This is an optimization exercise on Yosys and OpenROAD, whose aim is small area, not a production implementation. Only simulation tests tie the RTL to the original design; equivalence was not proved. The series may have gaps, and a smaller design here may also do less where the tests do not look. No activity file was given, so power comes from the tool's default toggle rates.

[log_lut.hex]
00
01
02
03
04
05
06
07
08
09
0b
0b
0c
0d
0e
0f
10
11
12
13
14
15
15
16
17
18
19
19
1a
1b
1c
1c
1d
1e
1f
1f
20
21
21
22
23
23
24
25
25
26
26
27
28
28
29
29
2a
2b
2b
2c
2c
2d
2d
2e
2e
2f
2f
30
30
31
31
32
32
33
33
34
34
35
35
36
36
37
37
38
38
39
39
39
3a
3a
3b
3b
3c
3c
3c
3d
3d
3e
3e
3f
3f
3f
40
40
40
41
41
42
42
42
43
43
43
44
44
45
45
45
46
46
46
47
47
47
48
48
48
49
49
49
4a
4a
4a
4b
4b
4b
4c
4c
4c
4d
4d
4d
4e
4e
4e
4e
4f
4f
4f
50
50
50
51
51
51
51
52
52
52
53
53
53
53
54
54
54
55
55
55
55
56
56
56
56
57
57
57
57
58
58
58
58
59
59
59
59
5a
5a
5a
5a
5b
5b
5b
5b
5c
5c
5c
5c
5d
5d
5d
5d
5e
5e
5e
5e
5e
5f
5f
5f
5f
60
60
60
60
61
61
61
61
61
62
62
62
62
62
63
63
63
63
64
64
64
64
64
65
65
65
65
65
66
66
66
66
66
67
67
67
67
67
68
68
68
68
68
69
69
69
69
69
69
6a
6a
6a
6a
6a
6b
6b
6b
6b
6b
6c
6c
6c
6c
6c
6c
6d
6d
6d
6d
6d
6d
6e
6e
6e
6e
6e
6f
6f
6f
6f
6f
6f
70
70
70
70
70
70
71
71
71
71
71
71
72
72
72
72
72
72
73
73
73
73
73
73
73
74
74
74
74
74
74
75
75
75
75
75
75
75
76
76
76
76
76
76
77
77
77
77
77
77
77
78
78
78
78
78
78
78
79
79
79
79
79
79
79
7a
7a
7a
7a
7a
7a
7a
7b
7b
7b
7b
7b
7b
7b
7c
7c
7c
7c
7c
7c
7c
7d
7d
7d
7d
7d
7d
7d
7d
7e
7e
7e
7e
7e
7e
7e
7f
7f
7f
7f
7f
7f
7f
7f
80
80
80
80
80
80
80
80
81
81
81
81
81
81
81
81
82
82
82
82
82
82
82
82
83
83
83
83
83
83
83
83
83
84
84
84
84
84
84
84
84
85
85
85
85
85
85
85
85
85
86
86
86
86
86
86
86
86
87
87
87
87
87
87
87
87
87
88
88
88
88
88
88
88
88
88
89
89
89
89
89
89
89
89
89
89
8a
8a
8a
8a
8a
8a
8a
8a
8a
8b
8b
8b
8b
8b
8b
8b
8b
8b
8b
8c
8c
8c
8c
8c
8c
8c
8c
8c
8d
8d
8d
8d
8d
8d
8d
8d
8d
8d
8e
8e
8e
8e
8e
8e
8e
8e
8e
8e
8f
8f
8f
8f
8f
8f
8f
8f
8f
8f
8f
90
90
90
90
90
90
90
90
90
90
91
91
91
91
91
91
91
91
91
91
91
92
92
92
92
92
92
92
92
92
92
93
93
93
93
93
93
93
93
93
93
93
94
94
94
94
94
94
94
94
94
94
94
94
95
95
95
95
95
95
95
95
95
95
95
96
96
96
96
96
96
96
96
96
96
96
96
97
97
97
97
97
97
97
97
97
97
97
98
98
98
98
98
98
98
98
98
98
98
98
99
99
99
99
99
99
99
99
99
99
99
99
99
9a
9a
9a
9a
9a
9a
9a
9a
9a
9a
9a
9a
9b
9b
9b
9b
9b
9b
9b
9b
9b
9b
9b
9b
9b
9c
9c
9c
9c
9c
9c
9c
9c
9c
9c
9c
9c
9c
9d
9d
9d
9d
9d
9d
9d
9d
9d
9d
9d
9d
9d
9e
9e
9e
9e
9e
9e
9e
9e
9e
9e
9e
9e
9e
9f
9f
9f
9f
9f
9f
9f
9f
9f
9f
9f
9f
9f
9f
a0
a0
a0
a0
a0
a0
a0
a0
a0
a0
a0
a0
a0
a0
a1
a1
a1
a1
a1
a1
a1
a1
a1
a1
a1
a1
a1
a1
a2
a2
a2
a2
a2
a2
a2
a2
a2
a2
a2
a2
a2
a2
a3
a3
a3
a3
a3
a3
a3
a3
a3
a3
a3
a3
a3
a3
a3
a4
a4
a4
a4
a4
a4
a4
a4
a4
a4
a4
a4
a4
a4
a5
a5
a5
a5
a5
a5
a5
a5
a5
a5
a5
a5
a5
a5
a5
a5
a6
a6
a6
a6
a6
a6
a6
a6
a6
a6
a6
a6
a6
a6
a6
a7
a7
a7
a7
a7
a7
a7
a7
a7
a7
a7
a7
a7
a7
a7
a7
a8
a8
a8
a8
a8
a8
a8
a8
a8
a8
a8
a8
a8
a8
a8
a9
a9
a9
a9
a9
a9
a9
a9
a9
a9
a9
a9
a9
a9
a9
a9
a9
aa
aa
aa
aa
aa
aa
aa
aa
aa
aa
aa
aa
aa
aa
aa
aa
ab
ab
ab
ab
ab
ab
ab
ab
ab
ab
ab
ab
ab
ab
ab
ab
ab
ac
ac
ac
ac
ac
ac
ac
ac
ac
ac
ac
ac
ac
ac
ac
ac
ac
ad
ad
ad
ad
ad
ad
ad
ad
ad
ad
ad
ad
ad
ad
ad
ad
ad
ae
ae
ae
ae
ae
ae
ae
ae
ae
ae
ae
ae
ae
ae
ae
ae
ae
ae
af
af
af
af
af
af
af
af
af
af
af
af
af
af
af
af
af
af
b0
b0
b0
b0
b0
b0
b0
b0
b0
b0
b0
b0
b0
b0
b0
b0
b0
b0
b1
b1
b1
b1
b1
b1
b1
b1
b1
b1
b1
b1
b1
b1
b1
b1
b1
b1
b1
b2
b2
b2
b2
b2
b2
b2
b2
b2
b2
b2
b2
b2
b2
b2
b2
b2
b2
b2
b3
b3
b3
b3
b3
b3
b3
b3
b3
b3
b3
b3
b3
b3
b3
b3
b3
b3
b3
b4
b4
b4
b4
b4
b4
b4
b4
b4
b4
b4
b4
b4
b4
b4
b4
b4
b4
b4
b4
b5
b5
b5
b5
b5
b5
b5
b5
b5
b5
b5
b5
b5
b5
b5
b5
b5
b5
b5
b5
b6
b6
b6
b6
b6
b6
b6
b6
b6
b6
b6
b6
b6
b6
b6
b6
b6
b6
b6
b6
b7
b7
b7
b7
b7
b7
b7
b7
b7
b7
b7
b7
b7
b7
b7
b7
b7
b7
b7
b7
b7
b8
b8
b8
b8
b8
b8
b8
b8
b8
b8
b8
b8
b8
b8
b8
b8
b8
b8
b8
b8
b8
b9
b9
b9
b9
b9
b9
b9
b9
b9
b9
b9
b9
b9
b9
b9
b9
b9
b9
b9
b9
b9
b9
ba
ba
ba
ba
ba
ba
ba
ba
ba
ba
ba
ba
ba
ba
ba
ba
ba
ba
ba
ba
ba
bb
bb
bb
bb
bb
bb
bb
bb
bb
bb
bb
bb
bb
bb
bb
bb
bb
bb
bb
bb
bb
bb
bb
bc
bc
bc
bc
bc
bc
bc
bc
bc
bc
bc
bc
bc
bc
bc
bc
bc
bc
bc
bc
bc
bc
bd
bd
bd
bd
bd
bd
bd
bd
bd
bd
bd
bd
bd
bd
bd
bd
bd
bd
bd
bd
bd
bd
bd
be
be
be
be
be
be
be
be
be
be
be
be
be
be
be
be
be
be
be
be
be
be
be
be
bf
bf
bf
bf
bf
bf
bf
bf
bf
bf
bf
bf
bf
bf
bf
bf
bf
bf
bf
bf
bf
bf
bf
bf
c0
c0
c0
c0
c0
c0
c0
c0
c0
c0
c0
c0
c0
c0
c0
c0
c0
c0
c0
c0
c0
c0
c0
c0
c1
c1
c1
c1
c1
c1
c1
c1
c1
c1
c1
c1
c1
c1
c1
c1
c1
c1
c1
c1
c1
c1
c1
c1
c1
c2
c2
c2
c2
c2
c2
c2
c2
c2
c2
c2
c2
c2
c2
c2
c2
c2
c2
c2
c2
c2
c2
c2
c2
c2
c3
c3
c3
c3
c3
c3
c3
c3
c3
c3
c3
c3
c3
c3
c3
c3
c3
c3
c3
c3
c3
c3
c3
c3
c3
c4
c4
c4
c4
c4
c4
c4
c4
c4
c4
c4
c4
c4
c4
c4
c4
c4
c4
c4
c4
c4
c4
c4
c4
c4
c4
c5
c5
c5
c5
c5
c5
c5
c5
c5
c5
c5
c5
c5
c5
c5
c5
c5
c5
c5
c5
c5
c5
c5
c5
c5
c5
c5
c6
c6
c6
c6
c6
c6
c6
c6
c6
c6
c6
c6
c6
c6
c6
c6
c6
c6
c6
c6
c6
c6
c6
c6
c6
c6
c6
c7
c7
c7
c7
c7
c7
c7
c7
c7
c7
c7
c7
c7
c7
c7
c7
c7
c7
c7
c7
c7
c7
c7
c7
c7
c7
c7
c8
c8
c8
c8
c8
c8
c8
c8
c8
c8
c8
c8
c8
c8
c8
c8
c8
c8
c8
c8
c8
c8
c8
c8
c8
c8
c8
c8
c9
c9
c9
c9
c9
c9
c9
c9
c9
c9
c9
c9
c9
c9
c9
c9
c9
c9
c9
c9
c9
c9
c9
c9
c9
c9
c9
c9
c9
ca
ca
ca
ca
ca
ca
ca
ca
ca
ca
ca
ca
ca
ca
ca
ca
ca
ca
ca
ca
ca
ca
ca
ca
ca
ca
ca
ca
ca
cb
cb
cb
cb
cb
cb
cb
cb
cb
cb
cb
cb
cb
cb
cb
cb
cb
cb
cb
cb
cb
cb
cb
cb
cb
cb
cb
cb
cb
cc
cc
cc
cc
cc
cc
cc
cc
cc
cc
cc
cc
cc
cc
cc
cc
cc
cc
cc
cc
cc
cc
cc
cc
cc
cc
cc
cc
cc
cc
cd
cd
cd
cd
cd
cd
cd
cd
cd
cd
cd
cd
cd
cd
cd
cd
cd
cd
cd
cd
cd
cd
cd
cd
cd
cd
cd
cd
cd
cd
ce
ce
ce
ce
ce
ce
ce
ce
ce
ce
ce
ce
ce
ce
ce
ce
ce
ce
ce
ce
ce
ce
ce
ce
ce
ce
ce
ce
ce
ce
ce
cf
cf
cf
cf
cf
cf
cf
cf
cf
cf
cf
cf
cf
cf
cf
cf
cf
cf
cf
cf
cf
cf
cf
cf
cf
cf
cf
cf
cf
cf
cf
cf
d0
d0
d0
d0
d0
d0
d0
d0
d0
d0
d0
d0
d0
d0
d0
d0
d0
d0
d0
d0
d0
d0
d0
d0
d0
d0
d0
d0
d0
d0
d0
d0
d1
d1
d1
d1
d1
d1
d1
d1
d1
d1
d1
d1
d1
d1
d1
d1
d1
d1
d1
d1
d1
d1
d1
d1
d1
d1
d1
d1
d1
d1
d1
d1
d1
d2
d2
d2
d2
d2
d2
d2
d2
d2
d2
d2
d2
d2
d2
d2
d2
d2
d2
d2
d2
d2
d2
d2
d2
d2
d2
d2
d2
d2
d2
d2
d2
d2
d3
d3
d3
d3
d3
d3
d3
d3
d3
d3
d3
d3
d3
d3
d3
d3
d3
d3
d3
d3
d3
d3
d3
d3
d3
d3
d3
d3
d3
d3
d3
d3
d3
d3
d4
d4
d4
d4
d4
d4
d4
d4
d4
d4
d4
d4
d4
d4
d4
d4
d4
d4
d4
d4
d4
d4
d4
d4
d4
d4
d4
d4
d4
d4
d4
d4
d4
d4
d4
d5
d5
d5
d5
d5
d5
d5
d5
d5
d5
d5
d5
d5
d5
d5
d5
d5
d5
d5
d5
d5
d5
d5
d5
d5
d5
d5
d5
d5
d5
d5
d5
d5
d5
d5
d6
d6
d6
d6
d6
d6
d6
d6
d6
d6
d6
d6
d6
d6
d6
d6
d6
d6
d6
d6
d6
d6
d6
d6
d6
d6
d6
d6
d6
d6
d6
d6
d6
d6
d6
d7
d7
d7
d7
d7
d7
d7
d7
d7
d7
d7
d7
d7
d7
d7
d7
d7
d7
d7
d7
d7
d7
d7
d7
d7
d7
d7
d7
d7
d7
d7
d7
d7
d7
d7
d7
d7
d8
d8
d8
d8
d8
d8
d8
d8
d8
d8
d8
d8
d8
d8
d8
d8
d8
d8
d8
d8
d8
d8
d8
d8
d8
d8
d8
d8
d8
d8
d8
d8
d8
d8
d8
d8
d8
d9
d9
d9
d9
d9
d9
d9
d9
d9
d9
d9
d9
d9
d9
d9
d9
d9
d9
d9
d9
d9
d9
d9
d9
d9
d9
d9
d9
d9
d9
d9
d9
d9
d9
d9
d9
d9
da
da
da
da
da
da
da
da
da
da
da
da
da
da
da
da
da
da
da
da
da
da
da
da
da
da
da
da
da
da
da
da
da
da
da
da
da
da
da
db
db
db
db
db
db
db
db
db
db
db
db
db
db
db
db
db
db
db
db
db
db
db
db
db
db
db
db
db
db
db
db
db
db
db
db
db
db
db
dc
dc
dc
dc
dc
dc
dc
dc
dc
dc
dc
dc
dc
dc
dc
dc
dc
dc
dc
dc
dc
dc
dc
dc
dc
dc
dc
dc
dc
dc
dc
dc
dc
dc
dc
dc
dc
dc
dc
dd
dd
dd
dd
dd
dd
dd
dd
dd
dd
dd
dd
dd
dd
dd
dd
dd
dd
dd
dd
dd
dd
dd
dd
dd
dd
dd
dd
dd
dd
dd
dd
dd
dd
dd
dd
dd
dd
dd
dd
dd
de
de
de
de
de
de
de
de
de
de
de
de
de
de
de
de
de
de
de
de
de
de
de
de
de
de
de
de
de
de
de
de
de
de
de
de
de
de
de
de
de
df
df
df
df
df
df
df
df
df
df
df
df
df
df
df
df
df
df
df
df
df
df
df
df
df
df
df
df
df
df
df
df
df
df
df
df
df
df
df
df
df
df
e0
e0
e0
e0
e0
e0
e0
e0
e0
e0
e0
e0
e0
e0
e0
e0
e0
e0
e0
e0
e0
e0
e0
e0
e0
e0
e0
e0
e0
e0
e0
e0
e0
e0
e0
e0
e0
e0
e0
e0
e0
e0
e1
e1
e1
e1
e1
e1
e1
e1
e1
e1
e1
e1
e1
e1
e1
e1
e1
e1
e1
e1
e1
e1
e1
e1
e1
e1
e1
e1
e1
e1
e1
e1
e1
e1
e1
e1
e1
e1
e1
e1
e1
e1
e1
e1
e2
e2
e2
e2
e2
e2
e2
e2
e2
e2
e2
e2
e2
e2
e2
e2
e2
e2
e2
e2
e2
e2
e2
e2
e2
e2
e2
e2
e2
e2
e2
e2
e2
e2
e2
e2
e2
e2
e2
e2
e2
e2
e2
e2
e3
e3
e3
e3
e3
e3
e3
e3
e3
e3
e3
e3
e3
e3
e3
e3
e3
e3
e3
e3
e3
e3
e3
e3
e3
e3
e3
e3
e3
e3
e3
e3
e3
e3
e3
e3
e3
e3
e3
e3
e3
e3
e3
e3
e3
e4
e4
e4
e4
e4
e4
e4
e4
e4
e4
e4
e4
e4
e4
e4
e4
e4
e4
e4
e4
e4
e4
e4
e4
e4
e4
e4
e4
e4
e4
e4
e4
e4
e4
e4
e4
e4
e4
e4
e4
e4
e4
e4
e4
e4
e5
e5
e5
e5
e5
e5
e5
e5
e5
e5
e5
e5
e5
e5
e5
e5
e5
e5
e5
e5
e5
e5
e5
e5
e5
e5
e5
e5
e5
e5
e5
e5
e5
e5
e5
e5
e5
e5
e5
e5
e5
e5
e5
e5
e5
e5
e5
e6
e6
e6
e6
e6
e6
e6
e6
e6
e6
e6
e6
e6
e6
e6
e6
e6
e6
e6
e6
e6
e6
e6
e6
e6
e6
e6
e6
e6
e6
e6
e6
e6
e6
e6
e6
e6
e6
e6
e6
e6
e6
e6
e6
e6
e6
e6
e7
e7
e7
e7
e7
e7
e7
e7
e7
e7
e7
e7
e7
e7
e7
e7
e7
e7
e7
e7
e7
e7
e7
e7
e7
e7
e7
e7
e7
e7
e7
e7
e7
e7
e7
e7
e7
e7
e7
e7
e7
e7
e7
e7
e7
e7
e7
e7
e8
e8
e8
e8
e8
e8
e8
e8
e8
e8
e8
e8
e8
e8
e8
e8
e8
e8
e8
e8
e8
e8
e8
e8
e8
e8
e8
e8
e8
e8
e8
e8
e8
e8
e8
e8
e8
e8
e8
e8
e8
e8
e8
e8
e8
e8
e8
e8
e8
e9
e9
e9
e9
e9
e9
e9
e9
e9
e9
e9
e9
e9
e9
e9
e9
e9
e9
e9
e9
e9
e9
e9
e9
e9
e9
e9
e9
e9
e9
e9
e9
e9
e9
e9
e9
e9
e9
e9
e9
e9
e9
e9
e9
e9
e9
e9
e9
e9
e9
ea
ea
ea
ea
ea
ea
ea
ea
ea
ea
ea
ea
ea
ea
ea
ea
ea
ea
ea
ea
ea
ea
ea
ea
ea
ea
ea
ea
ea
ea
ea
ea
ea
ea
ea
ea
ea
ea
ea
ea
ea
ea
ea
ea
ea
ea
ea
ea
ea
ea
ea
eb
eb
eb
eb
eb
eb
eb
eb
eb
eb
eb
eb
eb
eb
eb
eb
eb
eb
eb
eb
eb
eb
eb
eb
eb
eb
eb
eb
eb
eb
eb
eb
eb
eb
eb
eb
eb
eb
eb
eb
eb
eb
eb
eb
eb
eb
eb
eb
eb
eb
eb
eb
ec
ec
ec
ec
ec
ec
ec
ec
ec
ec
ec
ec
ec
ec
ec
ec
ec
ec
ec
ec
ec
ec
ec
ec
ec
ec
ec
ec
ec
ec
ec
ec
ec
ec
ec
ec
ec
ec
ec
ec
ec
ec
ec
ec
ec
ec
ec
ec
ec
ec
ec
ec
ed
ed
ed
ed
ed
ed
ed
ed
ed
ed
ed
ed
ed
ed
ed
ed
ed
ed
ed
ed
ed
ed
ed
ed
ed
ed
ed
ed
ed
ed
ed
ed
ed
ed
ed
ed
ed
ed
ed
ed
ed
ed
ed
ed
ed
ed
ed
ed
ed
ed
ed
ed
ed
ed
ee
ee
ee
ee
ee
ee
ee
ee
ee
ee
ee
ee
ee
ee
ee
ee
ee
ee
ee
ee
ee
ee
ee
ee
ee
ee
ee
ee
ee
ee
ee
ee
ee
ee
ee
ee
ee
ee
ee
ee
ee
ee
ee
ee
ee
ee
ee
ee
ee
ee
ee
ee
ee
ee
ef
ef
ef
ef
ef
ef
ef
ef
ef
ef
ef
ef
ef
ef
ef
ef
ef
ef
ef
ef
ef
ef
ef
ef
ef
ef
ef
ef
ef
ef
ef
ef
ef
ef
ef
ef
ef
ef
ef
ef
ef
ef
ef
ef
ef
ef
ef
ef
ef
ef
ef
ef
ef
ef
ef
ef
f0
f0
f0
f0
f0
f0
f0
f0
f0
f0
f0
f0
f0
f0
f0
f0
f0
f0
f0
f0
f0
f0
f0
f0
f0
f0
f0
f0
f0
f0
f0
f0
f0
f0
f0
f0
f0
f0
f0
f0
f0
f0
f0
f0
f0
f0
f0
f0
f0
f0
f0
f0
f0
f0
f0
f0
f1
f1
f1
f1
f1
f1
f1
f1
f1
f1
f1
f1
f1
f1
f1
f1
f1
f1
f1
f1
f1
f1
f1
f1
f1
f1
f1
f1
f1
f1
f1
f1
f1
f1
f1
f1
f1
f1
f1
f1
f1
f1
f1
f1
f1
f1
f1
f1
f1
f1
f1
f1
f1
f1
f1
f1
f1
f1
f2
f2
f2
f2
f2
f2
f2
f2
f2
f2
f2
f2
f2
f2
f2
f2
f2
f2
f2
f2
f2
f2
f2
f2
f2
f2
f2
f2
f2
f2
f2
f2
f2
f2
f2
f2
f2
f2
f2
f2
f2
f2
f2
f2
f2
f2
f2
f2
f2
f2
f2
f2
f2
f2
f2
f2
f2
f2
f3
f3
f3
f3
f3
f3
f3
f3
f3
f3
f3
f3
f3
f3
f3
f3
f3
f3
f3
f3
f3
f3
f3
f3
f3
f3
f3
f3
f3
f3
f3
f3
f3
f3
f3
f3
f3
f3
f3
f3
f3
f3
f3
f3
f3
f3
f3
f3
f3
f3
f3
f3
f3
f3
f3
f3
f3
f3
f3
f3
f4
f4
f4
f4
f4
f4
f4
f4
f4
f4
f4
f4
f4
f4
f4
f4
f4
f4
f4
f4
f4
f4
f4
f4
f4
f4
f4
f4
f4
f4
f4
f4
f4
f4
f4
f4
f4
f4
f4
f4
f4
f4
f4
f4
f4
f4
f4
f4
f4
f4
f4
f4
f4
f4
f4
f4
f4
f4
f4
f4
f5
f5
f5
f5
f5
f5
f5
f5
f5
f5
f5
f5
f5
f5
f5
f5
f5
f5
f5
f5
f5
f5
f5
f5
f5
f5
f5
f5
f5
f5
f5
f5
f5
f5
f5
f5
f5
f5
f5
f5
f5
f5
f5
f5
f5
f5
f5
f5
f5
f5
f5
f5
f5
f5
f5
f5
f5
f5
f5
f5
f5
f5
f6
f6
f6
f6
f6
f6
f6
f6
f6
f6
f6
f6
f6
f6
f6
f6
f6
f6
f6
f6
f6
f6
f6
f6
f6
f6
f6
f6
f6
f6
f6
f6
f6
f6
f6
f6
f6
f6
f6
f6
f6
f6
f6
f6
f6
f6
f6
f6
f6
f6
f6
f6
f6
f6
f6
f6
f6
f6
f6
f6
f6
f6
f7
f7
f7
f7
f7
f7
f7
f7
f7
f7
f7
f7
f7
f7
f7
f7
f7
f7
f7
f7
f7
f7
f7
f7
f7
f7
f7
f7
f7
f7
f7
f7
f7
f7
f7
f7
f7
f7
f7
f7
f7
f7
f7
f7
f7
f7
f7
f7
f7
f7
f7
f7
f7
f7
f7
f7
f7
f7
f7
f7
f7
f7
f7
f7
f8
f8
f8
f8
f8
f8
f8
f8
f8
f8
f8
f8
f8
f8
f8
f8
f8
f8
f8
f8
f8
f8
f8
f8
f8
f8
f8
f8
f8
f8
f8
f8
f8
f8
f8
f8
f8
f8
f8
f8
f8
f8
f8
f8
f8
f8
f8
f8
f8
f8
f8
f8
f8
f8
f8
f8
f8
f8
f8
f8
f8
f8
f8
f8
f8
f9
f9
f9
f9
f9
f9
f9
f9
f9
f9
f9
f9
f9
f9
f9
f9
f9
f9
f9
f9
f9
f9
f9
f9
f9
f9
f9
f9
f9
f9
f9
f9
f9
f9
f9
f9
f9
f9
f9
f9
f9
f9
f9
f9
f9
f9
f9
f9
f9
f9
f9
f9
f9
f9
f9
f9
f9
f9
f9
f9
f9
f9
f9
f9
f9
f9
fa
fa
fa
fa
fa
fa
fa
fa
fa
fa
fa
fa
fa
fa
fa
fa
fa
fa
fa
fa
fa
fa
fa
fa
fa
fa
fa
fa
fa
fa
fa
fa
fa
fa
fa
fa
fa
fa
fa
fa
fa
fa
fa
fa
fa
fa
fa
fa
fa
fa
fa
fa
fa
fa
fa
fa
fa
fa
fa
fa
fa
fa
fa
fa
fa
fa
fa
fb
fb
fb
fb
fb
fb
fb
fb
fb
fb
fb
fb
fb
fb
fb
fb
fb
fb
fb
fb
fb
fb
fb
fb
fb
fb
fb
fb
fb
fb
fb
fb
fb
fb
fb
fb
fb
fb
fb
fb
fb
fb
fb
fb
fb
fb
fb
fb
fb
fb
fb
fb
fb
fb
fb
fb
fb
fb
fb
fb
fb
fb
fb
fb
fb
fb
fb
fb
fb
fc
fc
fc
fc
fc
fc
fc
fc
fc
fc
fc
fc
fc
fc
fc
fc
fc
fc
fc
fc
fc
fc
fc
fc
fc
fc
fc
fc
fc
fc
fc
fc
fc
fc
fc
fc
fc
fc
fc
fc
fc
fc
fc
fc
fc
fc
fc
fc
fc
fc
fc
fc
fc
fc
fc
fc
fc
fc
fc
fc
fc
fc
fc
fc
fc
fc
fc
fc
fc
fd
fd
fd
fd
fd
fd
fd
fd
fd
fd
fd
fd
fd
fd
fd
fd
fd
fd
fd
fd
fd
fd
fd
fd
fd
fd
fd
fd
fd
fd
fd
fd
fd
fd
fd
fd
fd
fd
fd
fd
fd
fd
fd
fd
fd
fd
fd
fd
fd
fd
fd
fd
fd
fd
fd
fd
fd
fd
fd
fd
fd
fd
fd
fd
fd
fd
fd
fd
fd
fd
fd
fe
fe
fe
fe
fe
fe
fe
fe
fe
fe
fe
fe
fe
fe
fe
fe
fe
fe
fe
fe
fe
fe
fe
fe
fe
fe
fe
fe
fe
fe
fe
fe
fe
fe
fe
fe
fe
fe
fe
fe
fe
fe
fe
fe
fe
fe
fe
fe
fe
fe
fe
fe
fe
fe
fe
fe
fe
fe
fe
fe
fe
fe
fe
fe
fe
fe
fe
fe
fe
fe
fe
fe
ff
[run.sh]
#!/bin/bash
# synth_recipe.tcl (not shown) runs the flow's synth.tcl, then flattens the netlist and writes it again
# the make line also repeats each setting of config.mk as NAME=value (left out here)
make -C /OpenROAD-flow-scripts/flow DESIGN_CONFIG=/design/flow/config.mk WORK_HOME=/design/flow/orfs CLKGATE_MAP_FILE= SYNTH_SCRIPT=/design/flow/synth_recipe.tcl finish
[config.mk]
export PLATFORM = sky130hd
export DESIGN_NAME = hispi_rx
export DESIGN_NICKNAME = hispi_rx
export VERILOG_FILES = /design/flow/design.v
export SDC_FILE = /design/flow/constraint.sdc
export NUM_CORES = 4
export LEC_CHECK = 0
export CAP_MARGIN = 20
export CORE_MARGIN = 2
export CORE_UTILIZATION = 40
export SLEW_MARGIN = 20
export SYNTH_MEMORY_MAX_BITS = 131072
[constraint.sdc]
create_clock -name core_clock -period 10.0 [get_ports {clk}]
set_input_delay 2.0000 -clock core_clock [delete_from_list [all_inputs] [get_ports {clk}]]
set_output_delay 2.0000 -clock core_clock [all_outputs]
set_load 0.01 [all_outputs]
[design.v]
module hispi_rx(
	input [47:0] data_in,
	output [63:0] data_out,
	output data_valid,
	output frame_start,
	input clk,
	input rst
);
reg [11:0] hispimodule00;
reg [11:0] hispimodule01;
reg [11:0] hispimodule02;
reg [11:0] hispimodule03;
wire [11:0] hispimodule0;
wire [11:0] hispimodule1;
wire [11:0] hispimodule2;
wire [11:0] hispimodule3;
reg [59:0] hispimodule0_data;
reg [5:0] hispimodule0_word_offset;
reg [5:0] hispimodule0_bit_offset;
reg hispimodule0_aligned;
reg [59:0] hispimodule1_data0;
reg [5:0] hispimodule1_word_offset;
reg [5:0] hispimodule1_bit_offset;
reg hispimodule1_aligned;
reg [59:0] hispimodule2_data;
reg [5:0] hispimodule2_word_offset;
reg [5:0] hispimodule2_bit_offset;
reg hispimodule2_aligned;
reg [59:0] hispimodule3_data;
reg [5:0] hispimodule3_word_offset;
reg [5:0] hispimodule3_bit_offset;
reg hispimodule3_aligned;
reg hispimodule1_frame_start;
reg hispimodule1_data_valid;
reg hispimodule1_data_actual_valid;
reg [7:0] hispimodule1_hispimodule10;
reg [7:0] hispimodule1_hispimodule11;
reg [7:0] hispimodule1_hispimodule12;
reg [7:0] hispimodule1_hispimodule13;
reg hispimodule1_found_frame_start;
reg [5:0] hispimodule1_padding_counter;
reg [23:0] hispimodule1_data1;
reg [23:0] hispimodule1_data2;
reg [23:0] hispimodule1_data3;
reg [23:0] hispimodule1_data4;
wire [7:0] hispimodule1_out0;
wire [11:0] hispimodule1_logarithmizer0_in_data;
wire [7:0] hispimodule1_logarithmizer0_out_data;
wire [11:0] hispimodule1_logarithmizer0_adr;
wire [7:0] hispimodule1_logarithmizer0_dat_r;
wire [7:0] hispimodule1_out1;
wire [11:0] hispimodule1_logarithmizer1_in_data;
wire [7:0] hispimodule1_logarithmizer1_out_data;
wire [11:0] hispimodule1_logarithmizer1_adr;
wire [7:0] hispimodule1_logarithmizer1_dat_r;
wire [7:0] hispimodule1_out2;
wire [11:0] hispimodule1_logarithmizer2_in_data;
wire [7:0] hispimodule1_logarithmizer2_out_data;
wire [11:0] hispimodule1_logarithmizer2_adr;
wire [7:0] hispimodule1_logarithmizer2_dat_r;
wire [7:0] hispimodule1_out3;
wire [11:0] hispimodule1_logarithmizer3_in_data;
wire [7:0] hispimodule1_logarithmizer3_out_data;
wire [11:0] hispimodule1_logarithmizer3_adr;
wire [7:0] hispimodule1_logarithmizer3_dat_r;
wire [31:0] data_out_1;
wire [83:0] hispimodule0_ext;
assign hispimodule0_ext = {24'd0, hispimodule0_data};
wire [83:0] hispimodule1_ext;
assign hispimodule1_ext = {24'd0, hispimodule1_data0};
wire [83:0] hispimodule2_ext;
assign hispimodule2_ext = {24'd0, hispimodule2_data};
wire [83:0] hispimodule3_ext;
assign hispimodule3_ext = {24'd0, hispimodule3_data};
reg [67:0] hispimodule2_double_in;
reg [1:0] hispimodule2_counter;
reg [3:0] state;
reg [3:0] next_state;
reg hispimodule1_found_frame_start_next_value;
reg hispimodule1_found_frame_start_next_value_ce;
reg [1:0] next_value0;
reg next_value_ce0;
reg [1:0] next_value1;
reg next_value_ce1;
reg [1:0] next_value2;
reg next_value_ce2;
reg [1:0] next_value3;
reg next_value_ce3;
reg [1:0] next_value4;
reg next_value_ce4;
reg [1:0] next_value5;
reg next_value_ce5;
reg [1:0] next_value6;
reg next_value_ce6;
reg [1:0] next_value7;
reg next_value_ce7;
assign data_out_1 = {hispimodule1_hispimodule13, hispimodule1_hispimodule12, hispimodule1_hispimodule11, hispimodule1_hispimodule10};
always @(*) begin
	hispimodule1_data_valid <= 1'd0;
	if (hispimodule1_data_actual_valid) begin
		hispimodule1_data_valid <= 1'd1;
	end else begin
		if ((hispimodule1_padding_counter != 1'd0)) begin
			hispimodule1_data_valid <= 1'd1;
		end else begin
			hispimodule1_data_valid <= 1'd0;
		end
	end
end
assign hispimodule1_logarithmizer0_in_data = hispimodule0_ext[(hispimodule0_bit_offset + (4'd12 * (hispimodule0_word_offset + 1'd0)))+:12];
assign hispimodule1_out0 = hispimodule1_logarithmizer0_out_data;
assign hispimodule1_logarithmizer1_in_data = hispimodule1_ext[(hispimodule1_bit_offset + (4'd12 * (hispimodule1_word_offset + 1'd0)))+:12];
assign hispimodule1_out1 = hispimodule1_logarithmizer1_out_data;
assign hispimodule1_logarithmizer2_in_data = hispimodule2_ext[(hispimodule2_bit_offset + (4'd12 * (hispimodule2_word_offset + 1'd0)))+:12];
assign hispimodule1_out2 = hispimodule1_logarithmizer2_out_data;
assign hispimodule1_logarithmizer3_in_data = hispimodule3_ext[(hispimodule3_bit_offset + (4'd12 * (hispimodule3_word_offset + 1'd0)))+:12];
assign hispimodule1_out3 = hispimodule1_logarithmizer3_out_data;
always @(*) begin
	hispimodule1_frame_start <= 1'd0;
	hispimodule1_data_actual_valid <= 1'd0;
	hispimodule1_hispimodule10 <= 8'd0;
	hispimodule1_hispimodule11 <= 8'd0;
	hispimodule1_hispimodule12 <= 8'd0;
	hispimodule1_hispimodule13 <= 8'd0;
	next_state <= 4'd0;
	hispimodule1_found_frame_start_next_value <= 1'd0;
	hispimodule1_found_frame_start_next_value_ce <= 1'd0;
	next_value0 <= 2'd0;
	next_value_ce0 <= 1'd0;
	next_value1 <= 2'd0;
	next_value_ce1 <= 1'd0;
	next_value2 <= 2'd0;
	next_value_ce2 <= 1'd0;
	next_value3 <= 2'd0;
	next_value_ce3 <= 1'd0;
	next_value4 <= 2'd0;
	next_value_ce4 <= 1'd0;
	next_value5 <= 2'd0;
	next_value_ce5 <= 1'd0;
	next_value6 <= 2'd0;
	next_value_ce6 <= 1'd0;
	next_value7 <= 2'd0;
	next_value_ce7 <= 1'd0;
	next_state <= state;
	case (state)
		1'd1: begin
			if ((hispimodule0_ext[(hispimodule0_bit_offset + (4'd12 * (hispimodule0_word_offset + 1'd1)))+:36] == 12'd4095)) begin
				next_state <= 2'd2;
			end
		end
		2'd2: begin
			next_state <= 2'd3;
		end
		2'd3: begin
			next_state <= 3'd4;
		end
		3'd4: begin
			next_state <= 3'd5;
		end
		3'd5: begin
			case (hispimodule0_ext[(hispimodule0_bit_offset + (4'd12 * (hispimodule0_word_offset + 1'd0)))+:12])
				1'd1: begin
					next_state <= 4'd8;
				end
				2'd3: begin
					hispimodule1_found_frame_start_next_value <= 1'd1;
					hispimodule1_found_frame_start_next_value_ce <= 1'd1;
					next_state <= 4'd8;
				end
				3'd5: begin
					next_state <= 3'd6;
				end
				3'd7: begin
					next_state <= 3'd6;
				end
				4'd9: begin
					next_state <= 1'd1;
				end
				5'd17: begin
					next_state <= 1'd1;
				end
				5'd19: begin
					hispimodule1_found_frame_start_next_value <= 1'd1;
					hispimodule1_found_frame_start_next_value_ce <= 1'd1;
					next_state <= 1'd1;
				end
				default: begin
					next_state <= 1'd1;
				end
			endcase
		end
		3'd6: begin
			next_value0 <= hispimodule0_ext[(hispimodule0_bit_offset + (4'd12 * (hispimodule0_word_offset + 1'd0)))+:12];
			next_value_ce0 <= 1'd1;
			next_value1 <= hispimodule1_ext[(hispimodule1_bit_offset + (4'd12 * (hispimodule1_word_offset + 1'd0)))+:12];
			next_value_ce1 <= 1'd1;
			next_value2 <= hispimodule2_ext[(hispimodule2_bit_offset + (4'd12 * (hispimodule2_word_offset + 1'd0)))+:12];
			next_value_ce2 <= 1'd1;
			next_value3 <= hispimodule3_ext[(hispimodule3_bit_offset + (4'd12 * (hispimodule3_word_offset + 1'd0)))+:12];
			next_value_ce3 <= 1'd1;
			next_state <= 3'd7;
		end
		3'd7: begin
			next_value4 <= hispimodule0_ext[(hispimodule0_bit_offset + (4'd12 * (hispimodule0_word_offset + 1'd0)))+:12];
			next_value_ce4 <= 1'd1;
			next_value5 <= hispimodule1_ext[(hispimodule1_bit_offset + (4'd12 * (hispimodule1_word_offset + 1'd0)))+:12];
			next_value_ce5 <= 1'd1;
			next_value6 <= hispimodule2_ext[(hispimodule2_bit_offset + (4'd12 * (hispimodule2_word_offset + 1'd0)))+:12];
			next_value_ce6 <= 1'd1;
			next_value7 <= hispimodule3_ext[(hispimodule3_bit_offset + (4'd12 * (hispimodule3_word_offset + 1'd0)))+:12];
			next_value_ce7 <= 1'd1;
			next_state <= 1'd1;
		end
		4'd8: begin
			hispimodule1_data_actual_valid <= 1'd1;
			hispimodule1_frame_start <= hispimodule1_found_frame_start;
			hispimodule1_found_frame_start_next_value <= 1'd0;
			hispimodule1_found_frame_start_next_value_ce <= 1'd1;
			hispimodule1_hispimodule10 <= hispimodule1_out0;
			hispimodule1_hispimodule11 <= hispimodule1_out1;
			hispimodule1_hispimodule12 <= hispimodule1_out2;
			hispimodule1_hispimodule13 <= hispimodule1_out3;
			if ((hispimodule0_ext[(hispimodule0_bit_offset + (4'd12 * (hispimodule0_word_offset + 1'd1)))+:36] == 12'd4095)) begin
				next_state <= 2'd2;
			end
		end
		default: begin
			if ((((hispimodule0_aligned & hispimodule1_aligned) & hispimodule2_aligned) & hispimodule3_aligned)) begin
				next_state <= 1'd1;
			end
		end
	endcase
end
assign hispimodule1_logarithmizer0_adr = hispimodule1_logarithmizer0_in_data;
assign hispimodule1_logarithmizer0_out_data = hispimodule1_logarithmizer0_dat_r;
assign hispimodule1_logarithmizer1_adr = hispimodule1_logarithmizer1_in_data;
assign hispimodule1_logarithmizer1_out_data = hispimodule1_logarithmizer1_dat_r;
assign hispimodule1_logarithmizer2_adr = hispimodule1_logarithmizer2_in_data;
assign hispimodule1_logarithmizer2_out_data = hispimodule1_logarithmizer2_dat_r;
assign hispimodule1_logarithmizer3_adr = hispimodule1_logarithmizer3_in_data;
assign hispimodule1_logarithmizer3_out_data = hispimodule1_logarithmizer3_dat_r;
assign data_out = {hispimodule2_double_in[65:34], hispimodule2_double_in[31:0]};
assign data_valid = ((hispimodule2_double_in[32] | hispimodule2_double_in[66]) & hispimodule2_counter[0]);
assign frame_start = (hispimodule2_double_in[33] | hispimodule2_double_in[67]);
assign hispimodule0 = hispimodule00;
assign hispimodule1 = hispimodule01;
assign hispimodule2 = hispimodule02;
assign hispimodule3 = hispimodule03;
always @(posedge clk) begin
	hispimodule0_data[47:0] <= hispimodule0_data[59:12];
	hispimodule0_data[59:48] <= hispimodule0;
	hispimodule1_data0[47:0] <= hispimodule1_data0[59:12];
	hispimodule1_data0[59:48] <= hispimodule1;
	hispimodule2_data[47:0] <= hispimodule2_data[59:12];
	hispimodule2_data[59:48] <= hispimodule2;
	hispimodule3_data[47:0] <= hispimodule3_data[59:12];
	hispimodule3_data[59:48] <= hispimodule3;
	if ((hispimodule0_data[35:0] == 12'd4095)) begin
		hispimodule0_bit_offset <= 1'd0;
	end
	if ((hispimodule0_data[36:1] == 12'd4095)) begin
		hispimodule0_bit_offset <= 1'd1;
	end
	if ((hispimodule0_data[37:2] == 12'd4095)) begin
		hispimodule0_bit_offset <= 2'd2;
	end
	if ((hispimodule0_data[38:3] == 12'd4095)) begin
		hispimodule0_bit_offset <= 2'd3;
	end
	if ((hispimodule0_data[39:4] == 12'd4095)) begin
		hispimodule0_bit_offset <= 3'd4;
	end
	if ((hispimodule0_data[40:5] == 12'd4095)) begin
		hispimodule0_bit_offset <= 3'd5;
	end
	if ((hispimodule0_data[41:6] == 12'd4095)) begin
		hispimodule0_bit_offset <= 3'd6;
	end
	if ((hispimodule0_data[42:7] == 12'd4095)) begin
		hispimodule0_bit_offset <= 3'd7;
	end
	if ((hispimodule0_data[43:8] == 12'd4095)) begin
		hispimodule0_bit_offset <= 4'd8;
	end
	if ((hispimodule0_data[44:9] == 12'd4095)) begin
		hispimodule0_bit_offset <= 4'd9;
	end
	if ((hispimodule0_data[45:10] == 12'd4095)) begin
		hispimodule0_bit_offset <= 4'd10;
	end
	if ((hispimodule0_data[46:11] == 12'd4095)) begin
		hispimodule0_bit_offset <= 4'd11;
	end
	if ((hispimodule1_data0[35:0] == 12'd4095)) begin
		hispimodule1_bit_offset <= 1'd0;
	end
	if ((hispimodule1_data0[36:1] == 12'd4095)) begin
		hispimodule1_bit_offset <= 1'd1;
	end
	if ((hispimodule1_data0[37:2] == 12'd4095)) begin
		hispimodule1_bit_offset <= 2'd2;
	end
	if ((hispimodule1_data0[38:3] == 12'd4095)) begin
		hispimodule1_bit_offset <= 2'd3;
	end
	if ((hispimodule1_data0[39:4] == 12'd4095)) begin
		hispimodule1_bit_offset <= 3'd4;
	end
	if ((hispimodule1_data0[40:5] == 12'd4095)) begin
		hispimodule1_bit_offset <= 3'd5;
	end
	if ((hispimodule1_data0[41:6] == 12'd4095)) begin
		hispimodule1_bit_offset <= 3'd6;
	end
	if ((hispimodule1_data0[42:7] == 12'd4095)) begin
		hispimodule1_bit_offset <= 3'd7;
	end
	if ((hispimodule1_data0[43:8] == 12'd4095)) begin
		hispimodule1_bit_offset <= 4'd8;
	end
	if ((hispimodule1_data0[44:9] == 12'd4095)) begin
		hispimodule1_bit_offset <= 4'd9;
	end
	if ((hispimodule1_data0[45:10] == 12'd4095)) begin
		hispimodule1_bit_offset <= 4'd10;
	end
	if ((hispimodule1_data0[46:11] == 12'd4095)) begin
		hispimodule1_bit_offset <= 4'd11;
	end
	if ((hispimodule2_data[35:0] == 12'd4095)) begin
		hispimodule2_bit_offset <= 1'd0;
	end
	if ((hispimodule2_data[36:1] == 12'd4095)) begin
		hispimodule2_bit_offset <= 1'd1;
	end
	if ((hispimodule2_data[37:2] == 12'd4095)) begin
		hispimodule2_bit_offset <= 2'd2;
	end
	if ((hispimodule2_data[38:3] == 12'd4095)) begin
		hispimodule2_bit_offset <= 2'd3;
	end
	if ((hispimodule2_data[39:4] == 12'd4095)) begin
		hispimodule2_bit_offset <= 3'd4;
	end
	if ((hispimodule2_data[40:5] == 12'd4095)) begin
		hispimodule2_bit_offset <= 3'd5;
	end
	if ((hispimodule2_data[41:6] == 12'd4095)) begin
		hispimodule2_bit_offset <= 3'd6;
	end
	if ((hispimodule2_data[42:7] == 12'd4095)) begin
		hispimodule2_bit_offset <= 3'd7;
	end
	if ((hispimodule2_data[43:8] == 12'd4095)) begin
		hispimodule2_bit_offset <= 4'd8;
	end
	if ((hispimodule2_data[44:9] == 12'd4095)) begin
		hispimodule2_bit_offset <= 4'd9;
	end
	if ((hispimodule2_data[45:10] == 12'd4095)) begin
		hispimodule2_bit_offset <= 4'd10;
	end
	if ((hispimodule2_data[46:11] == 12'd4095)) begin
		hispimodule2_bit_offset <= 4'd11;
	end
	if ((hispimodule3_data[35:0] == 12'd4095)) begin
		hispimodule3_bit_offset <= 1'd0;
	end
	if ((hispimodule3_data[36:1] == 12'd4095)) begin
		hispimodule3_bit_offset <= 1'd1;
	end
	if ((hispimodule3_data[37:2] == 12'd4095)) begin
		hispimodule3_bit_offset <= 2'd2;
	end
	if ((hispimodule3_data[38:3] == 12'd4095)) begin
		hispimodule3_bit_offset <= 2'd3;
	end
	if ((hispimodule3_data[39:4] == 12'd4095)) begin
		hispimodule3_bit_offset <= 3'd4;
	end
	if ((hispimodule3_data[40:5] == 12'd4095)) begin
		hispimodule3_bit_offset <= 3'd5;
	end
	if ((hispimodule3_data[41:6] == 12'd4095)) begin
		hispimodule3_bit_offset <= 3'd6;
	end
	if ((hispimodule3_data[42:7] == 12'd4095)) begin
		hispimodule3_bit_offset <= 3'd7;
	end
	if ((hispimodule3_data[43:8] == 12'd4095)) begin
		hispimodule3_bit_offset <= 4'd8;
	end
	if ((hispimodule3_data[44:9] == 12'd4095)) begin
		hispimodule3_bit_offset <= 4'd9;
	end
	if ((hispimodule3_data[45:10] == 12'd4095)) begin
		hispimodule3_bit_offset <= 4'd10;
	end
	if ((hispimodule3_data[46:11] == 12'd4095)) begin
		hispimodule3_bit_offset <= 4'd11;
	end
	hispimodule0_word_offset <= 1'd1;
	hispimodule0_aligned <= 1'd1;
	if ((hispimodule0_ext[(hispimodule0_bit_offset + 4'd12)+:36] == 12'd4095)) begin
		if ((hispimodule1_ext[(hispimodule1_bit_offset + 1'd0)+:36] == 12'd4095)) begin
			hispimodule1_word_offset <= 1'd0;
			hispimodule1_aligned <= 1'd1;
		end
		if ((hispimodule1_ext[(hispimodule1_bit_offset + 4'd12)+:36] == 12'd4095)) begin
			hispimodule1_word_offset <= 1'd1;
			hispimodule1_aligned <= 1'd1;
		end
		if ((hispimodule1_ext[(hispimodule1_bit_offset + 5'd24)+:36] == 12'd4095)) begin
			hispimodule1_word_offset <= 2'd2;
			hispimodule1_aligned <= 1'd1;
		end
	end
	if ((hispimodule0_ext[(hispimodule0_bit_offset + 4'd12)+:36] == 12'd4095)) begin
		if ((hispimodule2_ext[(hispimodule2_bit_offset + 1'd0)+:36] == 12'd4095)) begin
			hispimodule2_word_offset <= 1'd0;
			hispimodule2_aligned <= 1'd1;
		end
		if ((hispimodule2_ext[(hispimodule2_bit_offset + 4'd12)+:36] == 12'd4095)) begin
			hispimodule2_word_offset <= 1'd1;
			hispimodule2_aligned <= 1'd1;
		end
		if ((hispimodule2_ext[(hispimodule2_bit_offset + 5'd24)+:36] == 12'd4095)) begin
			hispimodule2_word_offset <= 2'd2;
			hispimodule2_aligned <= 1'd1;
		end
	end
	if ((hispimodule0_ext[(hispimodule0_bit_offset + 4'd12)+:36] == 12'd4095)) begin
		if ((hispimodule3_ext[(hispimodule3_bit_offset + 1'd0)+:36] == 12'd4095)) begin
			hispimodule3_word_offset <= 1'd0;
			hispimodule3_aligned <= 1'd1;
		end
		if ((hispimodule3_ext[(hispimodule3_bit_offset + 4'd12)+:36] == 12'd4095)) begin
			hispimodule3_word_offset <= 1'd1;
			hispimodule3_aligned <= 1'd1;
		end
		if ((hispimodule3_ext[(hispimodule3_bit_offset + 5'd24)+:36] == 12'd4095)) begin
			hispimodule3_word_offset <= 2'd2;
			hispimodule3_aligned <= 1'd1;
		end
	end
	if (hispimodule1_data_valid) begin
		if (((hispimodule1_padding_counter + 1'd1) < 6'd32)) begin
			hispimodule1_padding_counter <= (hispimodule1_padding_counter + 1'd1);
		end else begin
			hispimodule1_padding_counter <= 1'd0;
		end
	end
	state <= next_state;
	if (hispimodule1_found_frame_start_next_value_ce) begin
		hispimodule1_found_frame_start <= hispimodule1_found_frame_start_next_value;
	end
	if (next_value_ce0) begin
		hispimodule1_data1[1:0] <= next_value0;
	end
	if (next_value_ce1) begin
		hispimodule1_data2[1:0] <= next_value1;
	end
	if (next_value_ce2) begin
		hispimodule1_data3[1:0] <= next_value2;
	end
	if (next_value_ce3) begin
		hispimodule1_data4[1:0] <= next_value3;
	end
	if (next_value_ce4) begin
		hispimodule1_data1[3:2] <= next_value4;
	end
	if (next_value_ce5) begin
		hispimodule1_data2[3:2] <= next_value5;
	end
	if (next_value_ce6) begin
		hispimodule1_data3[3:2] <= next_value6;
	end
	if (next_value_ce7) begin
		hispimodule1_data4[3:2] <= next_value7;
	end
	if (hispimodule1_data_valid) begin
		if ((hispimodule2_counter == 2'd2)) begin
			hispimodule2_counter <= 1'd0;
		end else begin
			hispimodule2_counter[0] <= (~hispimodule2_counter[0]);
		end
	end else begin
		hispimodule2_counter <= 2'd2;
	end
	hispimodule2_double_in[65:34] <= data_out_1;
	hispimodule2_double_in[66] <= hispimodule1_data_valid;
	hispimodule2_double_in[67] <= hispimodule1_frame_start;
	hispimodule2_double_in[33:0] <= hispimodule2_double_in[67:34];
	if (rst) begin
		hispimodule0_data <= 60'd1152921504606846975;
		hispimodule0_word_offset <= 6'd0;
		hispimodule0_bit_offset <= 6'd0;
		hispimodule0_aligned <= 1'd0;
		hispimodule1_data0 <= 60'd1152921504606846975;
		hispimodule1_word_offset <= 6'd0;
		hispimodule1_bit_offset <= 6'd0;
		hispimodule1_aligned <= 1'd0;
		hispimodule2_data <= 60'd1152921504606846975;
		hispimodule2_word_offset <= 6'd0;
		hispimodule2_bit_offset <= 6'd0;
		hispimodule2_aligned <= 1'd0;
		hispimodule3_data <= 60'd1152921504606846975;
		hispimodule3_word_offset <= 6'd0;
		hispimodule3_bit_offset <= 6'd0;
		hispimodule3_aligned <= 1'd0;
		hispimodule1_found_frame_start <= 1'd0;
		hispimodule1_padding_counter <= 6'd0;
		hispimodule1_data1 <= 24'd16777215;
		hispimodule1_data2 <= 24'd16777215;
		hispimodule1_data3 <= 24'd16777215;
		hispimodule1_data4 <= 24'd16777215;
		hispimodule2_double_in <= 68'd0;
		hispimodule2_counter <= 2'd1;
		state <= 4'd0;
	end
end
always @(posedge clk) begin
	hispimodule00[0] <= (~data_in[0]);
	hispimodule00[1] <= (~data_in[4]);
	hispimodule00[2] <= (~data_in[8]);
	hispimodule00[3] <= (~data_in[12]);
	hispimodule00[4] <= (~data_in[16]);
	hispimodule00[5] <= (~data_in[20]);
	hispimodule00[6] <= (~data_in[24]);
	hispimodule00[7] <= (~data_in[28]);
	hispimodule00[8] <= (~data_in[32]);
	hispimodule00[9] <= (~data_in[36]);
	hispimodule00[10] <= (~data_in[40]);
	hispimodule00[11] <= (~data_in[44]);
	hispimodule01[0] <= (~data_in[1]);
	hispimodule01[1] <= (~data_in[5]);
	hispimodule01[2] <= (~data_in[9]);
	hispimodule01[3] <= (~data_in[13]);
	hispimodule01[4] <= (~data_in[17]);
	hispimodule01[5] <= (~data_in[21]);
	hispimodule01[6] <= (~data_in[25]);
	hispimodule01[7] <= (~data_in[29]);
	hispimodule01[8] <= (~data_in[33]);
	hispimodule01[9] <= (~data_in[37]);
	hispimodule01[10] <= (~data_in[41]);
	hispimodule01[11] <= (~data_in[45]);
	hispimodule02[0] <= (~data_in[2]);
	hispimodule02[1] <= (~data_in[6]);
	hispimodule02[2] <= (~data_in[10]);
	hispimodule02[3] <= (~data_in[14]);
	hispimodule02[4] <= (~data_in[18]);
	hispimodule02[5] <= (~data_in[22]);
	hispimodule02[6] <= (~data_in[26]);
	hispimodule02[7] <= (~data_in[30]);
	hispimodule02[8] <= (~data_in[34]);
	hispimodule02[9] <= (~data_in[38]);
	hispimodule02[10] <= (~data_in[42]);
	hispimodule02[11] <= (~data_in[46]);
	hispimodule03[0] <= (~data_in[3]);
	hispimodule03[1] <= (~data_in[7]);
	hispimodule03[2] <= (~data_in[11]);
	hispimodule03[3] <= (~data_in[15]);
	hispimodule03[4] <= (~data_in[19]);
	hispimodule03[5] <= (~data_in[23]);
	hispimodule03[6] <= (~data_in[27]);
	hispimodule03[7] <= (~data_in[31]);
	hispimodule03[8] <= (~data_in[35]);
	hispimodule03[9] <= (~data_in[39]);
	hispimodule03[10] <= (~data_in[43]);
	hispimodule03[11] <= (~data_in[47]);
	if (rst) begin
		hispimodule00 <= 12'd0;
		hispimodule01 <= 12'd0;
		hispimodule02 <= 12'd0;
		hispimodule03 <= 12'd0;
	end
end
reg [7:0] mem[0:4095];
assign hispimodule1_logarithmizer0_dat_r = mem[hispimodule1_logarithmizer0_adr];
initial begin
	$readmemh("log_lut.hex", mem);
end
reg [7:0] mem_1[0:4095];
assign hispimodule1_logarithmizer1_dat_r = mem_1[hispimodule1_logarithmizer1_adr];
initial begin
	$readmemh("log_lut.hex", mem_1);
end
reg [7:0] mem_2[0:4095];
assign hispimodule1_logarithmizer2_dat_r = mem_2[hispimodule1_logarithmizer2_adr];
initial begin
	$readmemh("log_lut.hex", mem_2);
end
reg [7:0] mem_3[0:4095];
assign hispimodule1_logarithmizer3_dat_r = mem_3[hispimodule1_logarithmizer3_adr];
initial begin
	$readmemh("log_lut.hex", mem_3);
end
endmodule
**Run 1: M3 wires**

The bar under the picture is 100 um long.
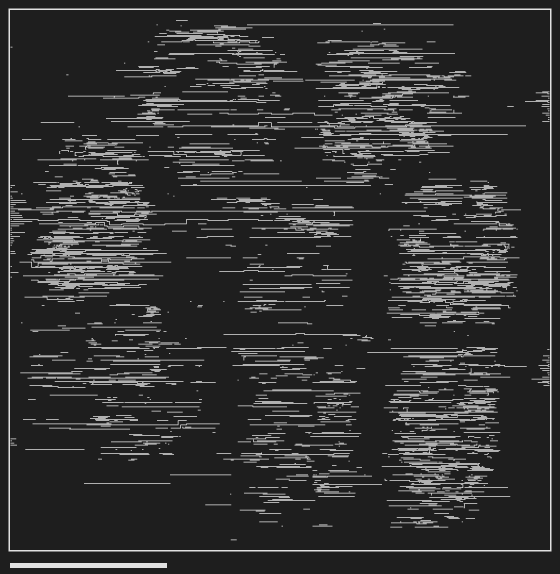
- wire length on this layer: 23.4 mm
- main direction: horizontal
vias post-DR: 50881
WL final: 199000 um
Global Route met3 Usage: 6.16%

**Run 1: selected gate families**

The bar under the picture is 100 um long.
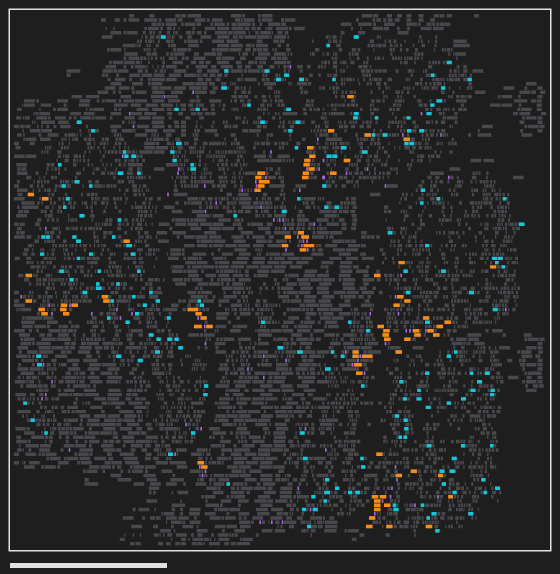
- cyan: AND-OR and OR-AND gates (cells 191; most used a21o_1; where spread over the die)
- purple: inverters (cells 98; most used inv_1)
- orange: adder and majority cells (cells 83; most used ha_1; where spread over the die)
Post-Layout Cell Count: 7189
multi-input gate share of total cell area: 71.5%
commonest non-fill, non-tap cell in the layout: nand2_1

==> run_results.csv, run 1 <==
group,metric,value,unit
setup_path,critPathKind,"reg -> reg",
sta,worst_pin_slew,1270,ps
die,start_util,40.2,%
clocking,cts_setup_buffers,0,
clocking,clk_latency,670,ps
detailed_routing,drt_first_pass_iters,10,
logic_synthesis,yosys.area_share.simple,23.8,%
logic_synthesis,ys_seq_area_share,17.0,%
setup_path,cp_num_buf_inv,6,
setup_path,crit_family,"compound AO/OA/AOI/OAI gates",
setup_path,required,10520,ps
logic_synthesis,synthXorXnorAreaFrac,0.317,%
logic_synthesis,yosys_warnings,1,
logic_synthesis,synth_flop_cell,"dfxtp_1",
detailed_routing,met2WireLength,84900,um
run_status,status,"no timing/DRC/antenna violations",
clocking,cts_hold_buf,0,
power,switching_share,30.5,%
logic_synthesis,synth_fa_ha_area_share,2.29,%
power,p_comb_share,15.3,%
detailed_routing,drt_iter0_drc,8366,
final_layout,largest_register_ffs,68,
detailed_routing,drc_errors,0,
sta,fin_crit_sh,67.7,%
clocking,clk_path_buf_depth,3,
sta,setup_viol,0,
power,p_leak,16.2,nW
power,internal-power,0.00300,W
power,comb-power,0.000660,W
detailed_routing,met1_length,80800,um
worst_hold_path,min_path_type,"reg -> reg",
detailed_routing,ant_nets,0,
setup_path,startpoint_type,"flop",
logic_synthesis,synth-compound-area-share,26.1,%
logic_synthesis,yosys_register_bits,394,
die,dieArea,119000,um^2
sta,relSlewSlack,14.9,%
clocking,cts_tree,"done",
logic_synthesis,synth_cell_types,115,
setup_path,reg2reg_slack,3230,ps
setup_path,crit_path_end_kind,"flop",
**Run 1: routing congestion map**

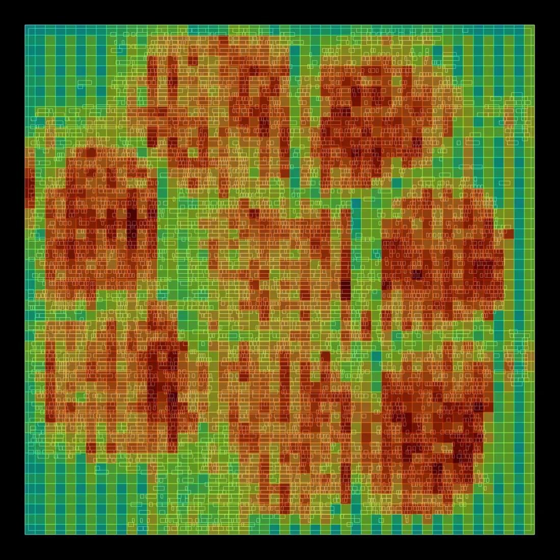
Most Crowded Layer GR: met2
met1 Use GR: 44.5%
DR WL/cell: 27.7 um
grt met2 use: 47.4%

**Run 1: sequential cells grouped by signal name**

The bar under the picture is 100 um long. Other sequential cells in the stronger grey, the rest of the logic in the fainter grey.
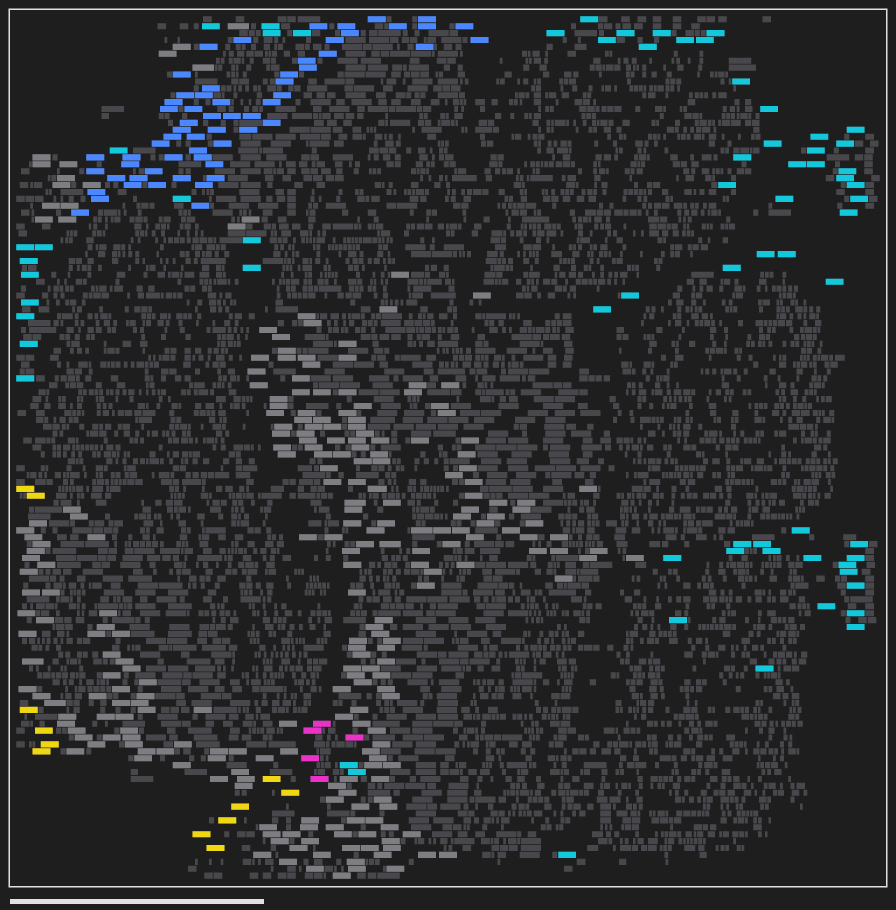
- yellow: hispimodule02 (sequential cells 12; where south-west)
- blue: hispimodule3_data (sequential cells 60; where north-west)
- magenta: hispimodule1_padding_counter (sequential cells 5)
- cyan: hispimodule2_double_in (sequential cells 68; where spread over the die)
- not coloured: 249
Seq group: 0.00172 W
Reg area: 7920 um^2
Seq area share: 16.1%
Final Util: 42.6%

[run 1: cell type report]
| type | instances | area (um^2) |
|---|---|---|
| tap | 1524 | 1910 |
| clock inverter | 34 | 439 |
| clock buffer | 58 | 1310 |
| sequential | 394 | 7920 |
| timing repair buffer | 240 | 2110 |
| inverter | 98 | 370 |
| fill | 11793 | 66500 |
| multi-input combinational | 4840 | 35200 |
| antenna | 1 | 2.50 |
[run 1: synth_stat cells (all sizes together), types with 21 or more instances]
master,n,area [um^2]
nand2,677,2570
o311ai,36,315
o211ai,79,593
nand3,181,906
and3,26,163
a21oi,467,2350
o21ai,444,2230
a22oi,31,233
or2,249,1560
or3,26,168
nor4,84,526
a211oi,89,673
o22ai,75,469
clkbuf,286,1070
o221ai,52,462
mux2i,207,2080
nor2,549,2110
and2,41,256
a2111oi,38,379
inv,94,355
or4,21,158
nand2b,34,213
nor2b,63,394
mux4,323,7340
nor3,159,796
a31oi,95,594
ha,77,963
nand4,71,444
a221oi,47,418
mux2,103,1160
o2111ai,32,280
dfxtp,394,7890
o21a,25,189
o31ai,41,322
a21o,28,210
a311oi,37,330
buf,362,2230
[run 1: through the flow]
stage | power (W) | area [um^2] | util, % | setup slack, ps | cells
5_1_grt | 0.00448 | 49200 | 42.6 | 2880 | 7188
3_3_place_gp | 0.00238 | 47400 | 41.0 | 3120 | 7093
2_1_floorplan | 0.00215 | 46500 | - | 4630 | 5980
3_5_place_dp | 0.00238 | 47500 | 41.0 | 3470 | 7095
6_report | 0.00431 | 49200 | 42.6 | 3230 | 7189
4_1_cts | 0.00435 | 49200 | 42.5 | 3450 | 7187
[run 1: worst min path at each step]
stage	startpoint	to	slack, ps	cells past startpoint
4_1_cts	hispimodule02[4]$_SDFF_PP0_	hispimodule2_data[52]$_SDFF_PP1_	400	1
3_3_place_gp	hispimodule00[10]$_SDFF_PP0_	hispimodule0_data[58]$_SDFF_PP1_	390	1
3_5_place_dp	hispimodule00[3]$_SDFF_PP0_	hispimodule0_data[51]$_SDFF_PP1_	390	1
6_report	hispimodule00[5]$_SDFF_PP0_	hispimodule0_data[53]$_SDFF_PP1_	400	1
5_1_grt	hispimodule02[7]$_SDFF_PP0_	hispimodule2_data[55]$_SDFF_PP1_	410	1
2_1_floorplan	hispimodule00[0]$_SDFF_PP0_	hispimodule0_data[48]$_SDFF_PP1_	390	1
## Run 2: what changed since run 1
==> design.v (replaced) <==
module hispi_rx(
	input [47:0] data_in,
	output [63:0] data_out,
	output data_valid,
	output frame_start,
	input clk,
	input rst
);
wire [11:0] nw0, nw1, nw2, nw3;
genvar k;
generate for (k = 0; k < 12; k = k + 1) begin : g_split
	assign nw0[k] = data_in[4*k+0];
	assign nw1[k] = data_in[4*k+1];
	assign nw2[k] = data_in[4*k+2];
	assign nw3[k] = data_in[4*k+3];
end endgenerate
reg [47:12] ns0;
reg [47:0] ns1, ns2, ns3;
wire [59:12] d0 = ~{nw0, ns0};
wire [59:0] d1 = ~{nw1, ns1};
wire [59:0] d2 = ~{nw2, ns2};
wire [59:0] d3 = ~{nw3, ns3};
function [4:0] match_hi;
	input [59:24] d;
	integer q, j;
	reg m;
	reg [3:0] b;
	reg v;
	begin
		v = 1'b0;
		b = 4'd0;
		for (q = 24; q < 36; q = q + 1) begin
			m = 1'b1;
			for (j = q; j < q + 12; j = j + 1) m = m & d[j];
			for (j = q + 12; j < 60; j = j + 1) m = m & ~d[j];
			if (m) begin
				v = 1'b1;
				b = b | (q - 24);
			end
		end
		match_hi = {v, b};
	end
endfunction
function zero_prefix;
	input [11:0] w;
	input [3:0] b;
	integer j;
	begin
		zero_prefix = 1'b1;
		for (j = 0; j < 12; j = j + 1)
			if (j < b && w[j]) zero_prefix = 1'b0;
	end
endfunction
wire [4:0] g2_0 = match_hi(d0[59:24]);
wire [4:0] g2_1 = match_hi(d1[59:24]);
wire [4:0] g2_2 = match_hi(d2[59:24]);
wire [4:0] g2_3 = match_hi(d3[59:24]);
reg [4:0] r2_0, r2_1, r2_2, r2_3;    
reg [4:0] r1_0, r1_1, r1_2, r1_3;    
wire [4:0] g1_0 = {r2_0[4] & zero_prefix(d0[59:48], r2_0[3:0]), r2_0[3:0]};
wire [4:0] g1_1 = {r2_1[4] & zero_prefix(d1[59:48], r2_1[3:0]), r2_1[3:0]};
wire [4:0] g1_2 = {r2_2[4] & zero_prefix(d2[59:48], r2_2[3:0]), r2_2[3:0]};
wire [4:0] g1_3 = {r2_3[4] & zero_prefix(d3[59:48], r2_3[3:0]), r2_3[3:0]};
wire [4:0] g0_0 = r1_0, g0_1 = r1_1, g0_2 = r1_2, g0_3 = r1_3;
reg [3:0] bo0, bo1, bo2, bo3;
reg [1:0] wo1, wo2, wo3;
reg al1, al2, al3;
wire a0 = g1_0[4] & (g1_0[3:0] == bo0);
wire s0 = g2_0[4] & (g2_0[3:0] == bo0);
reg [3:0] state;
reg ffs;
reg [4:0] pc;
reg [31:0] h;
reg hfs;
wire in_pix = (state == 4'd8);
wire [11:0] code = d0[bo0 + 12 +: 12];
wire [11:0] px0 = d0[bo0 + 12 +: 12];
wire [11:0] px1 = d1[bo1 + 12 * wo1 +: 12];
wire [11:0] px2 = d2[bo2 + 12 * wo2 +: 12];
wire [11:0] px3 = d3[bo3 + 12 * wo3 +: 12];
reg [7:0] lut [0:4095];
initial $readmemh("log_lut.hex", lut);
wire [31:0] grp = in_pix ? {lut[px3], lut[px2], lut[px1], lut[px0]} : 32'd0;
wire gfs = in_pix & ffs;
wire dv = in_pix | (pc != 5'd0);
assign data_out = {grp, h};
assign frame_start = gfs | hfs;
assign data_valid = pc[0];
always @(posedge clk) begin
	ns0 <= {nw0, ns0[47:24]};
	ns1 <= {nw1, ns1[47:12]};
	ns2 <= {nw2, ns2[47:12]};
	ns3 <= {nw3, ns3[47:12]};
	r2_0 <= g2_0; r2_1 <= g2_1; r2_2 <= g2_2; r2_3 <= g2_3;
	r1_0 <= g1_0; r1_1 <= g1_1; r1_2 <= g1_2; r1_3 <= g1_3;
	if (g0_0[4]) bo0 <= g0_0[3:0];
	if (g0_1[4]) bo1 <= g0_1[3:0];
	if (g0_2[4]) bo2 <= g0_2[3:0];
	if (g0_3[4]) bo3 <= g0_3[3:0];
	if (a0) begin
		if (g0_1[4] && g0_1[3:0] == bo1) begin wo1 <= 2'd0; al1 <= 1'b1; end
		if (g1_1[4] && g1_1[3:0] == bo1) begin wo1 <= 2'd1; al1 <= 1'b1; end
		if (g2_1[4] && g2_1[3:0] == bo1) begin wo1 <= 2'd2; al1 <= 1'b1; end
		if (g0_2[4] && g0_2[3:0] == bo2) begin wo2 <= 2'd0; al2 <= 1'b1; end
		if (g1_2[4] && g1_2[3:0] == bo2) begin wo2 <= 2'd1; al2 <= 1'b1; end
		if (g2_2[4] && g2_2[3:0] == bo2) begin wo2 <= 2'd2; al2 <= 1'b1; end
		if (g0_3[4] && g0_3[3:0] == bo3) begin wo3 <= 2'd0; al3 <= 1'b1; end
		if (g1_3[4] && g1_3[3:0] == bo3) begin wo3 <= 2'd1; al3 <= 1'b1; end
		if (g2_3[4] && g2_3[3:0] == bo3) begin wo3 <= 2'd2; al3 <= 1'b1; end
	end
	case (state)
		4'd0: if (al1 & al2 & al3) state <= 4'd1;
		4'd1: if (s0) state <= 4'd2;
		4'd2: state <= 4'd3;
		4'd3: state <= 4'd4;
		4'd4: state <= 4'd5;
		4'd5: begin
			case (code)
				12'h001: state <= 4'd8;
				12'h003: begin ffs <= 1'b1; state <= 4'd8; end
				12'h005, 12'h007: state <= 4'd6;
				12'h013: begin ffs <= 1'b1; state <= 4'd1; end
				default: state <= 4'd1;
			endcase
		end
		4'd6: state <= 4'd7;
		4'd7: state <= 4'd1;
		4'd8: begin
			ffs <= 1'b0;
			if (s0) state <= 4'd2;
		end
		default: if (al1 & al2 & al3) state <= 4'd1;
	endcase
	if (dv) pc <= pc + 5'd1;
	h <= grp;
	hfs <= gfs;
	if (rst) begin
		ns0[47:24] <= {12'hfff, 12'h000};
		ns1[47:24] <= {12'hfff, 12'h000};
		ns2[47:24] <= {12'hfff, 12'h000};
		ns3[47:24] <= {12'hfff, 12'h000};
		r2_0[4] <= 1'b0; r2_1[4] <= 1'b0; r2_2[4] <= 1'b0; r2_3[4] <= 1'b0;
		r1_0[4] <= 1'b0; r1_1[4] <= 1'b0; r1_2[4] <= 1'b0; r1_3[4] <= 1'b0;
		bo0 <= 4'd0; bo1 <= 4'd0; bo2 <= 4'd0; bo3 <= 4'd0;
		wo1 <= 2'd0; wo2 <= 2'd0; wo3 <= 2'd0;
		al1 <= 1'b0; al2 <= 1'b0; al3 <= 1'b0;
		state <= 4'd0;
		ffs <= 1'b0;
		pc <= 5'd0;
	end
end
endmodule
--- a/config.mk
+++ b/config.mk
@@ -5,6 +5,7 @@
 export SDC_FILE = /design/flow/constraint.sdc
 export NUM_CORES = 4
 export LEC_CHECK = 0
+export ABC_AREA = 1
 export CAP_MARGIN = 20
 export CORE_MARGIN = 2
 export CORE_UTILIZATION = 40
**Run 2: sequential cells grouped by signal name**

The bar under the picture is 100 um long. Other sequential cells in the stronger grey, the rest of the logic in the fainter grey.
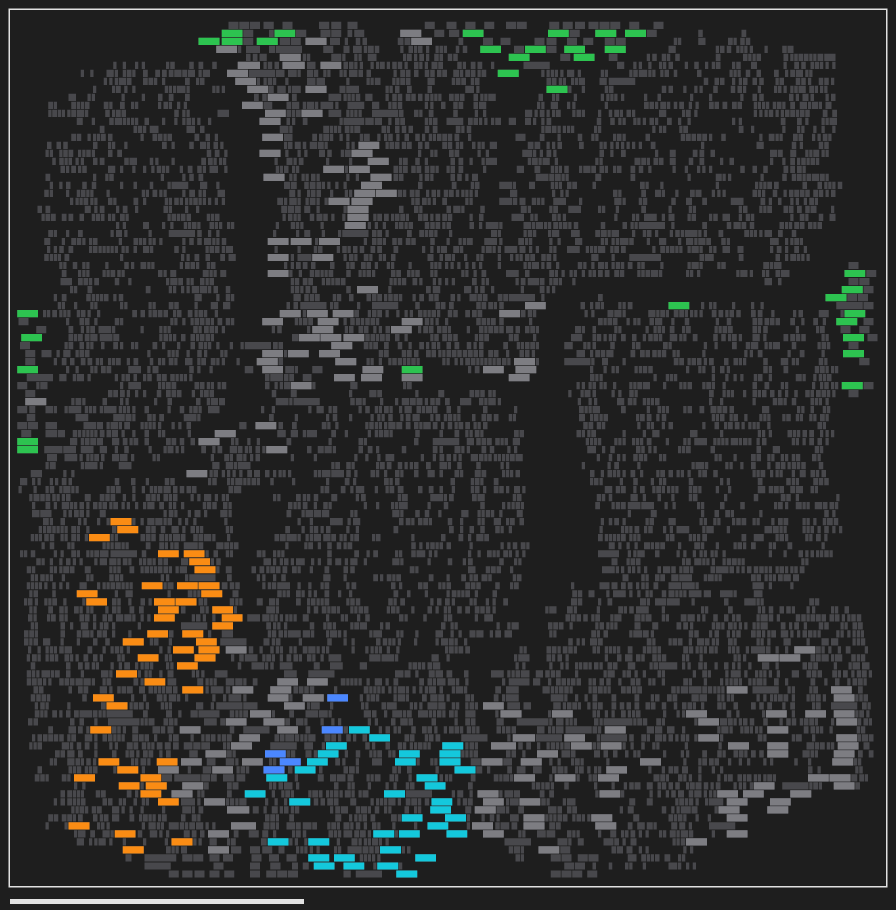
- cyan: ns0 (sequential cells 36; where south)
- orange: ns1 (sequential cells 48)
- green: h (sequential cells 32)
- blue: r2_0 (sequential cells 5)
Reg area: 5780 um^2
Final Util: 43.8%

**Run 2: routing congestion map**

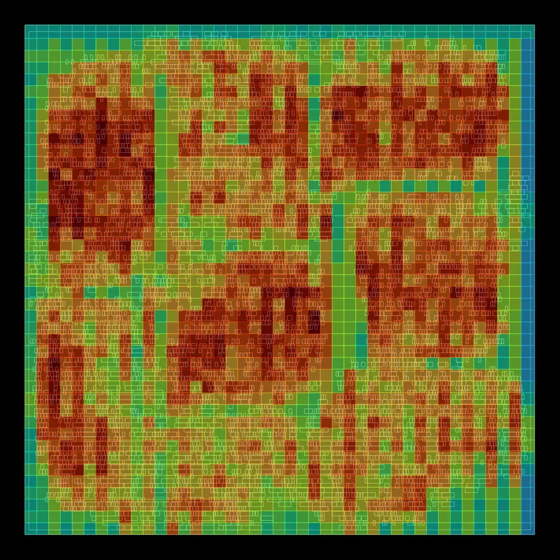
grt met2 use: 53.5%
Global Route met3 Usage: 6.69%
Total GRT Usage: 34.3%

==> run_results.csv, run 2 <==
group,metric,value,unit
logic_synthesis,netlist.area_leader.share,22.4,%
clocking,clk_latency,620,ps
setup_path,reg2reg_slack,3670,ps
setup_path,r2r_end,"h[8]$_DFF_P_",
final_layout,antenna_cells,0,
logic_synthesis,synth_cell_types,69,
logic_synthesis,synth_fa_ha_area_share,2.68,%
sta,finalWorstSetupSlack,494,ps
placed_design,place_area,36000,um^2
power,switching_share,39.8,%
logic_synthesis,yosys_warnings,1,
detailed_routing,ant_nets,0,
sta,fin_crit_sh,95.1,%
clocking,clk_path_buf_depth,3,
setup_path,required,8000,ps
setup_path,crit_path_end_kind,"output port",
power,p_comb_share,33.2,%
detailed_routing,wl_per_cell,21.2,um
run_status,status,"no timing/DRC/antenna violations",
logic_synthesis,ys_top_cells_by_count,"nand2_1 (2058), nand3_1 (1080), nor2_1 (538)",
final_layout,final_common_cell,"nand2_1",
setup_path,critPathKind,"in -> out",
logic_synthesis,synth-compound-area-share,18.2,%
die,start_util,40.4,%
clocking,cts_buffers,39,
final_layout,fin_area,37300,um^2
worst_hold_path,min_path_type,"reg -> reg",
worst_hold_path,hold_path_depth,0,
logic_synthesis,yosys_register_bits,288,
logic_synthesis,synth-edff-count,0,
sta,fmax,105,MHz
logic_synthesis,synthXorXnorAreaFrac,0.860,%
logic_synthesis,ys_seq_area_share,16.7,%
sta,relSlewSlack,27.1,%
worst_hold_path,hp-start,"ns2[18]$_DFF_P_",
logic_synthesis,synth_top_cells_by_area,"nand2_1 (22%), dfxtp_1 (17%), nand3_1 (16%), nor2_1 (5.9%), o21ai_0 (5.6%)",
clocking,cts_tree,"done",
detailed_routing,drc_errors,0,
placed_design,dp_slack,757,ps
detailed_routing,drt_first_pass_iters,7,
logic_synthesis,yosysTopAreaCell,"nand2_1",
detailed_routing,drt_iter0_drc,6249,
logic_synthesis,synth_flop_cell,"dfxtp_1",
clocking,cts_hold_buf,0,
worst_hold_path,hold_end,"ns2[6]$_DFF_P_",
sta,worst_pin_slew,1090,ps
logic_synthesis,yosys.area_share.simple,50.2,%
setup_path,startpoint_type,"primary input",
sta,setup_viol,0,
die,dieArea,88600,um^2
setup_path,crit_family,"simple AND/OR/NAND/NOR gates",
**Run 2: M3 wires**

The bar under the picture is 100 um long.
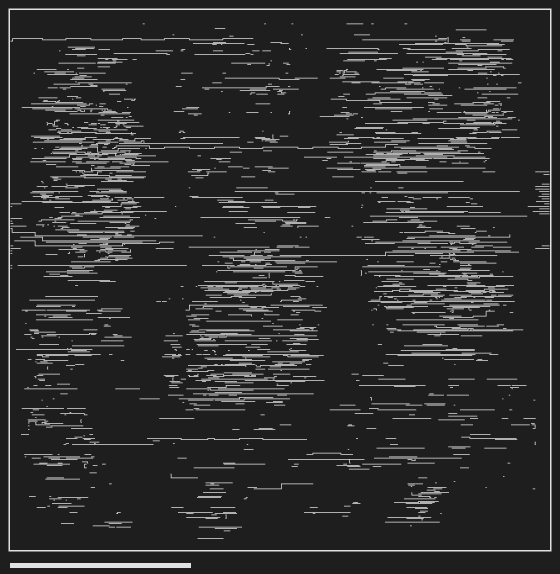
vias post-DR: 45335
WL final: 158000 um

**Run 2: final layout**

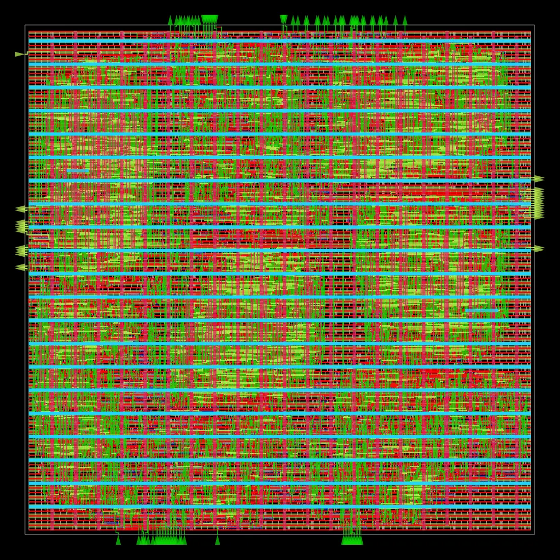
Chip Width: 298 um
I/O pin cnt: 116
die height: 298 um
FP Rows: 107
Post-Layout Cell Count: 7468

[run 2: what timing repair did]
item / CTS / global route
resized for setup: 0 / 1
endpoints found under the hold margin: 0 / 0
setup buffers: 0 / 0
setup endpoints to repair: 0 / 2
[run 2: routing by layer]
metal  global-route usage (%)  share of wire (%)
met2                     53.5                 43
met4                     18.6                6.2
met3                     6.69                 10
met1                     44.4                 40
met5                        0              0.018
[run 2: area by class of cell]
class | instances | area (um^2)
Tap cell | 1144 | 1430
Clock inverter | 14 | 214
Clock buffer | 54 | 1110
Sequential cell | 288 | 5780
Inverter | 524 | 1970
Fill cell | 9539 | 47900
Timing Repair Buffer | 214 | 1910
Multi-Input combinational cell | 5230 | 24900
[run 2: worst max path at each step]
stage / from / slack, ps / endpoint / cells after the start
floorplan: data_in[9] / 3500 / data_out[40] / 24
global placement: data_in[45] / 790 / data_out[40] / 27
detailed placement: data_in[45] / 760 / data_out[40] / 27
CTS: wo1[0]$_SDFFE_PP0P_ / 550 / data_out[40] / 29
global route: wo1[0]$_SDFFE_PP0P_ / 230 / data_out[40] / 31
finish: data_in[45] / 490 / data_out[40] / 27
[run 2: cells by family (layout without fill, tap and decap cells)]
| kind of cell | after synthesis | after routing |
|---|---|---|
| multiplexers | 7 | 7 |
| flip-flops | 288 | 288 |
| buffers and inverters | 877 | 806 |
| adder cells (fa/ha/maj) | 72 | 72 |
| AO/OA/AOI/OAI | 1110 | 1110 |
| XOR/XNOR | 33 | 33 |
| AND/OR/NAND/NOR | 4008 | 4008 |
[run 2: power by group through the flow]
stage | registers, W | clock network [W] | logic (W)
after CTS | 0.00125 | 0.00148 | 0.00128
after detailed placement | 0.00128 | 0 | 0.00127
after global routing | 0.00126 | 0.00152 | 0.00145
after floorplan | 0.00125 | 0 | 0.000863
final | 0.00125 | 0.00145 | 0.00134
after global placement | 0.00128 | 0 | 0.00130
[run 2: metrics by stage]
step	std cells	utilization [%]	total power, W
6_report	7468	43.8	0.00404
5_1_grt	7468	43.8	0.00423
4_1_cts	7467	43.7	0.00401
3_5_place_dp	7399	42.2	0.00255
3_3_place_gp	7399	42.2	0.00258
2_1_floorplan	6395	-	0.00212
==> run 3: a larger rewrite; changed files in full <==
removed: log_lut.hex
removed: run.sh
==> design.v <==
module hispi_rx(
	input [47:0] data_in,
	output [63:0] data_out,
	output data_valid,
	output frame_start,
	input clk,
	input rst
);
wire [11:0] nw0, nw1, nw2, nw3;
genvar k;
generate for (k = 0; k < 12; k = k + 1) begin : g_split
	assign nw0[k] = data_in[4*k+0];
	assign nw1[k] = data_in[4*k+1];
	assign nw2[k] = data_in[4*k+2];
	assign nw3[k] = data_in[4*k+3];
end endgenerate
reg [47:12] ns0;
reg [47:0] ns1, ns2, ns3;
wire [59:12] d0 = ~{nw0, ns0};
wire [59:0] d1 = ~{nw1, ns1};
wire [59:0] d2 = ~{nw2, ns2};
wire [59:0] d3 = ~{nw3, ns3};
function [4:0] match_hi;
	input [59:24] d;
	reg [48:36] zs;    
	reg [35:24] suf;   
	reg [46:36] pre;   
	reg [11:0] m;
	integer k;
	begin
		zs[48] = ~|d[59:48];
		for (k = 47; k >= 36; k = k - 1) zs[k] = zs[k+1] & ~d[k];
		suf[35] = d[35];
		for (k = 34; k >= 24; k = k - 1) suf[k] = suf[k+1] & d[k];
		pre[36] = d[36];
		for (k = 37; k <= 46; k = k + 1) pre[k] = pre[k-1] & d[k];
		m[0] = suf[24] & zs[36];
		for (k = 1; k < 12; k = k + 1) m[k] = suf[24+k] & pre[35+k] & zs[36+k];
		match_hi = {|m, m[8] | m[9] | m[10] | m[11], m[4] | m[5] | m[6] | m[7],
			m[2] | m[3] | m[6] | m[7] | m[10] | m[11], m[1] | m[3] | m[5] | m[7] | m[9] | m[11]};
	end
endfunction
function zero_prefix;
	input [11:0] w;
	input [3:0] b;
	integer j;
	begin
		zero_prefix = 1'b1;
		for (j = 0; j < 12; j = j + 1)
			if (j < b && w[j]) zero_prefix = 1'b0;
	end
endfunction
wire [4:0] g2_0 = match_hi(d0[59:24]);
wire [4:0] g2_1 = match_hi(d1[59:24]);
wire [4:0] g2_2 = match_hi(d2[59:24]);
wire [4:0] g2_3 = match_hi(d3[59:24]);
reg [4:0] r2_0, r2_1, r2_2, r2_3;    
reg [4:0] r1_0, r1_1, r1_2, r1_3;    
wire [4:0] g1_0 = {r2_0[4] & zero_prefix(d0[59:48], r2_0[3:0]), r2_0[3:0]};
wire [4:0] g1_1 = {r2_1[4] & zero_prefix(d1[59:48], r2_1[3:0]), r2_1[3:0]};
wire [4:0] g1_2 = {r2_2[4] & zero_prefix(d2[59:48], r2_2[3:0]), r2_2[3:0]};
wire [4:0] g1_3 = {r2_3[4] & zero_prefix(d3[59:48], r2_3[3:0]), r2_3[3:0]};
wire [4:0] g0_0 = r1_0, g0_1 = r1_1, g0_2 = r1_2, g0_3 = r1_3;
reg [3:0] bo0, bo1, bo2, bo3;
reg [1:0] wo1, wo2, wo3;
reg al1, al2, al3;
wire a0 = g1_0[4] & (g1_0[3:0] == bo0);
wire s0 = g2_0[4] & (g2_0[3:0] == bo0);
reg [3:0] state;
reg ffs;
reg [4:0] pc;
reg [31:0] h;
reg hfs;
wire in_pix = (state == 4'd8);
wire [14:0] sh0a = (bo0[3:2] == 2'd0) ? d0[26:12] : (bo0[3:2] == 2'd1) ? d0[30:16] : d0[34:20];
wire [11:0] px0 = sh0a[bo0[1:0] +: 12];
wire [11:0] code = px0;
function [11:0] pick;
	input [46:0] d;
	input [1:0] wo;
	input [3:0] bo;
	reg [22:0] w;
	reg [14:0] s;
	begin
		w = (wo == 2'd0) ? d[22:0] : (wo == 2'd1) ? d[34:12] : d[46:24];
		s = (bo[3:2] == 2'd0) ? w[14:0] : (bo[3:2] == 2'd1) ? w[18:4] : w[22:8];
		pick = s[bo[1:0] +: 12];
	end
endfunction
wire [11:0] px1 = pick(d1[46:0], wo1, bo1);
wire [11:0] px2 = pick(d2[46:0], wo2, bo2);
wire [11:0] px3 = pick(d3[46:0], wo3, bo3);
wire [7:0] y0, y1, y2, y3;
hispi_rx_log lg0 (.x(px0), .y(y0));
hispi_rx_log lg1 (.x(px1), .y(y1));
hispi_rx_log lg2 (.x(px2), .y(y2));
hispi_rx_log lg3 (.x(px3), .y(y3));
wire [31:0] grp = in_pix ? {y3, y2, y1, y0} : 32'd0;
wire gfs = in_pix & ffs;
wire dv = in_pix | (pc != 5'd0);
assign data_out = {grp, h};
assign frame_start = gfs | hfs;
assign data_valid = pc[0];
always @(posedge clk) begin
	ns0 <= {nw0, ns0[47:24]};
	ns1 <= {nw1, ns1[47:12]};
	ns2 <= {nw2, ns2[47:12]};
	ns3 <= {nw3, ns3[47:12]};
	r2_0 <= g2_0; r2_1 <= g2_1; r2_2 <= g2_2; r2_3 <= g2_3;
	r1_0 <= g1_0; r1_1 <= g1_1; r1_2 <= g1_2; r1_3 <= g1_3;
	if (g0_0[4]) bo0 <= g0_0[3:0];
	if (g0_1[4]) bo1 <= g0_1[3:0];
	if (g0_2[4]) bo2 <= g0_2[3:0];
	if (g0_3[4]) bo3 <= g0_3[3:0];
	if (a0) begin
		if (g0_1[4] && g0_1[3:0] == bo1) begin wo1 <= 2'd0; al1 <= 1'b1; end
		if (g1_1[4] && g1_1[3:0] == bo1) begin wo1 <= 2'd1; al1 <= 1'b1; end
		if (g2_1[4] && g2_1[3:0] == bo1) begin wo1 <= 2'd2; al1 <= 1'b1; end
		if (g0_2[4] && g0_2[3:0] == bo2) begin wo2 <= 2'd0; al2 <= 1'b1; end
		if (g1_2[4] && g1_2[3:0] == bo2) begin wo2 <= 2'd1; al2 <= 1'b1; end
		if (g2_2[4] && g2_2[3:0] == bo2) begin wo2 <= 2'd2; al2 <= 1'b1; end
		if (g0_3[4] && g0_3[3:0] == bo3) begin wo3 <= 2'd0; al3 <= 1'b1; end
		if (g1_3[4] && g1_3[3:0] == bo3) begin wo3 <= 2'd1; al3 <= 1'b1; end
		if (g2_3[4] && g2_3[3:0] == bo3) begin wo3 <= 2'd2; al3 <= 1'b1; end
	end
	case (state)
		4'd0: if (al1 & al2 & al3) state <= 4'd1;
		4'd1: if (s0) state <= 4'd2;
		4'd2: state <= 4'd3;
		4'd3: state <= 4'd4;
		4'd4: state <= 4'd5;
		4'd5: begin
			case (code)
				12'h001: state <= 4'd8;
				12'h003: begin ffs <= 1'b1; state <= 4'd8; end
				12'h005, 12'h007: state <= 4'd6;
				12'h013: begin ffs <= 1'b1; state <= 4'd1; end
				default: state <= 4'd1;
			endcase
		end
		4'd6: state <= 4'd7;
		4'd7: state <= 4'd1;
		4'd8: begin
			ffs <= 1'b0;
			if (s0) state <= 4'd2;
		end
		default: if (al1 & al2 & al3) state <= 4'd1;
	endcase
	if (dv) pc <= pc + 5'd1;
	h <= grp;
	hfs <= gfs;
	if (rst) begin
		ns0[47:24] <= {12'hfff, 12'h000};
		ns1[47:24] <= {12'hfff, 12'h000};
		ns2[47:24] <= {12'hfff, 12'h000};
		ns3[47:24] <= {12'hfff, 12'h000};
		r2_0[4] <= 1'b0; r2_1[4] <= 1'b0; r2_2[4] <= 1'b0; r2_3[4] <= 1'b0;
		r1_0[4] <= 1'b0; r1_1[4] <= 1'b0; r1_2[4] <= 1'b0; r1_3[4] <= 1'b0;
		bo0 <= 4'd0; bo1 <= 4'd0; bo2 <= 4'd0; bo3 <= 4'd0;
		wo1 <= 2'd0; wo2 <= 2'd0; wo3 <= 2'd0;
		al1 <= 1'b0; al2 <= 1'b0; al3 <= 1'b0;
		state <= 4'd0;
		ffs <= 1'b0;
		pc <= 5'd0;
	end
end
endmodule
module hispi_rx_log(input [11:0] x, output [7:0] y);
wire [7:0] g;
wire n_new_n100;
wire n_new_n101;
wire n_new_n102;
wire n_new_n103;
wire n_new_n104;
wire n_new_n105;
wire n_new_n106;
wire n_new_n107;
wire n_new_n108;
wire n_new_n109;
wire n_new_n110;
wire n_new_n111;
wire n_new_n112;
wire n_new_n113;
wire n_new_n114;
wire n_new_n115;
wire n_new_n116;
wire n_new_n117;
wire n_new_n118;
wire n_new_n119;
wire n_new_n120;
wire n_new_n121;
wire n_new_n122;
wire n_new_n123;
wire n_new_n124;
wire n_new_n125;
wire n_new_n126;
wire n_new_n127;
wire n_new_n128;
wire n_new_n129;
wire n_new_n130;
wire n_new_n132;
wire n_new_n133;
wire n_new_n134;
wire n_new_n135;
wire n_new_n136;
wire n_new_n137;
wire n_new_n138;
wire n_new_n139;
wire n_new_n140;
wire n_new_n141;
wire n_new_n142;
wire n_new_n143;
wire n_new_n144;
wire n_new_n145;
wire n_new_n146;
wire n_new_n147;
wire n_new_n148;
wire n_new_n149;
wire n_new_n150;
wire n_new_n151;
wire n_new_n152;
wire n_new_n153;
wire n_new_n154;
wire n_new_n155;
wire n_new_n156;
wire n_new_n157;
wire n_new_n158;
wire n_new_n159;
wire n_new_n160;
wire n_new_n161;
wire n_new_n162;
wire n_new_n163;
wire n_new_n164;
wire n_new_n165;
wire n_new_n166;
wire n_new_n167;
wire n_new_n168;
wire n_new_n169;
wire n_new_n170;
wire n_new_n171;
wire n_new_n172;
wire n_new_n173;
wire n_new_n174;
wire n_new_n175;
wire n_new_n176;
wire n_new_n177;
wire n_new_n178;
wire n_new_n179;
wire n_new_n180;
wire n_new_n181;
wire n_new_n182;
wire n_new_n183;
wire n_new_n184;
wire n_new_n185;
wire n_new_n186;
wire n_new_n187;
wire n_new_n188;
wire n_new_n189;
wire n_new_n190;
wire n_new_n191;
wire n_new_n192;
wire n_new_n193;
wire n_new_n194;
wire n_new_n195;
wire n_new_n196;
wire n_new_n197;
wire n_new_n198;
wire n_new_n200;
wire n_new_n201;
wire n_new_n202;
wire n_new_n203;
wire n_new_n204;
wire n_new_n205;
wire n_new_n206;
wire n_new_n207;
wire n_new_n208;
wire n_new_n209;
wire n_new_n21;
wire n_new_n210;
wire n_new_n211;
wire n_new_n212;
wire n_new_n213;
wire n_new_n214;
wire n_new_n215;
wire n_new_n216;
wire n_new_n217;
wire n_new_n218;
wire n_new_n219;
wire n_new_n22;
wire n_new_n220;
wire n_new_n221;
wire n_new_n222;
wire n_new_n223;
wire n_new_n224;
wire n_new_n225;
wire n_new_n226;
wire n_new_n227;
wire n_new_n228;
wire n_new_n229;
wire n_new_n23;
wire n_new_n230;
wire n_new_n231;
wire n_new_n232;
wire n_new_n233;
wire n_new_n234;
wire n_new_n235;
wire n_new_n236;
wire n_new_n237;
wire n_new_n238;
wire n_new_n239;
wire n_new_n24;
wire n_new_n240;
wire n_new_n241;
wire n_new_n242;
wire n_new_n243;
wire n_new_n244;
wire n_new_n245;
wire n_new_n246;
wire n_new_n247;
wire n_new_n248;
wire n_new_n249;
wire n_new_n25;
wire n_new_n250;
wire n_new_n251;
wire n_new_n252;
wire n_new_n253;
wire n_new_n254;
wire n_new_n255;
wire n_new_n256;
wire n_new_n257;
wire n_new_n258;
wire n_new_n259;
wire n_new_n26;
wire n_new_n260;
wire n_new_n261;
wire n_new_n262;
wire n_new_n263;
wire n_new_n264;
wire n_new_n265;
wire n_new_n266;
wire n_new_n267;
wire n_new_n268;
wire n_new_n269;
wire n_new_n27;
wire n_new_n270;
wire n_new_n271;
wire n_new_n272;
wire n_new_n273;
wire n_new_n274;
wire n_new_n275;
wire n_new_n276;
wire n_new_n277;
wire n_new_n278;
wire n_new_n279;
wire n_new_n28;
wire n_new_n280;
wire n_new_n281;
wire n_new_n282;
wire n_new_n283;
wire n_new_n284;
wire n_new_n285;
wire n_new_n286;
wire n_new_n287;
wire n_new_n288;
wire n_new_n289;
wire n_new_n29;
wire n_new_n290;
wire n_new_n291;
wire n_new_n292;
wire n_new_n293;
wire n_new_n294;
wire n_new_n295;
wire n_new_n296;
wire n_new_n297;
wire n_new_n298;
wire n_new_n299;
wire n_new_n30;
wire n_new_n300;
wire n_new_n301;
wire n_new_n302;
wire n_new_n303;
wire n_new_n304;
wire n_new_n306;
wire n_new_n307;
wire n_new_n308;
wire n_new_n309;
wire n_new_n310;
wire n_new_n311;
wire n_new_n312;
wire n_new_n313;
wire n_new_n314;
wire n_new_n315;
wire n_new_n316;
wire n_new_n317;
wire n_new_n318;
wire n_new_n319;
wire n_new_n32;
wire n_new_n320;
wire n_new_n321;
wire n_new_n322;
wire n_new_n323;
wire n_new_n324;
wire n_new_n325;
wire n_new_n326;
wire n_new_n327;
wire n_new_n328;
wire n_new_n329;
wire n_new_n33;
wire n_new_n330;
wire n_new_n331;
wire n_new_n332;
wire n_new_n333;
wire n_new_n334;
wire n_new_n335;
wire n_new_n336;
wire n_new_n337;
wire n_new_n338;
wire n_new_n339;
wire n_new_n34;
wire n_new_n340;
wire n_new_n341;
wire n_new_n342;
wire n_new_n343;
wire n_new_n344;
wire n_new_n345;
wire n_new_n346;
wire n_new_n347;
wire n_new_n348;
wire n_new_n349;
wire n_new_n35;
wire n_new_n350;
wire n_new_n351;
wire n_new_n352;
wire n_new_n353;
wire n_new_n354;
wire n_new_n355;
wire n_new_n356;
wire n_new_n357;
wire n_new_n358;
wire n_new_n359;
wire n_new_n36;
wire n_new_n360;
wire n_new_n361;
wire n_new_n362;
wire n_new_n363;
wire n_new_n364;
wire n_new_n365;
wire n_new_n366;
wire n_new_n367;
wire n_new_n368;
wire n_new_n369;
wire n_new_n37;
wire n_new_n370;
wire n_new_n371;
wire n_new_n372;
wire n_new_n373;
wire n_new_n374;
wire n_new_n375;
wire n_new_n376;
wire n_new_n377;
wire n_new_n378;
wire n_new_n379;
wire n_new_n38;
wire n_new_n380;
wire n_new_n381;
wire n_new_n382;
wire n_new_n383;
wire n_new_n384;
wire n_new_n385;
wire n_new_n386;
wire n_new_n387;
wire n_new_n388;
wire n_new_n389;
wire n_new_n39;
wire n_new_n390;
wire n_new_n391;
wire n_new_n392;
wire n_new_n393;
wire n_new_n394;
wire n_new_n395;
wire n_new_n396;
wire n_new_n397;
wire n_new_n398;
wire n_new_n399;
wire n_new_n40;
wire n_new_n400;
wire n_new_n401;
wire n_new_n402;
wire n_new_n403;
wire n_new_n404;
wire n_new_n405;
wire n_new_n406;
wire n_new_n407;
wire n_new_n408;
wire n_new_n409;
wire n_new_n41;
wire n_new_n410;
wire n_new_n411;
wire n_new_n412;
wire n_new_n413;
wire n_new_n414;
wire n_new_n415;
wire n_new_n416;
wire n_new_n417;
wire n_new_n418;
wire n_new_n419;
wire n_new_n42;
wire n_new_n420;
wire n_new_n421;
wire n_new_n422;
wire n_new_n423;
wire n_new_n424;
wire n_new_n425;
wire n_new_n426;
wire n_new_n427;
wire n_new_n428;
wire n_new_n429;
wire n_new_n43;
wire n_new_n430;
wire n_new_n431;
wire n_new_n432;
wire n_new_n433;
wire n_new_n434;
wire n_new_n435;
wire n_new_n436;
wire n_new_n437;
wire n_new_n438;
wire n_new_n44;
wire n_new_n440;
wire n_new_n441;
wire n_new_n442;
wire n_new_n443;
wire n_new_n444;
wire n_new_n445;
wire n_new_n446;
wire n_new_n447;
wire n_new_n448;
wire n_new_n449;
wire n_new_n45;
wire n_new_n450;
wire n_new_n451;
wire n_new_n452;
wire n_new_n453;
wire n_new_n454;
wire n_new_n455;
wire n_new_n456;
wire n_new_n457;
wire n_new_n458;
wire n_new_n459;
wire n_new_n46;
wire n_new_n460;
wire n_new_n461;
wire n_new_n462;
wire n_new_n463;
wire n_new_n464;
wire n_new_n465;
wire n_new_n466;
wire n_new_n467;
wire n_new_n468;
wire n_new_n469;
wire n_new_n47;
wire n_new_n470;
wire n_new_n471;
wire n_new_n472;
wire n_new_n473;
wire n_new_n474;
wire n_new_n475;
wire n_new_n476;
wire n_new_n477;
wire n_new_n478;
wire n_new_n479;
wire n_new_n48;
wire n_new_n480;
wire n_new_n481;
wire n_new_n482;
wire n_new_n483;
wire n_new_n484;
wire n_new_n485;
wire n_new_n486;
wire n_new_n487;
wire n_new_n488;
wire n_new_n489;
wire n_new_n49;
wire n_new_n490;
wire n_new_n491;
wire n_new_n492;
wire n_new_n493;
wire n_new_n494;
wire n_new_n495;
wire n_new_n496;
wire n_new_n497;
wire n_new_n498;
wire n_new_n499;
wire n_new_n50;
wire n_new_n500;
wire n_new_n501;
wire n_new_n502;
wire n_new_n503;
wire n_new_n504;
wire n_new_n505;
wire n_new_n506;
wire n_new_n507;
wire n_new_n508;
wire n_new_n509;
wire n_new_n51;
wire n_new_n510;
wire n_new_n511;
wire n_new_n512;
wire n_new_n513;
wire n_new_n514;
wire n_new_n515;
wire n_new_n516;
wire n_new_n517;
wire n_new_n518;
wire n_new_n519;
wire n_new_n52;
wire n_new_n520;
wire n_new_n521;
wire n_new_n522;
wire n_new_n523;
wire n_new_n524;
wire n_new_n525;
wire n_new_n526;
wire n_new_n527;
wire n_new_n528;
wire n_new_n529;
wire n_new_n53;
wire n_new_n530;
wire n_new_n531;
wire n_new_n532;
wire n_new_n533;
wire n_new_n534;
wire n_new_n535;
wire n_new_n536;
wire n_new_n537;
wire n_new_n538;
wire n_new_n539;
wire n_new_n540;
wire n_new_n541;
wire n_new_n542;
wire n_new_n543;
wire n_new_n544;
wire n_new_n545;
wire n_new_n546;
wire n_new_n547;
wire n_new_n548;
wire n_new_n549;
wire n_new_n55;
wire n_new_n550;
wire n_new_n551;
wire n_new_n552;
wire n_new_n553;
wire n_new_n554;
wire n_new_n555;
wire n_new_n556;
wire n_new_n557;
wire n_new_n558;
wire n_new_n559;
wire n_new_n56;
wire n_new_n560;
wire n_new_n561;
wire n_new_n562;
wire n_new_n563;
wire n_new_n564;
wire n_new_n565;
wire n_new_n566;
wire n_new_n567;
wire n_new_n568;
wire n_new_n569;
wire n_new_n57;
wire n_new_n570;
wire n_new_n571;
wire n_new_n572;
wire n_new_n573;
wire n_new_n574;
wire n_new_n575;
wire n_new_n576;
wire n_new_n577;
wire n_new_n578;
wire n_new_n579;
wire n_new_n58;
wire n_new_n580;
wire n_new_n581;
wire n_new_n582;
wire n_new_n583;
wire n_new_n584;
wire n_new_n585;
wire n_new_n586;
wire n_new_n587;
wire n_new_n588;
wire n_new_n589;
wire n_new_n59;
wire n_new_n590;
wire n_new_n591;
wire n_new_n592;
wire n_new_n593;
wire n_new_n594;
wire n_new_n595;
wire n_new_n596;
wire n_new_n597;
wire n_new_n598;
wire n_new_n599;
wire n_new_n60;
wire n_new_n600;
wire n_new_n601;
wire n_new_n602;
wire n_new_n603;
wire n_new_n604;
wire n_new_n605;
wire n_new_n606;
wire n_new_n607;
wire n_new_n608;
wire n_new_n609;
wire n_new_n61;
wire n_new_n610;
wire n_new_n611;
wire n_new_n612;
wire n_new_n613;
wire n_new_n614;
wire n_new_n615;
wire n_new_n616;
wire n_new_n617;
wire n_new_n618;
wire n_new_n619;
wire n_new_n62;
wire n_new_n620;
wire n_new_n621;
wire n_new_n622;
wire n_new_n623;
wire n_new_n624;
wire n_new_n625;
wire n_new_n626;
wire n_new_n627;
wire n_new_n628;
wire n_new_n629;
wire n_new_n63;
wire n_new_n630;
wire n_new_n631;
wire n_new_n64;
wire n_new_n65;
wire n_new_n66;
wire n_new_n67;
wire n_new_n68;
wire n_new_n69;
wire n_new_n70;
wire n_new_n71;
wire n_new_n72;
wire n_new_n73;
wire n_new_n74;
wire n_new_n75;
wire n_new_n76;
wire n_new_n77;
wire n_new_n78;
wire n_new_n79;
wire n_new_n80;
wire n_new_n81;
wire n_new_n82;
wire n_new_n83;
wire n_new_n84;
wire n_new_n85;
wire n_new_n87;
wire n_new_n88;
wire n_new_n89;
wire n_new_n90;
wire n_new_n91;
wire n_new_n92;
wire n_new_n93;
wire n_new_n94;
wire n_new_n95;
wire n_new_n96;
wire n_new_n97;
wire n_new_n98;
wire n_new_n99;
assign n_new_n21 = (x[8] & x[7]);
assign n_new_n22 = (x[6] & n_new_n21);
assign n_new_n23 = (~x[10] & ~x[9]);
assign n_new_n24 = (x[2] & x[1]);
assign n_new_n25 = (x[3] & n_new_n24);
assign n_new_n26 = (~x[5] & ~x[4]);
assign n_new_n27 = (~n_new_n25 & n_new_n26);
assign n_new_n28 = (n_new_n21 & ~n_new_n27);
assign n_new_n29 = (~x[11] & n_new_n23);
assign n_new_n30 = (~n_new_n22 & n_new_n29);
assign g[7] = ~((~n_new_n28 & n_new_n30));
assign n_new_n32 = (x[10] & x[9]);
assign n_new_n33 = (~x[2] & ~x[1]);
assign n_new_n34 = (x[3] & ~n_new_n33);
assign n_new_n35 = (~x[2] & ~x[0]);
assign n_new_n36 = (n_new_n34 & ~n_new_n35);
assign n_new_n37 = (~x[4] & ~n_new_n36);
assign n_new_n38 = (x[5] & ~n_new_n37);
assign n_new_n39 = (~x[7] & ~x[6]);
assign n_new_n40 = (~n_new_n38 & n_new_n39);
assign n_new_n41 = (x[10] & x[8]);
assign n_new_n42 = (~n_new_n40 & n_new_n41);
assign n_new_n43 = (~x[3] & ~x[2]);
assign n_new_n44 = (~x[4] & n_new_n43);
assign n_new_n45 = (~x[1] & n_new_n44);
assign n_new_n46 = (x[5] & ~n_new_n45);
assign n_new_n47 = (x[6] & n_new_n46);
assign n_new_n48 = (~x[8] & ~x[7]);
assign n_new_n49 = (~x[10] & n_new_n48);
assign n_new_n50 = (~n_new_n47 & n_new_n49);
assign n_new_n51 = (~n_new_n42 & ~n_new_n50);
assign n_new_n52 = (~x[9] & ~n_new_n51);
assign n_new_n53 = (~x[11] & ~n_new_n32);
assign g[6] = (~n_new_n52 & n_new_n53);
assign n_new_n55 = (x[5] & ~n_new_n44);
assign n_new_n56 = (n_new_n39 & ~n_new_n55);
assign n_new_n57 = (x[8] & ~x[6]);
assign n_new_n58 = (x[1] & x[0]);
assign n_new_n59 = (x[3] & x[2]);
assign n_new_n60 = (n_new_n58 & n_new_n59);
assign n_new_n61 = (~x[8] & ~x[5]);
assign n_new_n62 = (~x[4] & n_new_n61);
assign n_new_n63 = (~n_new_n60 & n_new_n62);
assign n_new_n64 = (x[6] & ~n_new_n48);
assign n_new_n65 = (~n_new_n63 & n_new_n64);
assign n_new_n66 = (~n_new_n56 & ~n_new_n57);
assign n_new_n67 = (~n_new_n65 & n_new_n66);
assign n_new_n68 = (n_new_n23 & ~n_new_n67);
assign n_new_n69 = (x[7] & x[6]);
assign n_new_n70 = (x[4] & x[3]);
assign n_new_n71 = (n_new_n24 & n_new_n70);
assign n_new_n72 = (~x[5] & ~n_new_n71);
assign n_new_n73 = (n_new_n69 & ~n_new_n72);
assign n_new_n74 = (~x[10] & x[9]);
assign n_new_n75 = (~x[8] & n_new_n74);
assign n_new_n76 = (~n_new_n73 & n_new_n75);
assign n_new_n77 = (~n_new_n68 & ~n_new_n76);
assign n_new_n78 = (~x[11] & ~n_new_n77);
assign n_new_n79 = (x[8] & ~n_new_n39);
assign n_new_n80 = (x[5] & x[4]);
assign n_new_n81 = (x[8] & n_new_n80);
assign n_new_n82 = (~n_new_n43 & n_new_n81);
assign n_new_n83 = (n_new_n23 & ~n_new_n79);
assign n_new_n84 = (~n_new_n82 & n_new_n83);
assign n_new_n85 = (x[11] & ~n_new_n84);
assign g[5] = (~n_new_n78 & ~n_new_n85);
assign n_new_n87 = (x[4] & n_new_n34);
assign n_new_n88 = (~n_new_n35 & n_new_n87);
assign n_new_n89 = (~x[5] & ~n_new_n88);
assign n_new_n90 = (n_new_n22 & ~n_new_n89);
assign n_new_n91 = (x[0] & n_new_n71);
assign n_new_n92 = (n_new_n39 & n_new_n61);
assign n_new_n93 = (~n_new_n91 & n_new_n92);
assign n_new_n94 = (n_new_n74 & ~n_new_n93);
assign n_new_n95 = (~n_new_n90 & n_new_n94);
assign n_new_n96 = (x[8] & n_new_n32);
assign n_new_n97 = (~x[3] & ~x[0]);
assign n_new_n98 = (~x[3] & ~n_new_n24);
assign n_new_n99 = (~n_new_n97 & ~n_new_n98);
assign n_new_n100 = (~x[4] & ~n_new_n99);
assign n_new_n101 = (x[5] & ~n_new_n100);
assign n_new_n102 = (n_new_n32 & n_new_n69);
assign n_new_n103 = (n_new_n101 & n_new_n102);
assign n_new_n104 = (~x[1] & ~x[0]);
assign n_new_n105 = (n_new_n43 & n_new_n104);
assign n_new_n106 = (x[4] & ~n_new_n105);
assign n_new_n107 = (~x[5] & ~n_new_n106);
assign n_new_n108 = (~x[6] & n_new_n107);
assign n_new_n109 = (x[7] & ~n_new_n108);
assign n_new_n110 = (~x[4] & ~x[3]);
assign n_new_n111 = (~x[0] & n_new_n33);
assign n_new_n112 = (n_new_n110 & n_new_n111);
assign n_new_n113 = (x[5] & ~n_new_n112);
assign n_new_n114 = (x[8] & ~n_new_n113);
assign n_new_n115 = (x[5] & n_new_n91);
assign n_new_n116 = (~x[8] & ~n_new_n115);
assign n_new_n117 = (~n_new_n114 & ~n_new_n116);
assign n_new_n118 = (n_new_n39 & ~n_new_n62);
assign n_new_n119 = (~n_new_n117 & n_new_n118);
assign n_new_n120 = (~n_new_n109 & ~n_new_n119);
assign n_new_n121 = (~n_new_n21 & n_new_n23);
assign n_new_n122 = (~n_new_n120 & n_new_n121);
assign n_new_n123 = (~x[11] & ~n_new_n96);
assign n_new_n124 = (~n_new_n103 & n_new_n123);
assign n_new_n125 = (~n_new_n95 & n_new_n124);
assign n_new_n126 = (~n_new_n122 & n_new_n125);
assign n_new_n127 = (~x[8] & n_new_n39);
assign n_new_n128 = (~x[9] & n_new_n127);
assign n_new_n129 = (x[11] & x[10]);
assign n_new_n130 = (~n_new_n128 & n_new_n129);
assign g[4] = (~n_new_n126 & ~n_new_n130);
assign n_new_n132 = (x[3] & ~n_new_n111);
assign n_new_n133 = (x[7] & n_new_n81);
assign n_new_n134 = (n_new_n132 & n_new_n133);
assign n_new_n135 = (x[10] & ~n_new_n134);
assign n_new_n136 = (n_new_n80 & n_new_n99);
assign n_new_n137 = (~x[8] & ~n_new_n136);
assign n_new_n138 = (x[8] & x[5]);
assign n_new_n139 = (x[4] & ~n_new_n43);
assign n_new_n140 = (x[8] & n_new_n139);
assign n_new_n141 = (~x[7] & ~n_new_n138);
assign n_new_n142 = (~n_new_n140 & n_new_n141);
assign n_new_n143 = (~n_new_n137 & n_new_n142);
assign n_new_n144 = (~x[8] & x[7]);
assign n_new_n145 = (~x[10] & ~n_new_n144);
assign n_new_n146 = (~n_new_n143 & n_new_n145);
assign n_new_n147 = (x[9] & ~n_new_n135);
assign n_new_n148 = (~n_new_n146 & n_new_n147);
assign n_new_n149 = (n_new_n21 & ~n_new_n107);
assign n_new_n150 = (x[2] & x[0]);
assign n_new_n151 = (n_new_n98 & ~n_new_n150);
assign n_new_n152 = (x[4] & ~n_new_n151);
assign n_new_n153 = (x[5] & n_new_n152);
assign n_new_n154 = (x[7] & n_new_n153);
assign n_new_n155 = (x[5] & n_new_n70);
assign n_new_n156 = (~x[8] & ~n_new_n155);
assign n_new_n157 = (~x[4] & ~n_new_n60);
assign n_new_n158 = (~x[5] & n_new_n157);
assign n_new_n159 = (n_new_n156 & ~n_new_n158);
assign n_new_n160 = (n_new_n142 & ~n_new_n159);
assign n_new_n161 = (n_new_n23 & ~n_new_n149);
assign n_new_n162 = (~n_new_n154 & n_new_n161);
assign n_new_n163 = (~n_new_n160 & n_new_n162);
assign n_new_n164 = (x[10] & ~x[9]);
assign n_new_n165 = (n_new_n48 & ~n_new_n136);
assign n_new_n166 = (~n_new_n134 & n_new_n164);
assign n_new_n167 = (~n_new_n165 & n_new_n166);
assign n_new_n168 = (x[6] & ~n_new_n167);
assign n_new_n169 = (~n_new_n148 & n_new_n168);
assign n_new_n170 = (~n_new_n163 & n_new_n169);
assign n_new_n171 = (~n_new_n21 & ~n_new_n48);
assign n_new_n172 = (n_new_n74 & n_new_n171);
assign n_new_n173 = (x[10] & n_new_n48);
assign n_new_n174 = (~x[5] & ~n_new_n110);
assign n_new_n175 = (x[4] & n_new_n132);
assign n_new_n176 = (n_new_n174 & ~n_new_n175);
assign n_new_n177 = (n_new_n48 & ~n_new_n80);
assign n_new_n178 = (~n_new_n176 & n_new_n177);
assign n_new_n179 = (~x[4] & ~n_new_n25);
assign n_new_n180 = (x[5] & ~n_new_n179);
assign n_new_n181 = (~x[8] & ~n_new_n180);
assign n_new_n182 = (x[7] & ~n_new_n181);
assign n_new_n183 = (~x[10] & ~n_new_n178);
assign n_new_n184 = (~n_new_n182 & n_new_n183);
assign n_new_n185 = (~x[9] & ~n_new_n173);
assign n_new_n186 = (~n_new_n184 & n_new_n185);
assign n_new_n187 = (~x[6] & ~n_new_n172);
assign n_new_n188 = (~n_new_n186 & n_new_n187);
assign n_new_n189 = (~n_new_n170 & ~n_new_n188);
assign n_new_n190 = (~x[11] & ~n_new_n189);
assign n_new_n191 = (n_new_n32 & ~n_new_n92);
assign n_new_n192 = (~x[6] & n_new_n61);
assign n_new_n193 = (~n_new_n71 & n_new_n192);
assign n_new_n194 = (x[9] & ~n_new_n48);
assign n_new_n195 = (~n_new_n193 & n_new_n194);
assign n_new_n196 = (~x[10] & ~n_new_n195);
assign n_new_n197 = (x[11] & ~n_new_n191);
assign n_new_n198 = (~n_new_n196 & n_new_n197);
assign g[3] = ~((~n_new_n190 & ~n_new_n198));
assign n_new_n200 = (~n_new_n44 & ~n_new_n91);
assign n_new_n201 = (n_new_n61 & ~n_new_n200);
assign n_new_n202 = (~x[8] & x[5]);
assign n_new_n203 = (~n_new_n71 & n_new_n202);
assign n_new_n204 = (n_new_n138 & ~n_new_n157);
assign n_new_n205 = (~n_new_n203 & ~n_new_n204);
assign n_new_n206 = (~n_new_n201 & n_new_n205);
assign n_new_n207 = (x[7] & ~n_new_n206);
assign n_new_n208 = (x[8] & ~x[7]);
assign n_new_n209 = (~x[4] & ~n_new_n34);
assign n_new_n210 = (~x[5] & n_new_n209);
assign n_new_n211 = (~n_new_n33 & n_new_n155);
assign n_new_n212 = (~n_new_n210 & ~n_new_n211);
assign n_new_n213 = (n_new_n208 & ~n_new_n212);
assign n_new_n214 = (x[4] & ~n_new_n98);
assign n_new_n215 = (~n_new_n97 & n_new_n214);
assign n_new_n216 = (x[5] & n_new_n48);
assign n_new_n217 = (~n_new_n209 & n_new_n216);
assign n_new_n218 = (~n_new_n215 & n_new_n217);
assign n_new_n219 = (~x[4] & n_new_n59);
assign n_new_n220 = (~n_new_n43 & n_new_n48);
assign n_new_n221 = (~n_new_n219 & n_new_n220);
assign n_new_n222 = (n_new_n72 & n_new_n221);
assign n_new_n223 = (~n_new_n218 & ~n_new_n222);
assign n_new_n224 = (~n_new_n213 & n_new_n223);
assign n_new_n225 = (~n_new_n207 & n_new_n224);
assign n_new_n226 = (~x[6] & ~n_new_n225);
assign n_new_n227 = (~x[5] & ~n_new_n70);
assign n_new_n228 = (~n_new_n100 & n_new_n227);
assign n_new_n229 = (n_new_n59 & ~n_new_n104);
assign n_new_n230 = (~x[4] & ~n_new_n229);
assign n_new_n231 = (x[5] & ~n_new_n230);
assign n_new_n232 = (n_new_n48 & ~n_new_n231);
assign n_new_n233 = (~n_new_n228 & n_new_n232);
assign n_new_n234 = (n_new_n80 & n_new_n208);
assign n_new_n235 = (~n_new_n113 & n_new_n144);
assign n_new_n236 = (n_new_n81 & n_new_n99);
assign n_new_n237 = (x[6] & ~n_new_n234);
assign n_new_n238 = (~n_new_n236 & n_new_n237);
assign n_new_n239 = (~n_new_n235 & n_new_n238);
assign n_new_n240 = (~n_new_n233 & n_new_n239);
assign n_new_n241 = (~n_new_n226 & ~n_new_n240);
assign n_new_n242 = (n_new_n23 & ~n_new_n241);
assign n_new_n243 = (~x[7] & x[6]);
assign n_new_n244 = (x[8] & ~n_new_n38);
assign n_new_n245 = (~x[4] & ~n_new_n59);
assign n_new_n246 = (x[5] & ~n_new_n245);
assign n_new_n247 = (~x[8] & n_new_n246);
assign n_new_n248 = (n_new_n243 & ~n_new_n247);
assign n_new_n249 = (~n_new_n244 & n_new_n248);
assign n_new_n250 = (~n_new_n21 & ~n_new_n127);
assign n_new_n251 = (~n_new_n249 & n_new_n250);
assign n_new_n252 = (n_new_n32 & ~n_new_n251);
assign n_new_n253 = (n_new_n61 & n_new_n179);
assign n_new_n254 = (x[6] & n_new_n171);
assign n_new_n255 = (~n_new_n253 & n_new_n254);
assign n_new_n256 = (n_new_n27 & n_new_n57);
assign n_new_n257 = (~n_new_n39 & ~n_new_n256);
assign n_new_n258 = (~x[4] & n_new_n98);
assign n_new_n259 = (x[5] & ~n_new_n258);
assign n_new_n260 = (~x[8] & n_new_n259);
assign n_new_n261 = (~n_new_n257 & ~n_new_n260);
assign n_new_n262 = (n_new_n164 & ~n_new_n255);
assign n_new_n263 = (~n_new_n261 & n_new_n262);
assign n_new_n264 = (x[6] & ~n_new_n208);
assign n_new_n265 = (~x[4] & ~n_new_n132);
assign n_new_n266 = (~x[5] & n_new_n265);
assign n_new_n267 = (~x[7] & ~n_new_n266);
assign n_new_n268 = (n_new_n264 & ~n_new_n267);
assign n_new_n269 = (~x[5] & ~n_new_n215);
assign n_new_n270 = (n_new_n208 & ~n_new_n269);
assign n_new_n271 = (~x[5] & ~n_new_n152);
assign n_new_n272 = (x[8] & ~n_new_n271);
assign n_new_n273 = (x[5] & ~n_new_n265);
assign n_new_n274 = (x[7] & ~n_new_n273);
assign n_new_n275 = (~n_new_n272 & n_new_n274);
assign n_new_n276 = (~x[6] & ~n_new_n270);
assign n_new_n277 = (~n_new_n275 & n_new_n276);
assign n_new_n278 = (n_new_n74 & ~n_new_n268);
assign n_new_n279 = (~n_new_n277 & n_new_n278);
assign n_new_n280 = (~n_new_n252 & ~n_new_n263);
assign n_new_n281 = (~n_new_n279 & n_new_n280);
assign n_new_n282 = (~n_new_n242 & n_new_n281);
assign n_new_n283 = (~x[11] & ~n_new_n282);
assign n_new_n284 = (n_new_n43 & ~n_new_n58);
assign n_new_n285 = (~x[4] & n_new_n284);
assign n_new_n286 = (x[5] & ~n_new_n285);
assign n_new_n287 = (n_new_n22 & n_new_n286);
assign n_new_n288 = (~x[8] & n_new_n108);
assign n_new_n289 = (~n_new_n287 & ~n_new_n288);
assign n_new_n290 = (~x[10] & ~n_new_n289);
assign n_new_n291 = (x[5] & ~n_new_n110);
assign n_new_n292 = (n_new_n39 & ~n_new_n291);
assign n_new_n293 = (n_new_n41 & ~n_new_n292);
assign n_new_n294 = (~x[9] & ~n_new_n49);
assign n_new_n295 = (~n_new_n293 & n_new_n294);
assign n_new_n296 = (~n_new_n290 & n_new_n295);
assign n_new_n297 = (x[8] & n_new_n291);
assign n_new_n298 = (x[6] & n_new_n297);
assign n_new_n299 = (~n_new_n21 & ~n_new_n298);
assign n_new_n300 = (n_new_n74 & ~n_new_n299);
assign n_new_n301 = (x[9] & n_new_n42);
assign n_new_n302 = (x[11] & ~n_new_n300);
assign n_new_n303 = (~n_new_n301 & n_new_n302);
assign n_new_n304 = (~n_new_n296 & n_new_n303);
assign g[2] = ~((~n_new_n283 & ~n_new_n304));
assign n_new_n306 = (~x[5] & ~n_new_n214);
assign n_new_n307 = (~n_new_n231 & ~n_new_n306);
assign n_new_n308 = (n_new_n208 & ~n_new_n307);
assign n_new_n309 = (~n_new_n214 & n_new_n259);
assign n_new_n310 = (~n_new_n209 & n_new_n227);
assign n_new_n311 = (n_new_n144 & ~n_new_n310);
assign n_new_n312 = (~n_new_n309 & n_new_n311);
assign n_new_n313 = (~n_new_n99 & ~n_new_n111);
assign n_new_n314 = (n_new_n230 & ~n_new_n313);
assign n_new_n315 = (~n_new_n36 & n_new_n139);
assign n_new_n316 = (x[5] & ~n_new_n315);
assign n_new_n317 = (~n_new_n314 & n_new_n316);
assign n_new_n318 = (x[2] & n_new_n70);
assign n_new_n319 = (~x[5] & ~n_new_n318);
assign n_new_n320 = (x[4] & ~x[0]);
assign n_new_n321 = (n_new_n24 & ~n_new_n320);
assign n_new_n322 = (~n_new_n33 & ~n_new_n70);
assign n_new_n323 = (~n_new_n321 & n_new_n322);
assign n_new_n324 = (n_new_n319 & ~n_new_n323);
assign n_new_n325 = (n_new_n48 & ~n_new_n324);
assign n_new_n326 = (~n_new_n317 & n_new_n325);
assign n_new_n327 = (n_new_n21 & ~n_new_n72);
assign n_new_n328 = (~x[6] & ~n_new_n327);
assign n_new_n329 = (~n_new_n308 & n_new_n328);
assign n_new_n330 = (~n_new_n312 & n_new_n329);
assign n_new_n331 = (~n_new_n326 & n_new_n330);
assign n_new_n332 = (~x[3] & n_new_n33);
assign n_new_n333 = (x[4] & ~n_new_n332);
assign n_new_n334 = (~n_new_n100 & ~n_new_n333);
assign n_new_n335 = (n_new_n203 & ~n_new_n334);
assign n_new_n336 = (n_new_n37 & ~n_new_n284);
assign n_new_n337 = (n_new_n139 & ~n_new_n229);
assign n_new_n338 = (n_new_n61 & ~n_new_n337);
assign n_new_n339 = (~n_new_n336 & n_new_n338);
assign n_new_n340 = (n_new_n46 & ~n_new_n91);
assign n_new_n341 = (~x[5] & n_new_n100);
assign n_new_n342 = (x[8] & ~n_new_n340);
assign n_new_n343 = (~n_new_n341 & n_new_n342);
assign n_new_n344 = (~n_new_n335 & ~n_new_n339);
assign n_new_n345 = (~n_new_n343 & n_new_n344);
assign n_new_n346 = (n_new_n243 & ~n_new_n345);
assign n_new_n347 = (x[8] & n_new_n55);
assign n_new_n348 = (n_new_n227 & ~n_new_n258);
assign n_new_n349 = (~x[8] & ~n_new_n348);
assign n_new_n350 = (~n_new_n38 & n_new_n349);
assign n_new_n351 = (n_new_n69 & ~n_new_n347);
assign n_new_n352 = (~n_new_n350 & n_new_n351);
assign n_new_n353 = (~x[10] & ~n_new_n352);
assign n_new_n354 = (~n_new_n331 & n_new_n353);
assign n_new_n355 = (~n_new_n346 & n_new_n354);
assign n_new_n356 = (~x[5] & n_new_n44);
assign n_new_n357 = (~n_new_n58 & n_new_n356);
assign n_new_n358 = (n_new_n22 & ~n_new_n357);
assign n_new_n359 = (n_new_n87 & n_new_n202);
assign n_new_n360 = (~n_new_n35 & n_new_n69);
assign n_new_n361 = (n_new_n359 & n_new_n360);
assign n_new_n362 = (x[8] & ~n_new_n319);
assign n_new_n363 = (n_new_n243 & ~n_new_n253);
assign n_new_n364 = (~n_new_n362 & n_new_n363);
assign n_new_n365 = (~n_new_n45 & n_new_n202);
assign n_new_n366 = (~x[6] & n_new_n171);
assign n_new_n367 = (~n_new_n365 & n_new_n366);
assign n_new_n368 = (x[10] & ~n_new_n358);
assign n_new_n369 = (~n_new_n361 & ~n_new_n367);
assign n_new_n370 = (n_new_n368 & n_new_n369);
assign n_new_n371 = (~n_new_n364 & n_new_n370);
assign n_new_n372 = (~x[9] & ~n_new_n371);
assign n_new_n373 = (~n_new_n355 & n_new_n372);
assign n_new_n374 = (~x[7] & ~n_new_n61);
assign n_new_n375 = (~n_new_n82 & n_new_n374);
assign n_new_n376 = (x[6] & ~n_new_n21);
assign n_new_n377 = (x[7] & ~n_new_n211);
assign n_new_n378 = (~n_new_n357 & n_new_n377);
assign n_new_n379 = (~n_new_n375 & n_new_n376);
assign n_new_n380 = (~n_new_n378 & n_new_n379);
assign n_new_n381 = (~n_new_n151 & n_new_n234);
assign n_new_n382 = (~n_new_n62 & ~n_new_n236);
assign n_new_n383 = (x[7] & ~n_new_n382);
assign n_new_n384 = (~n_new_n43 & n_new_n80);
assign n_new_n385 = (n_new_n48 & ~n_new_n384);
assign n_new_n386 = (~n_new_n210 & n_new_n385);
assign n_new_n387 = (~x[6] & ~n_new_n381);
assign n_new_n388 = (~n_new_n386 & n_new_n387);
assign n_new_n389 = (~n_new_n383 & n_new_n388);
assign n_new_n390 = (n_new_n74 & ~n_new_n380);
assign n_new_n391 = (~n_new_n389 & n_new_n390);
assign n_new_n392 = (n_new_n144 & n_new_n291);
assign n_new_n393 = (n_new_n202 & n_new_n333);
assign n_new_n394 = (n_new_n39 & ~n_new_n297);
assign n_new_n395 = (~n_new_n393 & n_new_n394);
assign n_new_n396 = (~n_new_n105 & n_new_n133);
assign n_new_n397 = (~n_new_n69 & ~n_new_n392);
assign n_new_n398 = (~n_new_n396 & n_new_n397);
assign n_new_n399 = (~n_new_n395 & n_new_n398);
assign n_new_n400 = (n_new_n32 & ~n_new_n399);
assign n_new_n401 = (~x[11] & ~n_new_n400);
assign n_new_n402 = (~n_new_n391 & n_new_n401);
assign n_new_n403 = (~n_new_n373 & n_new_n402);
assign n_new_n404 = (n_new_n26 & n_new_n105);
assign n_new_n405 = (x[8] & ~n_new_n404);
assign n_new_n406 = (n_new_n39 & ~n_new_n405);
assign n_new_n407 = (~n_new_n116 & n_new_n406);
assign n_new_n408 = (n_new_n57 & n_new_n210);
assign n_new_n409 = (~x[8] & n_new_n113);
assign n_new_n410 = (n_new_n69 & n_new_n409);
assign n_new_n411 = (n_new_n264 & ~n_new_n357);
assign n_new_n412 = (~x[7] & ~n_new_n411);
assign n_new_n413 = (~n_new_n408 & ~n_new_n410);
assign n_new_n414 = (~n_new_n412 & n_new_n413);
assign n_new_n415 = (~x[9] & ~n_new_n414);
assign n_new_n416 = (~x[10] & ~n_new_n407);
assign n_new_n417 = (~n_new_n415 & n_new_n416);
assign n_new_n418 = (~x[8] & ~n_new_n286);
assign n_new_n419 = (x[9] & ~n_new_n236);
assign n_new_n420 = (~n_new_n418 & n_new_n419);
assign n_new_n421 = (x[7] & ~x[6]);
assign n_new_n422 = (x[8] & ~n_new_n46);
assign n_new_n423 = (~n_new_n393 & ~n_new_n422);
assign n_new_n424 = (~x[9] & ~n_new_n423);
assign n_new_n425 = (~n_new_n420 & n_new_n421);
assign n_new_n426 = (~n_new_n424 & n_new_n425);
assign n_new_n427 = (x[10] & ~n_new_n48);
assign n_new_n428 = (~n_new_n22 & n_new_n427);
assign n_new_n429 = (~n_new_n426 & n_new_n428);
assign n_new_n430 = (~n_new_n417 & ~n_new_n429);
assign n_new_n431 = (x[8] & ~x[5]);
assign n_new_n432 = (~n_new_n333 & n_new_n431);
assign n_new_n433 = (~x[8] & n_new_n421);
assign n_new_n434 = (~n_new_n264 & ~n_new_n433);
assign n_new_n435 = (n_new_n74 & ~n_new_n434);
assign n_new_n436 = (~n_new_n432 & n_new_n435);
assign n_new_n437 = (x[11] & ~n_new_n436);
assign n_new_n438 = (~n_new_n430 & n_new_n437);
assign g[1] = ~((~n_new_n403 & ~n_new_n438));
assign n_new_n440 = (~n_new_n58 & ~n_new_n104);
assign n_new_n441 = (~n_new_n214 & ~n_new_n440);
assign n_new_n442 = (~n_new_n24 & ~n_new_n33);
assign n_new_n443 = (~n_new_n150 & n_new_n442);
assign n_new_n444 = (x[4] & n_new_n443);
assign n_new_n445 = (~x[4] & ~n_new_n35);
assign n_new_n446 = (x[3] & ~n_new_n445);
assign n_new_n447 = (~n_new_n444 & n_new_n446);
assign n_new_n448 = (~n_new_n441 & ~n_new_n447);
assign n_new_n449 = (n_new_n61 & ~n_new_n448);
assign n_new_n450 = (~x[3] & n_new_n443);
assign n_new_n451 = (x[0] & ~n_new_n442);
assign n_new_n452 = (~n_new_n35 & ~n_new_n451);
assign n_new_n453 = (x[3] & ~n_new_n452);
assign n_new_n454 = (~x[4] & ~n_new_n450);
assign n_new_n455 = (~n_new_n453 & n_new_n454);
assign n_new_n456 = (~x[2] & x[0]);
assign n_new_n457 = (n_new_n70 & n_new_n456);
assign n_new_n458 = (n_new_n202 & ~n_new_n457);
assign n_new_n459 = (~n_new_n444 & n_new_n458);
assign n_new_n460 = (~n_new_n455 & n_new_n459);
assign n_new_n461 = (x[4] & ~n_new_n284);
assign n_new_n462 = (n_new_n101 & ~n_new_n461);
assign n_new_n463 = (~x[4] & ~n_new_n151);
assign n_new_n464 = (n_new_n89 & ~n_new_n463);
assign n_new_n465 = (x[8] & ~n_new_n462);
assign n_new_n466 = (~n_new_n464 & n_new_n465);
assign n_new_n467 = (~n_new_n449 & ~n_new_n460);
assign n_new_n468 = (~n_new_n466 & n_new_n467);
assign n_new_n469 = (n_new_n39 & ~n_new_n468);
assign n_new_n470 = (~n_new_n36 & ~n_new_n151);
assign n_new_n471 = (x[4] & ~n_new_n470);
assign n_new_n472 = (n_new_n132 & ~n_new_n451);
assign n_new_n473 = (n_new_n463 & ~n_new_n472);
assign n_new_n474 = (~n_new_n471 & ~n_new_n473);
assign n_new_n475 = (n_new_n202 & ~n_new_n474);
assign n_new_n476 = (~n_new_n24 & ~n_new_n111);
assign n_new_n477 = (~x[3] & ~n_new_n476);
assign n_new_n478 = (x[4] & n_new_n61);
assign n_new_n479 = (~n_new_n477 & n_new_n478);
assign n_new_n480 = (~n_new_n453 & n_new_n479);
assign n_new_n481 = (~n_new_n443 & ~n_new_n456);
assign n_new_n482 = (n_new_n62 & ~n_new_n481);
assign n_new_n483 = (x[5] & ~n_new_n215);
assign n_new_n484 = (~n_new_n265 & n_new_n483);
assign n_new_n485 = (n_new_n89 & ~n_new_n230);
assign n_new_n486 = (x[8] & ~n_new_n484);
assign n_new_n487 = (~n_new_n485 & n_new_n486);
assign n_new_n488 = (n_new_n243 & ~n_new_n482);
assign n_new_n489 = (~n_new_n480 & n_new_n488);
assign n_new_n490 = (~n_new_n475 & n_new_n489);
assign n_new_n491 = (~n_new_n487 & n_new_n490);
assign n_new_n492 = (~n_new_n306 & ~n_new_n483);
assign n_new_n493 = (~n_new_n258 & ~n_new_n492);
assign n_new_n494 = (x[8] & ~n_new_n493);
assign n_new_n495 = (n_new_n179 & ~n_new_n313);
assign n_new_n496 = (~n_new_n315 & ~n_new_n495);
assign n_new_n497 = (n_new_n61 & ~n_new_n496);
assign n_new_n498 = (~n_new_n34 & n_new_n202);
assign n_new_n499 = (~n_new_n332 & n_new_n498);
assign n_new_n500 = (n_new_n421 & ~n_new_n499);
assign n_new_n501 = (~n_new_n497 & n_new_n500);
assign n_new_n502 = (~n_new_n494 & n_new_n501);
assign n_new_n503 = (n_new_n37 & ~n_new_n332);
assign n_new_n504 = (~n_new_n229 & n_new_n461);
assign n_new_n505 = (n_new_n61 & ~n_new_n504);
assign n_new_n506 = (~n_new_n503 & n_new_n505);
assign n_new_n507 = (~x[4] & ~n_new_n98);
assign n_new_n508 = (n_new_n202 & ~n_new_n507);
assign n_new_n509 = (x[8] & n_new_n174);
assign n_new_n510 = (~n_new_n508 & ~n_new_n509);
assign n_new_n511 = (~n_new_n87 & ~n_new_n510);
assign n_new_n512 = (x[8] & n_new_n231);
assign n_new_n513 = (~n_new_n506 & ~n_new_n512);
assign n_new_n514 = (~n_new_n511 & n_new_n513);
assign n_new_n515 = (n_new_n69 & ~n_new_n514);
assign n_new_n516 = (~x[10] & ~n_new_n491);
assign n_new_n517 = (~n_new_n502 & ~n_new_n515);
assign n_new_n518 = (n_new_n516 & n_new_n517);
assign n_new_n519 = (~n_new_n469 & n_new_n518);
assign n_new_n520 = (~n_new_n153 & ~n_new_n357);
assign n_new_n521 = (n_new_n208 & ~n_new_n520);
assign n_new_n522 = (~n_new_n55 & n_new_n144);
assign n_new_n523 = (~n_new_n327 & ~n_new_n522);
assign n_new_n524 = (~n_new_n521 & n_new_n523);
assign n_new_n525 = (x[6] & ~n_new_n524);
assign n_new_n526 = (n_new_n243 & n_new_n365);
assign n_new_n527 = (~x[5] & ~n_new_n461);
assign n_new_n528 = (n_new_n39 & ~n_new_n359);
assign n_new_n529 = (~n_new_n527 & n_new_n528);
assign n_new_n530 = (~x[5] & n_new_n245);
assign n_new_n531 = (n_new_n137 & ~n_new_n530);
assign n_new_n532 = (~n_new_n297 & n_new_n421);
assign n_new_n533 = (~n_new_n531 & n_new_n532);
assign n_new_n534 = (x[10] & ~n_new_n526);
assign n_new_n535 = (~n_new_n529 & n_new_n534);
assign n_new_n536 = (~n_new_n533 & n_new_n535);
assign n_new_n537 = (~n_new_n525 & n_new_n536);
assign n_new_n538 = (~x[9] & ~n_new_n537);
assign n_new_n539 = (~n_new_n519 & n_new_n538);
assign n_new_n540 = (~n_new_n341 & ~n_new_n431);
assign n_new_n541 = (~n_new_n140 & ~n_new_n540);
assign n_new_n542 = (n_new_n69 & ~n_new_n541);
assign n_new_n543 = (n_new_n192 & n_new_n209);
assign n_new_n544 = (n_new_n257 & ~n_new_n543);
assign n_new_n545 = (n_new_n208 & ~n_new_n341);
assign n_new_n546 = (n_new_n48 & ~n_new_n271);
assign n_new_n547 = (~n_new_n544 & ~n_new_n545);
assign n_new_n548 = (~n_new_n546 & n_new_n547);
assign n_new_n549 = (n_new_n265 & n_new_n431);
assign n_new_n550 = (~n_new_n63 & n_new_n243);
assign n_new_n551 = (~n_new_n549 & n_new_n550);
assign n_new_n552 = (~n_new_n542 & ~n_new_n551);
assign n_new_n553 = (~n_new_n548 & n_new_n552);
assign n_new_n554 = (n_new_n32 & ~n_new_n553);
assign n_new_n555 = (~x[5] & ~n_new_n139);
assign n_new_n556 = (~n_new_n71 & n_new_n273);
assign n_new_n557 = (~n_new_n555 & ~n_new_n556);
assign n_new_n558 = (n_new_n48 & ~n_new_n557);
assign n_new_n559 = (~n_new_n259 & ~n_new_n356);
assign n_new_n560 = (n_new_n21 & ~n_new_n559);
assign n_new_n561 = (~n_new_n285 & n_new_n319);
assign n_new_n562 = (x[5] & n_new_n214);
assign n_new_n563 = (~n_new_n561 & ~n_new_n562);
assign n_new_n564 = (n_new_n144 & ~n_new_n563);
assign n_new_n565 = (x[5] & ~n_new_n150);
assign n_new_n566 = (n_new_n258 & n_new_n565);
assign n_new_n567 = (~n_new_n174 & n_new_n208);
assign n_new_n568 = (~n_new_n566 & n_new_n567);
assign n_new_n569 = (~x[6] & ~n_new_n568);
assign n_new_n570 = (~n_new_n560 & n_new_n569);
assign n_new_n571 = (~n_new_n564 & n_new_n570);
assign n_new_n572 = (~n_new_n558 & n_new_n571);
assign n_new_n573 = (~n_new_n62 & ~n_new_n247);
assign n_new_n574 = (~n_new_n512 & n_new_n573);
assign n_new_n575 = (~n_new_n549 & n_new_n574);
assign n_new_n576 = (x[7] & ~n_new_n575);
assign n_new_n577 = (~n_new_n286 & ~n_new_n356);
assign n_new_n578 = (n_new_n208 & ~n_new_n577);
assign n_new_n579 = (~n_new_n246 & n_new_n546);
assign n_new_n580 = (x[6] & ~n_new_n578);
assign n_new_n581 = (~n_new_n579 & n_new_n580);
assign n_new_n582 = (~n_new_n576 & n_new_n581);
assign n_new_n583 = (~n_new_n572 & ~n_new_n582);
assign n_new_n584 = (n_new_n74 & ~n_new_n583);
assign n_new_n585 = (~x[11] & ~n_new_n554);
assign n_new_n586 = (~n_new_n584 & n_new_n585);
assign n_new_n587 = (~n_new_n539 & n_new_n586);
assign n_new_n588 = (~x[8] & n_new_n155);
assign n_new_n589 = (n_new_n243 & ~n_new_n588);
assign n_new_n590 = (~n_new_n347 & n_new_n589);
assign n_new_n591 = (~n_new_n138 & ~n_new_n246);
assign n_new_n592 = (n_new_n69 & ~n_new_n591);
assign n_new_n593 = (n_new_n61 & n_new_n110);
assign n_new_n594 = (n_new_n39 & ~n_new_n593);
assign n_new_n595 = (x[10] & ~n_new_n594);
assign n_new_n596 = (~n_new_n590 & n_new_n595);
assign n_new_n597 = (~n_new_n592 & n_new_n596);
assign n_new_n598 = (n_new_n72 & n_new_n127);
assign n_new_n599 = (n_new_n208 & ~n_new_n210);
assign n_new_n600 = (n_new_n81 & ~n_new_n98);
assign n_new_n601 = (~n_new_n156 & ~n_new_n600);
assign n_new_n602 = (x[7] & ~n_new_n601);
assign n_new_n603 = (~x[6] & ~n_new_n599);
assign n_new_n604 = (~n_new_n602 & n_new_n603);
assign n_new_n605 = (~n_new_n71 & n_new_n431);
assign n_new_n606 = (n_new_n376 & ~n_new_n605);
assign n_new_n607 = (~n_new_n217 & n_new_n606);
assign n_new_n608 = (~n_new_n604 & ~n_new_n607);
assign n_new_n609 = (~x[10] & ~n_new_n598);
assign n_new_n610 = (~n_new_n608 & n_new_n609);
assign n_new_n611 = (~x[9] & ~n_new_n597);
assign n_new_n612 = (~n_new_n610 & n_new_n611);
assign n_new_n613 = (~n_new_n63 & n_new_n69);
assign n_new_n614 = (~n_new_n82 & n_new_n118);
assign n_new_n615 = (n_new_n362 & n_new_n421);
assign n_new_n616 = (n_new_n181 & n_new_n243);
assign n_new_n617 = (n_new_n74 & ~n_new_n613);
assign n_new_n618 = (~n_new_n614 & n_new_n617);
assign n_new_n619 = (~n_new_n615 & n_new_n618);
assign n_new_n620 = (~n_new_n616 & n_new_n619);
assign n_new_n621 = (n_new_n60 & n_new_n81);
assign n_new_n622 = (~n_new_n260 & ~n_new_n621);
assign n_new_n623 = (n_new_n69 & ~n_new_n622);
assign n_new_n624 = (~x[7] & ~n_new_n81);
assign n_new_n625 = (~n_new_n409 & n_new_n624);
assign n_new_n626 = (~n_new_n39 & ~n_new_n625);
assign n_new_n627 = (~n_new_n623 & n_new_n626);
assign n_new_n628 = (n_new_n32 & ~n_new_n627);
assign n_new_n629 = (x[11] & ~n_new_n620);
assign n_new_n630 = (~n_new_n628 & n_new_n629);
assign n_new_n631 = (~n_new_n612 & n_new_n630);
assign g[0] = ~((~n_new_n587 & ~n_new_n631));
assign y[7] = g[7];
assign y[6] = y[7] ^ g[6];
assign y[5] = y[6] ^ g[5];
assign y[4] = y[5] ^ g[4];
assign y[3] = y[4] ^ g[3];
assign y[2] = y[3] ^ g[2];
assign y[1] = y[2] ^ g[1];
assign y[0] = y[1] ^ g[0];
endmodule
==> flow/run.sh <==
#!/bin/bash
# Layout flow: the standard flow, with one change in synthesis: ABC maps the
# logic with an area-oriented script (flow/abc_area.script) instead of ORFS's
# abc_area.script. Everything else (registers, later steps) is the standard flow.
set -euo pipefail
W=$(pwd)
cp flow/abc_area.script "$W/abc_area.script"
cat > "$W/own_synth.tcl" <<TCL
# Use the flow's own ABC script; every other synthesis step is synth_recipe.tcl's.
proc abc {args} {
  set i [lsearch -exact \$args -script]
  if { \$i >= 0 } { lset args [expr {\$i + 1}] $W/abc_area.script }
  yosys abc {*}\$args
}
source $W/synth_recipe.tcl
TCL
sed "s#SYNTH_SCRIPT=[^ ]*#SYNTH_SCRIPT=$W/own_synth.tcl#" standard.sh > own_standard.sh
grep -q "SYNTH_SCRIPT=$W/own_synth.tcl" own_standard.sh
bash own_standard.sh synth > synth.log 2>&1
bash own_standard.sh finish > finish.log 2>&1
test -f out/final.def
==> flow/abc_area.script <==
strash
dch
amap
==> standard.sh <==
#!/bin/bash
# synth_recipe.tcl (not shown) runs the flow's synth.tcl, then flattens the netlist and writes it again
# the make line also repeats each setting of config.mk as NAME=value (left out here)
make -C /OpenROAD-flow-scripts/flow DESIGN_CONFIG=/design/flow/config.mk WORK_HOME=/design/flow/orfs CLKGATE_MAP_FILE= SYNTH_SCRIPT=/design/flow/synth_recipe.tcl "${@:-finish}"
**Run 3: M3 wires**

The bar under the picture is 50 um long.
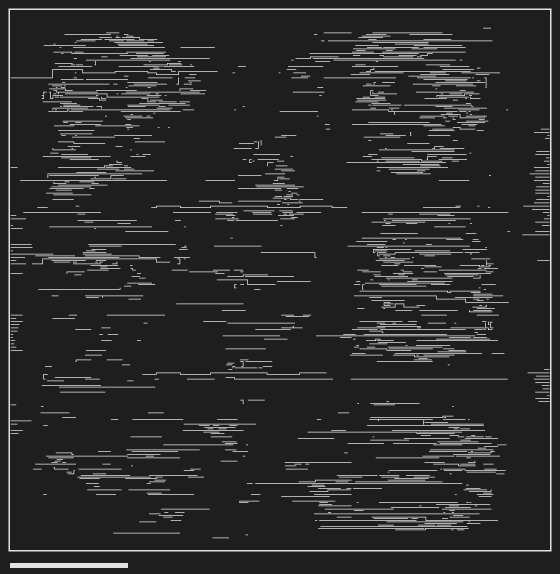
Global Route met3 Usage: 7.25%
WL final: 89000 um

**Run 3: close-up of the layout**

Window x 102 to 127, y 102 to 127 um. Cells in grey, sequential cells in the stronger grey; small squares are vias.
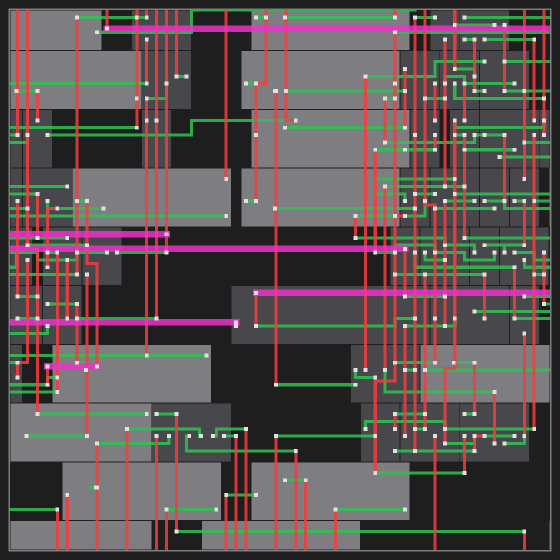
- green: metal 1
- magenta: metal 3
- red: metal 2
- netlist names of flops here include: ns0 (4), state (4), bo1 (3)
- cells with their middle in the window: 48
- most frequent: dfxtp_1 (14), clkinv_1 (5), nor2_1 (5)
- sequential cells in the window: 14

==> run_results.csv, run 3 <==
group,metric,value,unit
setup_path,startpoint_type,"flop",
logic_synthesis,yosysTopAreaCell,"dfxtp_1",
sta,setup_viol,0,
sta,skew,21.1,ps
logic_synthesis,synth_area,20200,um^2
sta,finalSetupTns,0,ps
logic_synthesis,synth_top_cells_by_area,"dfxtp_1 (28%), nor2_1 (14%), clkinv_1 (6.4%), o21ai_0 (5.0%), a21oi_1 (4.5%)",
final_layout,multiInputGateArea,13300,um^2
detailed_routing,ant_nets,0,
die,io_pins,116,
clocking,cts_setup_buffers,0,
logic_synthesis,synthXorXnorAreaFrac,0,%
final_layout,final_common_cell,"nor2_1",
final_layout,nFillCells,5195,
clocking,cts_resized,4,
setup_path,cp_num_buf_inv,2,
clocking,cts_hold_buf,0,
logic_synthesis,synth_flop_cell,"dfxtp_1",
detailed_routing,top_layer,"met4",
power,p_leak,8.44,nW
logic_synthesis,yosys_register_bits,288,
grt,track_usage,32.5,%
detailed_routing,met2WireLength,37800,um
logic_synthesis,synth-compound-area-share,33.0,%
detailed_routing,drt_iter0_drc,4063,
grt,grt_max_degree,84,
setup_path,crit_family,"compound AO/OA/AOI/OAI gates",
detailed_routing,drc_errors,0,
detailed_routing,dr_total_vias,25943,
clocking,cts_tree,"done",
sta,fin_crit_sh,93.4,%
logic_synthesis,ys_top_cells_by_count,"nor2_1 (756), clkinv_1 (343), dfxtp_1 (288)",
power,p_comb_share,28.8,%
die,num_rows,82,
sta,worst_pin_slew,1150,ps
sta,slew_violations,0,
run_status,status,"no timing/DRC/antenna violations",
grt,grt_pass1_wl,138000,um
setup_path,path_common_cell,"nor2_1",
clocking,cts_buffers,34,
setup_path,crit_path_end_kind,"output port",
logic_synthesis,synth-edff-count,0,
logic_synthesis,yosys.area_share.simple,29.9,%
logic_synthesis,yosys_warnings,1,
sta,relSlewSlack,22.3,%
detailed_routing,wl_per_cell,22.4,um
sta,fmax,107,MHz
logic_synthesis,synth_fa_ha_area_share,2.35,%
die,core_area,50100,um^2
detailed_routing,wl_met3,10100,um
worst_hold_path,min_path_type,"reg -> reg",
power,switching_share,34.2,%
clocking,clk_path_buf_depth,3,
logic_synthesis,synth.most_common_cell,"nor2_1",
die,start_util,40.4,%
logic_synthesis,ys_seq_area_share,28.5,%
final_layout,syn_to_final_growth,20.1,%
logic_synthesis,netlist.area_leader.share,28.5,%
detailed_routing,drt_first_pass_iters,10,
power,internal-power,0.00242,W
setup_path,required,8000,ps
logic_synthesis,synth_cell_types,50,
detailed_routing,met1_length,37600,um
sta,hold_viol,0,
clocking,htree_levels,2,
logic_synthesis,synthMuxAreaShare,0,%
final_layout,antenna_cells,0,
setup_path,critPathKind,"reg -> out",
placed_design,hpwl,67800,um
clocking,clk_latency,550,ps
**Run 3: sequential cells grouped by signal name**

The bar under the picture is 50 um long. Other sequential cells in the stronger grey, the rest of the logic in the fainter grey.
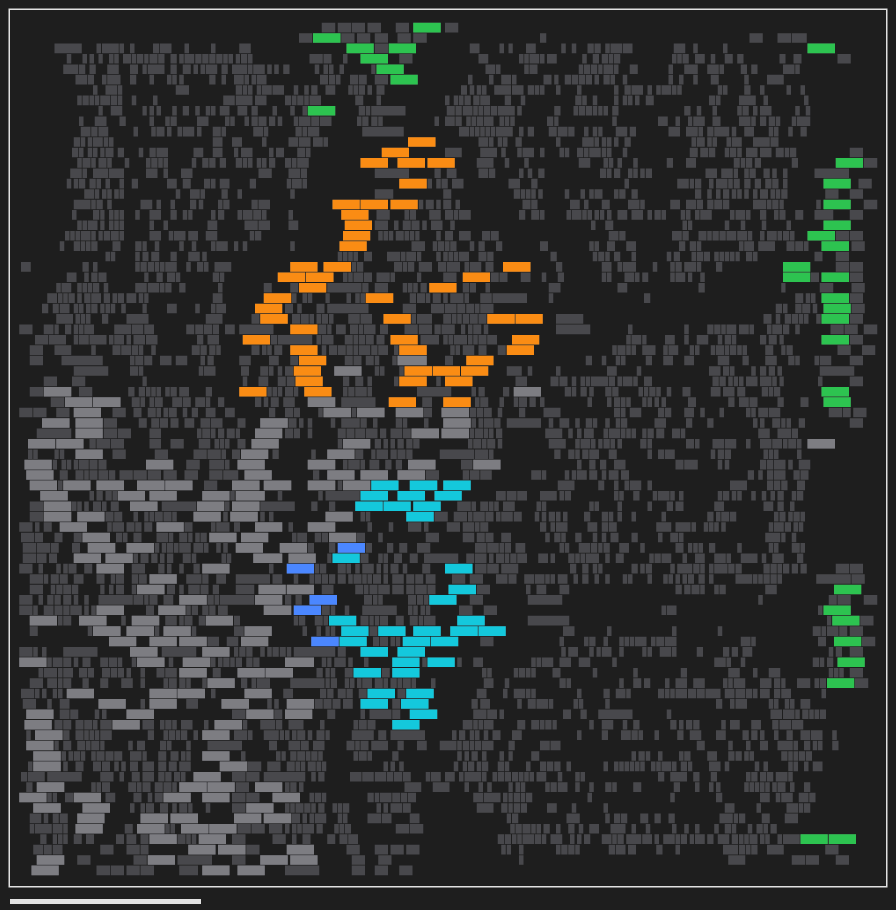
Reg area: 5770 um^2
Final Util: 48.6%

**Run 3: final layout**

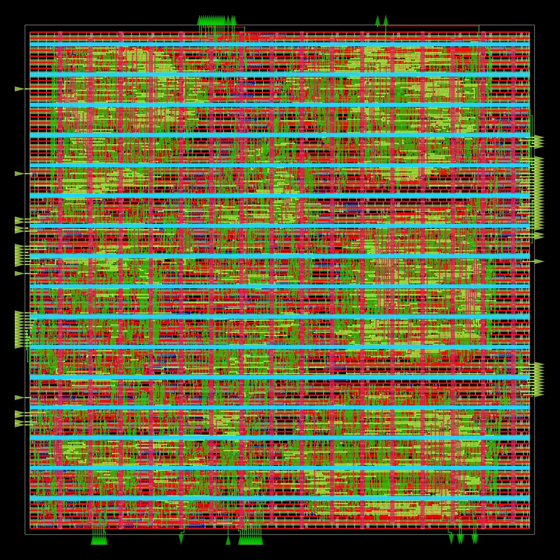
Chip Width: 229 um
die height: 229 um
design area: 24300 um^2
full die area: 52400 um^2
Post-Layout Cell Count: 3973

-- run 3: cell count changes in the layout (fill, tap and decap cells not counted), sizes merged, moves of 148 or more --
| cell | previous run | this run |
|---|---|---|
| nand3 | 1088 | 35 |
| nor2 | 580 | 756 |
| o21ai | 495 | 203 |
| nand2 | 2080 | 221 |
| a21oi | 330 | 182 |
| inv | 519 | 7 |
| clkinv | 13 | 343 |
-- run 3: power groups by stage --
| stage | clock [W] | sequential, W | combinational [W] |
|---|---|---|---|
| floorplan | 0 | 0.00132 | 0.000563 |
| CTS | 0.00135 | 0.00129 | 0.00102 |
| detailed placement | 0 | 0.00132 | 0.00102 |
| finish | 0.00133 | 0.00129 | 0.00106 |
| global route | 0.00140 | 0.00130 | 0.00113 |
| global placement | 0 | 0.00132 | 0.00104 |
-- run 3: cell type report --
| class | instances | area share [%] |
|---|---|---|
| multi-input cells | 2400 | 54.8 |
| flip-flops and latches | 288 | 23.7 |
| repair buffers | 209 | 7.67 |
| inverters | 343 | 5.34 |
| clock buffers | 44 | 3.86 |
| well taps | 672 | 3.46 |
| clock inverters | 17 | 1.14 |
-- run 3: final timing paths --
path,from,to,slack [ps],depth (start not counted)
worst min-delay path,ns1[23]$_DFF_P_,ns1[11]$_DFF_P_,360,0
worst max register to register,wo1[1]$_SDFFE_PP0P_,h[8]$_DFF_P_,3690,28
worst min register to register,ns1[23]$_DFF_P_,ns1[11]$_DFF_P_,360,0
worst max-delay path,wo1[1]$_SDFFE_PP0P_,data_out[40],660,28
-- run 3: stage by stage --
step	power (W)	area [um^2]	std cells	setup slack (ps)	util [%]
CTS	0.00367	24200	3973	29.2	48.4
floorplan	0.00188	20200	3031	1350	-
detailed placement	0.00233	23000	3912	490	45.9
finish	0.00368	24300	3973	655	48.6
global placement	0.00235	23000	3912	711	45.9
global route	0.00383	24300	3973	21.7	48.6
-- run 3: per-layer routing --
layer | vias to the layer above | track usage, %
met2 | 1857 | 49.0
met5 | - | 0
met3 | 318 | 7.25
met1 | 12028 | 45.1
met4 | 0 | 12.1
li1 | 11740 | -
-- run 3: logic make-up after synthesis --
logic type | Yosys count
buf+inv | 343
fa+ha+maj | 38
simple gates | 1387
flops | 288
compound gates | 975
## Run 4: what changed since run 3
==> run.sh (new file) <==
#!/bin/bash
# synth_recipe.tcl (not shown) runs the flow's synth.tcl, then flattens the netlist and writes it again
# the make line also repeats each setting of config.mk as NAME=value (left out here)
make -C /OpenROAD-flow-scripts/flow DESIGN_CONFIG=/design/flow/config.mk WORK_HOME=/design/flow/orfs CLKGATE_MAP_FILE= SYNTH_SCRIPT=/design/flow/synth_recipe.tcl finish
removed: flow/run.sh
removed: flow/abc_area.script
removed: standard.sh
**Run 4: final layout**

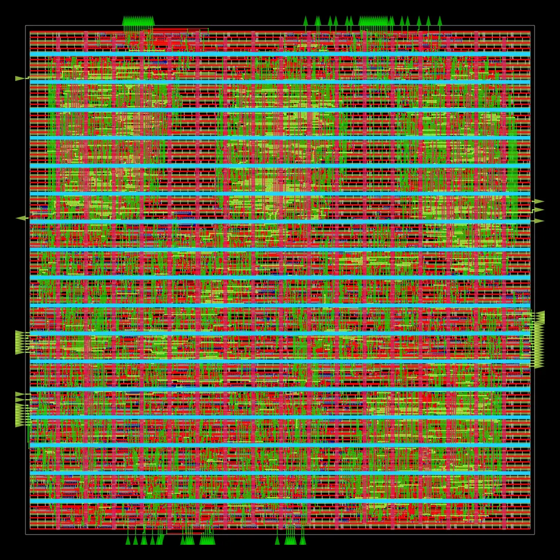
FP Rows: 89
design area: 26400 um^2
Post-Layout Cell Count: 4805
Final Util: 44.8%

**Run 4: routing congestion map**

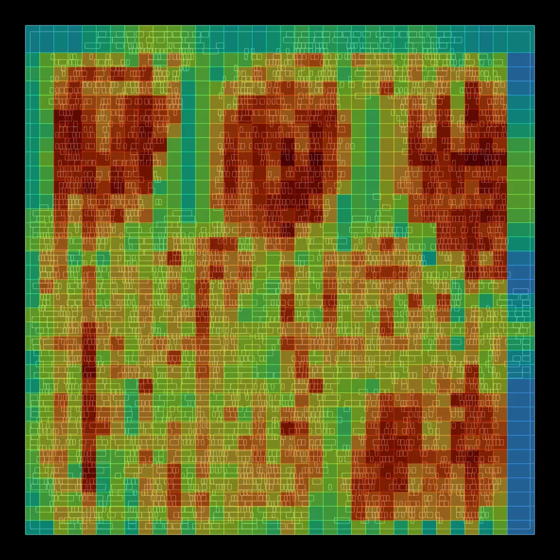
met1 Use GR: 39.3%
grt met2 use: 49.3%
DR WL/cell: 19.9 um
Global Route met3 Usage: 4.24%

==> run_results.csv, run 4 <==
group,metric,value,unit
clocking,path_clk_slew,60,ps
final_layout,nFillCells,6411,
sta,worst_pin_slew,989,ps
setup_path,startpoint_type,"flop",
setup_path,critPathKind,"reg -> out",
grt,busiest_layer,"met2",
die,io_pins,116,
logic_synthesis,netlist.area_leader.share,24.2,%
setup_path,path_common_cell,"nand2_1",
run_status,status,"no timing/DRC/antenna violations",
clocking,clock_sinks,288,
sta,fin_crit_sh,84.0,%
final_layout,largestRegisters,"ns1: 48 flops, ns2: 48 flops, ns3: 48 flops",
logic_synthesis,syn_inst,3984,
clocking,cts_buffers,35,
power,p_leak,11.9,nW
logic_synthesis,avgSynthCellArea,5.97,um^2
sta,skew,29.7,ps
setup_path,required,8000,ps
detailed_routing,drc_errors,0,
sta,relSlewSlack,34.0,%
detailed_routing,drt_iter0_drc,3176,
final_layout,nets,4094,
logic_synthesis,yosys_register_bits,288,
detailed_routing,drt_first_pass_iters,9,
final_layout,drive_above_1_share,8.61,%
sta,hold_viol,0,
clocking,clockRootBuffer,"clkbuf_16",
setup_path,cp_slowest_stage_delay,930,ps
setup_path,cp.arrival,6400,ps
logic_synthesis,synth-edff-count,0,
final_layout,antenna_cells,0,
placed_design,portBuffers,115,
logic_synthesis,yosys_warnings,1,
detailed_routing,ant_nets,0,
logic_synthesis,synth_area,23800,um^2
logic_synthesis,ys_top_cells_by_count,"nand2_1 (1140), nand3_1 (450), inv_1 (379)",
clocking,cts_resized,0,
final_layout,syn_to_final_growth,10.9,%
grt,track_usage,30.5,%
logic_synthesis,synth_flop_cell,"dfxtp_1",
power,ir_worst_vdd,0.184,mV
placed_design,place_area,25200,um^2
sta,fin_crit,8400,ps
setup_path,slowest_stage,"dfxtp_1",
die,dieArea,61400,um^2
die,core_area,58900,um^2
logic_synthesis,synth_cell_types,73,
detailed_routing,routed_via_density,5.82,
grt,antenna_found_initial,0,
clocking,cts_hold_buf,0,
placed_design,dp.cells,4742,
die,die_w,248,um
power,power_density,142,nW/um^2
logic_synthesis,synth_top_cells_by_area,"dfxtp_1 (24%), nand2_1 (18%), nand3_1 (9.5%), inv_1 (6.0%), nor2_1 (5.7%)",
grt,grt_max_degree,72,
detailed_routing,drt_wl_total,95800,um
logic_synthesis,yosysTopAreaCell,"dfxtp_1",
die,die_h,248,um
setup_path,crit_path_end_kind,"output port",
setup_path,critPathMaxFanout,26,
final_layout,final_cell_mix,"nand2_1 (1140), nand3_1 (449), inv_1 (379), nor2_1 (361), dfxtp_1 (288)",
clocking,clk_path_buf_depth,3,
worst_hold_path,min_path_type,"reg -> reg",
logic_synthesis,ys_seq_area_share,24.2,%
detailed_routing,dr_total_vias,27948,
die,start_util,40.4,%
sta,rsz0062_at_grt,"no",
sta,finalSetupTns,0,ps
clocking,clk_latency,570,ps
placed_design,hpwl,73500,um
sta,slew_violations,0,
grt,grt_pass1_vias,26331,
final_layout,final_common_cell,"nand2_1",
clocking,cts_tree,"done",
logic_synthesis,ys_async_sr_fraction,0,%
setup_path,reg2reg_slack,4620,ps
placed_design,gp_congestion,1.01,
flow_run,maxCapViolations,0,
clocking,htree_levels,2,
clocking,cts_setup_buffers,0,
grt,grt_pass1_wl,148000,um
grt,grt_overflow,0,
sta,setup_viol,0,
sta,fmax,119,MHz
logic_synthesis,synth.most_common_cell,"nand2_1",
**Run 4: sequential cells grouped by signal name**

The bar under the picture is 50 um long. Other sequential cells in the stronger grey, the rest of the logic in the fainter grey.
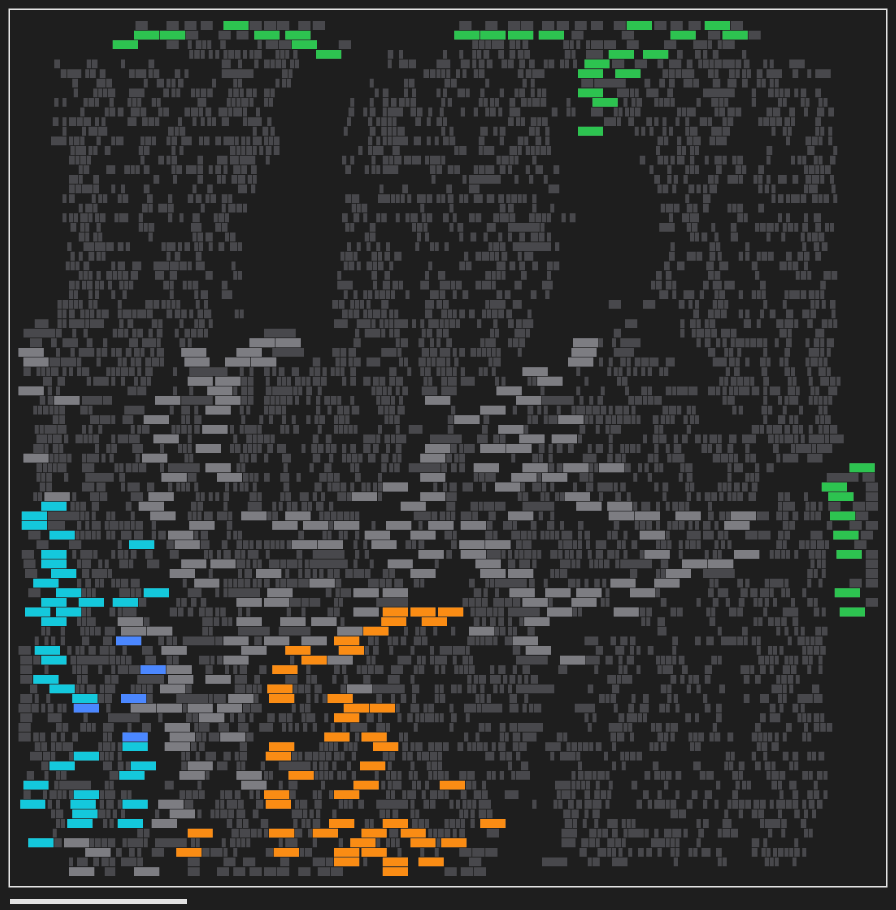
- cyan: ns0 (sequential cells 36)
- blue: r2_0 (sequential cells 5; where south-west)
- green: h (sequential cells 32)
- orange: ns1 (sequential cells 48; where south)
- not coloured: 167
Seq area share: 21.9%
Reg area: 5770 um^2
Seq group: 0.00129 W

**Run 4: selected gate families**

The bar under the picture is 50 um long.
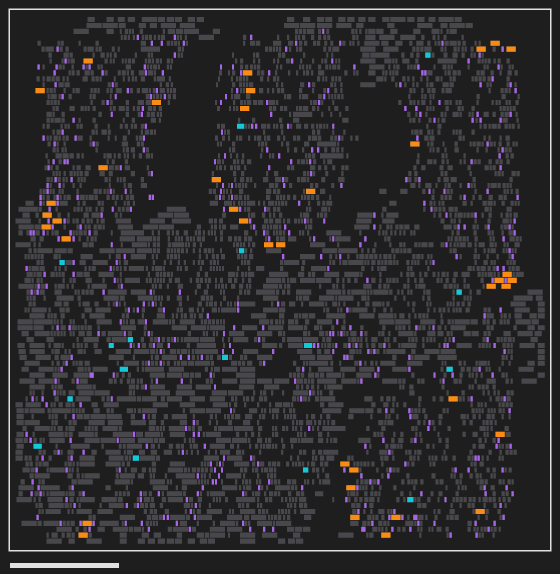
- purple: inverters (cells 441; most used inv_1; where spread over the die)
- orange: adder and majority cells (cells 38; most used ha_1; where spread over the die)
- cyan: AND-OR and OR-AND gates (cells 16; most used o21a_1)
multi-input gate share of total cell area: 58.8%

[run 4: worst max-delay path, delay by kind of cell, from the launching register on]
| kind | cells | cell delay, ps |
|---|---|---|
| buffers and inverters | 4 | 1610 |
| DFF | 1 | 930 |
| adders and majority gates | 1 | 540 |
| AOI/OAI and AO/OA | 1 | 180 |
| and+or+nand+nor | 22 | 2560 |
[run 4: final timing paths]
check                                    startpoint              end  cells past startpoint
worst min register to register      ns2[23]$_DFF_P_  ns2[11]$_DFF_P_                      0
worst max-delay path            wo3[1]$_SDFFE_PP0P_     data_out[56]                     28
worst min-delay path                ns2[23]$_DFF_P_  ns2[11]$_DFF_P_                      0
worst max register to register  wo3[1]$_SDFFE_PP0P_    h[24]$_DFF_P_                     27
[run 4: final cells by class]
type                       count  area, um^2  share of cell area (%)
multi-input combinational   3108       15500                    58.8
sequential                   288        5770                    21.9
inverter                     441        1660                    6.31
timing repair buffer         132        1280                    4.84
clock buffer                  49         968                    3.67
tap                          773         967                    3.67
clock inverter                14         211                   0.802
[run 4: kinds of logic (layout without fill, tap and decap cells)]
group                      count (synthesis)  in the layout  share of synthesized area (%)
muxes                                      7              7                          0.347
and+or+nand+nor                         2344           2344                           44.3
buffers and inverters                    588            636                           10.6
AOI/OAI and AO/OA                        689            689                           17.4
DFF                                      288            288                           24.2
xor gates and xnor gates                  30             30                           1.10
adders and majority gates                 38             38                           2.00
[run 4: where the power goes]
group	switching (W)	internal [W]	total, W
sequential	0.0000568	0.00123	0.00129
clock	0.000540	0.000769	0.00131
combinational	0.000769	0.000377	0.00115
[run 4: per-stage QoR]
stage               power (W)  hold WS [ps]  setup slack, ps  util, %
finish                0.00374           352             1600     44.8
global route          0.00393           360             1120     44.8
CTS                   0.00374           351             1760     44.7
global placement      0.00245           333             2420     42.7
detailed placement    0.00242           338             2390     42.7
floorplan             0.00201           331             4470        -
[run 4: metal layers]
layer | routed length (um) | share of wire (%) | vias up
met1 | 39700 | 42 | 12823
met4 | 5280 | 5.5 | 0
met3 | 7700 | 8.0 | 369
met2 | 43000 | 45 | 1436
li1 | - | - | 13320
met5 | 0 | 0 | -
## Run 5: what changed since run 4
==> flow/run.sh (new file) <==
#!/bin/bash
# Layout flow: the standard flow (standard.sh) with these changes:
#  - synthesis: ABC maps the logic with flow/abc_area.script (area-oriented
#    amap) instead of ORFS's abc_area.script, and Yosys's extract_fa is
#    skipped; registers come out exactly as in the standard synthesis;
#  - CTS: no dummy loads, clkbuf_8 clock buffers;
#  - port buffers: every input and output port still gets a buffer,
#    sky130_fd_sc_hd__buf_1.
# Each tool's output goes to a log file in this folder (and ORFS's own logs
# under orfs/logs).
set -euo pipefail
W=$(pwd)
cp flow/abc_area.script "$W/own_abc.script"
cat > "$W/own_synth.tcl" <<TCL
proc abc {args} {
  set i [lsearch -exact \$args -script]
  if { \$i >= 0 } { lset args [expr {\$i + 1}] $W/own_abc.script }
  yosys abc {*}\$args
}
proc extract_fa {args} { puts "extract_fa skipped" }
source $W/synth_recipe.tcl
TCL
cp config.mk own_config.mk
cat >> own_config.mk <<'MK'
export CTS_ARGS = -sink_clustering_enable -repair_clock_nets -dont_use_dummy_load -buf_list sky130_fd_sc_hd__clkbuf_8
export BUFFER_PORTS_ARGS = -buffer_cell sky130_fd_sc_hd__buf_1
MK
sed -e "s#SYNTH_SCRIPT=[^ ]*#SYNTH_SCRIPT=$W/own_synth.tcl#" \
    -e "s#DESIGN_CONFIG=[^ ]*#DESIGN_CONFIG=$W/own_config.mk#" standard.sh > own_standard.sh
grep -q "SYNTH_SCRIPT=$W/own_synth.tcl" own_standard.sh
grep -q "DESIGN_CONFIG=$W/own_config.mk" own_standard.sh
bash own_standard.sh synth > synth.log 2>&1
bash own_standard.sh finish > finish.log 2>&1
test -f out/final.def
==> flow/abc_area.script (new file) <==
strash
ifraig
dc2
dch
amap
==> standard.sh (new file) <==
#!/bin/bash
# synth_recipe.tcl (not shown) runs the flow's synth.tcl, then flattens the netlist and writes it again
# the make line also repeats each setting of config.mk as NAME=value (left out here)
make -C /OpenROAD-flow-scripts/flow DESIGN_CONFIG=/design/flow/config.mk WORK_HOME=/design/flow/orfs CLKGATE_MAP_FILE= SYNTH_SCRIPT=/design/flow/synth_recipe.tcl "${@:-finish}"
removed: run.sh
**Run 5: routing congestion map**

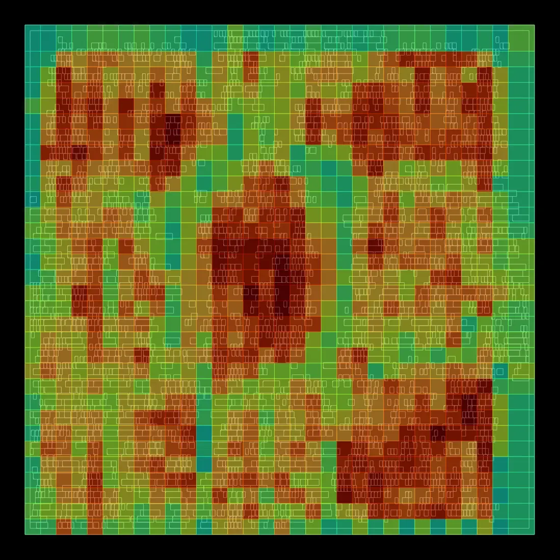
Global Route met3 Usage: 7.03%
Final Util: 45.8%

**Run 5: sequential cells grouped by signal name**

The bar under the picture is 50 um long. Other sequential cells in the stronger grey, the rest of the logic in the fainter grey.
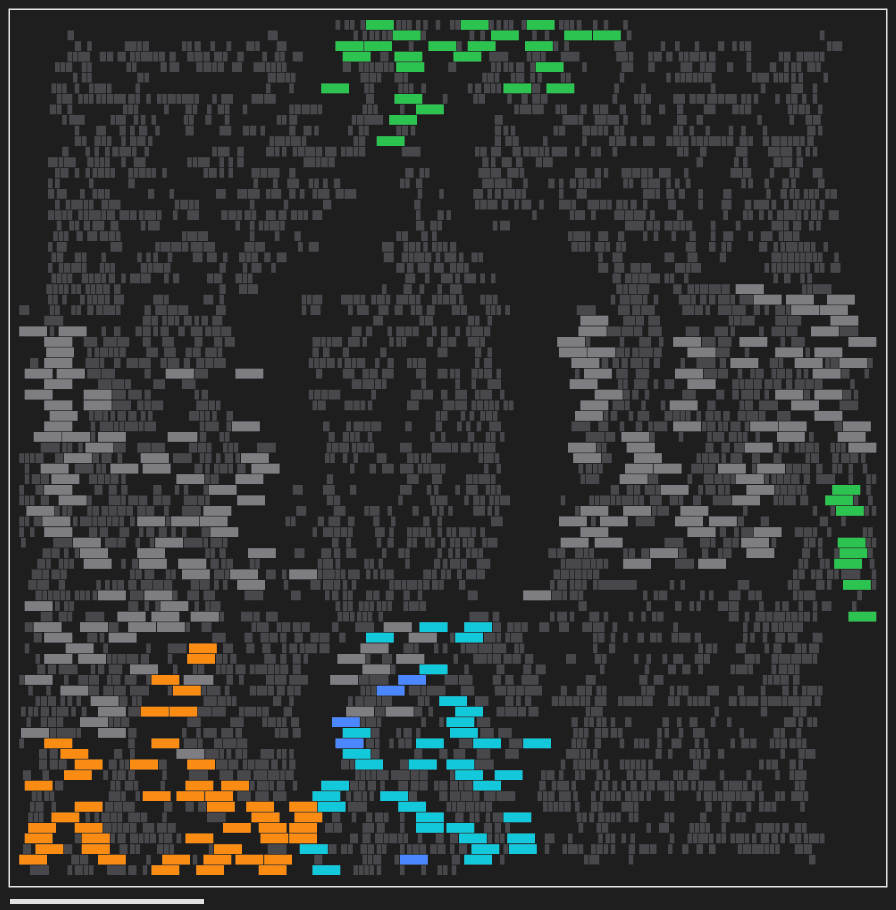
- cyan: ns0 (sequential cells 36; where south)
- orange: ns1 (sequential cells 48; where south-west)
- green: h (sequential cells 32)
- blue: r2_0 (sequential cells 5; where south)
- not coloured: 167
Seq group: 0.00125 W
Reg area: 5770 um^2
Seq area share: 25.9%

==> run_results.csv, run 5 <==
group,metric,value,unit
sta,rsz0062_at_grt,"no",
run_status,status,"no timing/DRC/antenna violations",
setup_path,path_common_cell,"nor2_1",
grt,grt_max_degree,78,
grt,grt_pass1_wl,133000,um
die,num_rows,81,
flow_run,maxCapViolations,0,
sta,fmax,108,MHz
clocking,clockRootBuffer,"clkbuf_8",
power,power_density,132,nW/um^2
clocking,cts_hold_buf,0,
setup_path,slowest_stage,"nand2_1",
final_layout,nFillCells,5162,
placed_design,dp_slack,1320,ps
logic_synthesis,synth.most_common_cell,"nor2_1",
logic_synthesis,avgSynthCellArea,6.56,um^2
setup_path,critPathKind,"reg -> out",
detailed_routing,wl_per_cell,22.2,um
die,start_util,40.3,%
clocking,cts_resized,0,
grt,grt_overflow,0,
power,ir_worst_vdd,0.142,mV
die,die_w,226,um
final_layout,syn_to_final_growth,13.5,%
clocking,htree_levels,2,
setup_path,cp_slowest_stage_delay,650,ps
detailed_routing,drt_iter0_drc,3540,
placed_design,place_area,21600,um^2
logic_synthesis,yosys_register_bits,288,
clocking,clock_sinks,288,
power,p_leak,7.64,nW
placed_design,portBuffers,115,
placed_design,hpwl,64500,um
sta,setup_viol,0,
logic_synthesis,synth_cell_types,50,
grt,antenna_found_initial,1,
sta,worst_pin_slew,1010,ps
grt,grt_pass1_vias,23573,
sta,finalWorstSetupSlack,735,ps
detailed_routing,routed_via_density,6.56,
logic_synthesis,ys_seq_area_share,29.4,%
logic_synthesis,synth_flop_cell,"dfxtp_1",
sta,fin_crit,9260,ps
setup_path,critPathMaxFanout,24,
die,io_pins,116,
clocking,cts_tree,"done",
final_layout,fin_area,22300,um^2
sta,hold_viol,0,
logic_synthesis,yosys_warnings,1,
final_layout,final_cell_mix,"nor2_1 (824), clkinv_1 (333), dfxtp_1 (286), nand2_1 (212), o21ai_0 (181)",
clocking,cts_setup_buffers,0,
setup_path,cp.arrival,7260,ps
final_layout,multiInputGateArea,12600,um^2
final_layout,drive_above_1_share,4.68,%
final_layout,nets,3301,
grt,track_usage,32.8,%
worst_hold_path,min_path_type,"reg -> reg",
**Run 5: close-up of the layout**

Window x 100 to 125, y 100 to 125 um. Cells in grey, sequential cells in the stronger grey; small squares are vias.
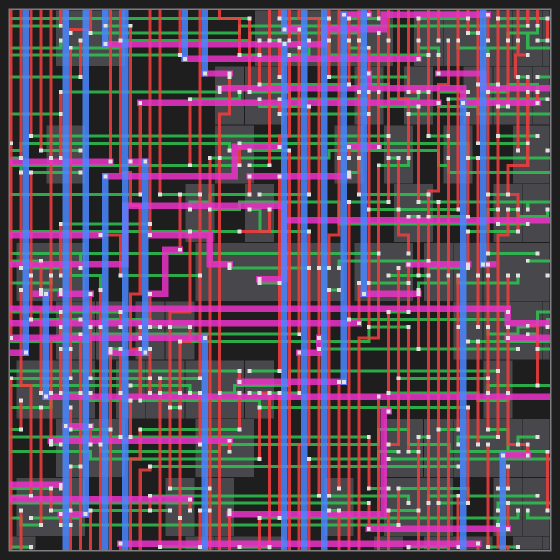
- blue: metal 4
- magenta: metal 3
- red: metal 2
- green: metal 1
- cells with their middle in the window: 57
- sequential cells in the window: 0
- most frequent: nor2_1 (18), nand2_1 (7)

**Run 5: selected gate families**

The bar under the picture is 50 um long.
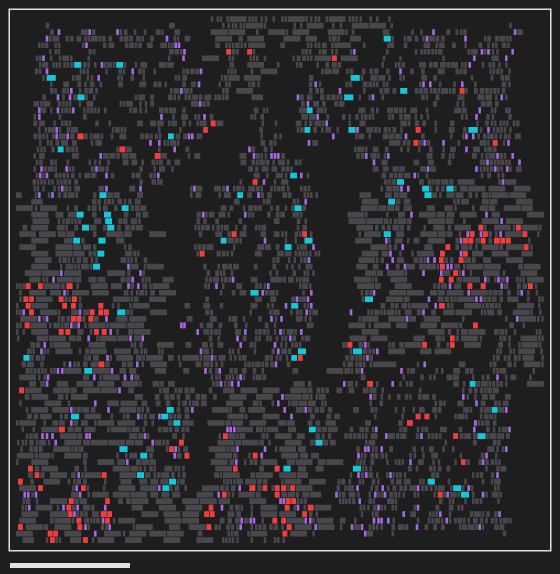
- purple: inverters (cells 333; most used clkinv_1; where spread over the die)
- red: AND and OR gates (cells 127; most used or3_1)
- cyan: AND-OR and OR-AND gates (cells 65; most used o22a_1; where spread over the die)
commonest non-fill, non-tap cell in the layout: nor2_1
multi-input gate share of total cell area: 56.7%
Post-Layout Cell Count: 3871

==> run 5: cell types whose count changed after synthesis, moves of 69 or more <==
cell,delta
inv_1,-379
a222oi_1,+69
nor2_1,+465
nor3_1,+83
clkinv_1,+327
nand4_1,-70
nand3_1,-409
nand2_1,-928
nand2_2,-72
==> run 5: logic make-up (layout without fill, tap and decap cells) <==
kind of cell           count (synthesis)  after routing  synth area share [%]
AO/OA/AOI/OAI                        909            909                  32.0
buffers and inverters                333            591                  6.37
flip-flops                           288            288                  29.4
AND/OR/NAND/NOR                     1461           1461                  32.2
==> run 5: final timing paths <==
| check | from | to | slack (ps) | depth (start not counted) |
|---|---|---|---|---|
| setup / recovery | bo2[3]$_SDFFE_PP0P_ | data_out[48] | 740 | 29 |
| setup reg to reg | bo2[3]$_SDFFE_PP0P_ | h[16]$_DFF_P_ | 3410 | 28 |
| hold / removal | ns3[22]$_DFF_P_ | ns3[10]$_DFF_P_ | 340 | 0 |
| hold reg to reg | ns3[22]$_DFF_P_ | ns3[10]$_DFF_P_ | 340 | 0 |
==> run 5: critical path: cells and delay by family (launching register included) <==
kind,cells,cell delay [ps]
AND/OR/NAND/NOR,12,2150
buffers and inverters,6,1540
AO/OA/AOI/OAI,11,2500
flip-flops,1,420
==> run 5: routing by layer <==
metal  global-route usage (%)  wire length [um]  up-vias
li1                         -                 -    11582
met1                     42.7             35400    11753
met2                     51.8             37900     1719
met3                     7.03              8880      348
met4                     14.8              3870        0
met5                        0                 0        -
==> run 5: final cells by class <==
cell class | instances | area share [%]
Clock buffer | 49 | 3.03
Inverter | 333 | 5.61
Timing Repair Buffer | 209 | 5.21
Tap cell | 622 | 3.49
Sequential cell | 288 | 25.9
Multi-Input combinational cell | 2370 | 56.7
==> run 5: metrics by stage <==
step / cells / total power [W]
after floorplan: 2991 / 0.00177
after global placement: 3821 / 0.00208
after detailed placement: 3821 / 0.00206
after CTS: 3870 / 0.00293
after global routing: 3871 / 0.00308
final: 3871 / 0.00294
==> run 5: report_power, final <==
group / internal (W) / total (W) / switching [W] / leakage, nW
Sequential: 0.00120 / 0.00125 / 0.0000472 / 2.38
Combinational: 0.000253 / 0.000829 / 0.000576 / 4.91
Clock: 0.000428 / 0.000864 / 0.000437 / 0.352
Total: 0.00188 / 0.00294 / 0.00106 / 7.64
## Run 6: what changed since run 5
--- a/design.v
+++ b/design.v
@@ -50,10 +50,20 @@
 			if (j < b && w[j]) zero_prefix = 1'b0;
 	end
 endfunction
-wire [4:0] g2_0 = match_hi(d0[59:24]);
-wire [4:0] g2_1 = match_hi(d1[59:24]);
-wire [4:0] g2_2 = match_hi(d2[59:24]);
-wire [4:0] g2_3 = match_hi(d3[59:24]);
+reg [1:0] post_rst;
+function [4:0] match_now;
+	input [59:24] d;
+	input [1:0] pr;
+	begin
+		if (pr[0]) match_now = {~|d[59:48], 4'd0};
+		else if (pr[1]) match_now = 5'd0;
+		else match_now = match_hi(d);
+	end
+endfunction
+wire [4:0] g2_0 = match_now(d0[59:24], post_rst);
+wire [4:0] g2_1 = match_now(d1[59:24], post_rst);
+wire [4:0] g2_2 = match_now(d2[59:24], post_rst);
+wire [4:0] g2_3 = match_now(d3[59:24], post_rst);
 reg [4:0] r2_0, r2_1, r2_2, r2_3;    
 reg [4:0] r1_0, r1_1, r1_2, r1_3;    
 wire [4:0] g1_0 = {r2_0[4] & zero_prefix(d0[59:48], r2_0[3:0]), r2_0[3:0]};
@@ -149,11 +159,9 @@
 	if (dv) pc <= pc + 5'd1;
 	h <= grp;
 	hfs <= gfs;
+	post_rst <= {post_rst[0], 1'b0};
 	if (rst) begin
-		ns0[47:24] <= {12'hfff, 12'h000};
-		ns1[47:24] <= {12'hfff, 12'h000};
-		ns2[47:24] <= {12'hfff, 12'h000};
-		ns3[47:24] <= {12'hfff, 12'h000};
+		post_rst <= 2'b01;
 		r2_0[4] <= 1'b0; r2_1[4] <= 1'b0; r2_2[4] <= 1'b0; r2_3[4] <= 1'b0;
 		r1_0[4] <= 1'b0; r1_1[4] <= 1'b0; r1_2[4] <= 1'b0; r1_3[4] <= 1'b0;
 		bo0 <= 4'd0; bo1 <= 4'd0; bo2 <= 4'd0; bo3 <= 4'd0;
**Run 6: sequential cells grouped by signal name**

The bar under the picture is 50 um long. Other sequential cells in the stronger grey, the rest of the logic in the fainter grey.
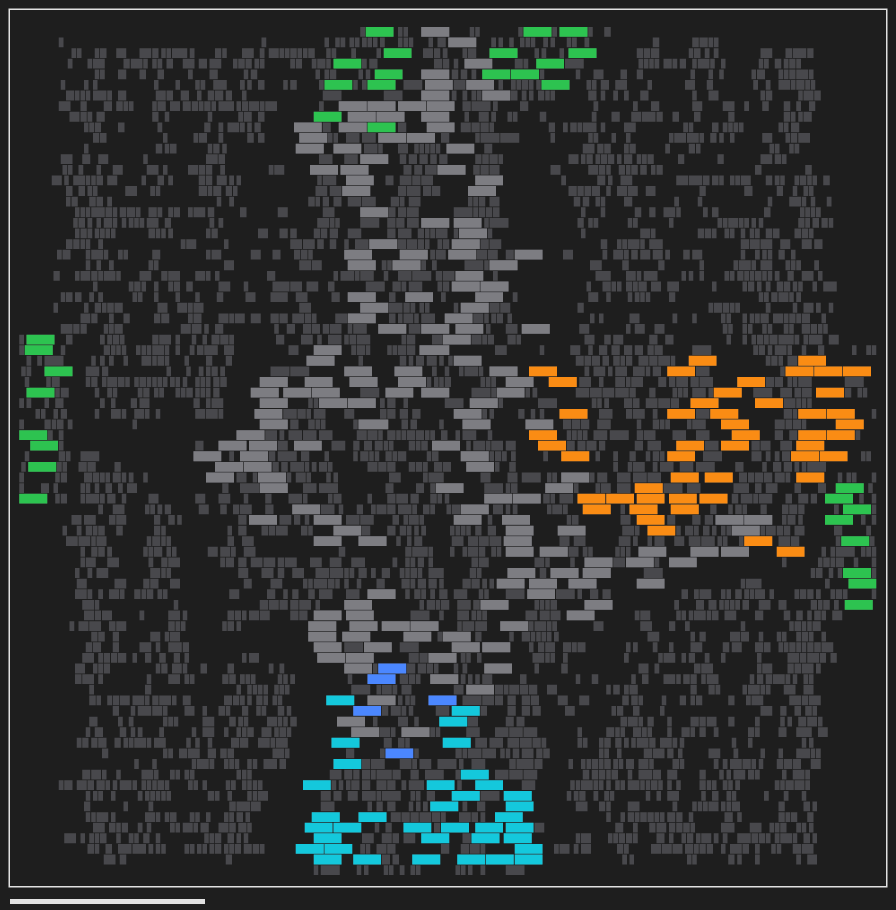
- orange: ns1 (sequential cells 48; where east)
- green: h (sequential cells 32)
- blue: r2_0 (sequential cells 5; where south)
- cyan: ns0 (sequential cells 36; where south)
- not coloured: 169
Final Util: 45.9%
Reg area: 5810 um^2
Seq area share: 26.4%

**Run 6: close-up of the layout**

Window x 100 to 125, y 100 to 125 um. Cells in grey, sequential cells in the stronger grey; small squares are vias.
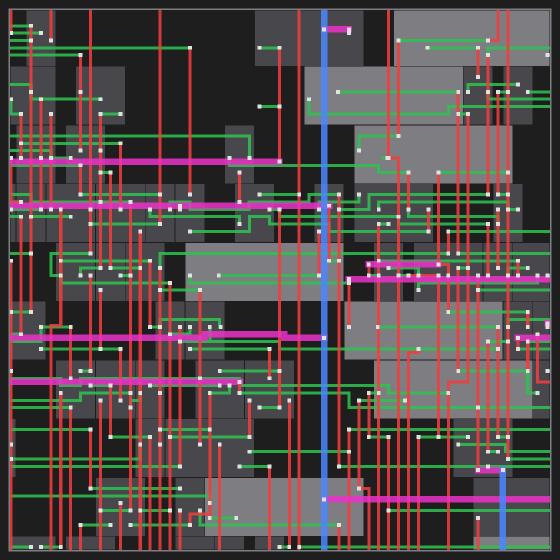

==> run_results.csv, run 6 <==
group,metric,value,unit
die,io_pins,116,
setup_path,cp_slowest_stage_delay,820,ps
logic_synthesis,yosysTopAreaCell,"dfxtp_1",
run_status,status,"no timing/DRC/antenna violations",
sta,holdWs,333,ps
logic_synthesis,yosys.area_share.simple,30.0,%
worst_hold_path,min_path_type,"reg -> reg",
power,p_sw,0.000931,W
detailed_routing,ant_nets,0,
clocking,cts_hold_buf,0,
logic_synthesis,synth-compound-area-share,34.3,%
detailed_routing,routed_via_density,6.66,
final_layout,final_cell_mix,"nor2_1 (794), clkinv_1 (306), dfxtp_1 (288), nand2_1 (191), o21ai_0 (191)",
detailed_routing,dr_total_vias,25072,
sta,finalWorstSetupSlack,739,ps
final_layout,multiInputGateArea,12500,um^2
detailed_routing,drt_wl_total,86100,um
setup_path,slowest_stage,"dfxtp_1",
detailed_routing,drc_errors,0,
sta,rsz0062_at_grt,"no",
final_layout,fin_area,22000,um^2
logic_synthesis,yosys_register_bits,290,
clocking,clk_path_buf_depth,3,
grt,grt_pass1_wl,134000,um
grt,antenna_found_initial,2,
power,ir_worst_vdd,0.0723,mV
power,internal-power,0.00183,W
sta,hold_viol,0,
setup_path,startpoint_type,"flop",
power,p_leak,7.47,nW
clocking,clock_sinks,290,
logic_synthesis,synth_top_family_by_area,"compound AO/OA/AOI/OAI gates",
sta,fmax,108,MHz
logic_synthesis,yosys_warnings,1,
detailed_routing,drt_first_pass_iters,10,
flow_run,maxCapViolations,0,
sta,setup_viol,0,
final_layout,nFillCells,5083,
clocking,clk_latency,600,ps
logic_synthesis,synth_top_cells_by_area,"dfxtp_1 (30%), nor2_1 (15%), clkinv_1 (5.9%), o21ai_0 (4.9%), a21oi_1 (4.0%)",
die,core_area,47800,um^2
logic_synthesis,avgSynthCellArea,6.70,um^2
clocking,cts_setup_buffers,0,
power,clockPowerShare,30.7,%
setup_path,path_common_cell,"nor2_1",
logic_synthesis,synth.most_common_cell,"nor2_1",
logic_synthesis,ys_top_cells_by_count,"nor2_1 (794), clkinv_1 (306), dfxtp_1 (290)",
logic_synthesis,ys_seq_area_share,29.8,%
**Run 6: routing congestion map**

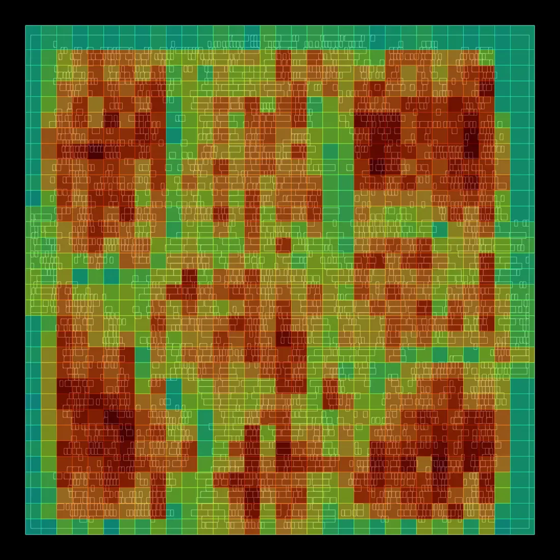
grt met2 use: 54.3%
DR WL/cell: 22.9 um
Total GRT Usage: 33.1%
met1 Use GR: 42.5%
Global Route met3 Usage: 4.79%

**Run 6: selected gate families**

The bar under the picture is 50 um long.
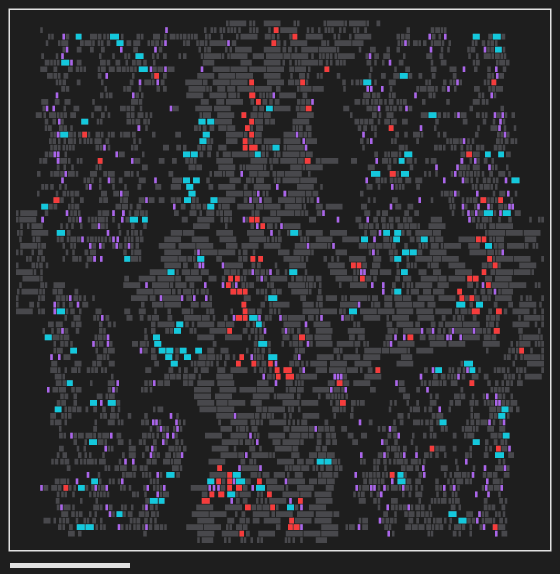
- purple: inverters (cells 306; most used clkinv_1; where spread over the die)
- cyan: AND-OR and OR-AND gates (cells 115; most used o22a_1; where spread over the die)
- red: AND and OR gates (cells 98; most used or3_1)
Post-Layout Cell Count: 3767
multi-input gate share of total cell area: 57.0%

## run 6: cell count changes in the layout (fill, tap and decap cells not counted), sizes merged, moves of 14 or more
cell,change
o22a,+16
nand2,-21
nor2b,-14
or2,-26
buf,-14
nor2,-32
clkinv,-27
## run 6: layer usage
layer / global-route usage, % / routed length, um / vias to the layer above
met5: 0 / 0 / -
met4: 16.3 / 4630 / 0
met3: 4.79 / 8110 / 382
met2: 54.3 / 39000 / 1724
met1: 42.5 / 34400 / 11587
li1: - / - / 11379
## run 6: stage by stage
| step | std cells | power, W | util, % |
|---|---|---|---|
| global route | 3767 | 0.00289 | 45.9 |
| CTS | 3765 | 0.00276 | 45.9 |
| global placement | 3716 | 0.00192 | 44.5 |
| finish | 3767 | 0.00277 | 45.9 |
| floorplan | 2906 | 0.00167 | - |
| detailed placement | 3716 | 0.00190 | 44.5 |
## run 6: final timing paths
kind | end | cells after the start | start
hold reg to reg | ns1[11]$_DFF_P_ | 0 | ns1[23]$_DFF_P_
setup reg to reg | h[8]$_DFF_P_ | 26 | wo1[1]$_SDFFE_PP0P_
hold / removal | ns1[11]$_DFF_P_ | 0 | ns1[23]$_DFF_P_
setup / recovery | data_out[40] | 27 | wo1[1]$_SDFFE_PP0P_
## run 6: logic make-up after synthesis
family / after synthesis
buffers and inverters: 306
DFF: 290
and+or+nand+nor: 1352
AOI/OAI and AO/OA: 958
## run 6: layout make-up
| class | count | share of cell area (%) |
|---|---|---|
| clock buffers | 49 | 3.07 |
| flip-flops and latches | 290 | 26.4 |
| well taps | 615 | 3.50 |
| multi-input cells | 2310 | 57.0 |
| inverters | 306 | 5.23 |
| diodes | 2 | 0.0228 |
| repair buffers | 195 | 4.71 |
## run 6: power by group through the flow
stage / Clock [W] / Combinational (W) / Sequential (W)
after global placement: 0 / 0.000654 / 0.00127
after detailed placement: 0 / 0.000635 / 0.00127
after floorplan: 0 / 0.000417 / 0.00125
after global routing: 0.000917 / 0.000718 / 0.00125
after CTS: 0.000872 / 0.000639 / 0.00125
final: 0.000849 / 0.000669 / 0.00125
## run 6: worst max-delay path: cells and delay by family, from the launching register on
| family | cells | cell delay, ps |
|---|---|---|
| compound gates | 10 | 2790 |
| simple gates | 14 | 2180 |
| buf+inv | 3 | 890 |
| flops | 1 | 820 |
--- run 7: outline of the changes from run 6 ---
design.v: 1402 -> 1294 lines; modules unchanged: 1
  hispi_rx_log: edited, 1227 -> 1119 lines
==> flow/run.sh (replaced) <==
#!/bin/bash
# Layout flow: the standard flow (standard.sh) with these changes:
#  - synthesis: ABC maps the logic with area-oriented scripts (flow/abc*.script)
#    instead of ORFS's abc_area.script, and Yosys's extract_fa is skipped.
#    The synthesis is run once per script and the one with the smallest cell
#    area is kept. Registers come out exactly as in the standard synthesis
#    (ABC only maps the logic between them).
#  - CTS: no dummy loads, clkbuf_16 clock buffers, clusters of up to 20 sinks;
#  - port buffers: every input and output port still gets a buffer,
#    sky130_fd_sc_hd__buf_1.
# Each tool's output goes to a log file in this folder (and ORFS's own logs
# under orfs*/logs).
set -euo pipefail
W=$(pwd)
cp config.mk own_config.mk
cat >> own_config.mk <<'MK'
export CTS_ARGS = -sink_clustering_enable -repair_clock_nets -dont_use_dummy_load -buf_list sky130_fd_sc_hd__clkbuf_16 -sink_clustering_size 20 -sink_clustering_max_diameter 100
export BUFFER_PORTS_ARGS = -buffer_cell sky130_fd_sc_hd__buf_1
MK
# own_synth_<n>.tcl: synth_recipe.tcl with ABC script <n> and no extract_fa
mk_synth() {
  cat > "$W/own_synth_$1.tcl" <<TCL
proc abc {args} {
  set i [lsearch -exact \$args -script]
  if { \$i >= 0 } { lset args [expr {\$i + 1}] $W/flow/abc$1.script }
  yosys abc {*}\$args
}
proc extract_fa {args} { puts "extract_fa skipped" }
source $W/synth_recipe.tcl
TCL
}
# own_standard_<n>.sh: standard.sh with that synthesis, in work home $2
mk_std() {
  sed -e "s#SYNTH_SCRIPT=[^ ]*#SYNTH_SCRIPT=$W/own_synth_$1.tcl#" \
      -e "s#DESIGN_CONFIG=[^ ]*#DESIGN_CONFIG=$W/own_config.mk#" \
      -e "s#WORK_HOME=[^ ]*#WORK_HOME=$2#" standard.sh > "own_standard_$1.sh"
  grep -q "SYNTH_SCRIPT=$W/own_synth_$1.tcl" "own_standard_$1.sh"
  grep -q "WORK_HOME=$2 " "own_standard_$1.sh"
}
best=""; best_area=""
for f in flow/abc*.script; do
  n=$(basename "$f" .script); n=${n#abc}
  mk_synth "$n"
  mk_std "$n" "$W/orfs_try$n"
  bash "own_standard_$n.sh" synth > "synth_try$n.log" 2>&1 &
done
wait
for f in flow/abc*.script; do
  n=$(basename "$f" .script); n=${n#abc}
  st="$W/orfs_try$n/reports/sky130hd/hispi_rx/base/synth_stat.txt"
  a=$(grep -m1 "Chip area for module" "$st" | awk '{print $NF}') || continue
  echo "script $n: area $a" >> synth_choice.log
  if [[ -z "$best" ]] || awk -v a="$a" -v b="$best_area" 'BEGIN{exit !(a < b)}'; then
    best=$n; best_area=$a
  fi
done
echo "chosen: script $best ($best_area)" >> synth_choice.log
mk_std "$best" "$W/orfs"
cp "own_standard_$best.sh" own_standard.sh
bash own_standard.sh synth > synth.log 2>&1
bash own_standard.sh finish > finish.log 2>&1
test -f out/final.def
==> flow/abc1.script (new file) <==
strash
ifraig
dc2
dch
amap
==> flow/abc2.script (new file) <==
strash
dc2
dc2
dch
amap
==> flow/abc3.script (new file) <==
strash
dc2
dch
amap
==> flow/abc4.script (new file) <==
strash
dch
amap
==> flow/abc5.script (new file) <==
strash
dc2
dch
amap
strash
dc2
dch
amap
==> flow/abc6.script (new file) <==
strash
&get -n
&dch -f
&nf -R 1000 -p -a
&put
--- a/config.mk
+++ b/config.mk
@@ -10,4 +10,5 @@
 export CORE_MARGIN = 2
 export CORE_UTILIZATION = 40
+export GPL_TIMING_DRIVEN = 0
 export SLEW_MARGIN = 20
 export SYNTH_MEMORY_MAX_BITS = 131072
removed: flow/abc_area.script
**Run 7: M3 wires**

The bar under the picture is 50 um long.
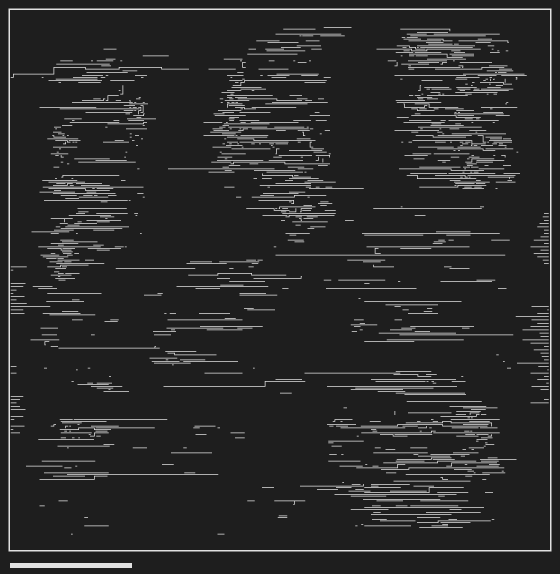
- longest straight run: 93.8 um
- main direction: horizontal
Global Route met3 Usage: 4.85%
WL final: 83300 um
vias post-DR: 24171

**Run 7: sequential cells grouped by signal name**

The bar under the picture is 50 um long. Other sequential cells in the stronger grey, the rest of the logic in the fainter grey.
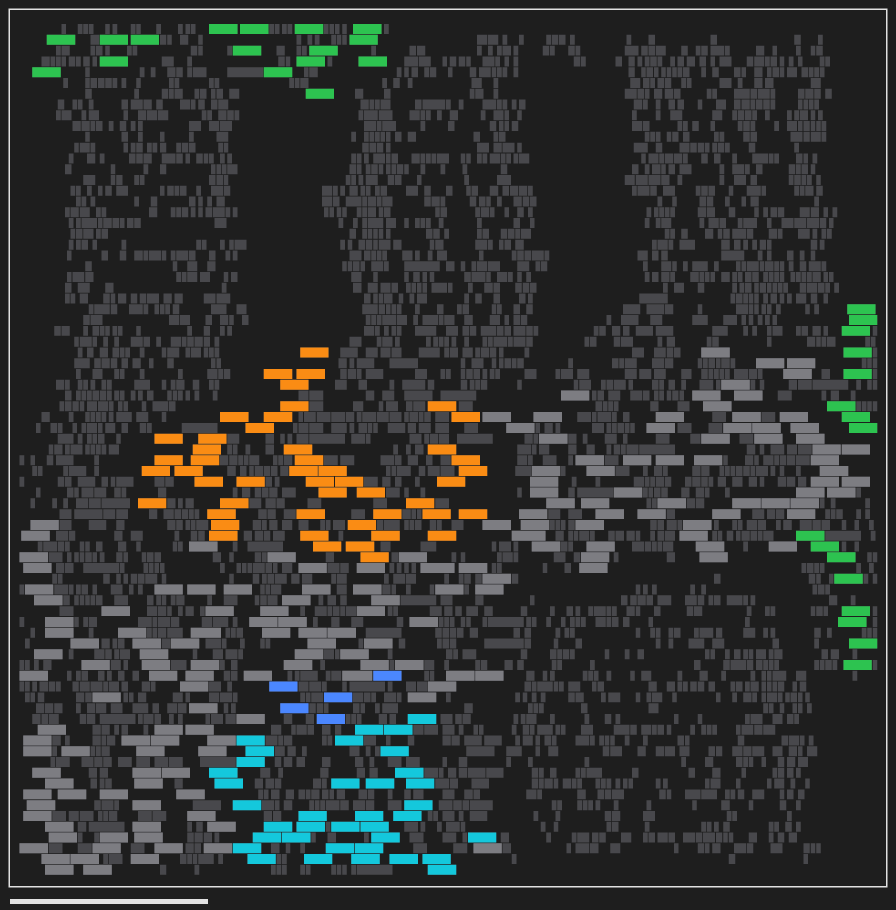
- green: h (sequential cells 32; where spread over the die)
- blue: r2_0 (sequential cells 5)
- orange: ns1 (sequential cells 48)
- cyan: ns0 (sequential cells 36; where south)
Final Util: 45.9%
Seq group: 0.00128 W
Reg area: 5820 um^2

==> run_results.csv, run 7 <==
group,metric,value,unit
sta,setup_viol,0,
die,core_area,46600,um^2
setup_path,cp_slowest_stage_delay,870,ps
setup_path,r2r_end,"h[24]$_DFF_P_",
setup_path,crit_path_end_kind,"output port",
detailed_routing,met2WireLength,35800,um
sta,fmax,104,MHz
power,power_density,131,nW/um^2
clocking,cts_buffers,20,
logic_synthesis,synth_fa_ha_area_share,0,%
placed_design,gp_congestion,1.02,
clocking,clock_sinks,290,
sta,fin_crit_sh,96.4,%
logic_synthesis,ys_async_sr_fraction,0,%
detailed_routing,routed_via_density,6.72,
clocking,htree_levels,1,
logic_synthesis,netlist.area_leader.share,30.8,%
die,io_pins,116,
setup_path,crit_family,"compound AO/OA/AOI/OAI gates",
setup_path,worstReg2RegStart,"wo3[1]$_SDFFE_PP0P_",
logic_synthesis,yosys_warnings,1,
die,num_rows,79,
logic_synthesis,synth.most_common_cell,"nor2_1",
grt,grt_overflow,0,
setup_path,r2r_cells,29,
logic_synthesis,synthMuxAreaShare,0,%
logic_synthesis,synth-compound-area-share,32.0,%
sta,holdWs,275,ps
placed_design,place_area,20500,um^2
setup_path,cp_num_buf_inv,5,
power,ir_worst_vdd,0.162,mV
logic_synthesis,ys_top_cells_by_count,"nor2_1 (750), clkinv_1 (315), dfxtp_1 (290)",
logic_synthesis,avgSynthCellArea,6.70,um^2
setup_path,required,8000,ps
grt,use_met1,43.7,%
logic_synthesis,synth_area,18800,um^2
setup_path,slowest_stage,"dfxtp_1",
final_layout,nets,3044,
clocking,cts_tree,"done",
placed_design,dp.cells,3561,
logic_synthesis,synth_top_cells_by_area,"dfxtp_1 (31%), nor2_1 (15%), clkinv_1 (6.3%), nor3_1 (4.7%), o21ai_0 (4.5%)",
detailed_routing,wl_met3,8630,um
grt,grt_max_degree,39,
setup_path,path_common_cell,"clkinv_1",
logic_synthesis,yosys.area_share.simple,30.9,%
detailed_routing,drt_first_pass_iters,9,
logic_synthesis,synth_flop_cell,"dfxtp_1",
die,die_h,221,um
final_layout,largestRegisters,"ns1: 48 flops, ns2: 48 flops, ns3: 48 flops",
sta,finalSetupTns,0,ps
logic_synthesis,yosys_register_bits,290,
setup_path,critPathMaxFanout,19,
die,start_util,40.5,%
sta,slew_violations,0,
worst_hold_path,hold_path_depth,0,
final_layout,nFillCells,4805,
logic_synthesis,synthXorXnorAreaFrac,0,%
run_status,status,"no timing/DRC/antenna violations",
detailed_routing,met1_length,34100,um
setup_path,reg2reg_slack,2890,ps
grt,antenna_found_initial,0,
setup_path,cp.arrival,7640,ps
detailed_routing,drc_errors,0,
sta,fin_crit,9640,ps
worst_hold_path,hp-start,"ns1[44]$_DFF_P_",
power,p_leak,7.16,nW
final_layout,antenna_cells,0,
clocking,clockRootBuffer,"clkbuf_16",
final_layout,fin_area,21400,um^2
placed_design,hpwl,63000,um
grt,grt_pass1_vias,21897,
logic_synthesis,synth-edff-count,0,
sta,skew,112,ps
worst_hold_path,hold_end,"ns1[32]$_DFF_P_",
final_layout,final_cell_mix,"nor2_1 (736), clkinv_1 (299), dfxtp_1 (286), nand2_1 (194), nor3_1 (174)",
final_layout,syn_to_final_growth,13.5,%
sta,hold_viol,0,
grt,grt_pass1_wl,127000,um
clocking,clk_path_buf_depth,3,
worst_hold_path,min_path_type,"reg -> reg",
final_layout,final_common_cell,"nor2_1",
die,die_w,221,um
clocking,clk_latency,570,ps
final_layout,drive_above_1_share,4.68,%
logic_synthesis,yosysTopAreaCell,"dfxtp_1",
flow_run,maxCapViolations,0,
detailed_routing,drt_iter0_drc,4002,
sta,relSlewSlack,19.5,%
logic_synthesis,ys_seq_area_share,30.8,%
setup_path,startpoint_type,"flop",
detailed_routing,ant_nets,0,
grt,busiest_layer,"met2",
logic_synthesis,synth_top_family_by_area,"compound AO/OA/AOI/OAI gates",
detailed_routing,top_layer,"met4",
logic_synthesis,synth_cell_types,58,
setup_path,worstSetupPathDepth,18,
sta,worst_pin_slew,1190,ps
clocking,path_clk_slew,90,ps
setup_path,critPathKind,"reg -> out",
logic_synthesis,syn_inst,2814,
placed_design,portBuffers,115,
**Run 7: routing congestion map**

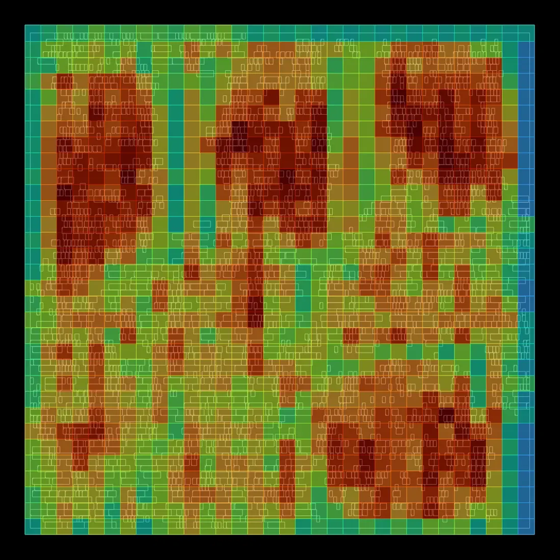
Total GRT Usage: 32.2%
DR WL/cell: 23.1 um
grt met2 use: 50.3%

**Run 7: selected gate families**

The bar under the picture is 50 um long.
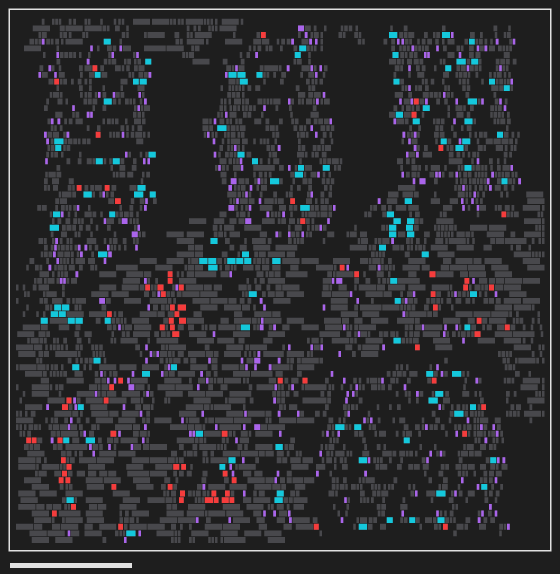
- purple: inverters (cells 315; most used clkinv_1; where spread over the die)
- cyan: AND-OR and OR-AND gates (cells 120; most used o22a_1; where spread over the die)
- red: AND and OR gates (cells 79; most used or3_1)
multi-input gate share of total cell area: 57.1%
Post-Layout Cell Count: 3599

## run 7: changes by cell type after synthesis, moves of 13 or more
| cell | previous run | this run |
|---|---|---|
| nor2_1 | 794 | 750 |
| o21ai_0 | 191 | 171 |
| a21oi_1 | 156 | 130 |
| o41ai_1 | 21 | 8 |
| nor3_1 | 139 | 177 |
| a211oi_1 | 57 | 39 |
| o21a_1 | 12 | 31 |
| o221ai_1 | 44 | 25 |
## run 7: cells by family after synthesis
logic type / after synthesis
simple gates: 1346
flops: 290
compound gates: 863
buf+inv: 315
## run 7: what timing repair did
item | CTS | global route
setup endpoints to repair | 7 | 12
buffers inserted | 0 | 17
resized for setup | 13 | 52
hold buffers | 0 | 0
pin swaps | 0 | 14
## run 7: worst register-to-register path, delay by kind of cell (launching register included)
kind	cells	cell delay [ps]
flops	1	700
simple gates	13	2260
compound gates	10	2820
buf+inv	6	1150
## run 7: power by group
group | leakage, nW | switching, W | internal [W]
Sequential | 2.41 | 0.0000500 | 0.00123
Combinational | 4.50 | 0.000541 | 0.000234
Clock | 0.246 | 0.000385 | 0.000353
## run 7: how the worst max path moves through the flow
stage | start | to | slack, ps
final | bo2[1]$_SDFFE_PP0P_ | data_out[48] | 360
after global routing | wo1[1]$_SDFFE_PP0P_ | data_out[40] | -40
after CTS | wo2[1]$_SDFFE_PP0P_ | data_out[48] | 6
after detailed placement | wo1[1]$_SDFFE_PP0P_ | data_out[40] | -100
after global placement | wo3[1]$_SDFFE_PP0P_ | data_out[56] | -2010
after floorplan | wo3[1]$_SDFFE_PP0P_ | data_out[56] | 1610
## run 7: layout make-up
| type | instances | area, um^2 | area share (%) |
|---|---|---|---|
| repair buffers | 158 | 867 | 4.05 |
| well taps | 607 | 759 | 3.55 |
| multi-input cells | 2209 | 12200 | 57.1 |
| clock buffers | 20 | 500 | 2.34 |
| inverters | 315 | 1230 | 5.76 |
| flip-flops and latches | 290 | 5820 | 27.2 |
## run 7: stage by stage
| step | util, % | setup slack, ps | power [W] |
|---|---|---|---|
| 2_1_floorplan | - | 1610 | 0.00176 |
| 3_3_place_gp | 43.0 | -2010 | 0.00203 |
| 3_5_place_dp | 44.0 | -101 | 0.00204 |
| 4_1_cts | 45.2 | 5.65 | 0.00277 |
| 5_1_grt | 45.9 | -36.6 | 0.00292 |
| 6_report | 45.9 | 359 | 0.00280 |
## Run 8: what changed since run 7
--- a/flow/run.sh
+++ b/flow/run.sh
@@ -5,7 +5,7 @@
 #    The synthesis is run once per script and the one with the smallest cell
 #    area is kept. Registers come out exactly as in the standard synthesis
 #    (ABC only maps the logic between them).
-#  - CTS: no dummy loads, clkbuf_16 clock buffers, clusters of up to 20 sinks;
+#  - CTS: no dummy loads, clkbuf_8 clock buffers;
 #  - port buffers: every input and output port still gets a buffer,
 #    sky130_fd_sc_hd__buf_1.
 # Each tool's output goes to a log file in this folder (and ORFS's own logs
@@ -14,7 +14,7 @@
 W=$(pwd)
 cp config.mk own_config.mk
 cat >> own_config.mk <<'MK'
-export CTS_ARGS = -sink_clustering_enable -repair_clock_nets -dont_use_dummy_load -buf_list sky130_fd_sc_hd__clkbuf_16 -sink_clustering_size 20 -sink_clustering_max_diameter 100
+export CTS_ARGS = -sink_clustering_enable -repair_clock_nets -dont_use_dummy_load -buf_list sky130_fd_sc_hd__clkbuf_8
 export BUFFER_PORTS_ARGS = -buffer_cell sky130_fd_sc_hd__buf_1
 MK
 # own_synth_<n>.tcl: synth_recipe.tcl with ABC script <n> and no extract_fa
--- a/config.mk
+++ b/config.mk
@@ -8,7 +8,6 @@
 export ABC_AREA = 1
 export CAP_MARGIN = 20
 export CORE_MARGIN = 2
-export CORE_UTILIZATION = 40
-export GPL_TIMING_DRIVEN = 0
+export CORE_UTILIZATION = 50
 export SLEW_MARGIN = 20
 export SYNTH_MEMORY_MAX_BITS = 131072
**Run 8: close-up of the layout**

Window x 87 to 112, y 87 to 112 um. Cells in grey, sequential cells in the stronger grey; small squares are vias.
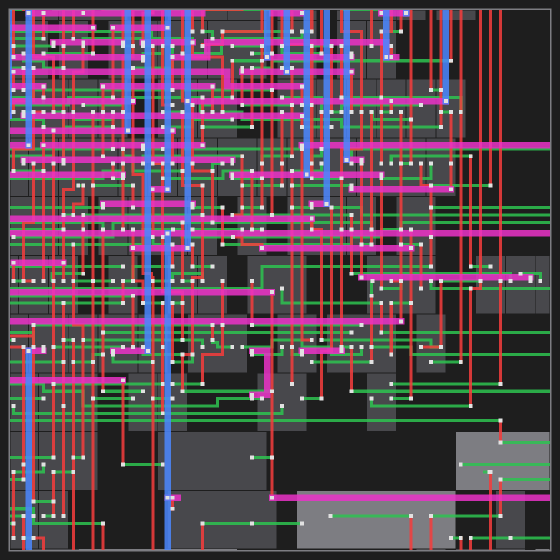
- red: metal 2
- green: metal 1
- magenta: metal 3
- blue: metal 4
- netlist names of flops here include: bo2 (1), r1_2 (1)
- sequential cells in the window: 2
- cells with their middle in the window: 70
- most frequent: nor2_1 (25), clkinv_1 (7)

**Run 8: routing congestion map**

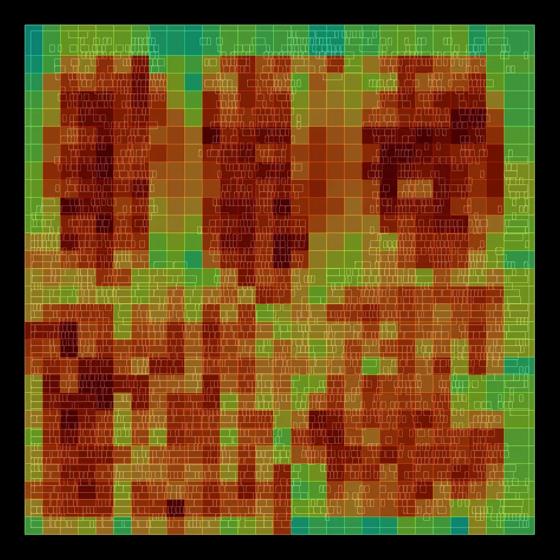
met1 Use GR: 51.7%
grt met2 use: 69.3%
Global Route met3 Usage: 10.9%

==> run_results.csv, run 8 <==
group,metric,value,unit
sta,slew_violations,0,
final_layout,final_common_cell,"nor2_1",
detailed_routing,ant_nets,0,
logic_synthesis,avgSynthCellArea,6.70,um^2
die,start_util,50.4,%
placed_design,portBuffers,115,
placed_design,hpwl,63100,um
logic_synthesis,synthMuxAreaShare,0,%
worst_hold_path,hp-start,"ns1[39]$_DFF_P_",
run_status,status,"no timing/DRC/antenna violations",
logic_synthesis,synth.most_common_cell,"nor2_1",
logic_synthesis,netlist.area_leader.share,30.8,%
die,core_area,37400,um^2
logic_synthesis,synth_top_cells_by_area,"dfxtp_1 (31%), nor2_1 (15%), clkinv_1 (6.3%), nor3_1 (4.7%), o21ai_0 (4.5%)",
die,die_w,198,um
setup_path,slowest_stage,"o32ai_1",
setup_path,startpoint_type,"flop",
setup_path,cp_num_buf_inv,4,
logic_synthesis,synth_top_family_by_area,"compound AO/OA/AOI/OAI gates",
logic_synthesis,yosys.area_share.simple,30.9,%
final_layout,nets,3111,
sta,fmax,105,MHz
logic_synthesis,yosysTopAreaCell,"dfxtp_1",
logic_synthesis,ys_seq_area_share,30.8,%
final_layout,largestRegisters,"ns1: 48 flops, ns2: 48 flops, ns3: 48 flops",
logic_synthesis,synth-edff-count,0,
power,ir_worst_vdd,0.160,mV
logic_synthesis,synth_fa_ha_area_share,0,%
logic_synthesis,yosys_warnings,1,
logic_synthesis,synth_area,18800,um^2
worst_hold_path,min_path_type,"reg -> reg",
clocking,clockRootBuffer,"clkbuf_8",
final_layout,finalNonFillerCells,3570,
placed_design,place_area,20500,um^2
die,num_rows,71,
worst_hold_path,hold_end,"ns1[27]$_DFF_P_",
final_layout,antenna_cells,0,
power,power_density,137,nW/um^2
sta,skew,98.6,ps
die,dieArea,39300,um^2
final_layout,fin_area,21300,um^2
power,p_leak,7.32,nW
sta,finalSetupTns,0,ps
sta,holdWs,306,ps
grt,grt_max_degree,39,
final_layout,syn_to_final_growth,12.8,%
detailed_routing,drt_first_pass_iters,19,
flow_run,maxCapViolations,0,
setup_path,reg2reg_slack,3060,ps
setup_path,r2r_end,"h[24]$_DFF_P_",
detailed_routing,drc_errors,0,
sta,rsz0062_at_grt,"no",
sta,setup_viol,0,
grt,grt_pass1_wl,132000,um
final_layout,final_cell_mix,"nor2_1 (742), clkinv_1 (312), dfxtp_1 (286), nand2_1 (194), nor3_1 (176)",
clocking,cts_tree,"done",
setup_path,worstReg2RegStart,"wo3[1]$_SDFFE_PP0P_",
setup_path,crit_family,"compound AO/OA/AOI/OAI gates",
final_layout,nFillCells,3389,
sta,relSlewSlack,16.6,%
logic_synthesis,synth_flop_cell,"dfxtp_1",
logic_synthesis,synthXorXnorAreaFrac,0,%
sta,fin_crit_sh,95.1,%
logic_synthesis,synth_cell_types,58,
die,die_h,198,um
setup_path,critPathKind,"reg -> out",
detailed_routing,routed_via_density,7.15,
detailed_routing,drt_iter0_drc,5292,
clocking,clk_latency,640,ps
logic_synthesis,synth-compound-area-share,32.0,%
grt,grt_overflow,0,
clocking,clock_sinks,290,
placed_design,dp.cells,3516,
detailed_routing,wl_per_cell,24.5,um
setup_path,cp_slowest_stage_delay,1000,ps
final_layout,drive_above_1_share,4.97,%
grt,track_usage,43.0,%
clocking,htree_levels,2,
placed_design,gp_congestion,1.17,
setup_path,cp.arrival,7510,ps
setup_path,crit_path_end_kind,"output port",
logic_synthesis,syn_inst,2814,
**Run 8: sequential cells grouped by signal name**

The bar under the picture is 50 um long. Other sequential cells in the stronger grey, the rest of the logic in the fainter grey.
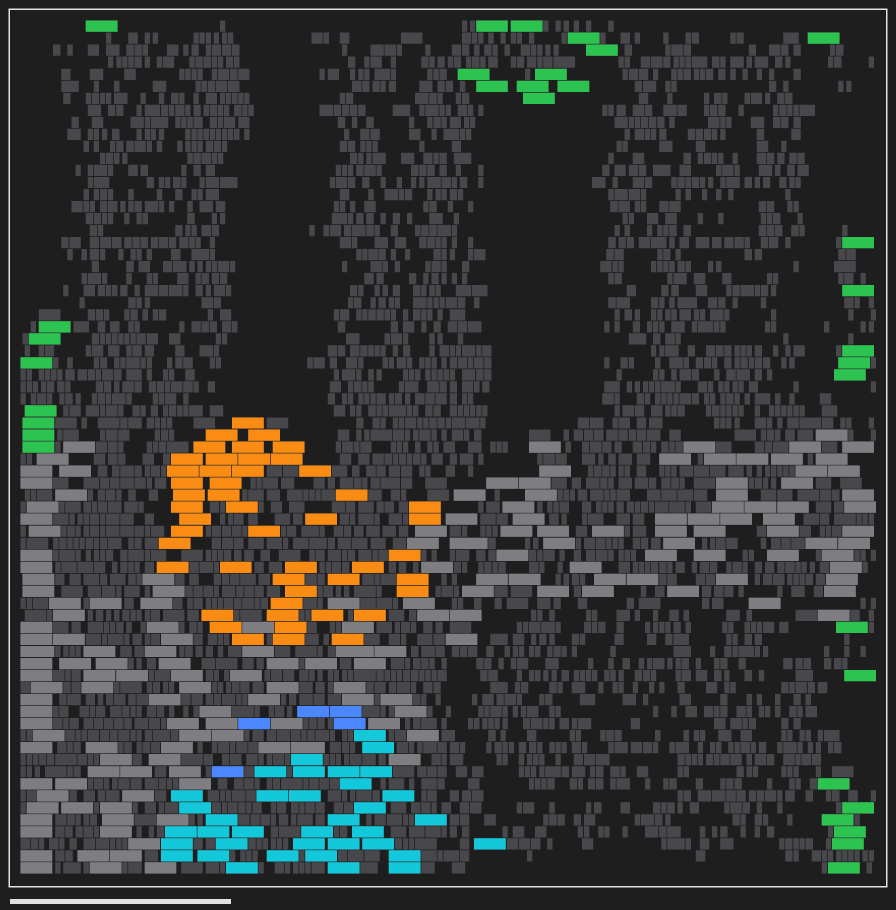
Seq area share: 27.3%
Seq group: 0.00130 W

**Run 8: M3 wires**

The bar under the picture is 50 um long.
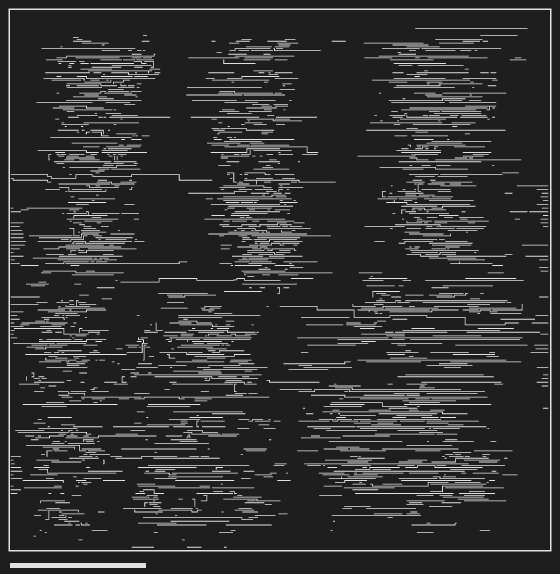
- nets with wire on the layer: 855
- longest straight run: 60.0 um
- main direction: horizontal
vias post-DR: 25515
WL final: 87500 um

run 8: changes by cell type in the layout (fill, tap and decap cells not counted), sizes merged:
cell,previous run,this run
clkinvlp,12,3
inv,1,0
clkbuf,21,48
buf,157,197
clkinv,302,312
run 8: power by group:
group	total (W)	leakage, nW	switching, W	internal, W
combinational	0.000776	4.57	0.000545	0.000232
sequential	0.00130	2.41	0.0000579	0.00124
clock	0.000844	0.338	0.000432	0.000412
total	0.00292	7.32	0.00103	0.00188
run 8: worst max-delay path by stage:
stage,from,endpoint,slack (ps),cells after the start
global placement,wo2[1]$_SDFFE_PP0P_,data_out[48],750,30
floorplan,wo3[1]$_SDFFE_PP0P_,data_out[56],1610,28
global route,bo3[2]$_SDFFE_PP0P_,data_out[56],50,32
detailed placement,wo2[1]$_SDFFE_PP0P_,data_out[48],660,30
finish,wo3[1]$_SDFFE_PP0P_,data_out[56],490,30
CTS,wo2[1]$_SDFFE_PP0P_,data_out[48],4,30
run 8: metal layers:
layer | GRT usage, % | share of wire, % | up-vias
li1 | - | - | 10913
met4 | 25.5 | 8.1 | 0
met2 | 69.3 | 44 | 2589
met3 | 10.9 | 14 | 703
met1 | 51.7 | 34 | 11310
met5 | 0 | 0 | -
run 8: worst register-to-register path: cells and delay by family (launching register included):
kind | cells | cell delay [ps]
AND/OR/NAND/NOR | 13 | 1940
buffers and inverters | 3 | 580
flip-flops | 1 | 630
AO/OA/AOI/OAI | 13 | 3550
run 8: metrics by stage:
step / power [W] / worst slack [ps] / utilization (%)
after floorplan: 0.00176 / 1610 / -
after global placement: 0.00205 / 754 / 54.8
after detailed placement: 0.00204 / 658 / 54.8
after CTS: 0.00287 / 4.27 / 56.5
after global routing: 0.00302 / 54.2 / 56.9
final: 0.00292 / 492 / 56.9
run 8: layout make-up:
type | instances | area [um^2] | area share, %
timing repair buffer | 198 | 1060 | 4.97
clock buffer | 47 | 647 | 3.04
inverter | 315 | 1190 | 5.61
tap | 511 | 639 | 3.01
multi-input combinational | 2209 | 11900 | 56.0
sequential | 290 | 5820 | 27.3
run 8: what timing repair did:
item	in CTS	in global routing
resized for setup	0	24
setup buffers	0	7
setup endpoints to repair	0	11
hold endpoints to repair	0	0
run 8: logic make-up after synthesis:
logic type	Yosys count
AND/OR/NAND/NOR	1346
buffers and inverters	315
flip-flops	290
AO/OA/AOI/OAI	863
## Run 9: what changed since run 8
--- a/config.mk
+++ b/config.mk
@@ -8,6 +8,7 @@
 export ABC_AREA = 1
 export CAP_MARGIN = 20
 export CORE_MARGIN = 2
-export CORE_UTILIZATION = 50
+export CORE_UTILIZATION = 60
+export SETUP_SLACK_MARGIN = 0.3
 export SLEW_MARGIN = 20
 export SYNTH_MEMORY_MAX_BITS = 131072
**Run 9: final layout**

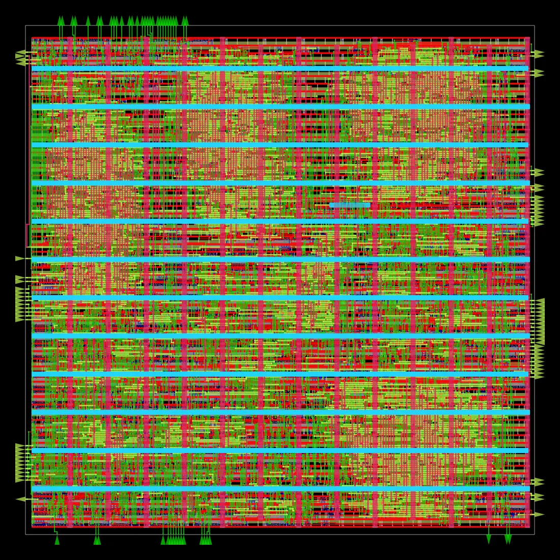
design area: 21000 um^2
Post-Layout Cell Count: 3436
Final Util: 68.3%

**Run 9: sequential cells grouped by signal name**

The bar under the picture is 50 um long. Other sequential cells in the stronger grey, the rest of the logic in the fainter grey.
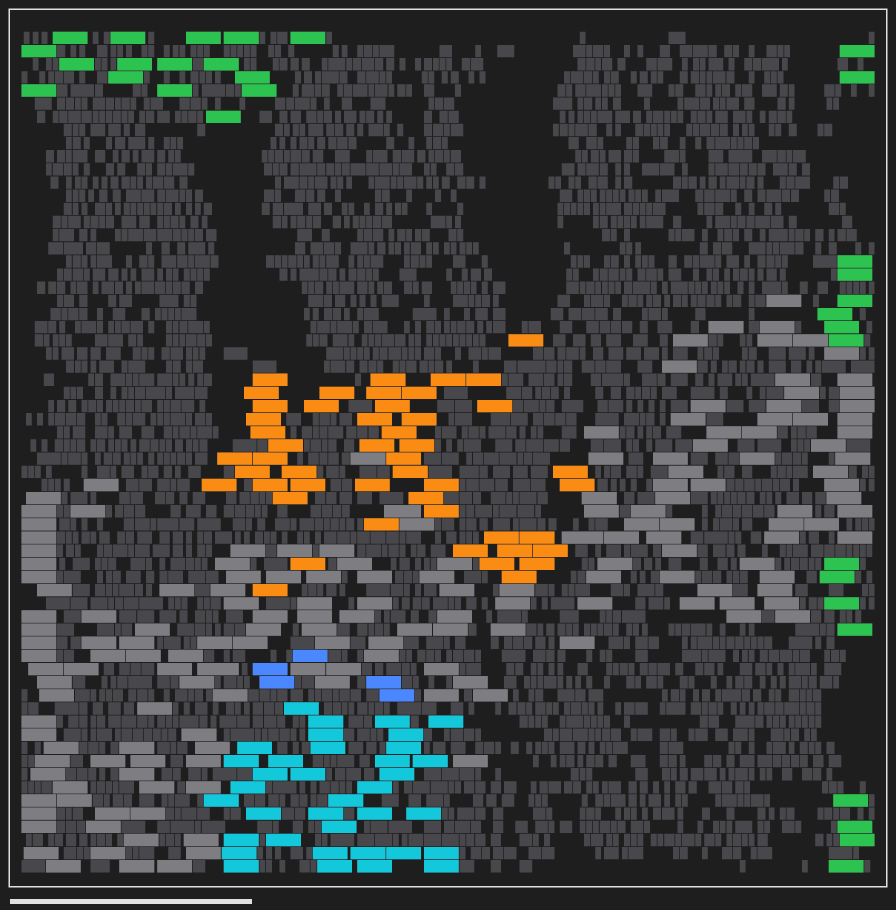
Seq group: 0.00129 W
Reg area: 5810 um^2
Seq area share: 27.7%

==> run_results.csv, run 9 <==
group,metric,value,unit
sta,skew,106,ps
power,finalPower,0.00289,W
sta,fin_crit_sh,93.3,%
clocking,clk_latency,660,ps
clocking,htree_levels,2,
sta,worst_pin_slew,1120,ps
die,dieArea,32800,um^2
setup_path,cp_slowest_stage_delay,560,ps
setup_path,crit_path_end_kind,"output port",
power,p_leak,7.22,nW
logic_synthesis,synth-edff-count,0,
clocking,clockRootBuffer,"clkbuf_8",
die,die_w,181,um
final_layout,largestRegisters,"ns1: 48 flops, ns2: 48 flops, ns3: 48 flops",
sta,fin_crit,9330,ps
die,io_pins,116,
run_status,status,"no timing/DRC/antenna violations",
placed_design,portBuffers,115,
detailed_routing,drc_errors,0,
logic_synthesis,avgSynthCellArea,6.70,um^2
placed_design,hpwl,55000,um
clocking,cts_buffers,47,
sta,slew_violations,0,
logic_synthesis,ys_top_cells_by_count,"nor2_1 (750), clkinv_1 (315), dfxtp_1 (290)",
detailed_routing,routed_via_density,7.37,
placed_design,gp_congestion,1.26,
logic_synthesis,yosysTopAreaCell,"dfxtp_1",
detailed_routing,drt_iter0_drc,5765,
logic_synthesis,syn_inst,2814,
clocking,path_clk_slew,60,ps
final_layout,final_common_cell,"nor2_1",
final_layout,syn_to_final_growth,11.5,%
die,die_h,181,um
sta,finalSetupTns,0,ps
grt,grt_pass1_vias,23349,
clocking,clock_sinks,290,
logic_synthesis,synth_area,18800,um^2
logic_synthesis,synth_flop_cell,"dfxtp_1",
final_layout,drive_above_1_share,4.70,%
clocking,cts_tree,"done",
logic_synthesis,synth_cell_types,58,
logic_synthesis,yosys_register_bits,290,
setup_path,cp.arrival,7330,ps
sta,setup_viol,0,
sta,relSlewSlack,24.8,%
sta,rsz0062_at_grt,"yes",
flow_run,maxCapViolations,0,
sta,hold_viol,0,
die,core_area,30700,um^2
**Run 9: selected gate families**

The bar under the picture is 50 um long.
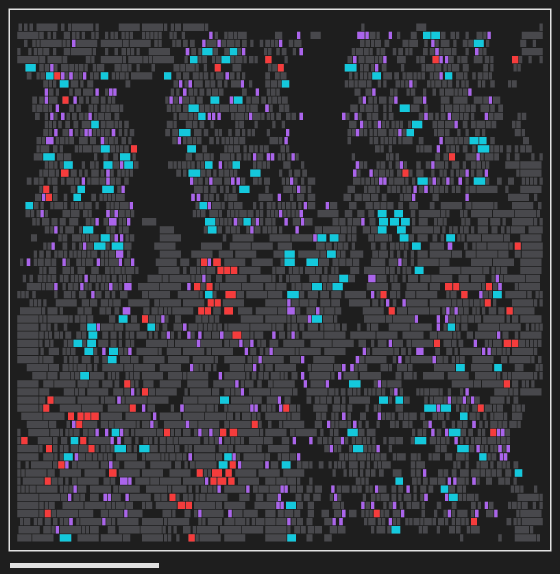
- purple: inverters (cells 316; most used clkinv_1; where spread over the die)
- red: AND and OR gates (cells 79; most used or3_1; where spread over the die)
- cyan: AND-OR and OR-AND gates (cells 120; most used o22a_1; where spread over the die)
multi-input gate share of total cell area: 56.8%

**Run 9: M3 wires**

The bar under the picture is 50 um long.
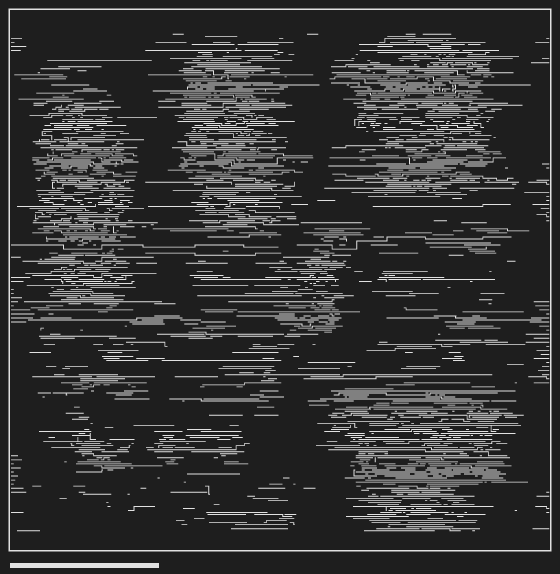
- nets with wire on the layer: 856
- wire length on this layer: 12300 um
vias post-DR: 25338
WL final: 77000 um
Global Route met3 Usage: 16.2%

==> run 9: cell counts after synthesis <==
Identical to the previous run, type by type.
==> run 9: layer usage <==
| layer | GRT usage [%] | vias up | routed length, um |
|---|---|---|---|
| met2 | 67.8 | 2596 | 31500 |
| met3 | 16.2 | 790 | 12300 |
| met4 | 27.4 | 2 | 6330 |
| met1 | 55.0 | 11048 | 26800 |
| li1 | - | 10902 | - |
| met5 | 0 | - | 12 |
==> run 9: repair_timing <==
action / 4_1_cts / 5_1_grt
setup endpoints to repair: 2 / 10
setup buffers: 0 / 5
cloned: 0 / 1
gates resized for setup: 2 / 30
hold buffers: 0 / 0
pin swaps: 0 / 3
==> run 9: final timing paths <==
check                                         start  slack [ps]  cells after the start             end
worst min-delay path                ns3[19]$_DFF_P_         300                      0  ns3[7]$_DFF_P_
worst max register to register  wo1[1]$_SDFFE_PP0P_        3250                     33    h[8]$_DFF_P_
worst min register to register      ns3[19]$_DFF_P_         300                      0  ns3[7]$_DFF_P_
worst max-delay path            wo1[1]$_SDFFE_PP0P_         670                     34    data_out[40]
==> run 9: cells by family after synthesis <==
logic type	after synthesis	share of synthesized area, %
flops	290	30.8
simple gates	1346	30.9
buf+inv	315	6.27
compound gates	863	32.0
==> run 9: where the power goes <==
group          total (W)  switching, W  leakage (nW)  internal, W
registers        0.00129     0.0000531          2.41      0.00124
clock network   0.000854      0.000442         0.338     0.000413
logic           0.000748      0.000522          4.48     0.000227
total            0.00289       0.00102          7.22      0.00188
==> run 9: layout make-up <==
class | instances | area (um^2)
multi-input combinational | 2209 | 11900
fill | 2595 | 9740
sequential | 290 | 5810
inverter | 315 | 1220
timing repair buffer | 178 | 906
clock buffer | 47 | 647
tap | 396 | 495
timing repair inverter | 1 | 5.00
==> run 9: through the flow <==
stage                     worst slack (ps)  util [%]
after floorplan                       1610         -
after global placement                1010      65.7
after detailed placement               905      65.7
after CTS                              551      67.8
after global routing                   121      68.3
final                                  667      68.3
==> run 9: critical path: cells and delay by family (launching register included) <==
family                 cells  cell delay (ps)
AO/OA/AOI/OAI             12             2720
AND/OR/NAND/NOR           15             2000
buffers and inverters      7             1560
flip-flops                 1              440
## Run 10: what changed since run 9
--- a/config.mk
+++ b/config.mk
@@ -8,7 +8,6 @@
 export ABC_AREA = 1
 export CAP_MARGIN = 20
 export CORE_MARGIN = 2
-export CORE_UTILIZATION = 60
-export SETUP_SLACK_MARGIN = 0.3
+export CORE_UTILIZATION = 40
 export SLEW_MARGIN = 20
 export SYNTH_MEMORY_MAX_BITS = 131072
**Run 10: routing congestion map**

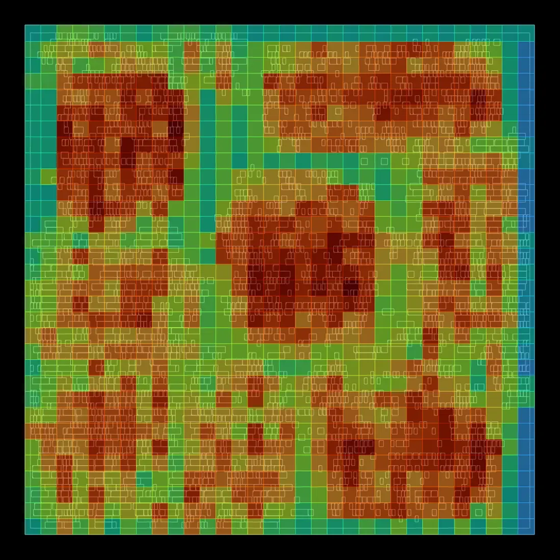
DR WL/cell: 23.4 um
met1 Use GR: 45.3%
Global Route met3 Usage: 8.84%

**Run 10: sequential cells grouped by signal name**

The bar under the picture is 50 um long. Other sequential cells in the stronger grey, the rest of the logic in the fainter grey.
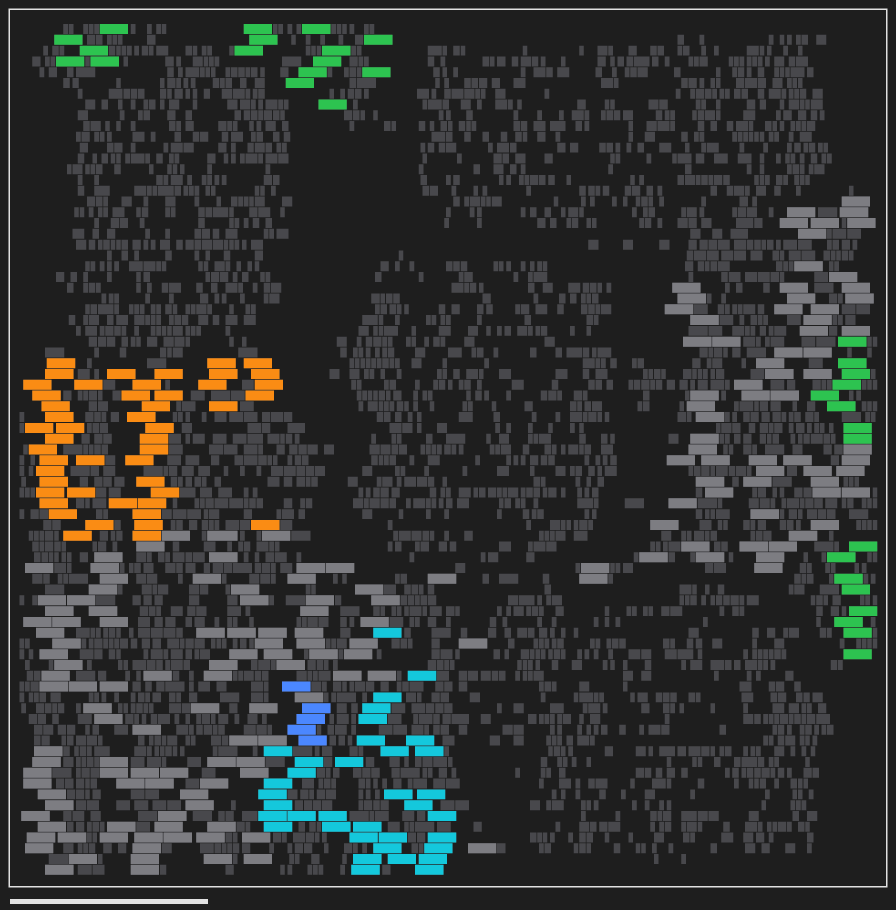
- cyan: ns0 (sequential cells 36; where south)
- green: h (sequential cells 32; where spread over the die)
- blue: r2_0 (sequential cells 5)
- orange: ns1 (sequential cells 48; where west)
Seq area share: 27.1%
Final Util: 46.0%
Reg area: 5810 um^2

==> run_results.csv, run 10 <==
group,metric,value,unit
setup_path,critPathKind,"reg -> out",
power,clockPowerShare,28.6,%
setup_path,reg2reg_slack,3060,ps
sta,setup_viol,0,
sta,hold_viol,0,
setup_path,cp-endpoint,"data_out[48]",
grt,grt_pass1_vias,22633,
power,seqPwrFrac,44.6,%
clocking,clock_sinks,290,
clocking,clockRootBuffer,"clkbuf_8",
power,ir_worst_vdd,0.122,mV
die,dieArea,48900,um^2
setup_path,critPathMaxFanout,18,
die,die_w,221,um
power,comb-power,0.000777,W
final_layout,multiInputGateArea,11900,um^2
logic_synthesis,ys_seq_area_share,30.8,%
logic_synthesis,synth-edff-count,0,
sta,fmax,105,MHz
grt,antenna_found_initial,1,
power,power_clock,0.000827,W
logic_synthesis,synth_flop_cell,"dfxtp_1",
sta,rsz0062_at_grt,"no",
logic_synthesis,ys_async_sr_fraction,0,%
sta,worst_pin_slew,1030,ps
grt,grt_overflow,0,
logic_synthesis,synth_cell_types,58,
logic_synthesis,synth_top_cells_by_area,"dfxtp_1 (31%), nor2_1 (15%), clkinv_1 (6.3%), nor3_1 (4.7%), o21ai_0 (4.5%)",
setup_path,r2r_cells,18,
power,internal-power,0.00188,W
logic_synthesis,ys_top_cells_by_count,"nor2_1 (750), clkinv_1 (315), dfxtp_1 (290)",
worst_hold_path,min_path_type,"reg -> reg",
placed_design,place_area,20700,um^2
run_status,status,"no timing/DRC/antenna violations",
setup_path,crit_path_start,"bo2[0]$_SDFFE_PP0P_",
flow_run,maxCapViolations,0,
setup_path,worstReg2RegStart,"bo2[0]$_SDFFE_PP0P_",
detailed_routing,ant_nets,0,
logic_synthesis,syn_inst,2814,
final_layout,antenna_cells,0,
die,core_area,46600,um^2
die,die_h,221,um
power,power_density,135,nW/um^2
setup_path,crit_path_end_kind,"output port",
clocking,htree_levels,2,
power,p_comb_share,26.8,%
logic_synthesis,yosysTopAreaCell,"dfxtp_1",
power,p_leak,7.34,nW
power,power.group.top,"registers",
final_layout,fin_area,21400,um^2
power,powerSeq,0.00129,W
final_layout,final_common_cell,"nor2_1",
final_layout,nFillCells,4880,
**Run 10: selected gate families**

The bar under the picture is 50 um long.
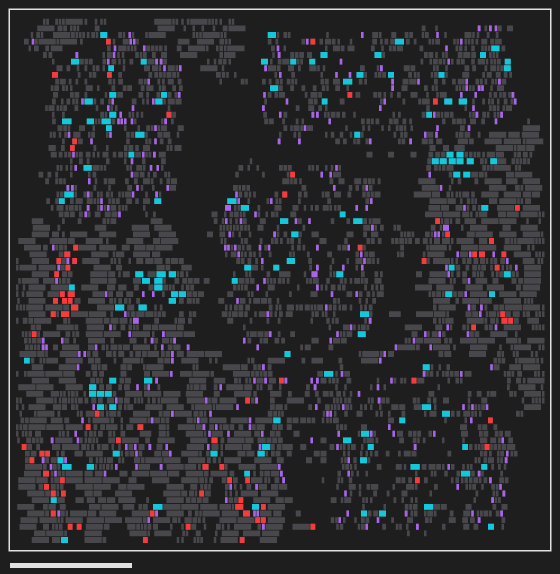
- red: AND and OR gates (cells 79; most used or3_1; where spread over the die)
- purple: inverters (cells 315; most used clkinv_1; where spread over the die)
- cyan: AND-OR and OR-AND gates (cells 120; most used o22a_1; where spread over the die)
multi-input gate share of total cell area: 55.6%
Post-Layout Cell Count: 3670

**Run 10: M3 wires**

The bar under the picture is 50 um long.
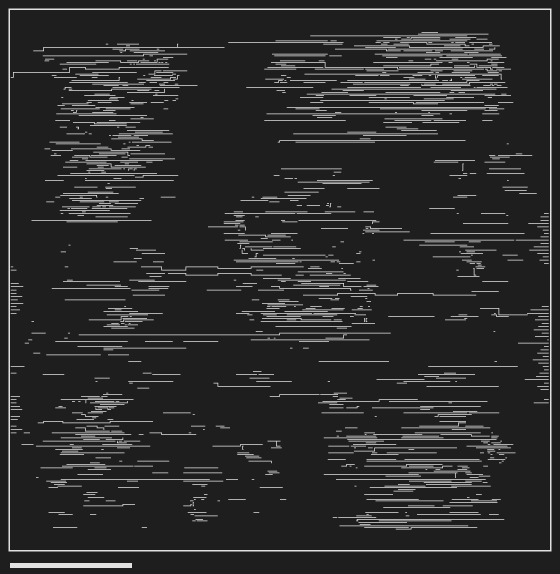
- share of all routed wire: 12%
- main direction: horizontal
vias post-DR: 24396
WL final: 86000 um

## run 10: cell types whose count changed in the layout (fill, tap and decap cells not counted), sizes merged
cell | previous run | this run
buf | 177 | 201
clkinv | 304 | 311
clkinvlp | 11 | 4
inv | 1 | 0
## run 10: worst min path at each step
stage                          from         endpoint  slack (ps)  cells after the start
floorplan           ns1[23]$_DFF_P_  ns1[11]$_DFF_P_         330                      0
global placement    ns2[23]$_DFF_P_  ns2[11]$_DFF_P_         340                      0
detailed placement  ns3[23]$_DFF_P_  ns3[11]$_DFF_P_         340                      0
CTS                 r2_1[3]$_DFF_P_  r1_1[3]$_DFF_P_         350                      0
global route        ns0[42]$_DFF_P_  ns0[30]$_DFF_P_         360                      0
finish              r2_1[3]$_DFF_P_  r1_1[3]$_DFF_P_         350                      0
## run 10: timing repair
action	in CTS	in global routing
setup endpoints to repair	0	8
setup buffers	0	2
gates resized for setup	0	13
endpoints found under the hold margin	0	0
hold buffers	0	0
## run 10: cells by family (layout without fill, tap and decap cells)
| kind of cell | after synthesis | in the layout | share of synthesized area [%] |
|---|---|---|---|
| AND/OR/NAND/NOR | 1346 | 1346 | 30.9 |
| buffers and inverters | 315 | 564 | 6.27 |
| flip-flops | 290 | 290 | 30.8 |
| AO/OA/AOI/OAI | 863 | 863 | 32.0 |
## run 10: cell type report
class / count / area share (%)
timing repair buffer: 202 / 5.06
tap: 607 / 3.55
multi-input combinational: 2209 / 55.6
inverter: 315 / 5.60
sequential: 290 / 27.1
clock buffer: 47 / 3.02
## run 10: layer usage
layer / wire, um / part of all wire [%] / up-vias / GRT usage (%)
met4: 4300 / 5.0 / 2 / 14.2
met1: 35000 / 41 / 11233 / 45.3
met3: 10400 / 12 / 381 / 8.84
met2: 36200 / 42 / 1838 / 50.5
met5: 13 / 0.015 / - / 0
li1: - / - / 10942 / -
## run 10: metrics by stage
| stage | total power (W) | std cells | worst slack (ps) | hold slack (ps) |
|---|---|---|---|---|
| 3_5_place_dp | 0.00205 | 3620 | 712 | 340 |
| 5_1_grt | 0.00302 | 3670 | 1.04 | 360 |
| 4_1_cts | 0.00288 | 3667 | 85.7 | 350 |
| 2_1_floorplan | 0.00176 | 2814 | 1610 | 330 |
| 3_3_place_gp | 0.00207 | 3620 | 909 | 336 |
| 6_report | 0.00289 | 3670 | 479 | 349 |
## Run 11: what changed since run 10
==> flow/abc7.script (new file) <==
strash
ifraig
dc2
dch
amap
mfs3 -ae
==> flow/abc8.script (new file) <==
strash
dch
amap
mfs3 -ae
==> flow/abc9.script (new file) <==
strash
dc2
dc2
dch
amap
mfs3 -ae
**Run 11: sequential cells grouped by signal name**

The bar under the picture is 50 um long. Other sequential cells in the stronger grey, the rest of the logic in the fainter grey.
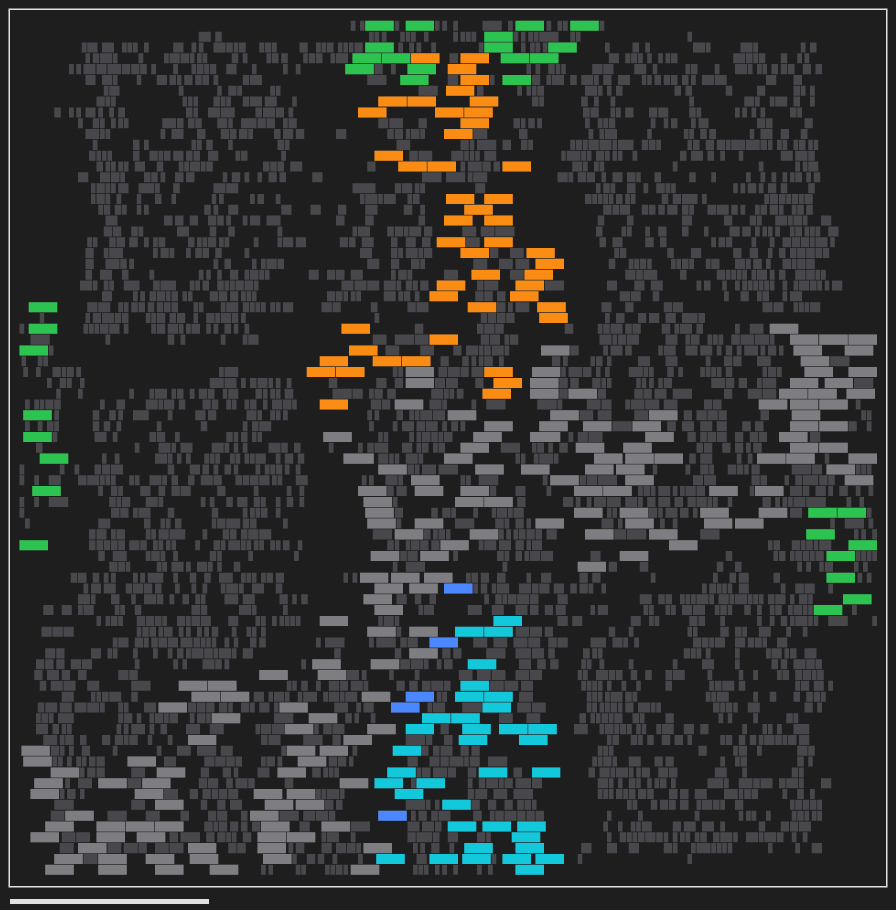
- green: h (sequential cells 32; where spread over the die)
- orange: ns1 (sequential cells 48)
- cyan: ns0 (sequential cells 36; where south)
- blue: r2_0 (sequential cells 5; where south)
Seq group: 0.00128 W
Final Util: 45.7%
Seq area share: 27.4%

**Run 11: close-up of the layout**

Window x 98 to 123, y 98 to 123 um. Cells in grey, sequential cells in the stronger grey; small squares are vias.
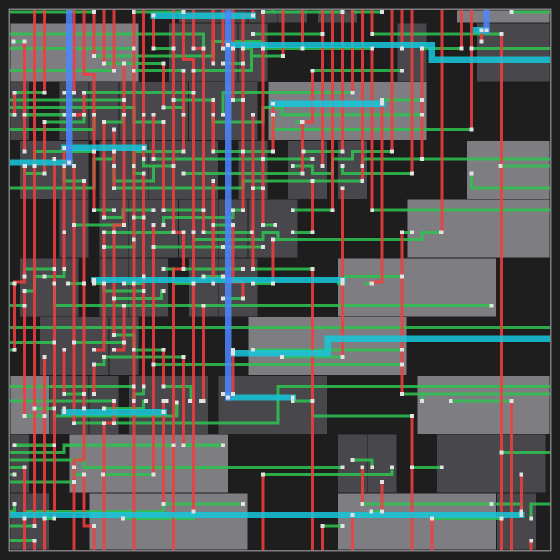
- blue: metal 4
- cyan: metal 3
- red: metal 2
- green: metal 1
- sequential cells in the window: 10
- netlist names of flops here include: r1_1 (3), r2_1 (3)
- most frequent: dfxtp_1 (10), nor2_1 (7), clkinv_1 (6)
- cells with their middle in the window: 47

==> run_results.csv, run 11 <==
group,metric,value,unit
setup_path,cp_slowest_stage_delay,560,ps
detailed_routing,drt_iter0_drc,3768,
sta,skew,41.9,ps
placed_design,dp_slack,1240,ps
clocking,clk_latency,610,ps
logic_synthesis,yosysTopAreaCell,"dfxtp_1",
clocking,cts_resized,0,
final_layout,nets,2966,
power,internal-power,0.00189,W
logic_synthesis,yosys_warnings,1,
final_layout,syn_to_final_growth,13.2,%
power,switching_share,34.6,%
setup_path,critPathKind,"reg -> out",
setup_path,crit_path_end_kind,"output port",
placed_design,dp.cells,3472,
clocking,cts_setup_buffers,0,
final_layout,nFillCells,4806,
logic_synthesis,netlist.area_leader.share,31.0,%
worst_hold_path,min_path_type,"reg -> reg",
setup_path,path_common_cell,"nor2_1",
sta,finalWorstSetupSlack,724,ps
sta,hold_viol,0,
grt,grt_max_degree,46,
grt,grt_pass1_wl,125000,um
power,p_leak,7.10,nW
logic_synthesis,synth_top_cells_by_area,"dfxtp_1 (31%), nor2_1 (13%), clkinv_1 (5.2%), a21oi_1 (4.4%), a222oi_1 (4.2%)",
clocking,cts_tree,"done",
clocking,clockRootBuffer,"clkbuf_8",
detailed_routing,wl_per_cell,23.1,um
detailed_routing,routed_via_density,6.68,
sta,relSlewSlack,26.6,%
sta,holdWs,341,ps
power,ir_worst_vdd,0.147,mV
logic_synthesis,synth.most_common_cell,"nor2_1",
placed_design,gp_congestion,1.06,
final_layout,final_cell_mix,"nor2_1 (621), dfxtp_1 (288), clkinv_1 (257), nand2_1 (172), a21oi_1 (165)",
flow_run,maxCapViolations,0,
detailed_routing,drt_first_pass_iters,8,
logic_synthesis,syn_inst,2675,
final_layout,finalNonFillerCells,3522,
logic_synthesis,avgSynthCellArea,6.99,um^2
logic_synthesis,synth_cell_types,62,
clocking,path_clk_slew,60,ps
logic_synthesis,ys_async_sr_fraction,0,%
power,p_comb_share,25.8,%
power,clockPowerShare,29.9,%
logic_synthesis,ys_seq_area_share,31.0,%
sta,setup_viol,0,
setup_path,startpoint_type,"flop",
die,start_util,40.3,%
final_layout,largestRegisters,"ns1: 48 flops, ns2: 48 flops, ns3: 48 flops",
power,seqPwrFrac,44.3,%
run_status,status,"no timing/DRC/antenna violations",
placed_design,portBuffers,115,
detailed_routing,ant_nets,0,
die,io_pins,116,
logic_synthesis,synth-edff-count,0,
die,die_w,220,um
die,dieArea,48500,um^2
clocking,cts_buffers,49,
setup_path,slowest_stage,"o22ai_1",
sta,worst_pin_slew,1100,ps
clocking,clk_path_buf_depth,3,
sta,rsz0062_at_grt,"no",
setup_path,critPathMaxFanout,12,
grt,grt_pass1_vias,22095,
placed_design,place_area,20500,um^2
**Run 11: final layout**

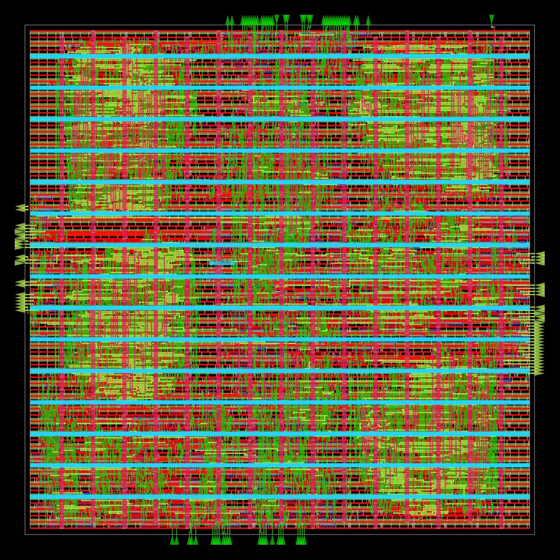
design area: 21200 um^2
die height: 220 um
FP Rows: 79

**Run 11: routing congestion map**

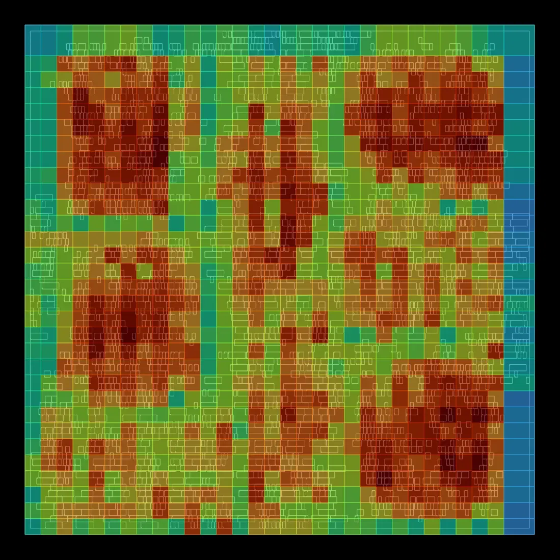
Global Route met3 Usage: 7.78%
met1 Use GR: 42.5%

==> run 11: cell count changes in the layout (fill, tap and decap cells not counted), moves of 19 or more <==
cell      delta
nor3_1      -61
nor2b_1     +33
o22ai_1     +19
o21ai_0     -31
nor2_1     -125
clkinv_1    -54
nand2_1     -23
a21oi_1     +35
==> run 11: kinds of logic (layout without fill, tap and decap cells) <==
logic type | Yosys count | after routing | synth area share [%]
AOI/OAI and AO/OA | 890 | 890 | 33.7
xor gates and xnor gates | 5 | 5 | 0.234
buffers and inverters | 258 | 497 | 5.18
DFF | 290 | 290 | 31.0
other | 0 | 1 | 0
and+or+nand+nor | 1232 | 1232 | 29.9
==> run 11: stage by stage <==
| step | power, W | util (%) |
|---|---|---|
| 2_1_floorplan | 0.00174 | - |
| 3_3_place_gp | 0.00202 | 44.1 |
| 3_5_place_dp | 0.00201 | 44.2 |
| 4_1_cts | 0.00287 | 45.6 |
| 5_1_grt | 0.00302 | 45.6 |
| 6_report | 0.00288 | 45.7 |
==> run 11: final timing paths <==
kind                             from              end  slack (ps)  depth (start not counted)
setup / recovery  bo1[2]$_SDFFE_PP0P_     data_out[40]         720                         28
hold / removal        ns1[38]$_DFF_P_  ns1[26]$_DFF_P_         340                          0
setup reg to reg  bo1[2]$_SDFFE_PP0P_     h[8]$_DFF_P_        3360                         27
hold reg to reg       ns1[38]$_DFF_P_  ns1[26]$_DFF_P_         340                          0
==> run 11: layout make-up <==
cell class              count  area, um^2  share of cell area (%)
multi-input cells        2127       12000                    56.5
well taps                 607         759                    3.59
flip-flops and latches    290        5810                    27.4
repair buffers            190         996                    4.71
diodes                      1        2.50                  0.0118
inverters                 258         972                    4.59
clock buffers              49         674                    3.19
==> run 11: metal layers <==
layer / vias to the layer above / GRT usage, % / wire length [um]
met5: - / 0 / 9
met4: 2 / 16.4 / 4480
met3: 404 / 7.78 / 9810
met2: 1730 / 49.7 / 34600
met1: 10785 / 42.5 / 32600
li1: 10617 / - / -
==> run 11: power by group through the flow <==
stage	Sequential, W	Clock [W]	Combinational, W
6_report	0.00128	0.000863	0.000744
5_1_grt	0.00128	0.000937	0.000797
4_1_cts	0.00127	0.000886	0.000714
3_5_place_dp	0.00130	0	0.000711
3_3_place_gp	0.00130	0	0.000729
2_1_floorplan	0.00129	0	0.000445
## Run 12: what changed since run 11
--- a/design.v
+++ b/design.v
@@ -74,8 +74,12 @@
 reg [3:0] bo0, bo1, bo2, bo3;
 reg [1:0] wo1, wo2, wo3;
 reg al1, al2, al3;
-wire a0 = g1_0[4] & (g1_0[3:0] == bo0);
-wire s0 = g2_0[4] & (g2_0[3:0] == bo0);
+wire eq0 = ((({4{g1_0[4]}} & g1_0[3:0]) | ({4{g2_0[4]}} & g2_0[3:0])) == bo0);
+wire a0 = g1_0[4] & eq0;
+wire s0 = g2_0[4] & eq0;
+wire [3:0] gb1 = ({4{g0_1[4]}} & g0_1[3:0]) | ({4{g1_1[4]}} & g1_1[3:0]) | ({4{g2_1[4]}} & g2_1[3:0]);
+wire [3:0] gb2 = ({4{g0_2[4]}} & g0_2[3:0]) | ({4{g1_2[4]}} & g1_2[3:0]) | ({4{g2_2[4]}} & g2_2[3:0]);
+wire [3:0] gb3 = ({4{g0_3[4]}} & g0_3[3:0]) | ({4{g1_3[4]}} & g1_3[3:0]) | ({4{g2_3[4]}} & g2_3[3:0]);
 reg [3:0] state;
 reg ffs;
 reg [4:0] pc;
@@ -122,17 +126,9 @@
 	if (g0_1[4]) bo1 <= g0_1[3:0];
 	if (g0_2[4]) bo2 <= g0_2[3:0];
 	if (g0_3[4]) bo3 <= g0_3[3:0];
-	if (a0) begin
-		if (g0_1[4] && g0_1[3:0] == bo1) begin wo1 <= 2'd0; al1 <= 1'b1; end
-		if (g1_1[4] && g1_1[3:0] == bo1) begin wo1 <= 2'd1; al1 <= 1'b1; end
-		if (g2_1[4] && g2_1[3:0] == bo1) begin wo1 <= 2'd2; al1 <= 1'b1; end
-		if (g0_2[4] && g0_2[3:0] == bo2) begin wo2 <= 2'd0; al2 <= 1'b1; end
-		if (g1_2[4] && g1_2[3:0] == bo2) begin wo2 <= 2'd1; al2 <= 1'b1; end
-		if (g2_2[4] && g2_2[3:0] == bo2) begin wo2 <= 2'd2; al2 <= 1'b1; end
-		if (g0_3[4] && g0_3[3:0] == bo3) begin wo3 <= 2'd0; al3 <= 1'b1; end
-		if (g1_3[4] && g1_3[3:0] == bo3) begin wo3 <= 2'd1; al3 <= 1'b1; end
-		if (g2_3[4] && g2_3[3:0] == bo3) begin wo3 <= 2'd2; al3 <= 1'b1; end
-	end
+	if (a0 && (g0_1[4] | g1_1[4] | g2_1[4]) && gb1 == bo1) begin wo1 <= {g2_1[4], g1_1[4]}; al1 <= 1'b1; end
+	if (a0 && (g0_2[4] | g1_2[4] | g2_2[4]) && gb2 == bo2) begin wo2 <= {g2_2[4], g1_2[4]}; al2 <= 1'b1; end
+	if (a0 && (g0_3[4] | g1_3[4] | g2_3[4]) && gb3 == bo3) begin wo3 <= {g2_3[4], g1_3[4]}; al3 <= 1'b1; end
 	case (state)
 		4'd0: if (al1 & al2 & al3) state <= 4'd1;
 		4'd1: if (s0) state <= 4'd2;
--- a/config.mk
+++ b/config.mk
@@ -8,6 +8,8 @@
 export ABC_AREA = 1
 export CAP_MARGIN = 20
 export CORE_MARGIN = 2
-export CORE_UTILIZATION = 40
+export CORE_UTILIZATION = 55
+export GPL_TIMING_DRIVEN = 0
+export SETUP_SLACK_MARGIN = 0.2
 export SLEW_MARGIN = 20
 export SYNTH_MEMORY_MAX_BITS = 131072
**Run 12: M3 wires**

The bar under the picture is 50 um long.
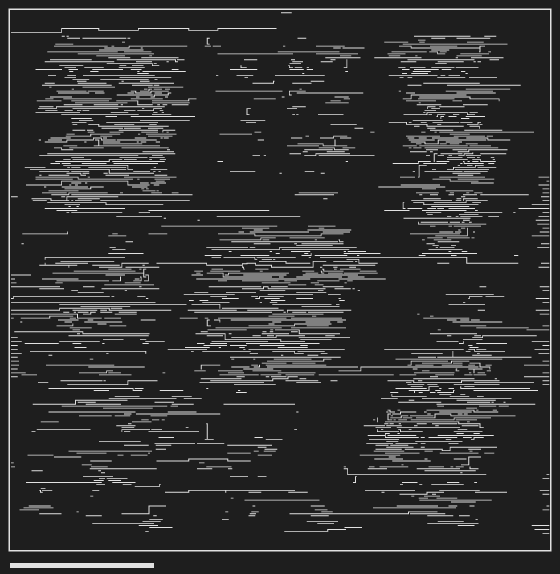
- share of all routed wire: 14%
- longest straight run: 50.8 um
- wire length on this layer: 10600 um
- nets with wire on the layer: 770
Global Route met3 Usage: 11.2%
WL final: 78000 um
vias post-DR: 24070

**Run 12: final layout**

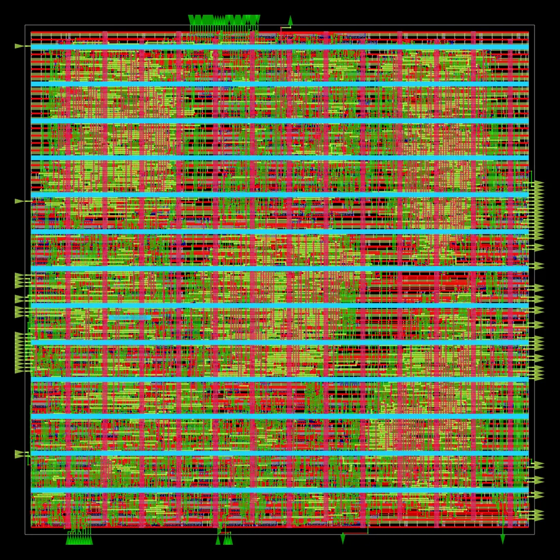
design area: 20900 um^2
Chip Width: 188 um
die height: 188 um

==> run_results.csv, run 12 <==
group,metric,value,unit
run_status,status,"no timing/DRC/antenna violations",
logic_synthesis,yosys_warnings,1,
logic_synthesis,yosys.area_share.simple,32.0,%
die,num_rows,67,
logic_synthesis,yosysTopAreaCell,"dfxtp_1",
setup_path,cp_slowest_stage_delay,560,ps
setup_path,reg2reg_slack,3050,ps
setup_path,critPathMaxFanout,23,
logic_synthesis,synthXorXnorAreaFrac,0.236,%
sta,slew_violations,0,
clocking,path_clk_slew,60,ps
detailed_routing,drc_errors,0,
setup_path,cp_num_buf_inv,6,
flow_run,maxCapViolations,0,
logic_synthesis,synth_top_family_by_area,"simple AND/OR/NAND/NOR gates",
worst_hold_path,hp-start,"ns3[13]$_DFF_P_",
setup_path,slowest_stage,"nor3b_1",
grt,antenna_found_initial,3,
sta,finalWorstSetupSlack,414,ps
clocking,clk_latency,630,ps
setup_path,crit_path_start,"wo1[1]$_SDFFE_PP0P_",
sta,holdWs,329,ps
sta,hold_viol,0,
logic_synthesis,ys_top_cells_by_count,"nor2_1 (689), dfxtp_1 (290), clkinv_1 (232)",
sta,fin_crit,9590,ps
die,core_area,33400,um^2
power,p_leak,6.93,nW
final_layout,drive_above_1_share,5.33,%
sta,setup_viol,0,
logic_synthesis,synth_fa_ha_area_share,0,%
detailed_routing,drt_iter0_drc,5102,
power,ir_worst_vdd,0.164,mV
die,io_pins,116,
setup_path,critPathKind,"reg -> out",
detailed_routing,ant_nets,0,
final_layout,nets,2940,
worst_hold_path,hold_path_depth,0,
worst_hold_path,hold_end,"ns3[1]$_DFF_P_",
clocking,clock_sinks,290,
detailed_routing,drt_first_pass_iters,10,
setup_path,r2r_end,"h[8]$_DFF_P_",
worst_hold_path,min_path_type,"reg -> reg",
setup_path,cp-endpoint,"data_out[40]",
setup_path,required,8000,ps
logic_synthesis,yosys_register_bits,290,
clocking,clockRootBuffer,"clkbuf_8",
grt,grt_overflow,0,
clocking,cts_buffers,47,
logic_synthesis,syn_inst,2700,
logic_synthesis,netlist.area_leader.share,31.3,%
clocking,clk_path_buf_depth,3,
logic_synthesis,ys_seq_area_share,31.3,%
grt,grt_pass1_vias,21999,
grt,grt_pass1_wl,120000,um
logic_synthesis,synth.most_common_cell,"nor2_1",
setup_path,worstReg2RegStart,"wo1[1]$_SDFFE_PP0P_",
sta,relSlewSlack,27.5,%
logic_synthesis,avgSynthCellArea,6.87,um^2
setup_path,r2r_cells,23,
placed_design,gp_congestion,1.14,
logic_synthesis,synth_top_cells_by_area,"dfxtp_1 (31%), nor2_1 (14%), clkinv_1 (4.7%), nor3_1 (4.3%), a222oi_1 (4.2%)",
die,start_util,55.6,%
sta,fin_crit_sh,95.9,%
sta,fmax,104,MHz
sta,skew,65.4,ps
logic_synthesis,synth_flop_cell,"dfxtp_1",
setup_path,worstSetupPathDepth,23,
die,dieArea,35200,um^2
placed_design,hpwl,55800,um
setup_path,cp.arrival,7590,ps
final_layout,finalNonFillerCells,3338,
clocking,htree_levels,2,
final_layout,largestRegisters,"ns1: 48 flops, ns2: 48 flops, ns3: 48 flops",
power,finalPower,0.00273,W
logic_synthesis,synth_area,18500,um^2
final_layout,final_cell_mix,"nor2_1 (675), dfxtp_1 (286), clkinv_1 (214), nand2_1 (187), nor3_1 (158)",
setup_path,crit_family,"compound AO/OA/AOI/OAI gates",
final_layout,syn_to_final_growth,12.9,%
logic_synthesis,synthMuxAreaShare,0.0607,%
detailed_routing,routed_via_density,7.21,
logic_synthesis,synth_cell_types,61,
logic_synthesis,synth-edff-count,0,
setup_path,crit_path_end_kind,"output port",
placed_design,portBuffers,115,
placed_design,dp_slack,83.0,ps
sta,rsz0062_at_grt,"yes",
placed_design,dp.cells,3275,
grt,grt_max_degree,27,
final_layout,final_common_cell,"nor2_1",
clocking,cts_tree,"done",
power,power_density,131,nW/um^2
logic_synthesis,ys_async_sr_fraction,0,%
setup_path,startpoint_type,"flop",
setup_path,path_cells,"clkinv_1 -> nand2_1 -> clkinvlp_4 -> a222oi_1 -> clkinv_1 -> a222oi_1 -> o22ai_1 -> a21oi_4 -> clkinv_1 -> nor2_1 -> nor2_1 -> nor2_1 -> a21oi_1 -> o21ai_0 -> clkinv_1 -> nor4_1 -> nor3b_1 -> o21ai_0 -> a21oi_1 -> o21ai_0 -> xor2_1 -> nor2_1 -> buf_1",
sta,worst_pin_slew,1090,ps
final_layout,nFillCells,3003,
logic_synthesis,synth-compound-area-share,31.7,%
**Run 12: routing congestion map**

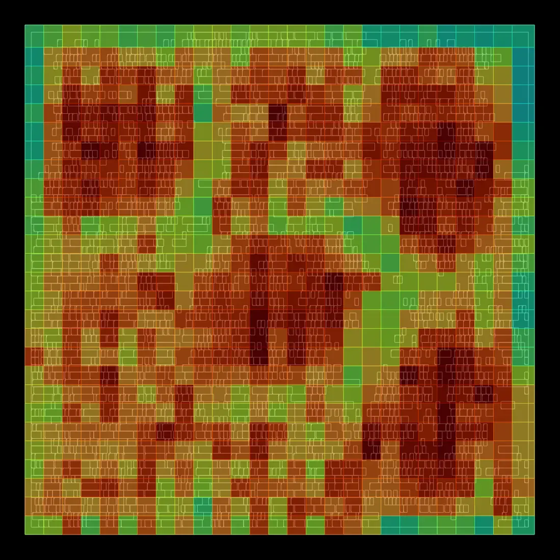
Final Util: 62.7%
DR WL/cell: 23.4 um
grt met2 use: 66.1%
met1 Use GR: 51.7%
Total GRT Usage: 41.9%

**Run 12: close-up of the layout**

Window x 81 to 106, y 81 to 106 um. Cells in grey, sequential cells in the stronger grey; small squares are vias.
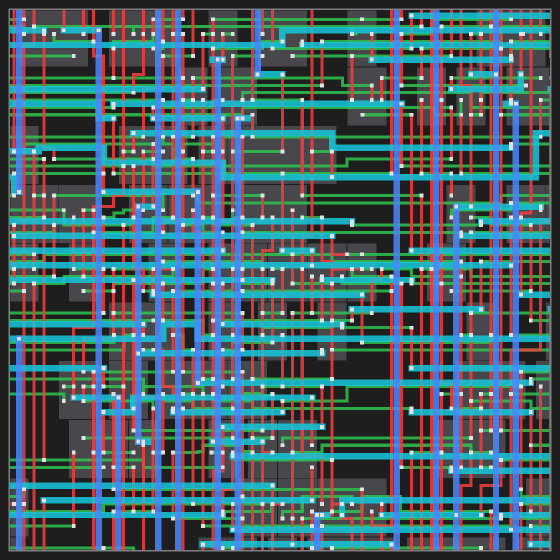

## run 12: cell types whose count changed after synthesis, moves of 8 or more
cell	delta
clkinv_1	-26
nor3_1	+46
a211oi_1	+23
o21ai_0	+14
a221oi_1	-9
nand2_1	+15
nor2_1	+63
or3_1	-10
o22ai_1	-27
o41ai_1	-8
a31oi_1	+8
a21oi_1	-15
o22a_1	-9
## run 12: what timing repair did
action / CTS / global route
hold buffers: 0 / 0
resized for setup: 15 / 66
pin swaps: 1 / 6
setup buffers: 0 / 13
gates cloned: 0 / 1
endpoints found under the setup margin: 12 / 14
## run 12: worst reg2reg max path: stages (launching register included)
cell        delay, ps
dfxtp_4           500
clkinv_1          190
nand2_1           240
clkinvlp_4        300
a222oi_1          480
clkinv_1          180
a222oi_1          490
o22ai_1           240
a21oi_4           460
clkinv_1          410
nor2_1            540
nor2_1            260
nor2_1            200
a21oi_1            50
o21ai_0           120
clkinv_1          190
nor4_1            410
nor3b_1           560
o21ai_0           230
nor2_1            120
a21oi_1            70
o21ai_0           280
xor2_1            170
nor2_1             70
## run 12: kinds of logic after synthesis
family                 Yosys count
XOR/XNOR                         5
other                            1
buffers and inverters          232
multiplexers                     1
AND/OR/NAND/NOR               1331
flip-flops                     290
AO/OA/AOI/OAI                  840
## run 12: per-stage QoR
step | area, um^2 | TNS, ps
2_1_floorplan | 18600 | 0
3_3_place_gp | 19500 | -5250
3_5_place_dp | 19800 | 0
4_1_cts | 20500 | 0
5_1_grt | 20900 | 0
6_report | 20900 | 0
## run 12: area by class of cell
class | count | area (um^2) | share of cell area, %
antenna | 2 | 5.00 | 0.0239
clock buffer | 47 | 647 | 3.09
inverter | 232 | 931 | 4.45
multi-input combinational | 2179 | 12300 | 58.7
sequential | 290 | 5820 | 27.8
tap | 448 | 561 | 2.68
timing repair buffer | 139 | 673 | 3.22
timing repair inverter | 1 | 5.00 | 0.0239
## run 12: per-layer routing
metal | track usage [%] | wire [um] | vias to the layer above
met5 | 0 | 13 | -
met1 | 51.7 | 27800 | 10740
met2 | 66.1 | 33700 | 2231
met3 | 11.2 | 10600 | 603
met4 | 24.1 | 5860 | 2
li1 | - | - | 10494
## run 12: power by group
part           switching (W)  internal [W]  total (W)  leakage, nW
sequential         0.0000412       0.00120    0.00124         2.41
combinational       0.000454      0.000195   0.000649         4.19
clock               0.000428      0.000412   0.000840        0.338
total               0.000924       0.00181    0.00273         6.93
## Run 13: what changed since run 12
--- a/config.mk
+++ b/config.mk
@@ -8,8 +8,7 @@
 export ABC_AREA = 1
 export CAP_MARGIN = 20
 export CORE_MARGIN = 2
-export CORE_UTILIZATION = 55
+export CORE_UTILIZATION = 40
 export GPL_TIMING_DRIVEN = 0
-export SETUP_SLACK_MARGIN = 0.2
 export SLEW_MARGIN = 20
 export SYNTH_MEMORY_MAX_BITS = 131072
**Run 13: close-up of the layout**

Window x 97 to 122, y 97 to 122 um. Cells in grey, sequential cells in the stronger grey; small squares are vias.
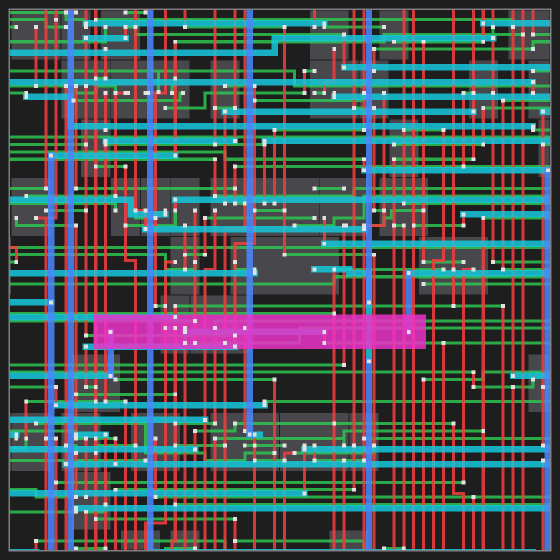

**Run 13: M3 wires**

The bar under the picture is 50 um long.
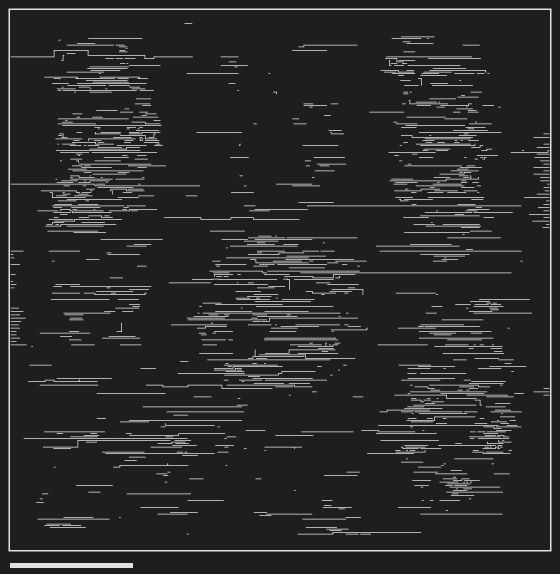
- share of all routed wire: 10%
- main direction: horizontal
- nets with wire on the layer: 573
WL final: 83600 um
Global Route met3 Usage: 6.75%
vias post-DR: 23240

==> run_results.csv, run 13 <==
group,metric,value,unit
detailed_routing,drc_errors,0,
logic_synthesis,synth_top_family_by_area,"simple AND/OR/NAND/NOR gates",
logic_synthesis,synth_area,18500,um^2
placed_design,portBuffers,115,
grt,grt_max_degree,37,
power,finalPower,0.00276,W
logic_synthesis,ys_async_sr_fraction,0,%
final_layout,largestRegisters,"ns1: 48 flops, ns2: 48 flops, ns3: 48 flops",
sta,holdWs,322,ps
clocking,cts_hold_buf,0,
final_layout,final_common_cell,"nor2_1",
setup_path,cp.arrival,7610,ps
grt,grt_overflow,0,
power,power_density,130,nW/um^2
setup_path,r2r_end,"h[8]$_DFF_P_",
setup_path,crit_path_end_kind,"output port",
clocking,clock_sinks,290,
sta,skew,98.7,ps
sta,setup_viol,0,
sta,fmax,104,MHz
setup_path,required,8000,ps
logic_synthesis,synthMuxAreaShare,0.0607,%
sta,worst_pin_slew,1150,ps
sta,finalSetupTns,0,ps
setup_path,critPathMaxFanout,23,
run_status,status,"no timing/DRC/antenna violations",
logic_synthesis,yosys.area_share.simple,32.0,%
setup_path,reg2reg_slack,3070,ps
clocking,cts_tree,"done",
placed_design,place_area,20100,um^2
placed_design,hpwl,63300,um
detailed_routing,drt_first_pass_iters,10,
clocking,path_clk_slew,60,ps
die,start_util,40.7,%
power,ir_worst_vdd,0.0994,mV
logic_synthesis,synth.most_common_cell,"nor2_1",
setup_path,crit_path_start,"wo1[1]$_SDFFE_PP0P_",
logic_synthesis,syn_inst,2700,
setup_path,critPathKind,"reg -> out",
flow_run,maxCapViolations,0,
**Run 13: routing congestion map**

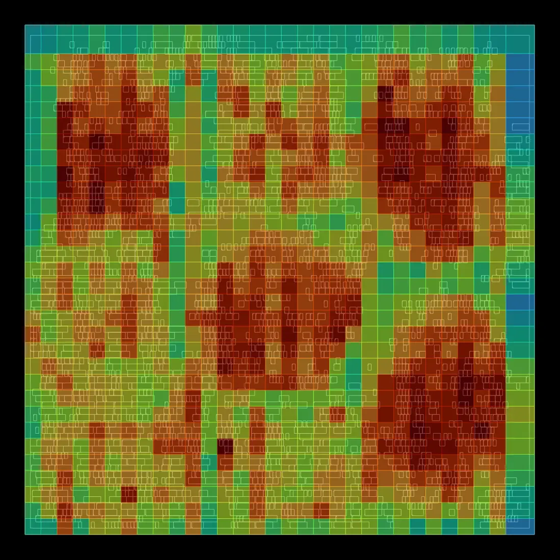
DR WL/cell: 23.9 um
grt met2 use: 54.1%
met1 Use GR: 42.4%
Total GRT Usage: 33.7%
Final Util: 46.6%

**Run 13: final layout**

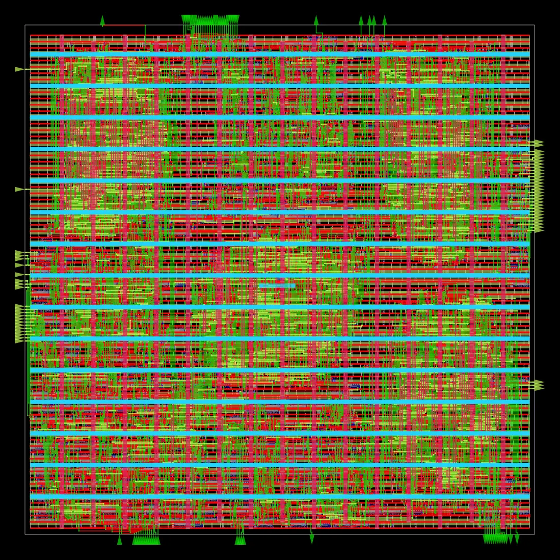
full die area: 48100 um^2
FP Rows: 78

-- run 13: cell counts after synthesis --
No cell type changed its count.
-- run 13: cell type report --
class / instances / area [um^2] / area share [%]
well taps: 600 / 751 / 3.53
inverters: 232 / 922 / 4.34
repair inverters: 1 / 5.00 / 0.0236
flip-flops and latches: 290 / 5820 / 27.4
multi-input cells: 2179 / 12300 / 57.8
repair buffers: 152 / 800 / 3.76
diodes: 1 / 2.50 / 0.0118
clock buffers: 49 / 674 / 3.17
-- run 13: per-stage QoR --
step,setup WS [ps],util (%)
after floorplan,1910,-
after global placement,-1390,43.3
after detailed placement,0.244,44.1
after CTS,51.8,45.7
after global routing,5.06,46.6
final,391,46.6
-- run 13: metal layers --
layer,track usage [%],up-vias,wire (um)
met5,0,-,13
li1,-,10521,-
met2,54.1,1647,37100
met1,42.4,10655,32600
met3,6.75,415,8630
met4,18.3,2,5270
-- run 13: critical path, delay by kind of cell, from the launching register on --
kind | cells | cell delay (ps)
compound gates | 13 | 3400
xor+xnor | 1 | 180
buf+inv | 5 | 1720
flops | 1 | 430
simple gates | 7 | 1250
-- run 13: cells by family after synthesis --
family                 after synthesis
other                                1
flip-flops                         290
AND/OR/NAND/NOR                   1331
AO/OA/AOI/OAI                      840
XOR/XNOR                             5
multiplexers                         1
buffers and inverters              232
-- run 13: worst min-delay path by stage --
stage	start	end	depth (start not counted)
2_1_floorplan	ns0[47]$_DFF_P_	ns0[35]$_DFF_P_	0
3_3_place_gp	ns3[23]$_DFF_P_	ns3[11]$_DFF_P_	0
3_5_place_dp	ns3[47]$_DFF_P_	ns3[35]$_DFF_P_	0
4_1_cts	ns1[25]$_DFF_P_	ns1[13]$_DFF_P_	0
5_1_grt	ns1[25]$_DFF_P_	ns1[13]$_DFF_P_	0
6_report	ns1[25]$_DFF_P_	ns1[13]$_DFF_P_	0
-- run 13: timing repair --
item                                    4_1_cts  5_1_grt
gates resized for setup                      13       63
pin swaps                                     2        9
setup buffers                                 1       20
endpoints found under the hold margin         0        0
gates cloned                                  0        1
endpoints found under the setup margin       10       13
-- run 13: power by group --
group          total [W]  switching [W]  internal (W)
Combinational   0.000670       0.000471      0.000199
Clock           0.000847       0.000419      0.000428
Sequential       0.00124      0.0000381       0.00120

-- afterwards: timing with drivers on the ports --
Ports are ideal in the flow. The routed layouts listed here were re-timed in OpenROAD.
Step 1 assumes that a clkbuf_16 drives the clock port and a buf_2 every other input.
Step 2 adds t to the input delays and takes it off the output delays; t is the mean of the earliest and latest rising clock arrival at the registers after step 1. Input paths then give back, and output paths get back, about the clock's delay inside the block.
Three values: ideal, step 1, step 2; two values: the first two.
| run | t, ns | setup slack, ns | hold WS [ns] | worst setup path after step 2 |
|---|---|---|---|---|
| run 1 | 0.738 | 3.234 / 3.234 / 3.234 | 0.401 / 0.401 / 0.401 | register to register |
| run 2 | 0.675 | 0.494 / 0.444 / 0.444 | 0.355 / 0.355 / 0.355 | input to output |
| run 3 | 0.606 | 0.655 / 0.592 / 1.198 | 0.355 / 0.355 / 0.355 | register to output |
| run 4 | 0.613 | 1.598 / 1.537 / 2.150 | 0.352 / 0.352 / 0.352 | register to output |
| run 5 | 0.665 | 0.735 / 0.681 / 1.346 | 0.341 / 0.341 / 0.341 | register to output |
| run 6 | 0.626 | 0.739 / 0.685 / 1.311 | 0.333 / 0.333 / 0.333 | register to output |
| run 7 | 0.570 | 0.359 / 0.301 / 0.870 | 0.275 / 0.275 / 0.275 | register to output |
| run 8 | 0.643 | 0.492 / 0.445 / 1.088 | 0.306 / 0.307 / 0.307 | register to output |
| run 9 | 0.654 | 0.667 / 0.618 / 1.272 | 0.299 / 0.299 / 0.299 | register to output |
| run 10 | 0.656 | 0.479 / 0.422 / 1.079 | 0.349 / 0.349 / 0.349 | register to output |
| run 11 | 0.647 | 0.724 / 0.666 / 1.312 | 0.341 / 0.341 / 0.341 | register to output |
| run 12 | 0.647 | 0.414 / 0.363 / 1.011 | 0.329 / 0.329 / 0.329 | register to output |
| run 13 | 0.639 | 0.391 / 0.337 / 0.977 | 0.322 / 0.322 / 0.322 | register to output |
After both steps setup and hold are still met in every run listed. The setup slack of run 2, which loses most, moves by -0.050 ns with the drivers and by -0.050 ns with both steps.
